This design comes from an exercise in tuning for small area, a short achievable clock period and few clock cycles per item on the open sky130 flow, not from production work.
RTL that was checked went through simulation tests only; none was proved equivalent to the original.
Some runs may be left out. An edit can pass the tests and still lose a function that they never use.
Only the layout flow was run in run 7; the RTL was not checked for function there.
No activity file was given, so power comes from the tool's default toggle rates.

--- design/flow/design.v ---
module scr_search(clk,rst,start,R_fixed,angle1,adder,error,X,Y,done);
input clk; input rst; input start; input [13:0] R_fixed; input [13:0] angle1; input [3:0] adder; input [4:0] error;
output [3:0] X; output [3:0] Y; output reg done;
wire [6:0] trH = R_fixed[13:7];
wire [2:0] trhH = trH[6:4];
wire trhh_1 = (trhH[2] | (trhH[1] | trhH[0]));
wire trhh_2 = (trhH[2] | (trhH[1] & 1'b1));
wire [3:0] trhL = trH[3:0];
wire [1:0] trhlH = trhL[3:2];
wire trhlh_1 = (trhlH[1] | trhlH[0]);
wire trhlh_2 = (trhlH[1] & 1'b1);
wire trhlh_3 = (trhlH[1] & trhlH[0]);
wire [1:0] trhlL = trhL[1:0];
wire trhll_1 = (trhlL[1] | trhlL[0]);
wire trhll_2 = (trhlL[1] & 1'b1);
wire trhll_3 = (trhlL[1] & trhlL[0]);
wire trhl_1 = trhlh_1 | (1'b1 & trhll_1);
wire trhl_2 = trhlh_1 | (1'b1 & trhll_2);
wire trhl_3 = trhlh_1 | (1'b1 & trhll_3);
wire trhl_4 = trhlh_1;
wire trhl_5 = trhlh_2 | (trhlh_1 & trhll_1);
wire trhl_6 = trhlh_2 | (trhlh_1 & trhll_2);
wire trhl_7 = trhlh_2 | (trhlh_1 & trhll_3);
wire trhl_8 = trhlh_2;
wire trhl_9 = trhlh_3 | (trhlh_2 & trhll_1);
wire trhl_10 = trhlh_3 | (trhlh_2 & trhll_2);
wire trhl_11 = trhlh_3 | (trhlh_2 & trhll_3);
wire trhl_12 = trhlh_3;
wire trhl_13 = 1'b0 | (trhlh_3 & trhll_1);
wire trhl_14 = 1'b0 | (trhlh_3 & trhll_2);
wire trhl_15 = 1'b0 | (trhlh_3 & trhll_3);
wire trh_1 = trhh_1 | (1'b1 & trhl_1);
wire trh_2 = trhh_1 | (1'b1 & trhl_2);
wire trh_3 = trhh_1 | (1'b1 & trhl_3);
wire trh_4 = trhh_1 | (1'b1 & trhl_4);
wire trh_5 = trhh_1 | (1'b1 & trhl_5);
wire trh_6 = trhh_1 | (1'b1 & trhl_6);
wire trh_7 = trhh_1 | (1'b1 & trhl_7);
wire trh_8 = trhh_1 | (1'b1 & trhl_8);
wire trh_9 = trhh_1 | (1'b1 & trhl_9);
wire trh_10 = trhh_1 | (1'b1 & trhl_10);
wire trh_11 = trhh_1 | (1'b1 & trhl_11);
wire trh_12 = trhh_1 | (1'b1 & trhl_12);
wire trh_13 = trhh_1 | (1'b1 & trhl_13);
wire trh_14 = trhh_1 | (1'b1 & trhl_14);
wire trh_15 = trhh_1 | (1'b1 & trhl_15);
wire trh_16 = trhh_1;
wire trh_17 = trhh_2 | (trhh_1 & trhl_1);
wire trh_18 = trhh_2 | (trhh_1 & trhl_2);
wire trh_19 = trhh_2 | (trhh_1 & trhl_3);
wire trh_20 = trhh_2 | (trhh_1 & trhl_4);
wire trh_21 = trhh_2 | (trhh_1 & trhl_5);
wire [6:0] trL = R_fixed[6:0];
wire [2:0] trlH = trL[6:4];
wire trlh_1 = (trlH[2] | (trlH[1] | trlH[0]));
wire trlh_2 = (trlH[2] | (trlH[1] & 1'b1));
wire trlh_3 = (trlH[2] | (trlH[1] & trlH[0]));
wire trlh_4 = (trlH[2] & 1'b1);
wire trlh_5 = (trlH[2] & (trlH[1] | trlH[0]));
wire trlh_6 = (trlH[2] & (trlH[1] & 1'b1));
wire trlh_7 = (trlH[2] & (trlH[1] & trlH[0]));
wire [3:0] trlL = trL[3:0];
wire [1:0] trllH = trlL[3:2];
wire trllh_1 = (trllH[1] | trllH[0]);
wire trllh_2 = (trllH[1] & 1'b1);
wire trllh_3 = (trllH[1] & trllH[0]);
wire [1:0] trllL = trlL[1:0];
wire trlll_1 = (trllL[1] | trllL[0]);
wire trlll_2 = (trllL[1] & 1'b1);
wire trlll_3 = (trllL[1] & trllL[0]);
wire trll_1 = trllh_1 | (1'b1 & trlll_1);
wire trll_2 = trllh_1 | (1'b1 & trlll_2);
wire trll_3 = trllh_1 | (1'b1 & trlll_3);
wire trll_4 = trllh_1;
wire trll_5 = trllh_2 | (trllh_1 & trlll_1);
wire trll_6 = trllh_2 | (trllh_1 & trlll_2);
wire trll_7 = trllh_2 | (trllh_1 & trlll_3);
wire trll_8 = trllh_2;
wire trll_9 = trllh_3 | (trllh_2 & trlll_1);
wire trll_10 = trllh_3 | (trllh_2 & trlll_2);
wire trll_11 = trllh_3 | (trllh_2 & trlll_3);
wire trll_12 = trllh_3;
wire trll_13 = 1'b0 | (trllh_3 & trlll_1);
wire trll_14 = 1'b0 | (trllh_3 & trlll_2);
wire trll_15 = 1'b0 | (trllh_3 & trlll_3);
wire trl_1 = trlh_1 | (1'b1 & trll_1);
wire trl_4 = trlh_1 | (1'b1 & trll_4);
wire trl_5 = trlh_1 | (1'b1 & trll_5);
wire trl_6 = trlh_1 | (1'b1 & trll_6);
wire trl_7 = trlh_1 | (1'b1 & trll_7);
wire trl_8 = trlh_1 | (1'b1 & trll_8);
wire trl_10 = trlh_1 | (1'b1 & trll_10);
wire trl_11 = trlh_1 | (1'b1 & trll_11);
wire trl_13 = trlh_1 | (1'b1 & trll_13);
wire trl_14 = trlh_1 | (1'b1 & trll_14);
wire trl_16 = trlh_1;
wire trl_17 = trlh_2 | (trlh_1 & trll_1);
wire trl_20 = trlh_2 | (trlh_1 & trll_4);
wire trl_21 = trlh_2 | (trlh_1 & trll_5);
wire trl_24 = trlh_2 | (trlh_1 & trll_8);
wire trl_27 = trlh_2 | (trlh_1 & trll_11);
wire trl_28 = trlh_2 | (trlh_1 & trll_12);
wire trl_29 = trlh_2 | (trlh_1 & trll_13);
wire trl_31 = trlh_2 | (trlh_1 & trll_15);
wire trl_34 = trlh_3 | (trlh_2 & trll_2);
wire trl_36 = trlh_3 | (trlh_2 & trll_4);
wire trl_38 = trlh_3 | (trlh_2 & trll_6);
wire trl_39 = trlh_3 | (trlh_2 & trll_7);
wire trl_41 = trlh_3 | (trlh_2 & trll_9);
wire trl_44 = trlh_3 | (trlh_2 & trll_12);
wire trl_50 = trlh_4 | (trlh_3 & trll_2);
wire trl_52 = trlh_4 | (trlh_3 & trll_4);
wire trl_54 = trlh_4 | (trlh_3 & trll_6);
wire trl_56 = trlh_4 | (trlh_3 & trll_8);
wire trl_57 = trlh_4 | (trlh_3 & trll_9);
wire trl_59 = trlh_4 | (trlh_3 & trll_11);
wire trl_67 = trlh_5 | (trlh_4 & trll_3);
wire trl_68 = trlh_5 | (trlh_4 & trll_4);
wire trl_70 = trlh_5 | (trlh_4 & trll_6);
wire trl_71 = trlh_5 | (trlh_4 & trll_7);
wire trl_77 = trlh_5 | (trlh_4 & trll_13);
wire trl_78 = trlh_5 | (trlh_4 & trll_14);
wire trl_79 = trlh_5 | (trlh_4 & trll_15);
wire trl_81 = trlh_6 | (trlh_5 & trll_1);
wire trl_83 = trlh_6 | (trlh_5 & trll_3);
wire trl_89 = trlh_6 | (trlh_5 & trll_9);
wire trl_91 = trlh_6 | (trlh_5 & trll_11);
wire trl_98 = trlh_7 | (trlh_6 & trll_2);
wire trl_103 = trlh_7 | (trlh_6 & trll_7);
wire trl_104 = trlh_7 | (trlh_6 & trll_8);
wire trl_107 = trlh_7 | (trlh_6 & trll_11);
wire trl_109 = trlh_7 | (trlh_6 & trll_13);
wire trl_111 = trlh_7 | (trlh_6 & trll_15);
wire trl_115 = 1'b0 | (trlh_7 & trll_3);
wire trl_119 = 1'b0 | (trlh_7 & trll_7);
wire tr_129 = trh_2 | (trh_1 & trl_1);
wire tr_182 = trh_2 | (trh_1 & trl_54);
wire tr_287 = trh_3 | (trh_2 & trl_31);
wire tr_405 = trh_4 | (trh_3 & trl_21);
wire tr_462 = trh_4 | (trh_3 & trl_78);
wire tr_528 = trh_5 | (trh_4 & trl_16);
wire tr_641 = trh_6 | (trh_5 & trl_1);
wire tr_653 = trh_6 | (trh_5 & trl_13);
wire tr_690 = trh_6 | (trh_5 & trl_50);
wire tr_747 = trh_6 | (trh_5 & trl_107);
wire tr_779 = trh_7 | (trh_6 & trl_11);
wire tr_820 = trh_7 | (trh_6 & trl_52);
wire tr_906 = trh_8 | (trh_7 & trl_10);
wire tr_932 = trh_8 | (trh_7 & trl_36);
wire tr_975 = trh_8 | (trh_7 & trl_79);
wire tr_1000 = trh_8 | (trh_7 & trl_104);
wire tr_1032 = trh_9 | (trh_8 & trl_8);
wire tr_1094 = trh_9 | (trh_8 & trl_70);
wire tr_1102 = trh_9 | (trh_8 & trl_78);
wire tr_1160 = trh_10 | (trh_9 & trl_8);
wire tr_1181 = trh_10 | (trh_9 & trl_29);
wire tr_1208 = trh_10 | (trh_9 & trl_56);
wire tr_1261 = trh_10 | (trh_9 & trl_109);
wire tr_1287 = trh_11 | (trh_10 & trl_7);
wire tr_1318 = trh_11 | (trh_10 & trl_38);
wire tr_1337 = trh_11 | (trh_10 & trl_57);
wire tr_1361 = trh_11 | (trh_10 & trl_81);
wire tr_1414 = trh_12 | (trh_11 & trl_6);
wire tr_1432 = trh_12 | (trh_11 & trl_24);
wire tr_1460 = trh_12 | (trh_11 & trl_52);
wire tr_1499 = trh_12 | (trh_11 & trl_91);
wire tr_1542 = trh_13 | (trh_12 & trl_6);
wire tr_1547 = trh_13 | (trh_12 & trl_11);
wire tr_1563 = trh_13 | (trh_12 & trl_27);
wire tr_1604 = trh_13 | (trh_12 & trl_68);
wire tr_1665 = trh_14 | (trh_13 & trl_1);
wire tr_1669 = trh_14 | (trh_13 & trl_5);
wire tr_1684 = trh_14 | (trh_13 & trl_20);
wire tr_1708 = trh_14 | (trh_13 & trl_44);
wire tr_1723 = trh_14 | (trh_13 & trl_59);
wire tr_1741 = trh_14 | (trh_13 & trl_77);
wire tr_1779 = trh_14 | (trh_13 & trl_115);
wire tr_1783 = trh_14 | (trh_13 & trl_119);
wire tr_1797 = trh_15 | (trh_14 & trl_5);
wire tr_1820 = trh_15 | (trh_14 & trl_28);
wire tr_1833 = trh_15 | (trh_14 & trl_41);
wire tr_1890 = trh_15 | (trh_14 & trl_98);
wire tr_1903 = trh_15 | (trh_14 & trl_111);
wire tr_1925 = trh_16 | (trh_15 & trl_5);
wire tr_1937 = trh_16 | (trh_15 & trl_17);
wire tr_1954 = trh_16 | (trh_15 & trl_34);
wire tr_1959 = trh_16 | (trh_15 & trl_39);
wire tr_1988 = trh_16 | (trh_15 & trl_68);
wire tr_2024 = trh_16 | (trh_15 & trl_104);
wire tr_2084 = trh_17 | (trh_16 & trl_36);
wire tr_2100 = trh_17 | (trh_16 & trl_52);
wire tr_2119 = trh_17 | (trh_16 & trl_71);
wire tr_2131 = trh_17 | (trh_16 & trl_83);
wire tr_2177 = trh_18 | (trh_17 & trl_1);
wire tr_2180 = trh_18 | (trh_17 & trl_4);
wire tr_2265 = trh_18 | (trh_17 & trl_89);
wire tr_2279 = trh_18 | (trh_17 & trl_103);
wire tr_2381 = trh_19 | (trh_18 & trl_77);
wire tr_2446 = trh_20 | (trh_19 & trl_14);
wire tr_2541 = trh_20 | (trh_19 & trl_109);
wire tr_2627 = trh_21 | (trh_20 & trl_67);
wire rl_128 = tr_129;
wire rl_181 = tr_182;
wire rl_286 = tr_287;
wire rl_404 = tr_405;
wire rl_461 = tr_462;
wire rl_527 = tr_528;
wire rl_640 = tr_641;
wire rl_652 = tr_653;
wire rl_689 = tr_690;
wire rl_746 = tr_747;
wire rl_778 = tr_779;
wire rl_819 = tr_820;
wire rl_905 = tr_906;
wire rl_931 = tr_932;
wire rl_974 = tr_975;
wire rl_999 = tr_1000;
wire rl_1031 = tr_1032;
wire rl_1093 = tr_1094;
wire rl_1101 = tr_1102;
wire rl_1159 = tr_1160;
wire rl_1180 = tr_1181;
wire rl_1207 = tr_1208;
wire rl_1260 = tr_1261;
wire rl_1286 = tr_1287;
wire rl_1317 = tr_1318;
wire rl_1336 = tr_1337;
wire rl_1360 = tr_1361;
wire rl_1413 = tr_1414;
wire rl_1431 = tr_1432;
wire rl_1459 = tr_1460;
wire rl_1498 = tr_1499;
wire rl_1541 = tr_1542;
wire rl_1546 = tr_1547;
wire rl_1562 = tr_1563;
wire rl_1603 = tr_1604;
wire rl_1664 = tr_1665;
wire rl_1668 = tr_1669;
wire rl_1683 = tr_1684;
wire rl_1707 = tr_1708;
wire rl_1722 = tr_1723;
wire rl_1740 = tr_1741;
wire rl_1778 = tr_1779;
wire rl_1782 = tr_1783;
wire rl_1796 = tr_1797;
wire rl_1819 = tr_1820;
wire rl_1832 = tr_1833;
wire rl_1889 = tr_1890;
wire rl_1902 = tr_1903;
wire rl_1924 = tr_1925;
wire rl_1936 = tr_1937;
wire rl_1953 = tr_1954;
wire rl_1958 = tr_1959;
wire rl_1987 = tr_1988;
wire rl_2023 = tr_2024;
wire rl_2083 = tr_2084;
wire rl_2099 = tr_2100;
wire rl_2118 = tr_2119;
wire rl_2130 = tr_2131;
wire rl_2176 = tr_2177;
wire rl_2179 = tr_2180;
wire rl_2264 = tr_2265;
wire rl_2278 = tr_2279;
wire rl_2380 = tr_2381;
wire rl_2445 = tr_2446;
wire rl_2540 = tr_2541;
wire rl_2626 = tr_2627;
wire al_2 = adder > 4'd2;
wire al_3 = adder > 4'd3;
wire al_4 = adder > 4'd4;
wire al_5 = adder > 4'd5;
wire al_6 = adder > 4'd6;
wire al_7 = adder > 4'd7;
wire mir = (angle1[13:8] >= 6'd22) & (angle1[13:8] < 6'd45);
wire [5:0] xh = mir ? (6'd44 - angle1[13:8]) : angle1[13:8];
wire [13:0] x = {xh, angle1[7:0] ^ {8{mir}}};
wire [6:0] taH = angle1[13:7];
wire [2:0] tahH = taH[6:4];
wire tahh_1 = (tahH[2] | (tahH[1] | tahH[0]));
wire tahh_2 = (tahH[2] | (tahH[1] & 1'b1));
wire tahh_3 = (tahH[2] | (tahH[1] & tahH[0]));
wire tahh_4 = (tahH[2] & 1'b1);
wire tahh_5 = (tahH[2] & (tahH[1] | tahH[0]));
wire tahh_6 = (tahH[2] & (tahH[1] & 1'b1));
wire [3:0] tahL = taH[3:0];
wire [1:0] tahlH = tahL[3:2];
wire tahlh_1 = (tahlH[1] | tahlH[0]);
wire tahlh_2 = (tahlH[1] & 1'b1);
wire tahlh_3 = (tahlH[1] & tahlH[0]);
wire [1:0] tahlL = tahL[1:0];
wire tahll_1 = (tahlL[1] | tahlL[0]);
wire tahll_2 = (tahlL[1] & 1'b1);
wire tahll_3 = (tahlL[1] & tahlL[0]);
wire tahl_1 = tahlh_1 | (1'b1 & tahll_1);
wire tahl_2 = tahlh_1 | (1'b1 & tahll_2);
wire tahl_3 = tahlh_1 | (1'b1 & tahll_3);
wire tahl_4 = tahlh_1;
wire tahl_5 = tahlh_2 | (tahlh_1 & tahll_1);
wire tahl_6 = tahlh_2 | (tahlh_1 & tahll_2);
wire tahl_7 = tahlh_2 | (tahlh_1 & tahll_3);
wire tahl_8 = tahlh_2;
wire tahl_9 = tahlh_3 | (tahlh_2 & tahll_1);
wire tahl_10 = tahlh_3 | (tahlh_2 & tahll_2);
wire tahl_11 = tahlh_3 | (tahlh_2 & tahll_3);
wire tahl_12 = tahlh_3;
wire tahl_13 = 1'b0 | (tahlh_3 & tahll_1);
wire tahl_14 = 1'b0 | (tahlh_3 & tahll_2);
wire tahl_15 = 1'b0 | (tahlh_3 & tahll_3);
wire tah_2 = tahh_1 | (1'b1 & tahl_2);
wire tah_3 = tahh_1 | (1'b1 & tahl_3);
wire tah_4 = tahh_1 | (1'b1 & tahl_4);
wire tah_5 = tahh_1 | (1'b1 & tahl_5);
wire tah_6 = tahh_1 | (1'b1 & tahl_6);
wire tah_7 = tahh_1 | (1'b1 & tahl_7);
wire tah_8 = tahh_1 | (1'b1 & tahl_8);
wire tah_9 = tahh_1 | (1'b1 & tahl_9);
wire tah_10 = tahh_1 | (1'b1 & tahl_10);
wire tah_11 = tahh_1 | (1'b1 & tahl_11);
wire tah_12 = tahh_1 | (1'b1 & tahl_12);
wire tah_13 = tahh_1 | (1'b1 & tahl_13);
wire tah_14 = tahh_1 | (1'b1 & tahl_14);
wire tah_15 = tahh_1 | (1'b1 & tahl_15);
wire tah_16 = tahh_1;
wire tah_17 = tahh_2 | (tahh_1 & tahl_1);
wire tah_18 = tahh_2 | (tahh_1 & tahl_2);
wire tah_19 = tahh_2 | (tahh_1 & tahl_3);
wire tah_20 = tahh_2 | (tahh_1 & tahl_4);
wire tah_21 = tahh_2 | (tahh_1 & tahl_5);
wire tah_22 = tahh_2 | (tahh_1 & tahl_6);
wire tah_23 = tahh_2 | (tahh_1 & tahl_7);
wire tah_24 = tahh_2 | (tahh_1 & tahl_8);
wire tah_25 = tahh_2 | (tahh_1 & tahl_9);
wire tah_26 = tahh_2 | (tahh_1 & tahl_10);
wire tah_27 = tahh_2 | (tahh_1 & tahl_11);
wire tah_28 = tahh_2 | (tahh_1 & tahl_12);
wire tah_29 = tahh_2 | (tahh_1 & tahl_13);
wire tah_30 = tahh_2 | (tahh_1 & tahl_14);
wire tah_31 = tahh_2 | (tahh_1 & tahl_15);
wire tah_32 = tahh_2;
wire tah_33 = tahh_3 | (tahh_2 & tahl_1);
wire tah_34 = tahh_3 | (tahh_2 & tahl_2);
wire tah_35 = tahh_3 | (tahh_2 & tahl_3);
wire tah_36 = tahh_3 | (tahh_2 & tahl_4);
wire tah_37 = tahh_3 | (tahh_2 & tahl_5);
wire tah_38 = tahh_3 | (tahh_2 & tahl_6);
wire tah_39 = tahh_3 | (tahh_2 & tahl_7);
wire tah_40 = tahh_3 | (tahh_2 & tahl_8);
wire tah_41 = tahh_3 | (tahh_2 & tahl_9);
wire tah_42 = tahh_3 | (tahh_2 & tahl_10);
wire tah_43 = tahh_3 | (tahh_2 & tahl_11);
wire tah_44 = tahh_3 | (tahh_2 & tahl_12);
wire tah_45 = tahh_3 | (tahh_2 & tahl_13);
wire tah_46 = tahh_3 | (tahh_2 & tahl_14);
wire tah_47 = tahh_3 | (tahh_2 & tahl_15);
wire tah_48 = tahh_3;
wire tah_49 = tahh_4 | (tahh_3 & tahl_1);
wire tah_50 = tahh_4 | (tahh_3 & tahl_2);
wire tah_51 = tahh_4 | (tahh_3 & tahl_3);
wire tah_52 = tahh_4 | (tahh_3 & tahl_4);
wire tah_53 = tahh_4 | (tahh_3 & tahl_5);
wire tah_54 = tahh_4 | (tahh_3 & tahl_6);
wire tah_55 = tahh_4 | (tahh_3 & tahl_7);
wire tah_56 = tahh_4 | (tahh_3 & tahl_8);
wire tah_57 = tahh_4 | (tahh_3 & tahl_9);
wire tah_58 = tahh_4 | (tahh_3 & tahl_10);
wire tah_59 = tahh_4 | (tahh_3 & tahl_11);
wire tah_60 = tahh_4 | (tahh_3 & tahl_12);
wire tah_61 = tahh_4 | (tahh_3 & tahl_13);
wire tah_62 = tahh_4 | (tahh_3 & tahl_14);
wire tah_63 = tahh_4 | (tahh_3 & tahl_15);
wire tah_64 = tahh_4;
wire tah_65 = tahh_5 | (tahh_4 & tahl_1);
wire tah_66 = tahh_5 | (tahh_4 & tahl_2);
wire tah_67 = tahh_5 | (tahh_4 & tahl_3);
wire tah_68 = tahh_5 | (tahh_4 & tahl_4);
wire tah_69 = tahh_5 | (tahh_4 & tahl_5);
wire tah_70 = tahh_5 | (tahh_4 & tahl_6);
wire tah_71 = tahh_5 | (tahh_4 & tahl_7);
wire tah_72 = tahh_5 | (tahh_4 & tahl_8);
wire tah_73 = tahh_5 | (tahh_4 & tahl_9);
wire tah_74 = tahh_5 | (tahh_4 & tahl_10);
wire tah_75 = tahh_5 | (tahh_4 & tahl_11);
wire tah_76 = tahh_5 | (tahh_4 & tahl_12);
wire tah_77 = tahh_5 | (tahh_4 & tahl_13);
wire tah_78 = tahh_5 | (tahh_4 & tahl_14);
wire tah_79 = tahh_5 | (tahh_4 & tahl_15);
wire tah_80 = tahh_5;
wire tah_81 = tahh_6 | (tahh_5 & tahl_1);
wire tah_82 = tahh_6 | (tahh_5 & tahl_2);
wire tah_83 = tahh_6 | (tahh_5 & tahl_3);
wire tah_84 = tahh_6 | (tahh_5 & tahl_4);
wire tah_85 = tahh_6 | (tahh_5 & tahl_5);
wire tah_86 = tahh_6 | (tahh_5 & tahl_6);
wire tah_87 = tahh_6 | (tahh_5 & tahl_7);
wire tah_88 = tahh_6 | (tahh_5 & tahl_8);
wire tah_90 = tahh_6 | (tahh_5 & tahl_10);
wire tah_92 = tahh_6 | (tahh_5 & tahl_12);
wire [6:0] taL = angle1[6:0];
wire [2:0] talH = taL[6:4];
wire talh_1 = (talH[2] | (talH[1] | talH[0]));
wire talh_2 = (talH[2] | (talH[1] & 1'b1));
wire talh_3 = (talH[2] | (talH[1] & talH[0]));
wire talh_4 = (talH[2] & 1'b1);
wire talh_5 = (talH[2] & (talH[1] | talH[0]));
wire talh_6 = (talH[2] & (talH[1] & 1'b1));
wire talh_7 = (talH[2] & (talH[1] & talH[0]));
wire [3:0] talL = taL[3:0];
wire [1:0] tallH = talL[3:2];
wire tallh_1 = (tallH[1] | tallH[0]);
wire tallh_2 = (tallH[1] & 1'b1);
wire tallh_3 = (tallH[1] & tallH[0]);
wire [1:0] tallL = talL[1:0];
wire talll_1 = (tallL[1] | tallL[0]);
wire talll_2 = (tallL[1] & 1'b1);
wire talll_3 = (tallL[1] & tallL[0]);
wire tall_1 = tallh_1 | (1'b1 & talll_1);
wire tall_2 = tallh_1 | (1'b1 & talll_2);
wire tall_3 = tallh_1 | (1'b1 & talll_3);
wire tall_4 = tallh_1;
wire tall_5 = tallh_2 | (tallh_1 & talll_1);
wire tall_6 = tallh_2 | (tallh_1 & talll_2);
wire tall_7 = tallh_2 | (tallh_1 & talll_3);
wire tall_8 = tallh_2;
wire tall_9 = tallh_3 | (tallh_2 & talll_1);
wire tall_10 = tallh_3 | (tallh_2 & talll_2);
wire tall_11 = tallh_3 | (tallh_2 & talll_3);
wire tall_12 = tallh_3;
wire tall_13 = 1'b0 | (tallh_3 & talll_1);
wire tall_14 = 1'b0 | (tallh_3 & talll_2);
wire tall_15 = 1'b0 | (tallh_3 & talll_3);
wire tal_1 = talh_1 | (1'b1 & tall_1);
wire tal_2 = talh_1 | (1'b1 & tall_2);
wire tal_3 = talh_1 | (1'b1 & tall_3);
wire tal_4 = talh_1 | (1'b1 & tall_4);
wire tal_5 = talh_1 | (1'b1 & tall_5);
wire tal_6 = talh_1 | (1'b1 & tall_6);
wire tal_7 = talh_1 | (1'b1 & tall_7);
wire tal_9 = talh_1 | (1'b1 & tall_9);
wire tal_10 = talh_1 | (1'b1 & tall_10);
wire tal_11 = talh_1 | (1'b1 & tall_11);
wire tal_12 = talh_1 | (1'b1 & tall_12);
wire tal_13 = talh_1 | (1'b1 & tall_13);
wire tal_15 = talh_1 | (1'b1 & tall_15);
wire tal_16 = talh_1;
wire tal_17 = talh_2 | (talh_1 & tall_1);
wire tal_20 = talh_2 | (talh_1 & tall_4);
wire tal_23 = talh_2 | (talh_1 & tall_7);
wire tal_24 = talh_2 | (talh_1 & tall_8);
wire tal_25 = talh_2 | (talh_1 & tall_9);
wire tal_26 = talh_2 | (talh_1 & tall_10);
wire tal_29 = talh_2 | (talh_1 & tall_13);
wire tal_30 = talh_2 | (talh_1 & tall_14);
wire tal_31 = talh_2 | (talh_1 & tall_15);
wire tal_32 = talh_2;
wire tal_33 = talh_3 | (talh_2 & tall_1);
wire tal_34 = talh_3 | (talh_2 & tall_2);
wire tal_35 = talh_3 | (talh_2 & tall_3);
wire tal_37 = talh_3 | (talh_2 & tall_5);
wire tal_38 = talh_3 | (talh_2 & tall_6);
wire tal_39 = talh_3 | (talh_2 & tall_7);
wire tal_40 = talh_3 | (talh_2 & tall_8);
wire tal_43 = talh_3 | (talh_2 & tall_11);
wire tal_44 = talh_3 | (talh_2 & tall_12);
wire tal_45 = talh_3 | (talh_2 & tall_13);
wire tal_47 = talh_3 | (talh_2 & tall_15);
wire tal_49 = talh_4 | (talh_3 & tall_1);
wire tal_50 = talh_4 | (talh_3 & tall_2);
wire tal_51 = talh_4 | (talh_3 & tall_3);
wire tal_52 = talh_4 | (talh_3 & tall_4);
wire tal_55 = talh_4 | (talh_3 & tall_7);
wire tal_56 = talh_4 | (talh_3 & tall_8);
wire tal_57 = talh_4 | (talh_3 & tall_9);
wire tal_59 = talh_4 | (talh_3 & tall_11);
wire tal_60 = talh_4 | (talh_3 & tall_12);
wire tal_61 = talh_4 | (talh_3 & tall_13);
wire tal_63 = talh_4 | (talh_3 & tall_15);
wire tal_65 = talh_5 | (talh_4 & tall_1);
wire tal_67 = talh_5 | (talh_4 & tall_3);
wire tal_68 = talh_5 | (talh_4 & tall_4);
wire tal_69 = talh_5 | (talh_4 & tall_5);
wire tal_71 = talh_5 | (talh_4 & tall_7);
wire tal_72 = talh_5 | (talh_4 & tall_8);
wire tal_73 = talh_5 | (talh_4 & tall_9);
wire tal_76 = talh_5 | (talh_4 & tall_12);
wire tal_77 = talh_5 | (talh_4 & tall_13);
wire tal_78 = talh_5 | (talh_4 & tall_14);
wire tal_79 = talh_5 | (talh_4 & tall_15);
wire tal_81 = talh_6 | (talh_5 & tall_1);
wire tal_83 = talh_6 | (talh_5 & tall_3);
wire tal_84 = talh_6 | (talh_5 & tall_4);
wire tal_85 = talh_6 | (talh_5 & tall_5);
wire tal_88 = talh_6 | (talh_5 & tall_8);
wire tal_89 = talh_6 | (talh_5 & tall_9);
wire tal_90 = talh_6 | (talh_5 & tall_10);
wire tal_91 = talh_6 | (talh_5 & tall_11);
wire tal_93 = talh_6 | (talh_5 & tall_13);
wire tal_94 = talh_6 | (talh_5 & tall_14);
wire tal_95 = talh_6 | (talh_5 & tall_15);
wire tal_96 = talh_6;
wire tal_97 = talh_7 | (talh_6 & tall_1);
wire tal_98 = talh_7 | (talh_6 & tall_2);
wire tal_99 = talh_7 | (talh_6 & tall_3);
wire tal_102 = talh_7 | (talh_6 & tall_6);
wire tal_103 = talh_7 | (talh_6 & tall_7);
wire tal_104 = talh_7 | (talh_6 & tall_8);
wire tal_105 = talh_7 | (talh_6 & tall_9);
wire tal_108 = talh_7 | (talh_6 & tall_12);
wire tal_111 = talh_7 | (talh_6 & tall_15);
wire tal_112 = talh_7;
wire tal_113 = 1'b0 | (talh_7 & tall_1);
wire tal_115 = 1'b0 | (talh_7 & tall_3);
wire tal_116 = 1'b0 | (talh_7 & tall_4);
wire tal_117 = 1'b0 | (talh_7 & tall_5);
wire tal_118 = 1'b0 | (talh_7 & tall_6);
wire tal_119 = 1'b0 | (talh_7 & tall_7);
wire tal_121 = 1'b0 | (talh_7 & tall_9);
wire tal_122 = 1'b0 | (talh_7 & tall_10);
wire tal_123 = 1'b0 | (talh_7 & tall_11);
wire tal_124 = 1'b0 | (talh_7 & tall_12);
wire tal_125 = 1'b0 | (talh_7 & tall_13);
wire tal_126 = 1'b0 | (talh_7 & tall_14);
wire tal_127 = 1'b0 | (talh_7 & tall_15);
wire ta_256 = tah_2;
wire ta_488 = tah_4 | (tah_3 & tal_104);
wire ta_522 = tah_5 | (tah_4 & tal_10);
wire ta_563 = tah_5 | (tah_4 & tal_51);
wire ta_609 = tah_5 | (tah_4 & tal_97);
wire ta_664 = tah_6 | (tah_5 & tal_24);
wire ta_730 = tah_6 | (tah_5 & tal_90);
wire ta_811 = tah_7 | (tah_6 & tal_43);
wire ta_911 = tah_8 | (tah_7 & tal_15);
wire ta_912 = tah_8 | (tah_7 & tal_16);
wire ta_972 = tah_8 | (tah_7 & tal_76);
wire ta_1040 = tah_9 | (tah_8 & tal_16);
wire ta_1119 = tah_9 | (tah_8 & tal_95);
wire ta_1211 = tah_10 | (tah_9 & tal_59);
wire ta_1319 = tah_11 | (tah_10 & tal_39);
wire ta_1447 = tah_12 | (tah_11 & tal_39);
wire ta_1548 = tah_13 | (tah_12 & tal_12);
wire ta_1603 = tah_13 | (tah_12 & tal_67);
wire ta_1663 = tah_13 | (tah_12 & tal_127);
wire ta_1796 = tah_15 | (tah_14 & tal_4);
wire ta_1911 = tah_15 | (tah_14 & tal_119);
wire ta_1952 = tah_16 | (tah_15 & tal_32);
wire ta_2041 = tah_16 | (tah_15 & tal_121);
wire ta_2137 = tah_17 | (tah_16 & tal_89);
wire ta_2189 = tah_18 | (tah_17 & tal_13);
wire ta_2359 = tah_19 | (tah_18 & tal_55);
wire ta_2515 = tah_20 | (tah_19 & tal_83);
wire ta_2557 = tah_20 | (tah_19 & tal_125);
wire ta_2631 = tah_21 | (tah_20 & tal_71);
wire ta_2692 = tah_22 | (tah_21 & tal_4);
wire ta_2790 = tah_22 | (tah_21 & tal_102);
wire ta_2895 = tah_23 | (tah_22 & tal_79);
wire ta_2969 = tah_24 | (tah_23 & tal_25);
wire ta_3067 = tah_24 | (tah_23 & tal_123);
wire ta_3128 = tah_25 | (tah_24 & tal_56);
wire ta_3171 = tah_25 | (tah_24 & tal_99);
wire ta_3202 = tah_26 | (tah_25 & tal_2);
wire ta_3400 = tah_27 | (tah_26 & tal_72);
wire ta_3593 = tah_29 | (tah_28 & tal_9);
wire ta_3622 = tah_29 | (tah_28 & tal_38);
wire ta_3662 = tah_29 | (tah_28 & tal_78);
wire ta_3718 = tah_30 | (tah_29 & tal_6);
wire ta_3807 = tah_30 | (tah_29 & tal_95);
wire ta_3872 = tah_31 | (tah_30 & tal_32);
wire ta_3963 = tah_31 | (tah_30 & tal_123);
wire ta_4045 = tah_32 | (tah_31 & tal_77);
wire ta_4096 = tah_32;
wire ta_4156 = tah_33 | (tah_32 & tal_60);
wire ta_4190 = tah_33 | (tah_32 & tal_94);
wire ta_4312 = tah_34 | (tah_33 & tal_88);
wire ta_4440 = tah_35 | (tah_34 & tal_88);
wire ta_4478 = tah_35 | (tah_34 & tal_126);
wire ta_4548 = tah_36 | (tah_35 & tal_68);
wire ta_4611 = tah_37 | (tah_36 & tal_3);
wire ta_4640 = tah_37 | (tah_36 & tal_32);
wire ta_4719 = tah_37 | (tah_36 & tal_111);
wire ta_4808 = tah_38 | (tah_37 & tal_72);
wire ta_4847 = tah_38 | (tah_37 & tal_111);
wire ta_4848 = tah_38 | (tah_37 & tal_112);
wire ta_4884 = tah_39 | (tah_38 & tal_20);
wire ta_4948 = tah_39 | (tah_38 & tal_84);
wire ta_5029 = tah_40 | (tah_39 & tal_37);
wire ta_5095 = tah_40 | (tah_39 & tal_103);
wire ta_5150 = tah_41 | (tah_40 & tal_30);
wire ta_5196 = tah_41 | (tah_40 & tal_76);
wire ta_5237 = tah_41 | (tah_40 & tal_117);
wire ta_5271 = tah_42 | (tah_41 & tal_23);
wire ta_5329 = tah_42 | (tah_41 & tal_81);
wire ta_5374 = tah_42 | (tah_41 & tal_126);
wire ta_5411 = tah_43 | (tah_42 & tal_35);
wire ta_5441 = tah_43 | (tah_42 & tal_65);
wire ta_5466 = tah_43 | (tah_42 & tal_90);
wire ta_5488 = tah_43 | (tah_42 & tal_112);
wire ta_5507 = tah_44 | (tah_43 & tal_3);
wire ta_5632 = tah_44;
wire ta_5760 = tah_45;
wire ta_5761 = tah_46 | (tah_45 & tal_1);
wire ta_6013 = tah_47 | (tah_46 & tal_125);
wire ta_6032 = tah_48 | (tah_47 & tal_16);
wire ta_6054 = tah_48 | (tah_47 & tal_38);
wire ta_6079 = tah_48 | (tah_47 & tal_63);
wire ta_6109 = tah_48 | (tah_47 & tal_93);
wire ta_6146 = tah_49 | (tah_48 & tal_2);
wire ta_6191 = tah_49 | (tah_48 & tal_47);
wire ta_6249 = tah_49 | (tah_48 & tal_105);
wire ta_6283 = tah_50 | (tah_49 & tal_11);
wire ta_6324 = tah_50 | (tah_49 & tal_52);
wire ta_6370 = tah_50 | (tah_49 & tal_98);
wire ta_6425 = tah_51 | (tah_50 & tal_25);
wire ta_6491 = tah_51 | (tah_50 & tal_91);
wire ta_6572 = tah_52 | (tah_51 & tal_44);
wire ta_6636 = tah_52 | (tah_51 & tal_108);
wire ta_6672 = tah_53 | (tah_52 & tal_16);
wire ta_6673 = tah_53 | (tah_52 & tal_17);
wire ta_6712 = tah_53 | (tah_52 & tal_56);
wire ta_6801 = tah_54 | (tah_53 & tal_17);
wire ta_6880 = tah_54 | (tah_53 & tal_96);
wire ta_6909 = tah_54 | (tah_53 & tal_125);
wire ta_6972 = tah_55 | (tah_54 & tal_60);
wire ta_7042 = tah_56 | (tah_55 & tal_2);
wire ta_7080 = tah_56 | (tah_55 & tal_40);
wire ta_7208 = tah_57 | (tah_56 & tal_40);
wire ta_7330 = tah_58 | (tah_57 & tal_34);
wire ta_7364 = tah_58 | (tah_57 & tal_68);
wire ta_7424 = tah_58;
wire ta_7475 = tah_59 | (tah_58 & tal_51);
wire ta_7557 = tah_60 | (tah_59 & tal_5);
wire ta_7648 = tah_60 | (tah_59 & tal_96);
wire ta_7713 = tah_61 | (tah_60 & tal_33);
wire ta_7802 = tah_61 | (tah_60 & tal_122);
wire ta_7858 = tah_62 | (tah_61 & tal_50);
wire ta_7898 = tah_62 | (tah_61 & tal_90);
wire ta_7927 = tah_62 | (tah_61 & tal_119);
wire ta_8120 = tah_64 | (tah_63 & tal_56);
wire ta_8318 = tah_65 | (tah_64 & tal_126);
wire ta_8349 = tah_66 | (tah_65 & tal_29);
wire ta_8392 = tah_66 | (tah_65 & tal_72);
wire ta_8453 = tah_67 | (tah_66 & tal_5);
wire ta_8551 = tah_67 | (tah_66 & tal_103);
wire ta_8625 = tah_68 | (tah_67 & tal_49);
wire ta_8730 = tah_69 | (tah_68 & tal_26);
wire ta_8828 = tah_69 | (tah_68 & tal_124);
wire ta_8889 = tah_70 | (tah_69 & tal_57);
wire ta_8963 = tah_71 | (tah_70 & tal_3);
wire ta_9005 = tah_71 | (tah_70 & tal_45);
wire ta_9161 = tah_72 | (tah_71 & tal_73);
wire ta_9331 = tah_73 | (tah_72 & tal_115);
wire ta_9383 = tah_74 | (tah_73 & tal_39);
wire ta_9479 = tah_75 | (tah_74 & tal_7);
wire ta_9568 = tah_75 | (tah_74 & tal_96);
wire ta_9609 = tah_76 | (tah_75 & tal_9);
wire ta_9724 = tah_76 | (tah_75 & tal_124);
wire ta_9857 = tah_78 | (tah_77 & tal_1);
wire ta_9917 = tah_78 | (tah_77 & tal_61);
wire ta_9972 = tah_78 | (tah_77 & tal_116);
wire ta_10073 = tah_79 | (tah_78 & tal_89);
wire ta_10201 = tah_80 | (tah_79 & tal_89);
wire ta_10309 = tah_81 | (tah_80 & tal_69);
wire ta_10401 = tah_82 | (tah_81 & tal_33);
wire ta_10480 = tah_82 | (tah_81 & tal_112);
wire ta_10548 = tah_83 | (tah_82 & tal_52);
wire ta_10608 = tah_83 | (tah_82 & tal_112);
wire ta_10609 = tah_83 | (tah_82 & tal_113);
wire ta_10709 = tah_84 | (tah_83 & tal_85);
wire ta_10790 = tah_85 | (tah_84 & tal_38);
wire ta_10856 = tah_85 | (tah_84 & tal_104);
wire ta_10911 = tah_86 | (tah_85 & tal_31);
wire ta_10957 = tah_86 | (tah_85 & tal_77);
wire ta_10998 = tah_86 | (tah_85 & tal_118);
wire ta_11032 = tah_87 | (tah_86 & tal_24);
wire ta_11264 = tah_88;
wire ta_11520 = tah_90;
wire ta_11776 = tah_92;
wire tx_256 = (ta_256 & ~ta_11264) | ta_11520;
wire tx_488 = (ta_488 & ~ta_11032) | ta_11520;
wire tx_522 = (ta_522 & ~ta_10998) | ta_11520;
wire tx_563 = (ta_563 & ~ta_10957) | ta_11520;
wire tx_609 = (ta_609 & ~ta_10911) | ta_11520;
wire tx_664 = (ta_664 & ~ta_10856) | ta_11520;
wire tx_730 = (ta_730 & ~ta_10790) | ta_11520;
wire tx_811 = (ta_811 & ~ta_10709) | ta_11520;
wire tx_911 = (ta_911 & ~ta_10609) | ta_11520;
wire tx_912 = (ta_912 & ~ta_10608) | ta_11520;
wire tx_972 = (ta_972 & ~ta_10548) | ta_11520;
wire tx_1040 = (ta_1040 & ~ta_10480) | ta_11520;
wire tx_1119 = (ta_1119 & ~ta_10401) | ta_11520;
wire tx_1211 = (ta_1211 & ~ta_10309) | ta_11520;
wire tx_1319 = (ta_1319 & ~ta_10201) | ta_11520;
wire tx_1447 = (ta_1447 & ~ta_10073) | ta_11520;
wire tx_1548 = (ta_1548 & ~ta_9972) | ta_11520;
wire tx_1603 = (ta_1603 & ~ta_9917) | ta_11520;
wire tx_1663 = (ta_1663 & ~ta_9857) | ta_11520;
wire tx_1796 = (ta_1796 & ~ta_9724) | ta_11520;
wire tx_1911 = (ta_1911 & ~ta_9609) | ta_11520;
wire tx_1952 = (ta_1952 & ~ta_9568) | ta_11520;
wire tx_2041 = (ta_2041 & ~ta_9479) | ta_11520;
wire tx_2137 = (ta_2137 & ~ta_9383) | ta_11520;
wire tx_2189 = (ta_2189 & ~ta_9331) | ta_11520;
wire tx_2359 = (ta_2359 & ~ta_9161) | ta_11520;
wire tx_2515 = (ta_2515 & ~ta_9005) | ta_11520;
wire tx_2557 = (ta_2557 & ~ta_8963) | ta_11520;
wire tx_2631 = (ta_2631 & ~ta_8889) | ta_11520;
wire tx_2692 = (ta_2692 & ~ta_8828) | ta_11520;
wire tx_2790 = (ta_2790 & ~ta_8730) | ta_11520;
wire tx_2895 = (ta_2895 & ~ta_8625) | ta_11520;
wire tx_2969 = (ta_2969 & ~ta_8551) | ta_11520;
wire tx_3067 = (ta_3067 & ~ta_8453) | ta_11520;
wire tx_3128 = (ta_3128 & ~ta_8392) | ta_11520;
wire tx_3171 = (ta_3171 & ~ta_8349) | ta_11520;
wire tx_3202 = (ta_3202 & ~ta_8318) | ta_11520;
wire tx_3400 = (ta_3400 & ~ta_8120) | ta_11520;
wire tx_3593 = (ta_3593 & ~ta_7927) | ta_11520;
wire tx_3622 = (ta_3622 & ~ta_7898) | ta_11520;
wire tx_3662 = (ta_3662 & ~ta_7858) | ta_11520;
wire tx_3718 = (ta_3718 & ~ta_7802) | ta_11520;
wire tx_3807 = (ta_3807 & ~ta_7713) | ta_11520;
wire tx_3872 = (ta_3872 & ~ta_7648) | ta_11520;
wire tx_3963 = (ta_3963 & ~ta_7557) | ta_11520;
wire tx_4045 = (ta_4045 & ~ta_7475) | ta_11520;
wire tx_4096 = (ta_4096 & ~ta_7424) | ta_11520;
wire tx_4156 = (ta_4156 & ~ta_7364) | ta_11520;
wire tx_4190 = (ta_4190 & ~ta_7330) | ta_11520;
wire tx_4312 = (ta_4312 & ~ta_7208) | ta_11520;
wire tx_4440 = (ta_4440 & ~ta_7080) | ta_11520;
wire tx_4478 = (ta_4478 & ~ta_7042) | ta_11520;
wire tx_4548 = (ta_4548 & ~ta_6972) | ta_11520;
wire tx_4611 = (ta_4611 & ~ta_6909) | ta_11520;
wire tx_4640 = (ta_4640 & ~ta_6880) | ta_11520;
wire tx_4719 = (ta_4719 & ~ta_6801) | ta_11520;
wire tx_4808 = (ta_4808 & ~ta_6712) | ta_11520;
wire tx_4847 = (ta_4847 & ~ta_6673) | ta_11520;
wire tx_4848 = (ta_4848 & ~ta_6672) | ta_11520;
wire tx_4884 = (ta_4884 & ~ta_6636) | ta_11520;
wire tx_4948 = (ta_4948 & ~ta_6572) | ta_11520;
wire tx_5029 = (ta_5029 & ~ta_6491) | ta_11520;
wire tx_5095 = (ta_5095 & ~ta_6425) | ta_11520;
wire tx_5150 = (ta_5150 & ~ta_6370) | ta_11520;
wire tx_5196 = (ta_5196 & ~ta_6324) | ta_11520;
wire tx_5237 = (ta_5237 & ~ta_6283) | ta_11520;
wire tx_5271 = (ta_5271 & ~ta_6249) | ta_11520;
wire tx_5329 = (ta_5329 & ~ta_6191) | ta_11520;
wire tx_5374 = (ta_5374 & ~ta_6146) | ta_11520;
wire tx_5411 = (ta_5411 & ~ta_6109) | ta_11520;
wire tx_5441 = (ta_5441 & ~ta_6079) | ta_11520;
wire tx_5466 = (ta_5466 & ~ta_6054) | ta_11520;
wire tx_5488 = (ta_5488 & ~ta_6032) | ta_11520;
wire tx_5507 = (ta_5507 & ~ta_6013) | ta_11520;
wire tx_5759 = (ta_5632 & ~ta_5761) | ta_11520;
wire tx_5760 = (ta_5632 & ~ta_5760) | ta_11520;
wire tx_6012 = ta_11520;
wire tx_6031 = ta_11520;
wire tx_6053 = ta_11520;
wire tx_6078 = ta_11520;
wire tx_6400 = ta_11520;
wire tx_11264 = ta_11520;
wire tx_11519 = ta_11520;
wire tx_11520 = ta_11520;
wire tx_11776 = ta_11776;
wire g_0 = mir ? 1'b1 : 1'b1;
wire g_1 = tx_488;
wire g_2 = tx_522;
wire g_3 = tx_563;
wire g_4 = tx_609;
wire g_5 = tx_664;
wire g_6 = tx_730;
wire g_7 = tx_811;
wire g_8 = mir ? tx_911 : tx_912;
wire g_9 = tx_972;
wire g_10 = tx_1040;
wire g_11 = tx_1119;
wire g_12 = tx_1211;
wire g_13 = tx_1319;
wire g_14 = tx_1447;
wire g_15 = tx_1548;
wire g_16 = tx_1603;
wire g_17 = tx_1663;
wire g_18 = tx_1796;
wire g_19 = tx_1911;
wire g_20 = tx_1952;
wire g_21 = tx_2041;
wire g_22 = tx_2137;
wire g_23 = tx_2189;
wire g_24 = tx_2359;
wire g_25 = tx_2515;
wire g_26 = tx_2557;
wire g_27 = tx_2631;
wire g_28 = tx_2692;
wire g_29 = tx_2790;
wire g_30 = tx_2895;
wire g_31 = tx_2969;
wire g_32 = tx_3067;
wire g_33 = tx_3128;
wire g_34 = tx_3171;
wire g_35 = tx_3202;
wire g_36 = tx_3400;
wire g_37 = tx_3593;
wire g_38 = tx_3622;
wire g_39 = tx_3662;
wire g_40 = tx_3718;
wire g_41 = tx_3807;
wire g_42 = tx_3872;
wire g_43 = tx_3963;
wire g_44 = tx_4045;
wire g_45 = tx_4096;
wire g_46 = tx_4156;
wire g_47 = tx_4190;
wire g_48 = tx_4312;
wire g_49 = tx_4440;
wire g_50 = tx_4478;
wire g_51 = tx_4548;
wire g_52 = tx_4611;
wire g_53 = tx_4640;
wire g_54 = tx_4719;
wire g_55 = tx_4808;
wire g_56 = mir ? tx_4847 : tx_4848;
wire g_57 = tx_4884;
wire g_58 = tx_4948;
wire g_59 = tx_5029;
wire g_60 = tx_5095;
wire g_61 = tx_5150;
wire g_62 = tx_5196;
wire g_63 = tx_5237;
wire g_64 = tx_5271;
wire g_65 = tx_5329;
wire g_66 = tx_5374;
wire g_67 = tx_5411;
wire g_68 = tx_5441;
wire g_69 = tx_5466;
wire g_70 = tx_5488;
wire g_71 = tx_5507;
wire g_72 = mir ? tx_5759 : tx_5760;
wire g_73 = tx_6012;
wire g_74 = tx_6031;
wire g_75 = tx_6053;
wire g_76 = tx_6078;
wire g_77 = mir ? tx_11519 : tx_11520;
wire m_16 = rl_128 & al_2;
wire v_0 = m_16;
wire bb_0 = v_0 & g_0 & ~tx_256;
wire aa_0 = v_0 & ~g_0;
wire m_241 = rl_1924 & al_2;
wire v_1 = m_241;
wire bb_1 = v_1 & g_1 & ~g_6;
wire aa_1 = v_1 & ~g_1 & tx_256;
wire m_225 = rl_1796 & al_5;
wire v_2 = m_225;
wire bb_2 = v_2 & g_2 & ~g_7;
wire aa_2 = v_2 & ~g_2 & tx_256;
wire m_209 = rl_1668 & al_4;
wire v_3 = m_209;
wire bb_3 = v_3 & g_3 & ~g_7;
wire aa_3 = v_3 & ~g_3 & tx_256;
wire m_193 = rl_1541 & al_4;
wire v_4 = m_193;
wire bb_4 = v_4 & g_4 & ~g_8;
wire aa_4 = v_4 & ~g_4 & tx_256;
wire m_177 = rl_1413 & al_3;
wire v_5 = m_177;
wire bb_5 = v_5 & g_5 & ~g_8;
wire aa_5 = v_5 & ~g_5 & tx_256;
wire m_161 = rl_1286 & al_4;
wire v_6 = m_161;
wire bb_6 = v_6 & g_6 & ~g_9;
wire aa_6 = v_6 & ~g_6 & g_1;
wire m_145 = rl_1159 & al_3;
wire v_7 = m_145;
wire bb_7 = v_7 & g_7 & ~g_10;
wire aa_7 = v_7 & ~g_7 & g_3;
wire m_129 = rl_1031 & al_3;
wire v_8 = m_129;
wire bb_8 = v_8 & g_8 & ~g_12;
wire aa_8 = v_8 & ~g_8 & g_5;
wire m_242 = rl_1936 & al_3;
wire v_9 = m_242;
wire bb_9 = v_9 & g_9 & ~g_12;
wire aa_9 = v_9 & ~g_9 & g_6;
wire m_113 = rl_905 & al_2;
wire v_10 = m_113;
wire bb_10 = v_10 & g_10 & ~g_13;
wire aa_10 = v_10 & ~g_10 & g_7;
wire m_210 = rl_1683 & al_5;
wire v_11 = m_210;
wire bb_11 = v_11 & g_11 & ~g_14;
wire aa_11 = v_11 & ~g_11 & g_7;
wire m_97 = rl_778 & al_4;
wire v_12 = m_97;
wire bb_12 = v_12 & g_12 & ~g_14;
wire aa_12 = v_12 & ~g_12 & g_9;
wire m_178 = rl_1431 & al_4;
wire v_13 = m_178;
wire bb_13 = v_13 & g_13 & ~g_15;
wire aa_13 = v_13 & ~g_13 & g_10;
wire m_81 = rl_652 & al_3;
wire m_243 = rl_1958 & al_2;
wire v_14 = m_81 | m_243;
wire f_81 = m_81;
wire f_243 = m_243 & ~(m_81);
wire bb_14 = v_14 & g_14 & ~g_17;
wire aa_14 = v_14 & ~g_14 & g_12;
wire m_227 = rl_1832 & al_5;
wire v_15 = m_227;
wire bb_15 = v_15 & g_15 & ~g_18;
wire aa_15 = v_15 & ~g_15 & g_13;
wire m_146 = rl_1180 & al_4;
wire v_16 = m_146;
wire bb_16 = v_16 & g_16 & ~g_19;
wire aa_16 = v_16 & ~g_16 & g_13;
wire m_211 = rl_1707 & al_4;
wire v_17 = m_211;
wire bb_17 = v_17 & g_17 & ~g_19;
wire aa_17 = v_17 & ~g_17 & g_14;
wire m_65 = rl_527 & al_3;
wire v_18 = m_65;
wire bb_18 = v_18 & g_18 & ~g_21;
wire aa_18 = v_18 & ~g_18 & g_15;
wire m_244 = rl_1987 & al_3;
wire v_19 = m_244;
wire bb_19 = v_19 & g_19 & ~g_22;
wire aa_19 = v_19 & ~g_19 & g_17;
wire m_179 = rl_1459 & al_3;
wire v_20 = m_179;
wire bb_20 = v_20 & g_20 & ~g_23;
wire aa_20 = v_20 & ~g_20 & g_17;
wire m_114 = rl_931 & al_3;
wire v_21 = m_114;
wire bb_21 = v_21 & g_21 & ~g_24;
wire aa_21 = v_21 & ~g_21 & g_18;
wire m_163 = rl_1336 & al_4;
wire v_22 = m_163;
wire bb_22 = v_22 & g_22 & ~g_24;
wire aa_22 = v_22 & ~g_22 & g_19;
wire m_212 = rl_1740 & al_5;
wire v_23 = m_212;
wire bb_23 = v_23 & g_23 & ~g_25;
wire aa_23 = v_23 & ~g_23 & g_20;
wire m_49 = rl_404 & al_2;
wire v_24 = m_49;
wire bb_24 = v_24 & g_24 & ~g_27;
wire aa_24 = v_24 & ~g_24 & g_22;
wire m_229 = rl_1902 & al_6;
wire v_25 = m_229;
wire bb_25 = v_25 & g_25 & ~g_29;
wire aa_25 = v_25 & ~g_25 & g_23;
wire m_180 = rl_1498 & al_4;
wire v_26 = m_180;
wire bb_26 = v_26 & g_26 & ~g_29;
wire aa_26 = v_26 & ~g_26 & g_23;
wire m_131 = rl_1093 & al_3;
wire v_27 = m_131;
wire bb_27 = v_27 & g_27 & ~g_30;
wire aa_27 = v_27 & ~g_27 & g_24;
wire m_213 = rl_1782 & al_5;
wire v_28 = m_213;
wire bb_28 = v_28 & g_28 & ~g_31;
wire aa_28 = v_28 & ~g_28 & g_24;
wire m_82 = rl_689 & al_4;
wire v_29 = m_82;
wire bb_29 = v_29 & g_29 & ~g_32;
wire aa_29 = v_29 & ~g_29 & g_26;
wire m_197 = rl_1664 & al_5;
wire v_30 = m_197;
wire bb_30 = v_30 & g_30 & ~g_33;
wire aa_30 = v_30 & ~g_30 & g_27;
wire m_115 = rl_974 & al_2;
wire v_31 = m_115;
wire bb_31 = v_31 & g_31 & ~g_35;
wire aa_31 = v_31 & ~g_31 & g_28;
wire m_148 = rl_1260 & al_4;
wire v_32 = m_148;
wire bb_32 = v_32 & g_32 & ~g_36;
wire aa_32 = v_32 & ~g_32 & g_29;
wire m_181 = rl_1546 & al_4;
wire v_33 = m_181;
wire bb_33 = v_33 & g_33 & ~g_36;
wire aa_33 = v_33 & ~g_33 & g_30;
wire m_214 = rl_1832 & al_6;
wire v_34 = m_214;
wire bb_34 = v_34 & g_34 & ~g_36;
wire aa_34 = v_34 & ~g_34 & g_30;
wire m_247 = rl_2118 & al_2;
wire v_35 = m_247;
wire bb_35 = v_35 & g_35 & ~g_37;
wire aa_35 = v_35 & ~g_35 & g_31;
wire m_33 = rl_286 & al_3;
wire v_36 = m_33;
wire bb_36 = v_36 & g_36 & ~g_38;
wire aa_36 = v_36 & ~g_36 & g_34;
wire m_248 = rl_2176 & al_3;
wire v_37 = m_248;
wire bb_37 = v_37 & g_37 & ~g_41;
wire aa_37 = v_37 & ~g_37 & g_35;
wire m_215 = rl_1889 & al_4;
wire v_38 = m_215;
wire bb_38 = v_38 & g_38 & ~g_42;
wire aa_38 = v_38 & ~g_38 & g_36;
wire m_182 = rl_1603 & al_5;
wire v_39 = m_182;
wire bb_39 = v_39 & g_39 & ~g_43;
wire aa_39 = v_39 & ~g_39 & g_36;
wire m_149 = rl_1317 & al_4;
wire v_40 = m_149;
wire bb_40 = v_40 & g_40 & ~g_43;
wire aa_40 = v_40 & ~g_40 & g_36;
wire m_116 = rl_1031 & al_3;
wire v_41 = m_116;
wire bb_41 = v_41 & g_41 & ~g_44;
wire aa_41 = v_41 & ~g_41 & g_37;
wire m_199 = rl_1778 & al_4;
wire v_42 = m_199;
wire bb_42 = v_42 & g_42 & ~g_45;
wire aa_42 = v_42 & ~g_42 & g_38;
wire m_83 = rl_746 & al_3;
wire v_43 = m_83;
wire bb_43 = v_43 & g_43 & ~g_47;
wire aa_43 = v_43 & ~g_43 & g_40;
wire m_216 = rl_1953 & al_5;
wire v_44 = m_216;
wire bb_44 = v_44 & g_44 & ~g_48;
wire aa_44 = v_44 & ~g_44 & g_41;
wire m_133 = rl_1207 & al_4;
wire v_45 = m_133;
wire bb_45 = v_45 & g_45 & ~g_48;
wire aa_45 = v_45 & ~g_45 & g_42;
wire m_183 = rl_1668 & al_3;
wire v_46 = m_183;
wire bb_46 = v_46 & g_46 & ~g_49;
wire aa_46 = v_46 & ~g_46 & g_42;
wire m_233 = rl_2130 & al_6;
wire v_47 = m_233;
wire bb_47 = v_47 & g_47 & ~g_49;
wire aa_47 = v_47 & ~g_47 & g_43;
wire m_50 = rl_461 & al_3;
wire v_48 = m_50;
wire bb_48 = v_48 & g_48 & ~g_51;
wire aa_48 = v_48 & ~g_48 & g_45;
wire m_217 = rl_2023 & al_5;
wire v_49 = m_217;
wire bb_49 = v_49 & g_49 & ~g_54;
wire aa_49 = v_49 & ~g_49 & g_47;
wire m_167 = rl_1562 & al_4;
wire v_50 = m_167;
wire bb_50 = v_50 & g_50 & ~g_54;
wire aa_50 = v_50 & ~g_50 & g_47;
wire m_117 = rl_1101 & al_3;
wire v_51 = m_117;
wire bb_51 = v_51 & g_51 & ~g_55;
wire aa_51 = v_51 & ~g_51 & g_48;
wire m_184 = rl_1740 & al_4;
wire v_52 = m_184;
wire bb_52 = v_52 & g_52 & ~g_56;
wire aa_52 = v_52 & ~g_52 & g_48;
wire m_251 = rl_2380 & al_3;
wire v_53 = m_251;
wire bb_53 = v_53 & g_53 & ~g_57;
wire aa_53 = v_53 & ~g_53 & g_48;
wire m_67 = rl_640 & al_3;
wire v_54 = m_67;
wire bb_54 = v_54 & g_54 & ~g_58;
wire aa_54 = v_54 & ~g_54 & g_50;
wire m_218 = rl_2099 & al_6;
wire v_55 = m_218;
wire bb_55 = v_55 & g_55 & ~g_59;
wire aa_55 = v_55 & ~g_55 & g_51;
wire m_151 = rl_1459 & al_3;
wire v_56 = m_151;
wire bb_56 = v_56 & g_56 & ~g_60;
wire aa_56 = v_56 & ~g_56 & g_52;
wire m_235 = rl_2278 & al_6;
wire v_57 = m_235;
wire bb_57 = v_57 & g_57 & ~g_61;
wire aa_57 = v_57 & ~g_57 & g_53;
wire m_84 = rl_819 & al_4;
wire v_58 = m_84;
wire bb_58 = v_58 & g_58 & ~g_62;
wire aa_58 = v_58 & ~g_58 & g_54;
wire m_185 = rl_1819 & al_4;
wire v_59 = m_185;
wire bb_59 = v_59 & g_59 & ~g_64;
wire aa_59 = v_59 & ~g_59 & g_55;
wire m_101 = rl_999 & al_5;
wire v_60 = m_101;
wire bb_60 = v_60 & g_60 & ~g_65;
wire aa_60 = v_60 & ~g_60 & g_56;
wire m_219 = rl_2179 & al_5;
wire v_61 = m_219;
wire bb_61 = v_61 & g_61 & ~g_66;
wire aa_61 = v_61 & ~g_61 & g_57;
wire m_118 = rl_1180 & al_4;
wire v_62 = m_118;
wire bb_62 = v_62 & g_62 & ~g_67;
wire aa_62 = v_62 & ~g_62 & g_58;
wire m_253 = rl_2540 & al_4;
wire v_63 = m_253;
wire bb_63 = v_63 & g_63 & ~g_69;
wire aa_63 = v_63 & ~g_63 & g_58;
wire m_135 = rl_1360 & al_3;
wire v_64 = m_135;
wire bb_64 = v_64 & g_64 & ~g_70;
wire aa_64 = v_64 & ~g_64 & g_59;
wire m_152 = rl_1541 & al_4;
wire v_65 = m_152;
wire bb_65 = v_65 & g_65 & ~g_72;
wire aa_65 = v_65 & ~g_65 & g_60;
wire m_169 = rl_1722 & al_5;
wire v_66 = m_169;
wire bb_66 = v_66 & g_66 & ~g_72;
wire aa_66 = v_66 & ~g_66 & g_61;
wire m_186 = rl_1902 & al_5;
wire v_67 = m_186;
wire bb_67 = v_67 & g_67 & ~g_72;
wire aa_67 = v_67 & ~g_67 & g_62;
wire m_203 = rl_2083 & al_5;
wire v_68 = m_203;
wire bb_68 = v_68 & g_68 & ~g_72;
wire aa_68 = v_68 & ~g_68 & g_62;
wire m_220 = rl_2264 & al_6;
wire v_69 = m_220;
wire bb_69 = v_69 & g_69 & ~g_72;
wire aa_69 = v_69 & ~g_69 & g_63;
wire m_237 = rl_2445 & al_7;
wire v_70 = m_237;
wire bb_70 = v_70 & g_70 & ~g_72;
wire aa_70 = v_70 & ~g_70 & g_64;
wire m_254 = rl_2626 & al_5;
wire v_71 = m_254;
wire bb_71 = v_71 & g_71 & ~g_72;
wire aa_71 = v_71 & ~g_71 & g_64;
wire m_17 = rl_181 & al_2;
wire v_72 = m_17;
wire bb_72 = v_72 & g_72 & ~g_73;
wire aa_72 = v_72 & ~g_72 & g_71;
wire m_239 = rl_2626 & al_5;
wire v_73 = m_239;
wire bb_73 = v_73 & g_73 & ~tx_6400;
wire aa_73 = v_73 & ~g_73 & g_72;
wire m_222 = rl_2445 & al_7;
wire v_74 = m_222;
wire bb_74 = v_74 & g_74 & ~tx_6400;
wire aa_74 = v_74 & ~g_74 & g_72;
wire m_205 = rl_2264 & al_6;
wire v_75 = m_205;
wire bb_75 = v_75 & g_75 & ~tx_6400;
wire aa_75 = v_75 & ~g_75 & g_72;
wire m_188 = rl_2083 & al_5;
wire v_76 = m_188;
wire bb_76 = v_76 & g_76 & ~tx_6400;
wire aa_76 = v_76 & ~g_76 & g_72;
wire m_1 = rl_128 & al_2;
wire v_77 = m_1;
wire bb_77 = v_77 & g_77 & ~tx_11776;
wire aa_77 = v_77 & ~g_77 & tx_11264;
wire bb4_0 = (bb_0 | bb_1 | bb_2 | bb_3);
wire bb4_1 = (bb_4 | bb_5 | bb_6 | bb_7);
wire bb4_2 = (bb_8 | bb_9 | bb_10 | bb_11);
wire bb4_3 = (bb_12 | bb_13 | bb_14 | bb_15);
wire bb4_4 = (bb_16 | bb_17 | bb_18 | bb_19);
wire bb4_5 = (bb_20 | bb_21 | bb_22 | bb_23);
wire bb4_6 = (bb_24 | bb_25 | bb_26 | bb_27);
wire bb4_7 = (bb_28 | bb_29 | bb_30 | bb_31);
wire bb4_8 = (bb_32 | bb_33 | bb_34 | bb_35);
wire bb4_9 = (bb_36 | bb_37 | bb_38 | bb_39);
wire bb4_10 = (bb_40 | bb_41 | bb_42 | bb_43);
wire bb4_11 = (bb_44 | bb_45 | bb_46 | bb_47);
wire bb4_12 = (bb_48 | bb_49 | bb_50 | bb_51);
wire bb4_13 = (bb_52 | bb_53 | bb_54 | bb_55);
wire bb4_14 = (bb_56 | bb_57 | bb_58 | bb_59);
wire bb4_15 = (bb_60 | bb_61 | bb_62 | bb_63);
wire bb4_16 = (bb_64 | bb_65 | bb_66 | bb_67);
wire bb4_17 = (bb_68 | bb_69 | bb_70 | bb_71);
wire bb4_18 = (bb_72 | bb_73 | bb_74 | bb_75);
wire bb4_19 = (bb_76 | bb_77);
wire aa4_0 = (aa_0 | aa_1 | aa_2 | aa_3);
wire aa4_1 = (aa_4 | aa_5 | aa_6 | aa_7);
wire aa4_2 = (aa_8 | aa_9 | aa_10 | aa_11);
wire aa4_3 = (aa_12 | aa_13 | aa_14 | aa_15);
wire aa4_4 = (aa_16 | aa_17 | aa_18 | aa_19);
wire aa4_5 = (aa_20 | aa_21 | aa_22 | aa_23);
wire aa4_6 = (aa_24 | aa_25 | aa_26 | aa_27);
wire aa4_7 = (aa_28 | aa_29 | aa_30 | aa_31);
wire aa4_8 = (aa_32 | aa_33 | aa_34 | aa_35);
wire aa4_9 = (aa_36 | aa_37 | aa_38 | aa_39);
wire aa4_10 = (aa_40 | aa_41 | aa_42 | aa_43);
wire aa4_11 = (aa_44 | aa_45 | aa_46 | aa_47);
wire aa4_12 = (aa_48 | aa_49 | aa_50 | aa_51);
wire aa4_13 = (aa_52 | aa_53 | aa_54 | aa_55);
wire aa4_14 = (aa_56 | aa_57 | aa_58 | aa_59);
wire aa4_15 = (aa_60 | aa_61 | aa_62 | aa_63);
wire aa4_16 = (aa_64 | aa_65 | aa_66 | aa_67);
wire aa4_17 = (aa_68 | aa_69 | aa_70 | aa_71);
wire aa4_18 = (aa_72 | aa_73 | aa_74 | aa_75);
wire aa4_19 = (aa_76 | aa_77);
wire bh_0 = bb_0 & ~1'b0;
wire ah_0 = aa_0 & ~1'b0;
wire bh_1 = bb_1 & ~((bb_2 | bb_3) | (bb_4 | bb_5) | bb_6);
wire ah_1 = aa_1 & ~1'b0;
wire bh_2 = bb_2 & ~(bb_3 | bb4_1);
wire ah_2 = aa_2 & ~aa_1;
wire bh_3 = bb_3 & ~bb4_1;
wire ah_3 = aa_3 & ~(aa_1 | aa_2);
wire bh_4 = bb_4 & ~(bb_5 | bb_6 | bb_7 | bb_8);
wire ah_4 = aa_4 & ~(aa_1 | aa_2 | aa_3);
wire bh_5 = bb_5 & ~(bb_6 | bb_7 | bb_8);
wire ah_5 = aa_5 & ~(aa_1 | aa_2 | aa_3 | aa_4);
wire bh_6 = bb_6 & ~(bb_7 | bb_8 | bb_9);
wire ah_6 = aa_6 & ~(aa_2 | aa_3 | aa_4 | aa_5);
wire bh_7 = bb_7 & ~(bb_8 | bb_9 | bb_10);
wire ah_7 = aa_7 & ~(aa_4 | aa_5 | aa_6);
wire bh_8 = bb_8 & ~(bb_9 | bb_10 | bb_11 | bb_12);
wire ah_8 = aa_8 & ~(aa_6 | aa_7);
wire bh_9 = bb_9 & ~(bb_10 | bb_11 | bb_12);
wire ah_9 = aa_9 & ~(aa_7 | aa_8);
wire bh_10 = bb_10 & ~(bb_11 | bb_12 | bb_13);
wire ah_10 = aa_10 & ~(aa_8 | aa_9);
wire bh_11 = bb_11 & ~(bb_12 | bb_13 | bb_14);
wire ah_11 = aa_11 & ~(aa_8 | aa_9 | aa_10);
wire bh_12 = bb_12 & ~(bb_13 | bb_14);
wire ah_12 = aa_12 & ~(aa_10 | aa_11);
wire bh_13 = bb_13 & ~(bb_14 | bb_15);
wire ah_13 = aa_13 & ~(aa_11 | aa_12);
wire bh_14 = bb_14 & ~(bb_15 | bb_16 | bb_17);
wire ah_14 = aa_14 & ~aa_13;
wire bh_15 = bb_15 & ~(bb_16 | bb_17 | bb_18);
wire ah_15 = aa_15 & ~aa_14;
wire bh_16 = bb_16 & ~(bb_17 | bb_18 | bb_19);
wire ah_16 = aa_16 & ~(aa_14 | aa_15);
wire bh_17 = bb_17 & ~(bb_18 | bb_19);
wire ah_17 = aa_17 & ~(aa_15 | aa_16);
wire bh_18 = bb_18 & ~(bb_19 | bb_20 | bb_21);
wire ah_18 = aa_18 & ~(aa_16 | aa_17);
wire bh_19 = bb_19 & ~(bb_20 | bb_21 | bb_22);
wire ah_19 = aa_19 & ~aa_18;
wire bh_20 = bb_20 & ~(bb_21 | bb_22 | bb_23);
wire ah_20 = aa_20 & ~(aa_18 | aa_19);
wire bh_21 = bb_21 & ~(bb_22 | bb_23 | bb_24);
wire ah_21 = aa_21 & ~(aa_19 | aa_20);
wire bh_22 = bb_22 & ~(bb_23 | bb_24);
wire ah_22 = aa_22 & ~(aa_20 | aa_21);
wire bh_23 = bb_23 & ~(bb_24 | bb_25);
wire ah_23 = aa_23 & ~(aa_21 | aa_22);
wire bh_24 = bb_24 & ~(bb_25 | bb_26 | bb_27);
wire ah_24 = aa_24 & ~aa_23;
wire bh_25 = bb_25 & ~(bb_26 | bb_27 | bb_28 | bb_29);
wire ah_25 = aa_25 & ~aa_24;
wire bh_26 = bb_26 & ~(bb_27 | bb_28 | bb_29);
wire ah_26 = aa_26 & ~(aa_24 | aa_25);
wire bh_27 = bb_27 & ~(bb_28 | bb_29 | bb_30);
wire ah_27 = aa_27 & ~(aa_25 | aa_26);
wire bh_28 = bb_28 & ~(bb_29 | bb_30 | bb_31);
wire ah_28 = aa_28 & ~(aa_25 | aa_26 | aa_27);
wire bh_29 = bb_29 & ~(bb_30 | bb_31 | bb_32);
wire ah_29 = aa_29 & ~(aa_27 | aa_28);
wire bh_30 = bb_30 & ~(bb_31 | bb_32 | bb_33);
wire ah_30 = aa_30 & ~(aa_28 | aa_29);
wire bh_31 = bb_31 & ~bb4_8;
wire ah_31 = aa_31 & ~(aa_29 | aa_30);
wire bh_32 = bb_32 & ~(bb_33 | bb_34 | bb_35 | bb_36);
wire ah_32 = aa_32 & ~(aa_30 | aa_31);
wire bh_33 = bb_33 & ~(bb_34 | bb_35 | bb_36);
wire ah_33 = aa_33 & ~(aa_31 | aa_32);
wire bh_34 = bb_34 & ~(bb_35 | bb_36);
wire ah_34 = aa_34 & ~(aa_31 | aa_32 | aa_33);
wire bh_35 = bb_35 & ~(bb_36 | bb_37);
wire ah_35 = aa_35 & ~(aa_32 | aa_33 | aa_34);
wire bh_36 = bb_36 & ~(bb_37 | bb_38);
wire ah_36 = aa_36 & ~aa_35;
wire bh_37 = bb_37 & ~(bb_38 | bb_39 | bb_40 | bb_41);
wire ah_37 = aa_37 & ~aa_36;
wire bh_38 = bb_38 & ~(bb_39 | bb_40 | bb_41 | bb_42);
wire ah_38 = aa_38 & ~aa_37;
wire bh_39 = bb_39 & ~bb4_10;
wire ah_39 = aa_39 & ~(aa_37 | aa_38);
wire bh_40 = bb_40 & ~(bb_41 | bb_42 | bb_43);
wire ah_40 = aa_40 & ~(aa_37 | aa_38 | aa_39);
wire bh_41 = bb_41 & ~(bb_42 | bb_43 | bb_44);
wire ah_41 = aa_41 & ~(aa_38 | aa_39 | aa_40);
wire bh_42 = bb_42 & ~(bb_43 | bb_44 | bb_45);
wire ah_42 = aa_42 & ~(aa_39 | aa_40 | aa_41);
wire bh_43 = bb_43 & ~bb4_11;
wire ah_43 = aa_43 & ~(aa_41 | aa_42);
wire bh_44 = bb_44 & ~(bb_45 | bb_46 | bb_47 | bb_48);
wire ah_44 = aa_44 & ~(aa_42 | aa_43);
wire bh_45 = bb_45 & ~(bb_46 | bb_47 | bb_48);
wire ah_45 = aa_45 & ~(aa_43 | aa_44);
wire bh_46 = bb_46 & ~(bb_47 | bb_48 | bb_49);
wire ah_46 = aa_46 & ~(aa_43 | aa_44 | aa_45);
wire bh_47 = bb_47 & ~(bb_48 | bb_49);
wire ah_47 = aa_47 & ~(aa_44 | aa_45 | aa_46);
wire bh_48 = bb_48 & ~(bb_49 | bb_50 | bb_51);
wire ah_48 = aa_48 & ~(aa_46 | aa_47);
wire bh_49 = bb_49 & ~((bb_50 | bb_51) | (bb_52 | bb_53) | bb_54);
wire ah_49 = aa_49 & ~aa_48;
wire bh_50 = bb_50 & ~(bb_51 | bb_52 | bb_53 | bb_54);
wire ah_50 = aa_50 & ~(aa_48 | aa_49);
wire bh_51 = bb_51 & ~bb4_13;
wire ah_51 = aa_51 & ~(aa_49 | aa_50);
wire bh_52 = bb_52 & ~(bb_53 | bb_54 | bb_55 | bb_56);
wire ah_52 = aa_52 & ~(aa_49 | aa_50 | aa_51);
wire bh_53 = bb_53 & ~(bb_54 | bb_55 | bb_56 | bb_57);
wire ah_53 = aa_53 & ~(aa_49 | aa_50 | aa_51 | aa_52);
wire bh_54 = bb_54 & ~(bb_55 | bb_56 | bb_57 | bb_58);
wire ah_54 = aa_54 & ~(aa_51 | aa_52 | aa_53);
wire bh_55 = bb_55 & ~bb4_14;
wire ah_55 = aa_55 & ~(aa_52 | aa_53 | aa_54);
wire bh_56 = bb_56 & ~(bb_57 | bb_58 | bb_59 | bb_60);
wire ah_56 = aa_56 & ~(aa_53 | aa_54 | aa_55);
wire bh_57 = bb_57 & ~(bb_58 | bb_59 | bb_60 | bb_61);
wire ah_57 = aa_57 & ~(aa_54 | aa_55 | aa_56);
wire bh_58 = bb_58 & ~(bb_59 | bb_60 | bb_61 | bb_62);
wire ah_58 = aa_58 & ~(aa_55 | aa_56 | aa_57);
wire bh_59 = bb_59 & ~(bb4_15 | bb_64);
wire ah_59 = aa_59 & ~(aa_56 | aa_57 | aa_58);
wire bh_60 = bb_60 & ~((bb_61 | bb_62) | (bb_63 | bb_64) | bb_65);
wire ah_60 = aa_60 & ~aa4_14;
wire bh_61 = bb_61 & ~((bb_62 | bb_63) | (bb_64 | bb_65) | bb_66);
wire ah_61 = aa_61 & ~(aa_58 | aa_59 | aa_60);
wire bh_62 = bb_62 & ~(bb_63 | bb4_16);
wire ah_62 = aa_62 & ~(aa_59 | aa_60 | aa_61);
wire bh_63 = bb_63 & ~(bb4_16 | bb_68 | bb_69);
wire ah_63 = aa_63 & ~(aa_59 | aa_60 | aa_61 | aa_62);
wire bh_64 = bb_64 & ~((bb_65 | bb_66) | (bb_67 | bb_68) | (bb_69 | bb_70));
wire ah_64 = aa_64 & ~aa4_15;
wire bh_65 = bb_65 & ~(bb_66 | bb_67 | bb4_17 | bb_72);
wire ah_65 = aa_65 & ~(aa_61 | aa_62 | aa_63 | aa_64);
wire bh_66 = bb_66 & ~(bb_67 | bb4_17 | bb_72);
wire ah_66 = aa_66 & ~(aa_62 | aa_63 | aa_64 | aa_65);
wire bh_67 = bb_67 & ~(bb4_17 | bb_72);
wire ah_67 = aa_67 & ~(aa_63 | aa_64 | aa_65 | aa_66);
wire bh_68 = bb_68 & ~(bb_69 | bb_70 | bb_71 | bb_72);
wire ah_68 = aa_68 & ~(aa_63 | aa4_16);
wire bh_69 = bb_69 & ~(bb_70 | bb_71 | bb_72);
wire ah_69 = aa_69 & ~(aa4_16 | aa_68);
wire bh_70 = bb_70 & ~(bb_71 | bb_72);
wire ah_70 = aa_70 & ~((aa_65 | aa_66) | (aa_67 | aa_68) | aa_69);
wire bh_71 = bb_71 & ~bb_72;
wire ah_71 = aa_71 & ~((aa_65 | aa_66) | (aa_67 | aa_68) | (aa_69 | aa_70));
wire bh_72 = bb_72 & ~bb_73;
wire ah_72 = aa_72 & ~1'b0;
wire bh_73 = bb_73 & ~(bb_74 | bb_75 | bb_76);
wire ah_73 = aa_73 & ~aa_72;
wire bh_74 = bb_74 & ~(bb_75 | bb_76);
wire ah_74 = aa_74 & ~(aa_72 | aa_73);
wire bh_75 = bb_75 & ~bb_76;
wire ah_75 = aa_75 & ~(aa_72 | aa_73 | aa_74);
wire bh_76 = bb_76 & ~1'b0;
wire ah_76 = aa_76 & ~aa4_18;
wire bh_77 = bb_77 & ~1'b0;
wire ah_77 = aa_77 & ~1'b0;
wire bvA = ((((bh_0 | bh_1) | (bh_2 | bh_3) | bh_4) | ((bh_5 | bh_6) | (bh_7 | bh_8) | bh_9) | ((bh_10 | bh_11) | (bh_12 | bh_13) | bh_14) | ((bh_15 | bh_16) | (bh_17 | bh_18) | bh_19)) | (((bh_20 | bh_21) | (bh_22 | bh_23) | bh_24) | ((bh_25 | bh_26) | (bh_27 | bh_28) | bh_29) | ((bh_30 | bh_31) | (bh_32 | bh_33) | bh_34) | ((bh_35 | bh_36) | (bh_37 | bh_38) | bh_39)) | (((bh_40 | bh_41) | (bh_42 | bh_43) | bh_44) | ((bh_45 | bh_46) | (bh_47 | bh_48) | bh_49) | ((bh_50 | bh_51) | (bh_52 | bh_53) | bh_54) | ((bh_55 | bh_56) | (bh_57 | bh_58) | bh_59)) | (((bh_60 | bh_61) | (bh_62 | bh_63) | bh_64) | ((bh_65 | bh_66) | (bh_67 | bh_68) | bh_69) | ((bh_70 | bh_71) | (bh_72 | bh_73) | bh_74) | (bh_75 | bh_76 | bh_77)));
wire avA = ((((ah_0 | ah_1) | (ah_2 | ah_3) | ah_4) | ((ah_5 | ah_6) | (ah_7 | ah_8) | ah_9) | ((ah_10 | ah_11) | (ah_12 | ah_13) | ah_14) | ((ah_15 | ah_16) | (ah_17 | ah_18) | ah_19)) | (((ah_20 | ah_21) | (ah_22 | ah_23) | ah_24) | ((ah_25 | ah_26) | (ah_27 | ah_28) | ah_29) | ((ah_30 | ah_31) | (ah_32 | ah_33) | ah_34) | ((ah_35 | ah_36) | (ah_37 | ah_38) | ah_39)) | (((ah_40 | ah_41) | (ah_42 | ah_43) | ah_44) | ((ah_45 | ah_46) | (ah_47 | ah_48) | ah_49) | ((ah_50 | ah_51) | (ah_52 | ah_53) | ah_54) | ((ah_55 | ah_56) | (ah_57 | ah_58) | ah_59)) | (((ah_60 | ah_61) | (ah_62 | ah_63) | ah_64) | ((ah_65 | ah_66) | (ah_67 | ah_68) | ah_69) | ((ah_70 | ah_71) | (ah_72 | ah_73) | ah_74) | (ah_75 | ah_76 | ah_77)));
wire [9:0] tbA;
assign tbA[0] = ((((bh_0 & ~mir) | bh_1 | bh_2) | (bh_5 | bh_6 | (bh_8 & ~mir)) | (bh_9 | bh_10 | bh_15) | (bh_18 | bh_20)) | ((bh_28 | bh_29 | bh_33) | (bh_35 | bh_36 | bh_38) | (bh_39 | bh_40 | bh_42) | (bh_45 | bh_46)) | ((bh_47 | bh_48 | bh_49) | (bh_50 | bh_51 | bh_53) | (bh_55 | (bh_56 & ~mir) | bh_57) | (bh_58 | bh_61)) | ((bh_62 | bh_66) | (bh_69 | bh_70) | ((bh_72 & ~mir) | bh_73) | (bh_76 | (bh_77 & ~mir))));
assign tbA[1] = ~(((bh_2 | bh_4) | (bh_6 | bh_21) | (bh_22 | bh_23) | bh_26) | ((bh_29 | bh_31) | (bh_35 | bh_37) | (bh_38 | bh_39) | bh_40) | ((bh_44 | bh_47) | (bh_50 | bh_59) | (bh_61 | bh_63) | bh_65) | ((bh_66 | bh_68) | (bh_69 | bh_75) | bh_76));
assign tbA[2] = ~(((bh_2 | bh_3) | (bh_4 | bh_6) | (bh_7 | bh_9) | (bh_12 | bh_15)) | ((bh_16 | bh_18) | (bh_21 | bh_22) | (bh_25 | bh_28) | (bh_31 | bh_32)) | ((bh_34 | bh_35) | (bh_37 | bh_43) | (bh_46 | bh_51) | (bh_52 | bh_57)) | ((bh_58 | bh_62) | (bh_65 | bh_67) | (bh_68 | bh_69) | (bh_71 | bh_73)));
assign tbA[3] = (((bh_1 | bh_3 | bh_4) | (bh_5 | bh_13 | bh_14) | (bh_16 | bh_18 | bh_19)) | ((bh_24 | bh_25 | bh_27) | (bh_28 | bh_29 | bh_33) | (bh_34 | bh_35 | bh_36)) | ((bh_38 | bh_40 | bh_48) | (bh_49 | bh_51 | bh_52) | (bh_55 | bh_57 | bh_58)) | ((bh_59 | bh_60 | bh_63) | (bh_64 | bh_65 | bh_67) | (bh_68 | bh_71 | bh_75)));
assign tbA[4] = (((bh_2 | bh_3) | (bh_5 | bh_7) | (bh_8 | bh_9) | (bh_10 | bh_15)) | ((bh_19 | bh_23) | (bh_24 | bh_25) | (bh_30 | bh_33) | (bh_37 | bh_39)) | ((bh_44 | bh_48) | (bh_49 | bh_54) | (bh_56 | bh_57) | (bh_58 | bh_62)) | ((bh_63 | bh_64) | (bh_65 | bh_70) | bh_74));
assign tbA[5] = ~(((bh_1 | bh_3) | (bh_4 | bh_6) | (bh_7 | bh_11) | (bh_13 | bh_14)) | ((bh_19 | bh_20) | (bh_22 | bh_24) | (bh_29 | bh_31) | (bh_33 | bh_34)) | ((bh_38 | bh_41) | (bh_42 | bh_47) | (bh_53 | bh_54) | (bh_56 | bh_59)) | ((bh_60 | bh_61) | (bh_63 | bh_67) | (bh_69 | bh_70) | bh_75));
assign tbA[6] = ~(((bh_3 | bh_7 | bh_9) | (bh_12 | bh_13 | bh_14) | (bh_16 | bh_20 | bh_24)) | ((bh_25 | bh_27 | bh_30) | (bh_31 | bh_33 | bh_36) | (bh_38 | bh_39 | bh_42)) | ((bh_44 | bh_46 | bh_48) | (bh_49 | bh_51 | bh_53) | (bh_55 | bh_58 | bh_59)) | ((bh_61 | bh_62) | (bh_65 | bh_67) | (bh_68 | bh_75) | bh_76));
assign tbA[7] = ~(((bh_0 | bh_1 | bh_2) | (bh_6 | bh_9 | bh_10) | (bh_12 | bh_14 | bh_15)) | ((bh_18 | bh_20 | bh_21) | (bh_25 | bh_26 | bh_29) | (bh_31 | bh_32 | bh_37)) | ((bh_41 | bh_44 | bh_45) | (bh_48 | bh_51 | bh_52) | (bh_55 | bh_56 | bh_57)) | ((bh_59 | bh_60) | (bh_65 | bh_66) | (bh_75 | bh_76) | bh_77));
assign tbA[8] = ~(((bh_6 | bh_7) | (bh_8 | bh_12) | (bh_13 | bh_18) | (bh_19 | bh_24)) | ((bh_29 | bh_30) | (bh_36 | bh_41) | (bh_42 | bh_43) | (bh_48 | bh_49)) | ((bh_50 | bh_55) | (bh_56 | bh_57) | (bh_58 | bh_65) | (bh_66 | bh_67)) | ((bh_68 | bh_69) | (bh_70 | bh_71) | (bh_73 | bh_74) | bh_77));
assign tbA[9] = ~(((bh_1 | bh_2 | bh_3) | (bh_4 | bh_5 | bh_12) | (bh_13 | bh_14 | bh_15) | bh_16) | ((bh_17 | bh_24 | bh_25) | (bh_26 | bh_27 | bh_28) | (bh_36 | bh_37 | bh_38) | bh_39) | ((bh_40 | bh_48 | bh_49) | (bh_50 | bh_51 | bh_52) | (bh_53 | bh_54 | bh_65) | bh_66) | ((bh_67 | bh_68) | (bh_69 | bh_70) | (bh_71 | bh_72) | bh_77));
wire [3:0] XbA;
assign XbA[0] = ~(((bh_2 | bh_4) | (bh_6 | bh_8) | (bh_12 | bh_15) | bh_18) | ((bh_22 | bh_25) | (bh_27 | bh_30) | (bh_36 | bh_42) | bh_45) | ((bh_47 | bh_50) | (bh_54 | bh_57) | (bh_60 | bh_64) | bh_66) | ((bh_68 | bh_70) | (bh_73 | bh_75) | bh_77));
assign XbA[1] = ~(((bh_0 | bh_3 | bh_4) | (bh_7 | bh_8 | bh_11) | ((bh_14 & f_81) | bh_16 | bh_17) | bh_18) | ((bh_23 | bh_27 | bh_28) | (bh_29 | bh_30 | bh_32) | (bh_34 | bh_38 | bh_40) | bh_42) | ((bh_43 | bh_44 | bh_45) | (bh_49 | bh_54 | bh_55) | (bh_56 | bh_58 | bh_61) | bh_64) | ((bh_65 | bh_68) | (bh_69 | bh_72) | (bh_74 | bh_75) | bh_77));
assign XbA[2] = ~(((bh_0 | bh_5) | (bh_6 | bh_7) | (bh_8 | bh_13) | (bh_16 | bh_20)) | ((bh_22 | bh_24) | (bh_26 | bh_27) | (bh_32 | bh_33) | (bh_36 | bh_39)) | ((bh_40 | bh_45) | (bh_46 | bh_48) | (bh_50 | bh_52) | (bh_56 | bh_59)) | ((bh_64 | bh_65) | (bh_66 | bh_67) | (bh_72 | bh_76) | bh_77));
assign XbA[3] = ~(((bh_0 | bh_10) | (bh_12 | (bh_14 & f_81)) | bh_18) | ((bh_21 | bh_24) | (bh_29 | bh_31) | bh_36) | ((bh_41 | bh_43) | (bh_48 | bh_51) | bh_54) | ((bh_58 | bh_60) | (bh_62 | bh_72) | bh_77));
wire [3:0] YbA;
assign YbA[0] = ~(((bh_0 | bh_9) | (bh_11 | bh_13) | (bh_16 | bh_19) | bh_21) | ((bh_23 | bh_26) | (bh_29 | bh_32) | (bh_34 | bh_37) | bh_39) | ((bh_41 | bh_44) | (bh_48 | bh_52) | (bh_55 | bh_58) | bh_62) | ((bh_65 | bh_67) | (bh_69 | bh_71) | (bh_74 | bh_76)));
assign YbA[1] = (((bh_9 | bh_11 | bh_13) | ((bh_14 & f_243) | bh_15 | bh_16) | (bh_17 | bh_20 | bh_21)) | ((bh_22 | bh_27 | bh_29) | (bh_31 | bh_34 | bh_35) | (bh_38 | bh_39 | bh_42)) | ((bh_43 | bh_46 | bh_48) | (bh_50 | bh_53 | bh_54) | (bh_55 | bh_56 | bh_57)) | ((bh_61 | bh_62) | (bh_64 | bh_67) | (bh_68 | bh_71) | (bh_73 | bh_74)));
assign YbA[2] = (((bh_19 | bh_23) | (bh_25 | bh_26) | (bh_28 | bh_30) | (bh_32 | bh_33)) | ((bh_34 | bh_35) | (bh_38 | bh_39) | (bh_40 | bh_41) | (bh_42 | bh_45)) | ((bh_46 | bh_50) | (bh_51 | bh_56) | (bh_58 | bh_60) | (bh_62 | bh_63)) | ((bh_64 | bh_69) | (bh_70 | bh_71) | (bh_73 | bh_74) | (bh_75 | bh_76)));
assign YbA[3] = (((bh_37 | bh_44) | (bh_47 | bh_49) | (bh_52 | bh_53)) | ((bh_55 | bh_57) | (bh_59 | bh_61) | (bh_63 | bh_65)) | ((bh_66 | bh_67) | (bh_68 | bh_69) | (bh_70 | bh_71)) | (bh_73 | bh_74 | bh_75 | bh_76));
wire [9:0] taA;
assign taA[0] = ((((ah_0 & ~mir) | ah_1 | ah_2) | (ah_5 | ah_6 | (ah_8 & ~mir)) | (ah_9 | ah_10 | ah_15) | (ah_18 | ah_20)) | ((ah_28 | ah_29 | ah_33) | (ah_35 | ah_36 | ah_38) | (ah_39 | ah_40 | ah_42) | (ah_45 | ah_46)) | ((ah_47 | ah_48 | ah_49) | (ah_50 | ah_51 | ah_53) | (ah_55 | (ah_56 & ~mir) | ah_57) | (ah_58 | ah_61)) | ((ah_62 | ah_66) | (ah_69 | ah_70) | ((ah_72 & ~mir) | ah_73) | (ah_76 | (ah_77 & ~mir))));
assign taA[1] = ~(((ah_2 | ah_4) | (ah_6 | ah_21) | (ah_22 | ah_23) | ah_26) | ((ah_29 | ah_31) | (ah_35 | ah_37) | (ah_38 | ah_39) | ah_40) | ((ah_44 | ah_47) | (ah_50 | ah_59) | (ah_61 | ah_63) | ah_65) | ((ah_66 | ah_68) | (ah_69 | ah_75) | ah_76));
assign taA[2] = ~(((ah_2 | ah_3) | (ah_4 | ah_6) | (ah_7 | ah_9) | (ah_12 | ah_15)) | ((ah_16 | ah_18) | (ah_21 | ah_22) | (ah_25 | ah_28) | (ah_31 | ah_32)) | ((ah_34 | ah_35) | (ah_37 | ah_43) | (ah_46 | ah_51) | (ah_52 | ah_57)) | ((ah_58 | ah_62) | (ah_65 | ah_67) | (ah_68 | ah_69) | (ah_71 | ah_73)));
assign taA[3] = (((ah_1 | ah_3 | ah_4) | (ah_5 | ah_13 | ah_14) | (ah_16 | ah_18 | ah_19)) | ((ah_24 | ah_25 | ah_27) | (ah_28 | ah_29 | ah_33) | (ah_34 | ah_35 | ah_36)) | ((ah_38 | ah_40 | ah_48) | (ah_49 | ah_51 | ah_52) | (ah_55 | ah_57 | ah_58)) | ((ah_59 | ah_60 | ah_63) | (ah_64 | ah_65 | ah_67) | (ah_68 | ah_71 | ah_75)));
assign taA[4] = (((ah_2 | ah_3) | (ah_5 | ah_7) | (ah_8 | ah_9) | (ah_10 | ah_15)) | ((ah_19 | ah_23) | (ah_24 | ah_25) | (ah_30 | ah_33) | (ah_37 | ah_39)) | ((ah_44 | ah_48) | (ah_49 | ah_54) | (ah_56 | ah_57) | (ah_58 | ah_62)) | ((ah_63 | ah_64) | (ah_65 | ah_70) | ah_74));
assign taA[5] = ~(((ah_1 | ah_3) | (ah_4 | ah_6) | (ah_7 | ah_11) | (ah_13 | ah_14)) | ((ah_19 | ah_20) | (ah_22 | ah_24) | (ah_29 | ah_31) | (ah_33 | ah_34)) | ((ah_38 | ah_41) | (ah_42 | ah_47) | (ah_53 | ah_54) | (ah_56 | ah_59)) | ((ah_60 | ah_61) | (ah_63 | ah_67) | (ah_69 | ah_70) | ah_75));
assign taA[6] = ~(((ah_3 | ah_7 | ah_9) | (ah_12 | ah_13 | ah_14) | (ah_16 | ah_20 | ah_24)) | ((ah_25 | ah_27 | ah_30) | (ah_31 | ah_33 | ah_36) | (ah_38 | ah_39 | ah_42)) | ((ah_44 | ah_46 | ah_48) | (ah_49 | ah_51 | ah_53) | (ah_55 | ah_58 | ah_59)) | ((ah_61 | ah_62) | (ah_65 | ah_67) | (ah_68 | ah_75) | ah_76));
assign taA[7] = ~(((ah_0 | ah_1 | ah_2) | (ah_6 | ah_9 | ah_10) | (ah_12 | ah_14 | ah_15)) | ((ah_18 | ah_20 | ah_21) | (ah_25 | ah_26 | ah_29) | (ah_31 | ah_32 | ah_37)) | ((ah_41 | ah_44 | ah_45) | (ah_48 | ah_51 | ah_52) | (ah_55 | ah_56 | ah_57)) | ((ah_59 | ah_60) | (ah_65 | ah_66) | (ah_75 | ah_76) | ah_77));
assign taA[8] = ~(((ah_6 | ah_7) | (ah_8 | ah_12) | (ah_13 | ah_18) | (ah_19 | ah_24)) | ((ah_29 | ah_30) | (ah_36 | ah_41) | (ah_42 | ah_43) | (ah_48 | ah_49)) | ((ah_50 | ah_55) | (ah_56 | ah_57) | (ah_58 | ah_65) | (ah_66 | ah_67)) | ((ah_68 | ah_69) | (ah_70 | ah_71) | (ah_73 | ah_74) | ah_77));
assign taA[9] = ~(((ah_1 | ah_2 | ah_3) | (ah_4 | ah_5 | ah_12) | (ah_13 | ah_14 | ah_15) | ah_16) | ((ah_17 | ah_24 | ah_25) | (ah_26 | ah_27 | ah_28) | (ah_36 | ah_37 | ah_38) | ah_39) | ((ah_40 | ah_48 | ah_49) | (ah_50 | ah_51 | ah_52) | (ah_53 | ah_54 | ah_65) | ah_66) | ((ah_67 | ah_68) | (ah_69 | ah_70) | (ah_71 | ah_72) | ah_77));
wire [3:0] XaA;
assign XaA[0] = ~(((ah_2 | ah_4) | (ah_6 | ah_8) | (ah_12 | ah_15) | ah_18) | ((ah_22 | ah_25) | (ah_27 | ah_30) | (ah_36 | ah_42) | ah_45) | ((ah_47 | ah_50) | (ah_54 | ah_57) | (ah_60 | ah_64) | ah_66) | ((ah_68 | ah_70) | (ah_73 | ah_75) | ah_77));
assign XaA[1] = ~(((ah_0 | ah_3 | ah_4) | (ah_7 | ah_8 | ah_11) | ((ah_14 & f_81) | ah_16 | ah_17) | ah_18) | ((ah_23 | ah_27 | ah_28) | (ah_29 | ah_30 | ah_32) | (ah_34 | ah_38 | ah_40) | ah_42) | ((ah_43 | ah_44 | ah_45) | (ah_49 | ah_54 | ah_55) | (ah_56 | ah_58 | ah_61) | ah_64) | ((ah_65 | ah_68) | (ah_69 | ah_72) | (ah_74 | ah_75) | ah_77));
assign XaA[2] = ~(((ah_0 | ah_5) | (ah_6 | ah_7) | (ah_8 | ah_13) | (ah_16 | ah_20)) | ((ah_22 | ah_24) | (ah_26 | ah_27) | (ah_32 | ah_33) | (ah_36 | ah_39)) | ((ah_40 | ah_45) | (ah_46 | ah_48) | (ah_50 | ah_52) | (ah_56 | ah_59)) | ((ah_64 | ah_65) | (ah_66 | ah_67) | (ah_72 | ah_76) | ah_77));
assign XaA[3] = ~(((ah_0 | ah_10) | (ah_12 | (ah_14 & f_81)) | ah_18) | ((ah_21 | ah_24) | (ah_29 | ah_31) | ah_36) | ((ah_41 | ah_43) | (ah_48 | ah_51) | ah_54) | ((ah_58 | ah_60) | (ah_62 | ah_72) | ah_77));
wire [3:0] YaA;
assign YaA[0] = ~(((ah_0 | ah_9) | (ah_11 | ah_13) | (ah_16 | ah_19) | ah_21) | ((ah_23 | ah_26) | (ah_29 | ah_32) | (ah_34 | ah_37) | ah_39) | ((ah_41 | ah_44) | (ah_48 | ah_52) | (ah_55 | ah_58) | ah_62) | ((ah_65 | ah_67) | (ah_69 | ah_71) | (ah_74 | ah_76)));
assign YaA[1] = (((ah_9 | ah_11 | ah_13) | ((ah_14 & f_243) | ah_15 | ah_16) | (ah_17 | ah_20 | ah_21)) | ((ah_22 | ah_27 | ah_29) | (ah_31 | ah_34 | ah_35) | (ah_38 | ah_39 | ah_42)) | ((ah_43 | ah_46 | ah_48) | (ah_50 | ah_53 | ah_54) | (ah_55 | ah_56 | ah_57)) | ((ah_61 | ah_62) | (ah_64 | ah_67) | (ah_68 | ah_71) | (ah_73 | ah_74)));
assign YaA[2] = (((ah_19 | ah_23) | (ah_25 | ah_26) | (ah_28 | ah_30) | (ah_32 | ah_33)) | ((ah_34 | ah_35) | (ah_38 | ah_39) | (ah_40 | ah_41) | (ah_42 | ah_45)) | ((ah_46 | ah_50) | (ah_51 | ah_56) | (ah_58 | ah_60) | (ah_62 | ah_63)) | ((ah_64 | ah_69) | (ah_70 | ah_71) | (ah_73 | ah_74) | (ah_75 | ah_76)));
assign YaA[3] = (((ah_37 | ah_44) | (ah_47 | ah_49) | (ah_52 | ah_53)) | ((ah_55 | ah_57) | (ah_59 | ah_61) | (ah_63 | ah_65)) | ((ah_66 | ah_67) | (ah_68 | ah_69) | (ah_70 | ah_71)) | (ah_73 | ah_74 | ah_75 | ah_76));
wire [9:0] xo = x[9:0] - 10'd153;
reg bv, av, mr; reg [9:0] tb, ta, xr; reg [3:0] Xb, Yb, Xa, Ya; reg [4:0] err;
always @(posedge clk) if (start) begin
  bv <= bvA; av <= avA; tb <= tbA; ta <= taA; Xb <= XbA; Yb <= YbA; Xa <= XaA; Ya <= YaA;
  xr <= xo; err <= error; mr <= mir;
end
reg [7:0] emax;
always @* case(err)
  5'd0: emax = 8'd73;
  5'd1: emax = 8'd80;
  5'd2: emax = 8'd88;
  5'd3: emax = 8'd95;
  5'd4: emax = 8'd102;
  5'd5: emax = 8'd110;
  5'd6: emax = 8'd117;
  5'd7: emax = 8'd124;
  5'd8: emax = 8'd132;
  5'd9: emax = 8'd139;
  5'd10: emax = 8'd146;
  5'd11: emax = 8'd154;
  5'd12: emax = 8'd161;
  5'd13: emax = 8'd168;
  5'd14: emax = 8'd176;
  5'd15: emax = 8'd183;
  5'd16: emax = 8'd190;
  5'd17: emax = 8'd198;
  5'd18: emax = 8'd205;
  5'd19: emax = 8'd212;
  default: emax = 8'd0;
endcase
wire [9:0] e = {2'd0,emax};
wire [9:0] qb_s = xr ^ ~e ^ ~tb;
wire [9:0] qb_k = {((xr) & (~e) | (xr) & (~tb) | (~e) & (~tb)) >> 0} << 1;
wire [9:0] qb_k1 = qb_k | 10'd1;
wire pg0 = (qb_s[1] & qb_k1[1]) | ((qb_s[1] | qb_k1[1]) & (qb_s[0] | qb_k1[0])); wire pp0 = (qb_s[1] | qb_k1[1]) & (qb_s[0] | qb_k1[0]);
wire pg1 = (qb_s[2] & qb_k1[2]) | ((qb_s[2] | qb_k1[2]) & pg0); wire pp1 = (qb_s[2] | qb_k1[2]) & pp0;
wire pg2 = (qb_s[4] & qb_k1[4]) | ((qb_s[4] | qb_k1[4]) & (qb_s[3] & qb_k1[3])); wire pp2 = (qb_s[4] | qb_k1[4]) & (qb_s[3] | qb_k1[3]);
wire pg3 = pg2 | (pp2 & pg1); wire pp3 = pp2 & pp1;
wire pg4 = (qb_s[6] & qb_k1[6]) | ((qb_s[6] | qb_k1[6]) & (qb_s[5] & qb_k1[5])); wire pp4 = (qb_s[6] | qb_k1[6]) & (qb_s[5] | qb_k1[5]);
wire pg5 = (qb_s[8] & qb_k1[8]) | ((qb_s[8] | qb_k1[8]) & (qb_s[7] & qb_k1[7])); wire pp5 = (qb_s[8] | qb_k1[8]) & (qb_s[7] | qb_k1[7]);
wire pg6 = pg5 | (pp5 & pg4); wire pp6 = pp5 & pp4;
wire pg7 = pg6 | (pp6 & pg3); wire pp7 = pp6 & pp3;
wire qb_neg = qb_s[9] ^ qb_k1[9] ^ pg7;
wire okb = bv & qb_neg;
wire [9:0] qa_s = ta ^ ~xr ^ ~e;
wire [9:0] qa_k = {((ta) & (~xr) | (ta) & (~e) | (~xr) & (~e)) >> 0} << 1;
wire [9:0] qa_k1 = qa_k | 10'd1;
wire pg8 = (qa_s[1] & qa_k1[1]) | ((qa_s[1] | qa_k1[1]) & (qa_s[0] | qa_k1[0])); wire pp8 = (qa_s[1] | qa_k1[1]) & (qa_s[0] | qa_k1[0]);
wire pg9 = (qa_s[2] & qa_k1[2]) | ((qa_s[2] | qa_k1[2]) & pg8); wire pp9 = (qa_s[2] | qa_k1[2]) & pp8;
wire pg10 = (qa_s[4] & qa_k1[4]) | ((qa_s[4] | qa_k1[4]) & (qa_s[3] & qa_k1[3])); wire pp10 = (qa_s[4] | qa_k1[4]) & (qa_s[3] | qa_k1[3]);
wire pg11 = pg10 | (pp10 & pg9); wire pp11 = pp10 & pp9;
wire pg12 = (qa_s[6] & qa_k1[6]) | ((qa_s[6] | qa_k1[6]) & (qa_s[5] & qa_k1[5])); wire pp12 = (qa_s[6] | qa_k1[6]) & (qa_s[5] | qa_k1[5]);
wire pg13 = (qa_s[8] & qa_k1[8]) | ((qa_s[8] | qa_k1[8]) & (qa_s[7] & qa_k1[7])); wire pp13 = (qa_s[8] | qa_k1[8]) & (qa_s[7] | qa_k1[7]);
wire pg14 = pg13 | (pp13 & pg12); wire pp14 = pp13 & pp12;
wire pg15 = pg14 | (pp14 & pg11); wire pp15 = pp14 & pp11;
wire qa_neg = qa_s[9] ^ qa_k1[9] ^ pg15;
wire oka = av & qa_neg;
wire [9:0] sd_s = ta ^ tb ^ {~xr[8:0],1'b1};
wire [9:0] sd_k = {((ta) & (tb) | (ta) & ({~xr[8:0],1'b1}) | (tb) & ({~xr[8:0],1'b1})) >> 0} << 1;
wire pg16 = (sd_s[1] & sd_k[1]) | ((sd_s[1] | sd_k[1]) & (sd_s[0] | sd_k[0])); wire pp16 = (sd_s[1] | sd_k[1]) & (sd_s[0] | sd_k[0]);
wire pg17 = (sd_s[2] & sd_k[2]) | ((sd_s[2] | sd_k[2]) & pg16); wire pp17 = (sd_s[2] | sd_k[2]) & pp16;
wire pg18 = (sd_s[4] & sd_k[4]) | ((sd_s[4] | sd_k[4]) & (sd_s[3] & sd_k[3])); wire pp18 = (sd_s[4] | sd_k[4]) & (sd_s[3] | sd_k[3]);
wire pg19 = pg18 | (pp18 & pg17); wire pp19 = pp18 & pp17;
wire pg20 = (sd_s[6] & sd_k[6]) | ((sd_s[6] | sd_k[6]) & (sd_s[5] & sd_k[5])); wire pp20 = (sd_s[6] | sd_k[6]) & (sd_s[5] | sd_k[5]);
wire pg21 = (sd_s[8] & sd_k[8]) | ((sd_s[8] | sd_k[8]) & (sd_s[7] & sd_k[7])); wire pp21 = (sd_s[8] | sd_k[8]) & (sd_s[7] | sd_k[7]);
wire pg22 = pg21 | (pp21 & pg20); wire pp22 = pp21 & pp20;
wire pg23 = pg22 | (pp22 & pg19); wire pp23 = pp22 & pp19;
wire sneg = sd_s[9] ^ sd_k[9] ^ pg23;
wire seq = &(sd_s ^ sd_k);
wire sgt = ~sneg & ~seq;
wire tie = mr ? (Yb < Ya) : (Xb <= Xa);
wire chb = ~av | bv & (sgt | (seq & tie));
wire ok = chb ? okb : oka;
wire [3:0] Xs = chb ? Xb : Xa;
wire [3:0] Ys = chb ? Yb : Ya;
assign X = ok ? (mr ? Ys : Xs) : 4'd0;
assign Y = ok ? (mr ? Xs : Ys) : 4'd0;
always @(posedge clk) begin
  if (rst) done <= 1'b0;
  else if (start) done <= 1'b1;
end
endmodule
--- design/flow/flow/run.sh ---
#!/bin/bash
set -euo pipefail
export BUFFER_PORTS_ARGS="-buffer_cell sky130_fd_sc_hd__buf_2"
sed 's/SETUP_SLACK_MARGIN=[0-9.]*/SETUP_SLACK_MARGIN=6.25/' standard.sh > standard_m.sh
grep -q 'SETUP_SLACK_MARGIN=6.25' standard_m.sh
bash standard_m.sh > standard_flow.log 2>&1
--- design/flow/standard.sh ---
#!/bin/bash
# synth_recipe.tcl (not shown) runs the flow's synth.tcl, then flattens the netlist and writes it again
# the make line also repeats each setting of config.mk as NAME=value (left out here)
make -C /OpenROAD-flow-scripts/flow DESIGN_CONFIG=/design/flow/config.mk WORK_HOME=/design/flow/orfs CLKGATE_MAP_FILE= SYNTH_SCRIPT=/design/flow/synth_recipe.tcl "${@:-finish}"
--- design/flow/config.mk ---
export PLATFORM = sky130hd
export DESIGN_NAME = scr_search
export DESIGN_NICKNAME = scr_search
export VERILOG_FILES = /design/flow/design.v
export SDC_FILE = /design/flow/constraint.sdc
export NUM_CORES = 4
export LEC_CHECK = 0
export ABC_AREA = 1
export CAP_MARGIN = 20
export CORE_MARGIN = 2
export CORE_UTILIZATION = 15
export PLACE_DENSITY = 0.3
export SETUP_SLACK_MARGIN = 5
export SLEW_MARGIN = 20
--- design/flow/constraint.sdc ---
create_clock -name core_clock -period 12.0 [get_ports {clk}]
set_input_delay 2.4000 -clock core_clock [delete_from_list [all_inputs] [get_ports {clk}]]
set_output_delay 2.4000 -clock core_clock [all_outputs]
set_load 0.01 [all_outputs]
==> flow_summary.toml, run 1 <==
[finish]
clkbuf_count = 9
multi_input_area_share_pct = 66.4
nNonClkInverters = 437
multi_input_gates = 2377
seqCellArea_um2 = 1800
mostFrequentLayoutCell = "nand2_1"
seq_cell_count = 63
fin_area_um2 = 17400
drive_gt1_share_pct = 8.38
multi_input_area_um2 = 11600
buffers = 77
signal_buffer_area_fraction_pct = 2.77

[timing]
drv_slew = 0
finalHoldViolations = 0
period_minus_slack_ns = 5.77
relSlewSlack_pct = 37.3
fin_skew_ns = 0.00117

[power]
p_seq_share_pct = 17.5
pg_seq_mw = 0.317
p_comb_mw = 1.21
p_sw_share_pct = 56.4

[hold_path]
min_to = "done"
hold_path_depth = 2

[route]
drt_pre_antenna_iters = 7
ant_nets = 0
remaining_drc_errors = 0

[status]
status = "complete, no violations"

[synth]
syn_nets = 3019
synth_area_um2 = 14800
synth_flop_cell = "edfxtp_1"
postSynthCellCount = 2920
seq_area_frac_synth_pct = 12.2
ys_ff_latch = 63

[clocking]
ctsResizeCount = 66
clk_pin_slew_ns = 0.06

[setup_path]
crit_arrival_ns = 5.86
timing.rr.start = "err[1]"
cp_slowest_cell = "nand4_1"

[die]
rows = 115

[placed_design]
place_congestion = 1.03

[global_routing]
grt_pass1_vias = 20000
grtUsageTotal_pct = 21.0
Testbench counts for the RTL of run 1, summed over its fixed seeds: cycles 384, queries 384.
Fig. 1: run 1, placement view
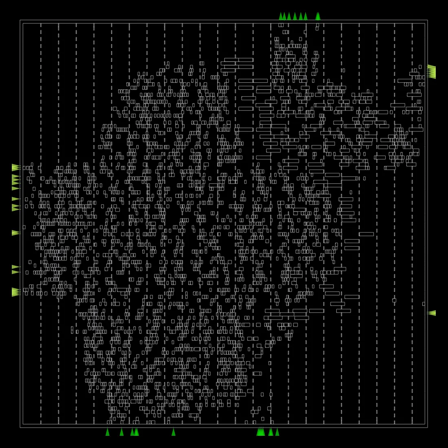
utilization after layout: 17.8%
Tapcell Cnt: 1287
fillers: 11700
Seq area share: 10.3%

Fig. 2: run 1, M3 wires
Drawn at 1.5 px/µm.
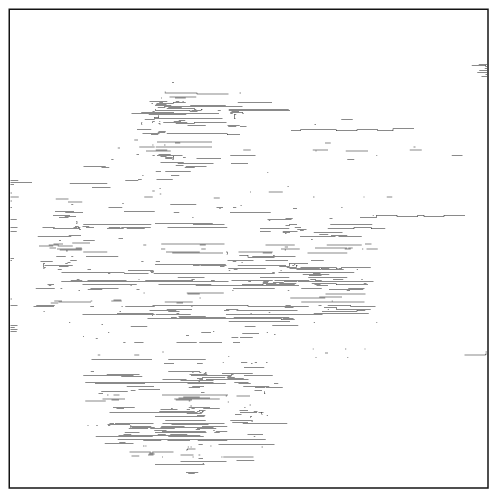
longest straight run: 111 µm
wire length on this layer: 7000 µm
Via Count: 20300
met3 Resource Use GR: 2.31%
Post-Route WL: 109000 µm

Fig. 3: run 1, where the registers sit
Drawn at 1.5 px/µm. Other sequential cells in the stronger grey, the rest of the logic in the fainter grey.
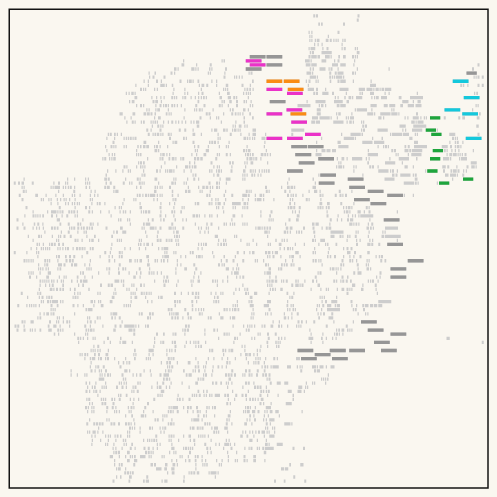
legend:
  ta:
    colour: magenta
    sequential_cells: 10
    where: north
  err:
    colour: cyan
    sequential_cells: 5
    where: north-east
  Ya:
    colour: orange
    sequential_cells: 4
    where: north
  emax:
    colour: green
    sequential_cells: 8

Fig. 4: run 1, met2 routing
Drawn at 1.5 px/µm.
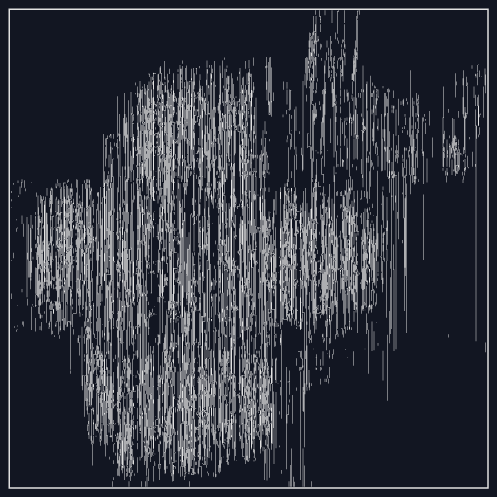

==> run 1 -> run 2 <==
==> design/flow/flow/run.sh (replaced) <==
#!/bin/bash
set -euo pipefail
export BUFFER_PORTS_ARGS="-buffer_cell sky130_fd_sc_hd__buf_2"
sed 's/SETUP_SLACK_MARGIN=[0-9.]*/SETUP_SLACK_MARGIN=6.5/' standard.sh > standard_m.sh
grep -q 'SETUP_SLACK_MARGIN=6.5' standard_m.sh
bash standard_m.sh > standard_flow.log 2>&1
Fig. 5: run 2, met2 routing
Drawn at 1.5 px/µm.
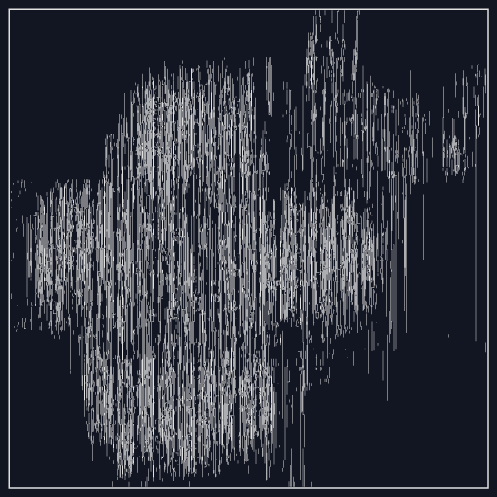
longest straight run: 144 µm
share of all routed wire: 44%
main direction: vertical
nets with wire on the layer: 2495
Via Count: 20500
Post-Route WL: 109000 µm
GRT met2 Usage: 33.8%

Fig. 6: run 2, where the registers sit
Drawn at 1.5 px/µm. Other sequential cells in the stronger grey, the rest of the logic in the fainter grey.
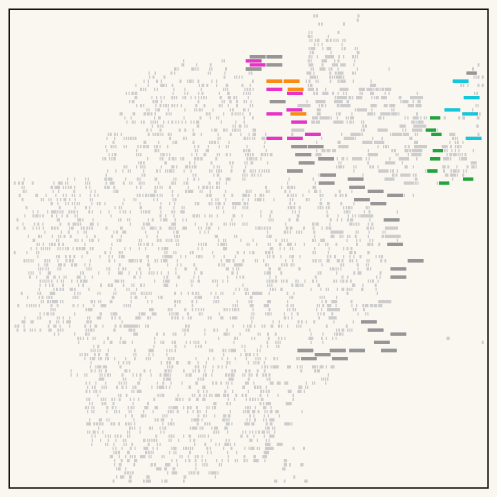
legend:
  err:
    colour: cyan
    sequential_cells: 5
    where: north-east
  emax:
    colour: green
    sequential_cells: 8
  Ya:
    colour: orange
    sequential_cells: 4
    where: north
  ta:
    colour: magenta
    sequential_cells: 10
    where: north

Fig. 7: run 2, placement view
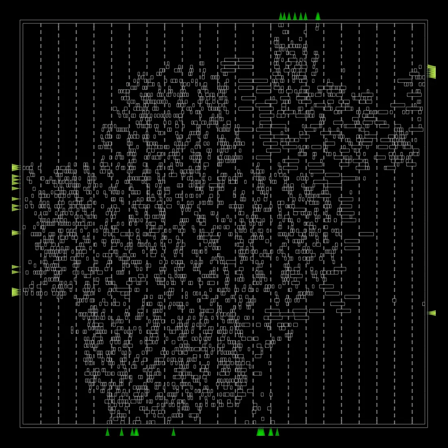
CORE AREA: 98100 µm²
fin cells: 4267
Seq area share: 10.0%
fillers: 11700

==> run 2 against run 1 <==
Compared with the run above: highest routed layer unchanged; maximum frequency up 0.60%; clock skew unchanged; total power up 1.7%; combinational power up 3%; routed wire length up 0.16%; setup slack better by 0.034 ns; sequential power about the same; non-clock buffer count up 10; die area unchanged; critical path depth up 1; still clean; register-to-register slack about the same; worst hold slack about the same.
==> flow_summary.toml, run 2 <==
[die]
rows = 115
die_height_um = 318
fp.dieW_um = 318
initial_core_util_pct = 15.1
dieArea_um2 = 101000
tap_cells = 1287

[finish]
buffers = 87
clock_area_share_pct = 1.69
multi_input_area_share_pct = 66.5
drive_gt1_share_pct = 11.5
largest_class = "multi-input combinational cells"
nNetsFinal = 3074
reg_top3 = "ta (10), tb (10), xr (10)"
seqCellArea_um2 = 1800
mostFrequentLayoutCell = "nand2_1"
multi_input_gates = 2377
multi_input_area_um2 = 11900
signal_buffer_area_fraction_pct = 3.37
layout_common_cells = "857 x nand2_1, 485 x nor2_1, 390 x inv_1"
final_util_pct = 18.3
seq_cell_count = 63
clkbuf_count = 9
fin_area_um2 = 18000
nNonClkInverters = 437
syn_to_final_growth_pct = 21.3
diodes = 0

[power]
maxPowerGroup = "combinational logic"
pwr-share-clk_pct = 15.0
p_seq_share_pct = 17.2
leakagePower_nw = 9.69
pg_seq_mw = 0.316
p_sw_share_pct = 56.3
p_comb_mw = 1.25

[timing]
max_freq_mhz = 174
period_minus_slack_ns = 5.74
finalWorstSetupSlack_ns = 6.26
rsz0062_at_grt = "yes"
relSlewSlack_pct = 46.0
fin_skew_ns = 0.00117
setup_viol = 0
drv_slew = 0
finalHoldViolations = 0
holdWs_ns = 0.474

[setup_path]
cp_slowest_cell = "fa_1"
crit_arrival_ns = 3.34
cp-endpoint = "X[0]"
critPathLaunch = "tb[1]"
crit_type = "register to output port"
crit_family = "simple AND/OR/NAND/NOR gates"
start_kind = "register"
path_cells = "inv_1 > fa_1 > inv_2 > ha_4 > o21bai_1 > a21oi_1 > nor2_1 > nor2_1 > nor2_1 > o21ai_2 > nand4_1 > nand3_4 > nand4_1 > nand2_8 > nand2_2 > nor2_2 > buf_2"
slowest_delay_ns = 0.61
worstRegToRegCells = 7
timing.rr.start = "err[1]"

[global_routing]
grt_pass1_vias = 20000
grt_util_met1_pct = 27.8
antenna_found_initial = 1
grt_first_pass_wirelength_um = 153000
grtUsageTotal_pct = 21.0
globalRouteMet3Util_pct = 2.52
grt_overflow_total = 0
grt_busiest_layer = "met2"

[synth]
synth-xor-area-share_pct = 1.01
syn_nets = 3019
avgSynthCellArea_um2 = 5.07
yosysWarnings = 1
synthMuxAreaShare_pct = 0
synth_top_family_by_area = "simple AND/OR/NAND/NOR gates"
seq_area_frac_synth_pct = 12.2
synth_common_cells = "903 x nand2_1, 523 x nor2_1, 399 x inv_1, 365 x nand3_1, 104 x a21oi_1"
synth_area_um2 = 14800
synth_top_area_share_pct = 22.9
yosys.area.top_type = "nand2_1"
postSynthCellCount = 2920
synth-edff-count = 54
ys_ff_latch = 63
synth_flop_cell = "edfxtp_1"
synth_simple_gate_area_share_pct = 58.3

[route]
drt_pre_antenna_iters = 6
drt-wirelength-per-cell_um = 25.6
remaining_drc_errors = 0
wl_met2_um = 48200
ant_nets = 0
drtIter0Drc = 2055
viasPerCell = 4.80

[clocking]
cts_tree = "yes"
ctsResizeCount = 106
clk_pin_slew_ns = 0.06
cts_sinks = 63
h-tree-depth = 3

[hold_path]
hold_path_depth = 2
min_to = "done"
holdCritPathClass = "register to register"

[placed_design]
place_area_um2 = 16500
dp_slack_ns = 4.75
dp.cells = 4222
place_congestion = 1.03
io_buffer_count = 48

[status]
status = "complete, no violations"
Fig. 8: run 2, M3 wires
Drawn at 1.5 px/µm.
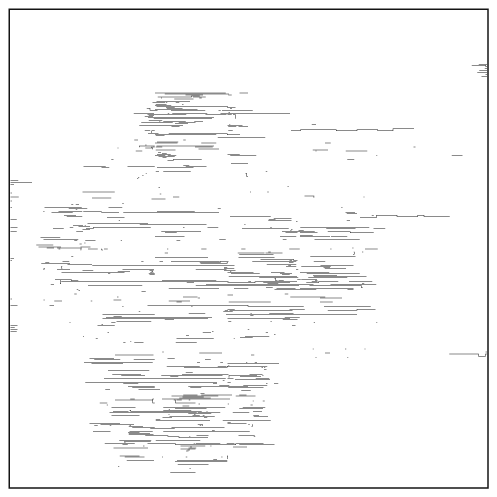

==> run 2 -> run 3 <==
--- a/design/flow/config.mk
+++ b/design/flow/config.mk
@@ -9,6 +9,6 @@
 export CAP_MARGIN = 20
 export CORE_MARGIN = 2
-export CORE_UTILIZATION = 15
-export PLACE_DENSITY = 0.3
+export CORE_UTILIZATION = 25
+export PLACE_DENSITY = 0.5
 export SETUP_SLACK_MARGIN = 5
 export SLEW_MARGIN = 20
Fig. 9: run 3, M3 wires
Drawn at 2 px/µm.
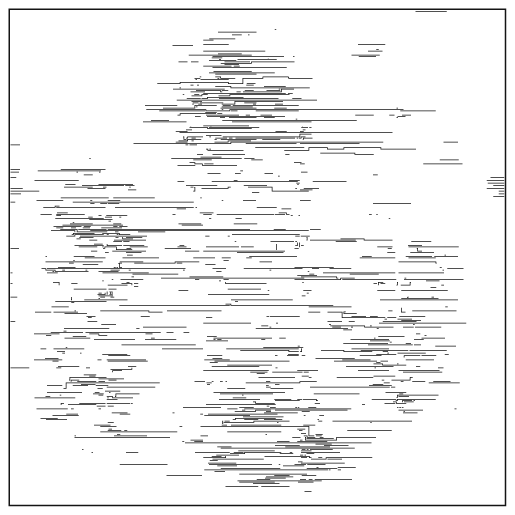
main direction: horizontal
wire length on this layer: 9720 µm
met3 Resource Use GR: 6.31%
Via Count: 21300

Fig. 10: run 3, where the registers sit
Drawn at 2 px/µm. Other sequential cells in the stronger grey, the rest of the logic in the fainter grey.
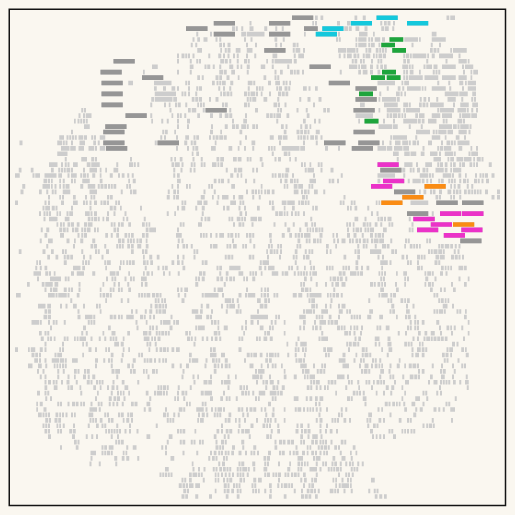
legend:
  emax:
    colour: green
    sequential_cells: 8
    where: north-east
  Ya:
    colour: orange
    sequential_cells: 4
    where: east
  ta:
    colour: magenta
    sequential_cells: 10
    where: east
  err:
    colour: cyan
    sequential_cells: 5

Fig. 11: run 3, placement density heat map
Drawn at 1.5 px/µm. 25 x 25 tiles, from black (low) to pale yellow (high), 0 to 100% covered.
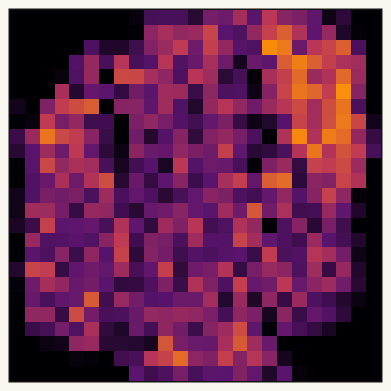
mean over tiles: 26%
nearly empty tiles: 18%
fullest tile: 75%
densest ninth of the die: north-east
tiles over 75% full: 0.20%
Initial Util: 25.2%
utilization after layout: 28.9%

==> run 3 against run 2 <==
Compared with the run above: total power is 2.8% lower; count of clock-buffer cells in the layout unchanged; maximum frequency increased by 0.59%; non-clock buffer count shrank 8; critical path depth decreased by 4; combinational power fell by 4%; via count rose by 3.9%; clock power fell by 3%; utilization increased by 11 points; clock skew increased by 0.0073 ns; routed wire length fell by 4.9%; synthesized cell count unchanged; critical path type unchanged; critical endpoint is now Y[0].
==> flow_summary.toml, run 3 <==
[synth]
synth_top_area_share_pct = 22.9
postSynthCellCount = 2920
yosys.area.top_type = "nand2_1"
seq_area_frac_synth_pct = 12.2
synth_flop_cell = "edfxtp_1"
synth-xor-area-share_pct = 1.01
avgSynthCellArea_um2 = 5.07
synth_common_cells = "903 x nand2_1, 523 x nor2_1, 399 x inv_1, 365 x nand3_1, 104 x a21oi_1"
synth_area_um2 = 14800
syn_nets = 3019
synth_top_family_by_area = "simple AND/OR/NAND/NOR gates"
synthMuxAreaShare_pct = 0

[route]
drtIter0Drc = 2924
finalWirelength_um = 104000
viasPerCell = 5.69
drt_pre_antenna_iters = 6
remaining_drc_errors = 0
drt-wirelength-per-cell_um = 27.8
ant_nets = 0
wl_met2_um = 44200

[setup_path]
start_kind = "register"
worstRegToRegCells = 7
cp_slowest_cell = "fa_1"
slowest_delay_ns = 0.57
cp-endpoint = "Y[0]"
path_cells = "inv_1 > fa_1 > inv_1 > ha_1 > o21bai_1 > a221oi_1 > nand4_1 > nand3_4 > nand4_1 > nand2_4 > nand2_1 > nor2_1 > buf_2"
crit_arrival_ns = 3.30
timing.rr.start = "err[1]"
crit_type = "register to output port"
critPathLaunch = "tb[6]"

[finish]
reg_top3 = "ta (10), tb (10), xr (10)"
diodes = 0
nNetsFinal = 3066
seqCellArea_um2 = 1800
mostFrequentLayoutCell = "nand2_1"
fin_area_um2 = 17000
drive_gt1_share_pct = 9.49
multi_input_area_um2 = 11700
signal_buffer_area_fraction_pct = 3.09
seq_cell_count = 63
multi_input_area_share_pct = 69.0
fillers = 7008
clkbuf_count = 9
instances_no_fill = 3745
multi_input_gates = 2377
nNonClkInverters = 437
buffers = 79
largest_class = "multi-input combinational cells"

[power]
pwr-share-clk_pct = 14.9
leakagePower_nw = 9.60
p_comb_mw = 1.20
p_seq_share_pct = 17.8

[timing]
finalHoldViolations = 0
max_freq_mhz = 175
fin_skew_ns = 0.00851
rsz0062_at_grt = "yes"
finalWorstSetupSlack_ns = 6.30
drv_slew = 0
holdWs_ns = 0.470
setup_viol = 0

[clocking]
ctsResizeCount = 67
cts_tree = "yes"
h-tree-depth = 3

[die]
tap_cells = 773
die_height_um = 247
core_um2 = 58800

[global_routing]
grt_overflow_total = 0
grt_util_met1_pct = 42.9
grt_pass1_vias = 20000
grt_busiest_layer = "met2"
antenna_found_initial = 0
grt_use_met2_pct = 51.8

[placed_design]
place_congestion = 1.09
io_buffer_count = 48
dp.cells = 3707
dp_slack_ns = 4.91

[hold_path]
min_to = "done"
holdCritPathClass = "register to register"

[status]
status = "complete, no violations"
Fig. 12: run 3, placement view
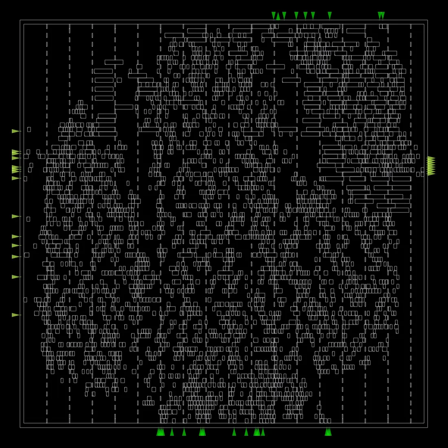

==> run 3 -> run 4 <==
==> design/flow/flow/run.sh (replaced) <==
#!/bin/bash
set -euo pipefail
export BUFFER_PORTS_ARGS="-buffer_cell sky130_fd_sc_hd__buf_2"
sed 's/SETUP_SLACK_MARGIN=[0-9.]*/SETUP_SLACK_MARGIN=6.4/' standard.sh > standard_m.sh
grep -q 'SETUP_SLACK_MARGIN=6.4' standard_m.sh
bash standard_m.sh > standard_flow.log 2>&1
--- a/design/flow/config.mk
+++ b/design/flow/config.mk
@@ -10,5 +10,5 @@
 export CORE_MARGIN = 2
 export CORE_UTILIZATION = 25
-export PLACE_DENSITY = 0.5
+export PLACE_DENSITY = 0.6
 export SETUP_SLACK_MARGIN = 5
 export SLEW_MARGIN = 20
Fig. 13: run 4, placement view
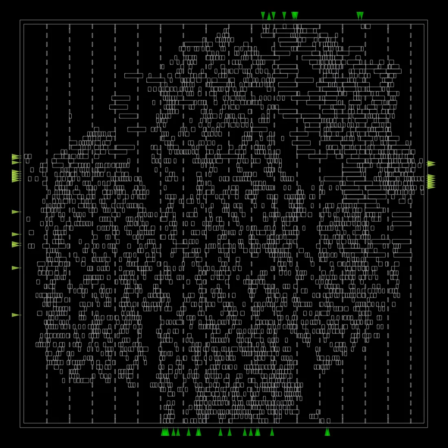
CORE AREA: 58800 µm²
fin cells: 3743
Tapcell Cnt: 773

Fig. 14: run 4, met2 routing
Drawn at 2 px/µm.
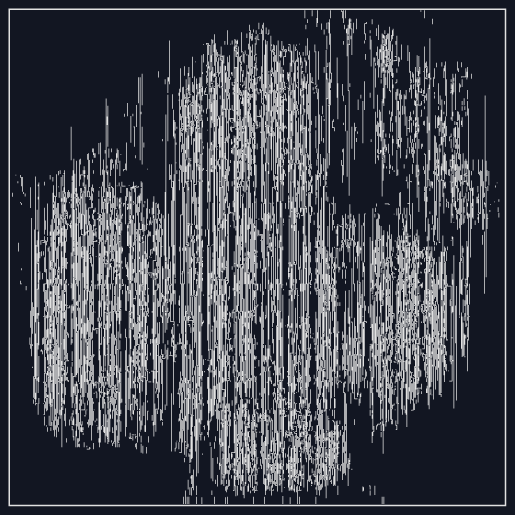
longest straight run: 97.3 µm
share of all routed wire: 41%
wire length on this layer: 40.3 mm
GRT met2 Usage: 47.4%
Post-Route WL: 98800 µm
Via Count: 21200

==> run 4 against run 3 <==
Compared with the run above: first-iteration DRC count is 16% higher; via count down 0.62%; non-clock buffer count fell by 2; utilization down 0.45 points; global-route usage is 1.8 points lower; total power is 0.61% lower; critical path depth rose by 4; synthesized cell count did not move; cell count about the same; critical path type is now primary input to register.
==> flow_summary.toml, run 4 <==
[power]
p_seq_share_pct = 17.8
pwr-share-clk_pct = 15.3
p_comb_mw = 1.19
leakagePower_nw = 9.52

[global_routing]
grt_pass1_vias = 19500
grt_busiest_layer = "met2"
grt_util_met1_pct = 41.1
grt_first_pass_wirelength_um = 139000
globalRouteMet3Util_pct = 5.14
antenna_found_initial = 1
grt_overflow_total = 0

[finish]
drive_gt1_share_pct = 7.91
clkbuf_count = 9
fin_area_um2 = 16700
diodes = 0
reg_top3 = "ta (10), tb (10), xr (10)"
multi_input_gates = 2376
mostFrequentLayoutCell = "nand2_1"
buffers = 77
nNonClkInverters = 438
seq_cell_count = 63
largest_class = "multi-input combinational cells"
signal_buffer_area_fraction_pct = 2.82
multi_input_area_share_pct = 68.7
multi_input_area_um2 = 11500
fillers = 7016

[hold_path]
min_to = "done"
holdCritPathClass = "register to register"

[timing]
finalHoldViolations = 0
setup_viol = 0
holdWs_ns = 0.467
rsz0062_at_grt = "yes"
fin_skew_ns = 0.00172
finalWorstSetupSlack_ns = 6.24
max_freq_mhz = 174

[synth]
synth_common_cells = "903 x nand2_1, 523 x nor2_1, 399 x inv_1, 365 x nand3_1, 104 x a21oi_1"
seq_area_frac_synth_pct = 12.2
synth_flop_cell = "edfxtp_1"
postSynthCellCount = 2920
yosys.area.top_type = "nand2_1"
synth_top_family_by_area = "simple AND/OR/NAND/NOR gates"
synth_top_area_share_pct = 22.9
synthMuxAreaShare_pct = 0
synth-xor-area-share_pct = 1.01
avgSynthCellArea_um2 = 5.07
synth_area_um2 = 14800
syn_nets = 3019

[setup_path]
cp_slowest_cell = "nand3_1"
crit_type = "primary input to register"
start_kind = "primary input"
slowest_delay_ns = 0.33
timing.rr.start = "err[1]"
cp-endpoint = "bv"
worstRegToRegCells = 7
path_cells = "buf_4 > inv_4 > nand2_4 > inv_2 > o21ai_1 > nand2_4 > clkinv_2 > nand2_1 > nand3_2 > nor2_1 > nand2_1 > nand3_1 > nand2_1 > nor2_1 > nand3_1 > nor2_1 > nand3_1"
crit_arrival_ns = 5.83

[placed_design]
dp_slack_ns = 4.99
io_buffer_count = 48
dp.cells = 3704
place_congestion = 1.07

[die]
die_height_um = 247
initial_core_util_pct = 25.2

[route]
viasPerCell = 5.65
top_layer = "met5"
remaining_drc_errors = 0
wl_met2_um = 40300
drt-wirelength-per-cell_um = 26.4
ant_nets = 0
drt_pre_antenna_iters = 10

[clocking]
ctsResizeCount = 50
cts_made_buffers = 9
cts_tree = "yes"
cts_sinks = 63
h-tree-depth = 3

[status]
status = "complete, no violations"
Fig. 15: run 4, where the registers sit
Drawn at 2 px/µm. Other sequential cells in the stronger grey, the rest of the logic in the fainter grey.
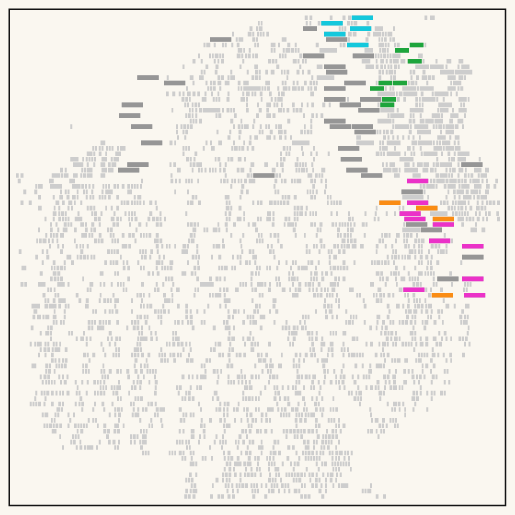
legend:
  ta:
    colour: magenta
    sequential_cells: 10
    where: east
  Ya:
    colour: orange
    sequential_cells: 4
    where: east
  emax:
    colour: green
    sequential_cells: 8
    where: north-east
  err:
    colour: cyan
    sequential_cells: 5
Seq. cell area: 1800 µm²
Seq area share: 10.8%
P_seq: 0.317 mW
utilization after layout: 28.4%

Fig. 16: run 4, placement density heat map
Drawn at 1.5 px/µm. 25 x 25 tiles, from black (low) to pale yellow (high), 0 to 100% covered.
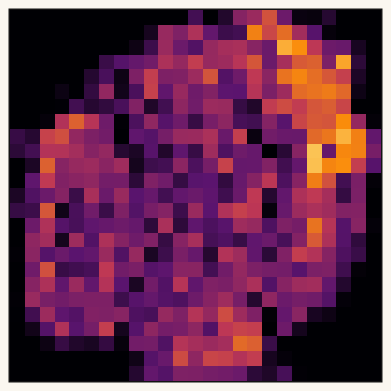

==> run 4 -> run 5 <==
--- a/design/flow/config.mk
+++ b/design/flow/config.mk
@@ -10,5 +10,5 @@
 export CORE_MARGIN = 2
 export CORE_UTILIZATION = 25
-export PLACE_DENSITY = 0.6
+export PLACE_DENSITY = 0.5
 export SETUP_SLACK_MARGIN = 5
 export SLEW_MARGIN = 20
Fig. 17: run 5, placement density heat map
Drawn at 1.5 px/µm. 25 x 25 tiles, from black (low) to pale yellow (high), 0 to 100% covered.
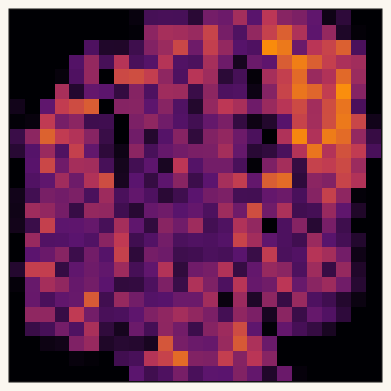
tiles over 75% full: 0.20%
nearly empty tiles: 18%
densest ninth of the die: north-east
fullest tile: 75%
utilization after layout: 28.5%

Fig. 18: run 5, placement view
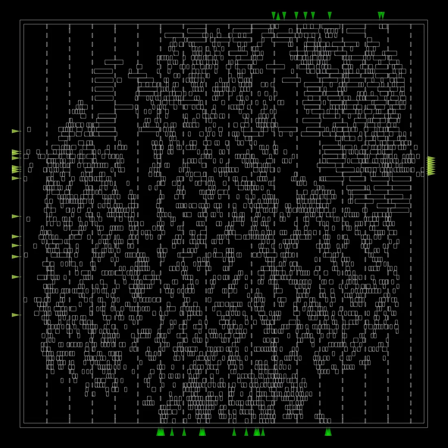
num rows: 89
fin cells: 3739
Seq cells: 63
fillers: 7023

Fig. 19: run 5, M3 wires
Drawn at 2 px/µm.
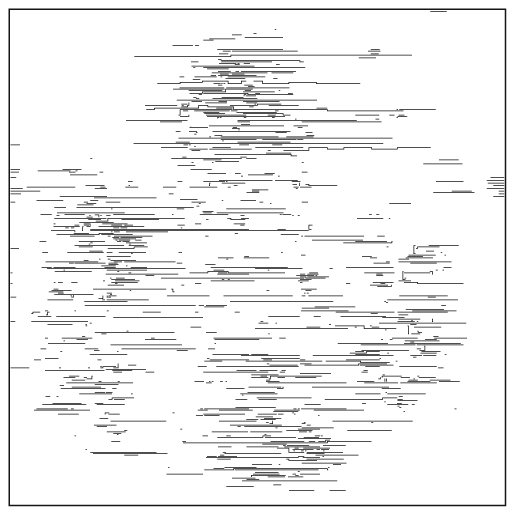
wire length on this layer: 9310 µm
main direction: horizontal

==> run 5 against run 4 <==
Compared with the run above: critical endpoint is now Y[0]; routed wire length increased by 5.1%; highest routed layer is now met4; still clean; combinational power about the same; first-iteration DRC count decreased by 8.4%; global-route usage increased by 1.8 points; worst hold slack improved by 0.0030 ns; die area unchanged.
==> flow_summary.toml, run 5 <==
[status]
status = "complete, no violations"

[synth]
synth_flop_cell = "edfxtp_1"
synth_common_cells = "903 x nand2_1, 523 x nor2_1, 399 x inv_1, 365 x nand3_1, 104 x a21oi_1"
seq_area_frac_synth_pct = 12.2
postSynthCellCount = 2920

[route]
drt-wirelength-per-cell_um = 27.8
ant_nets = 0
wl_met2_um = 44200
vias = 21200
drt_pre_antenna_iters = 14

[clocking]
cts_sinks = 63
cts_tree = "yes"
h-tree-depth = 3
cts_made_buffers = 9

[setup_path]
timing.rr.start = "err[1]"
worstRegToRegCells = 7
crit_type = "register to output port"
cp-endpoint = "Y[0]"
cp_slowest_cell = "fa_1"
path_cells = "fa_1 > inv_1 > ha_2 > o21bai_4 > a21oi_2 > nor2_1 > nor2_1 > nor2_1 > o21ai_2 > nand4_1 > nand3_4 > nand4_1 > nand2_4 > nand2_1 > nor2_1 > buf_2"

[finish]
nNonClkInverters = 437
mostFrequentLayoutCell = "nand2_1"
buffers = 73
seq_share_pct = 10.8
diodes = 0
clkbuf_count = 9
multi_input_gates = 2377
signal_buffer_area_fraction_pct = 2.72
reg_top3 = "ta (10), tb (10), xr (10)"
fin_area_um2 = 16700
multi_input_area_um2 = 11600

[global_routing]
grt_util_met1_pct = 43.0
globalRouteMet3Util_pct = 5.93
grt_first_pass_wirelength_um = 145000
grt_use_met2_pct = 51.8
grt_busiest_layer = "met2"

[placed_design]
dp_slack_ns = 4.91
place_congestion = 1.09
dp.cells = 3707

[power]
leakagePower_nw = 9.53
pwr-share-clk_pct = 15.0
pg_seq_mw = 0.317
p_seq_share_pct = 17.9

[timing]
fin_skew_ns = 0.00683
rsz0062_at_grt = "yes"

[hold_path]
min_to = "done"

[die]
tap_cells = 773
initial_core_util_pct = 25.2
die_height_um = 247
Fig. 20: run 5, where the registers sit
Drawn at 2 px/µm. Other sequential cells in the stronger grey, the rest of the logic in the fainter grey.
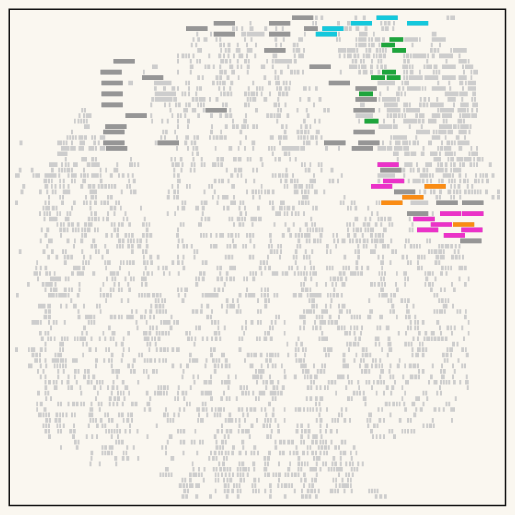

==> run 5 -> run 6 <==
--- a/design/flow/config.mk
+++ b/design/flow/config.mk
@@ -10,4 +10,7 @@
 export CORE_MARGIN = 2
 export CORE_UTILIZATION = 25
+export CTS_BUF_LIST = sky130_fd_sc_hd__clkbuf_4 sky130_fd_sc_hd__clkbuf_8
+export CTS_CLUSTER_DIAMETER = 100
+export CTS_CLUSTER_SIZE = 30
 export PLACE_DENSITY = 0.5
 export SETUP_SLACK_MARGIN = 5
Fig. 21: run 6, where the registers sit
Drawn at 2 px/µm. Other sequential cells in the stronger grey, the rest of the logic in the fainter grey.
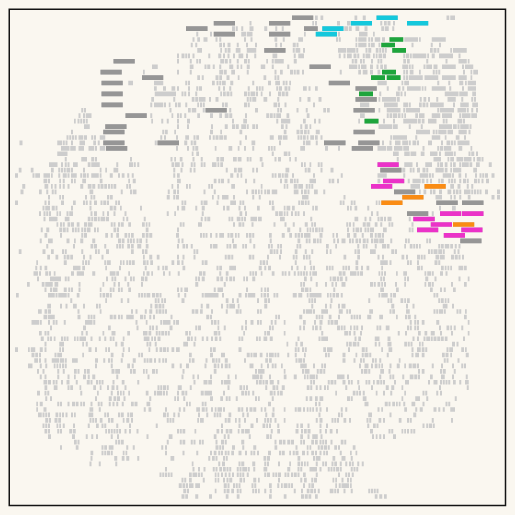
legend:
  ta:
    colour: magenta
    sequential_cells: 10
    where: east
  emax:
    colour: green
    sequential_cells: 8
    where: north-east
  Ya:
    colour: orange
    sequential_cells: 4
    where: east
  err:
    colour: cyan
    sequential_cells: 5
not coloured: 36

Fig. 22: run 6, met2 routing
Drawn at 2 px/µm.
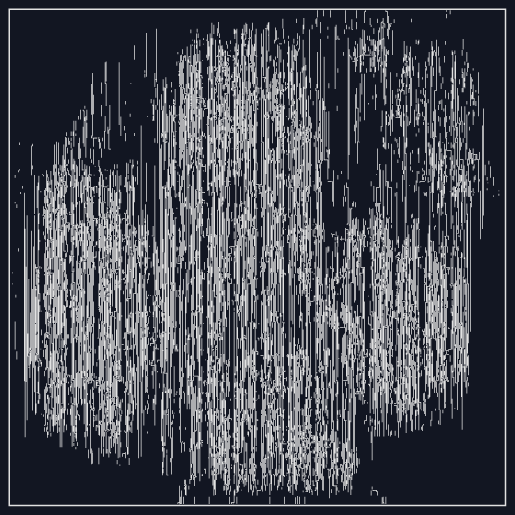
main direction: vertical
share of all routed wire: 42%
longest straight run: 104 µm
nets with wire on the layer: 2499
wire length on this layer: 43.8 mm
Post-Route WL: 104000 µm
Via Count: 21400
GRT met2 Usage: 51.6%

==> run 6 against run 5 <==
Compared with the run above: global-route usage decreased by 0.064 points; area after synthesis unchanged; sequential power about the same; setup slack got worse by 0.027 ns; still clean; highest routed layer is now met5; largest cell class unchanged; maximum frequency decreased by 0.47%.
==> flow_summary.toml, run 6 <==
[die]
tap_cells = 773
initial_core_util_pct = 25.2
rows = 89
die_height_um = 247

[timing]
fin_skew_ns = 0.00625
rsz0062_at_grt = "yes"

[power]
pg_clk_mw = 0.191
leakagePower_nw = 9.47
comb_power_share_pct = 70.1
pwr-share-clk_pct = 11.2
pg_seq_mw = 0.318
p_seq_share_pct = 18.7

[finish]
buffers = 73
multi_input_area_um2 = 11500
instances_no_fill = 3739
fillers = 7027
seqCellArea_um2 = 1800
fin_area_um2 = 16600
seq_cell_count = 63
reg_top3 = "ta (10), tb (10), xr (10)"
signal_buffer_area_fraction_pct = 2.73
mostFrequentLayoutCell = "nand2_1"
seq_share_pct = 10.9
nNonClkInverters = 437
clkbuf_count = 9
multi_input_gates = 2377

[clocking]
cts_made_buffers = 9
clock_latency_ns = 0.37
clockBufferDepth = 2
cts_tree = "yes"

[route]
ant_nets = 0
wl_met2_um = 43800
drt_pre_antenna_iters = 7
wl_met3_um = 9590
drt-wirelength-per-cell_um = 27.7

[setup_path]
path_cells = "fa_1 > inv_1 > ha_1 > nand2_1 > nor3b_1 > nand4_1 > nor2_1 > nand3_1 > nand2_1 > inv_1 > nand3_4 > nand4_1 > nand2_4 > nand2_1 > nor2_1 > buf_2"
timing.rr.start = "err[1]"
crit_type = "register to output port"
worstRegToRegCells = 7
cp_slowest_cell = "fa_1"

[global_routing]
grt_util_met1_pct = 43.1
grt_pass1_vias = 20000
grt_first_pass_wirelength_um = 145000
globalRouteMet3Util_pct = 5.70
grt_busiest_layer = "met2"

[placed_design]
place_congestion = 1.09
dp_slack_ns = 4.91
dp.cells = 3707
dp_hpwl_um = 88000

[synth]
synth_common_cells = "903 x nand2_1, 523 x nor2_1, 399 x inv_1, 365 x nand3_1, 104 x a21oi_1"
synth_top_family_by_area = "simple AND/OR/NAND/NOR gates"
postSynthCellCount = 2920
synth_simple_gate_area_share_pct = 58.3
synth_cell_types = 50
synth_compound_area_share_pct = 9.86
seq_area_frac_synth_pct = 12.2

[status]
status = "complete, no violations"

[hold_path]
min_to = "done"
Fig. 23: run 6, placement density heat map
Drawn at 1.5 px/µm. 25 x 25 tiles, from black (low) to pale yellow (high), 0 to 100% covered.
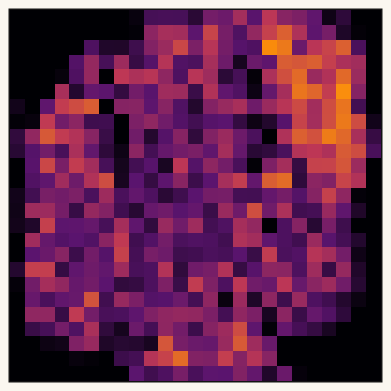
nearly empty tiles: 18%
tiles over 75% full: 0.20%
fullest tile: 75%
emptiest ninth of the die: north-west
densest ninth of the die: north-east
mean over tiles: 26%
utilization after layout: 28.2%

Fig. 24: run 6, placement view
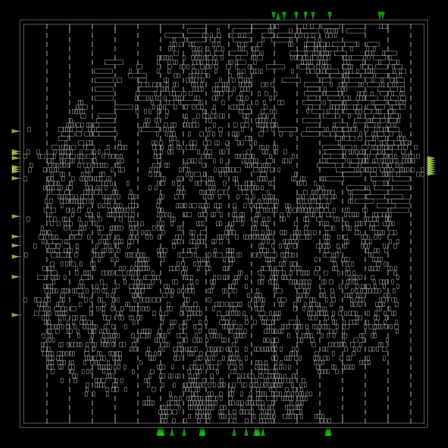

## Run 7: large edit since run 6, in outline
design/flow/design.v: 1475 -> 1440 lines; modules unchanged: 0
  scr_search: edited, 1475 -> 1440 lines
--- a/design/flow/config.mk
+++ b/design/flow/config.mk
@@ -10,7 +10,4 @@
 export CORE_MARGIN = 2
 export CORE_UTILIZATION = 25
-export CTS_BUF_LIST = sky130_fd_sc_hd__clkbuf_4 sky130_fd_sc_hd__clkbuf_8
-export CTS_CLUSTER_DIAMETER = 100
-export CTS_CLUSTER_SIZE = 30
 export PLACE_DENSITY = 0.5
 export SETUP_SLACK_MARGIN = 5
Fig. 25: run 7, placement view
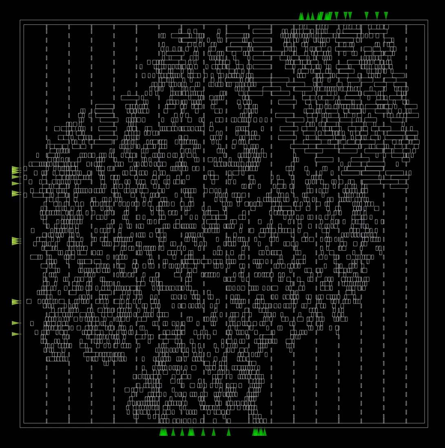
Seq area share: 10.7%
utilization after layout: 27.9%
fillers: 7122
num rows: 90

Fig. 26: run 7, met2 routing
Drawn at 2 px/µm.
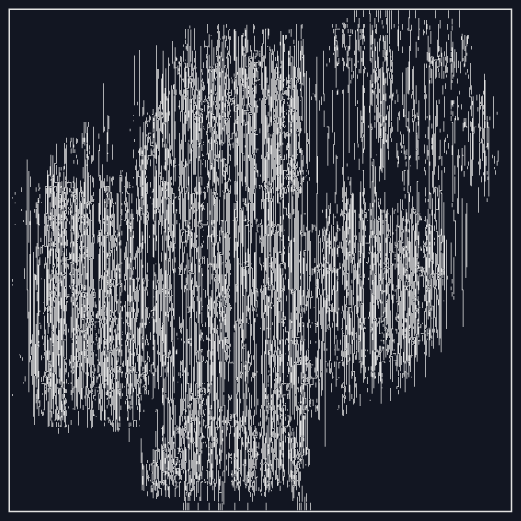
wire length on this layer: 40.8 mm
main direction: vertical
nets with wire on the layer: 2439
longest straight run: 88.7 µm
Via Count: 20900
Post-Route WL: 96100 µm
GRT met2 Usage: 46.5%

Fig. 27: run 7, placement density heat map
Drawn at 1.5 px/µm. 25 x 25 tiles, from black (low) to pale yellow (high), 0 to 100% covered.
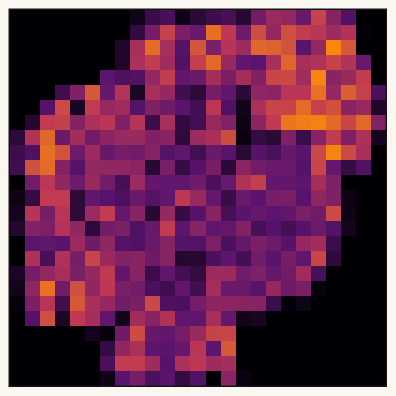
nearly empty tiles: 25%
emptiest ninth of the die: south-east
densest ninth of the die: north-east
fullest tile: 74%
Initial Util: 25.2%
CORE AREA: 60200 µm²

==> run 7 against run 6 <==
Compared with the run above: still clean on timing, DRC and antenna; utilization down 0.38 points; sequential share of layout area down 0.11 points; non-clock buffer count is 5 lower; via count decreased by 2.4%; clock power rose by 34%; area after synthesis increased by 2.5%; sequential power down 4%; combinational power hardly changed; total power up 1.2%; global-route usage shrank 3.4 points; count of clock-buffer cells in the layout unchanged; critical path depth stayed put; critical path type unchanged; critical endpoint is now Y[3]; largest cell class unchanged; highest routed layer is now met4.
==> flow_summary.toml, run 7 <==
[finish]
seq_cell_count = 63
fin_area_um2 = 16800
multi_input_gates = 2414
buffers = 68
clkbuf_count = 9
multi_input_area_um2 = 11800
signal_buffer_area_fraction_pct = 2.38
multi_input_area_share_pct = 70.1
instances_no_fill = 3754
seqCellArea_um2 = 1800
mostFrequentLayoutCell = "nand2_1"
nNonClkInverters = 411
reg_top3 = "ta (10), tb (10), xr (10)"

[global_routing]
grt_first_pass_wirelength_um = 136000
grt_pass1_vias = 19200
grt_busiest_layer = "met2"
globalRouteMet3Util_pct = 3.99
grt_util_met1_pct = 40.2
grtUsageTotal_pct = 29.9

[timing]
holdWs_ns = 0.470
fin_crit_sh_pct = 47.7
rsz0062_at_grt = "yes"
fin_skew_ns = 0.00291
drv_slew = 0

[power]
leakagePower_nw = 9.53
powerDensity_nw_per_um2 = 103
pg_seq_mw = 0.306
pg_clk_mw = 0.256
pwr-share-clk_pct = 14.9
p_seq_share_pct = 17.8
comb_power_share_pct = 67.4

[synth]
yosysWarnings = 1
synth_top_family_by_area = "simple AND/OR/NAND/NOR gates"
synth_most_common_cell = "nand2_1"
yosys.area.top_type = "nand2_1"
synth_common_cells = "932 x nand2_1, 509 x nor2_1, 363 x inv_1, 350 x nand3_1, 121 x a21oi_1"
postSynthCellCount = 2938
synth_compound_area_share_pct = 10.2
synth_simple_gate_area_share_pct = 58.7
synth_cell_types = 54
seq_area_frac_synth_pct = 11.9
synth_top_area_share_pct = 23.0

[clocking]
cts_sinks = 63
h-tree-depth = 3
cts_tree = "yes"
cts_made_buffers = 9
clock_latency_ns = 0.35
clockBufferDepth = 2

[route]
drt-wirelength-per-cell_um = 25.6
ant_nets = 0
wl_met3_um = 8920
drtIter0Drc = 3078
drt_pre_antenna_iters = 7
wl_met2_um = 40800

[placed_design]
place_area_um2 = 16100
place_congestion = 1.07
dp_slack_ns = 5.64
dp.cells = 3723
dp_hpwl_um = 81100

[flow_run]
drv_cap = 0

[setup_path]
timing.rr.start = "err[1]"
crit_buf_inv = 3
crit_type = "register to output port"
worstRegToRegCells = 7
cp_slowest_cell = "fa_1"
path_cells = "fa_1 > inv_2 > ha_4 > nand2_2 > nor3b_2 > nand4_1 > nor2_1 > nand3_1 > nand2_1 > inv_2 > nand3_4 > nand4_1 > nand2_4 > nand2_1 > nor2_1 > buf_2"

[hold_path]
min_to = "done"

[die]
die_height_um = 250
tap_cells = 782

[status]
status = "complete, no violations"

==> re-timing with driven ports <==
No port has a modelled driver above. Below, the same layouts with a new extraction and two added sets of constraints.
Step 1 (the two cells are an assumption about what drives the block):
set clk [get_ports {clk}]
set_driving_cell -lib_cell sky130_fd_sc_hd__clkbuf_16 $clk
set_driving_cell -lib_cell sky130_fd_sc_hd__buf_2 [delete_from_list [all_inputs] $clk]
Step 2 moves the port delays by t, midway between the first and last clock arrival at a register: inputs arrive t later, outputs are due t later. That takes back most of the time a late clock gives input paths.
Slacks: ideal ports / drivers / drivers and shift; pairs: ideal ports / drivers.
| run | t (ns) | setup WS [ns] | cell pins on the clock port's net |
|---|---|---|---|
| run 1 | 0.403 | 6.228 / 6.221 / 5.848 | 1 |
| run 2 | 0.401 | 6.262 / 6.215 / 6.119 | 1 |
| run 3 | 0.396 | 6.296 / 6.248 / 6.073 | 1 |
| run 4 | 0.395 | 6.243 / 6.264 / 5.872 | 1 |
| run 5 | 0.402 | 6.308 / 6.258 / 5.967 | 1 |
| run 6 | 0.412 | 6.281 / 6.239 / 5.911 | 1 |
| run 7 | 0.394 | 6.271 / 6.226 / 6.036 | 1 |
After both steps every run listed still meets setup and hold. For run 1, which loses most, drivers alone change the setup slack by -0.007 ns; drivers and shift together by -0.380 ns.
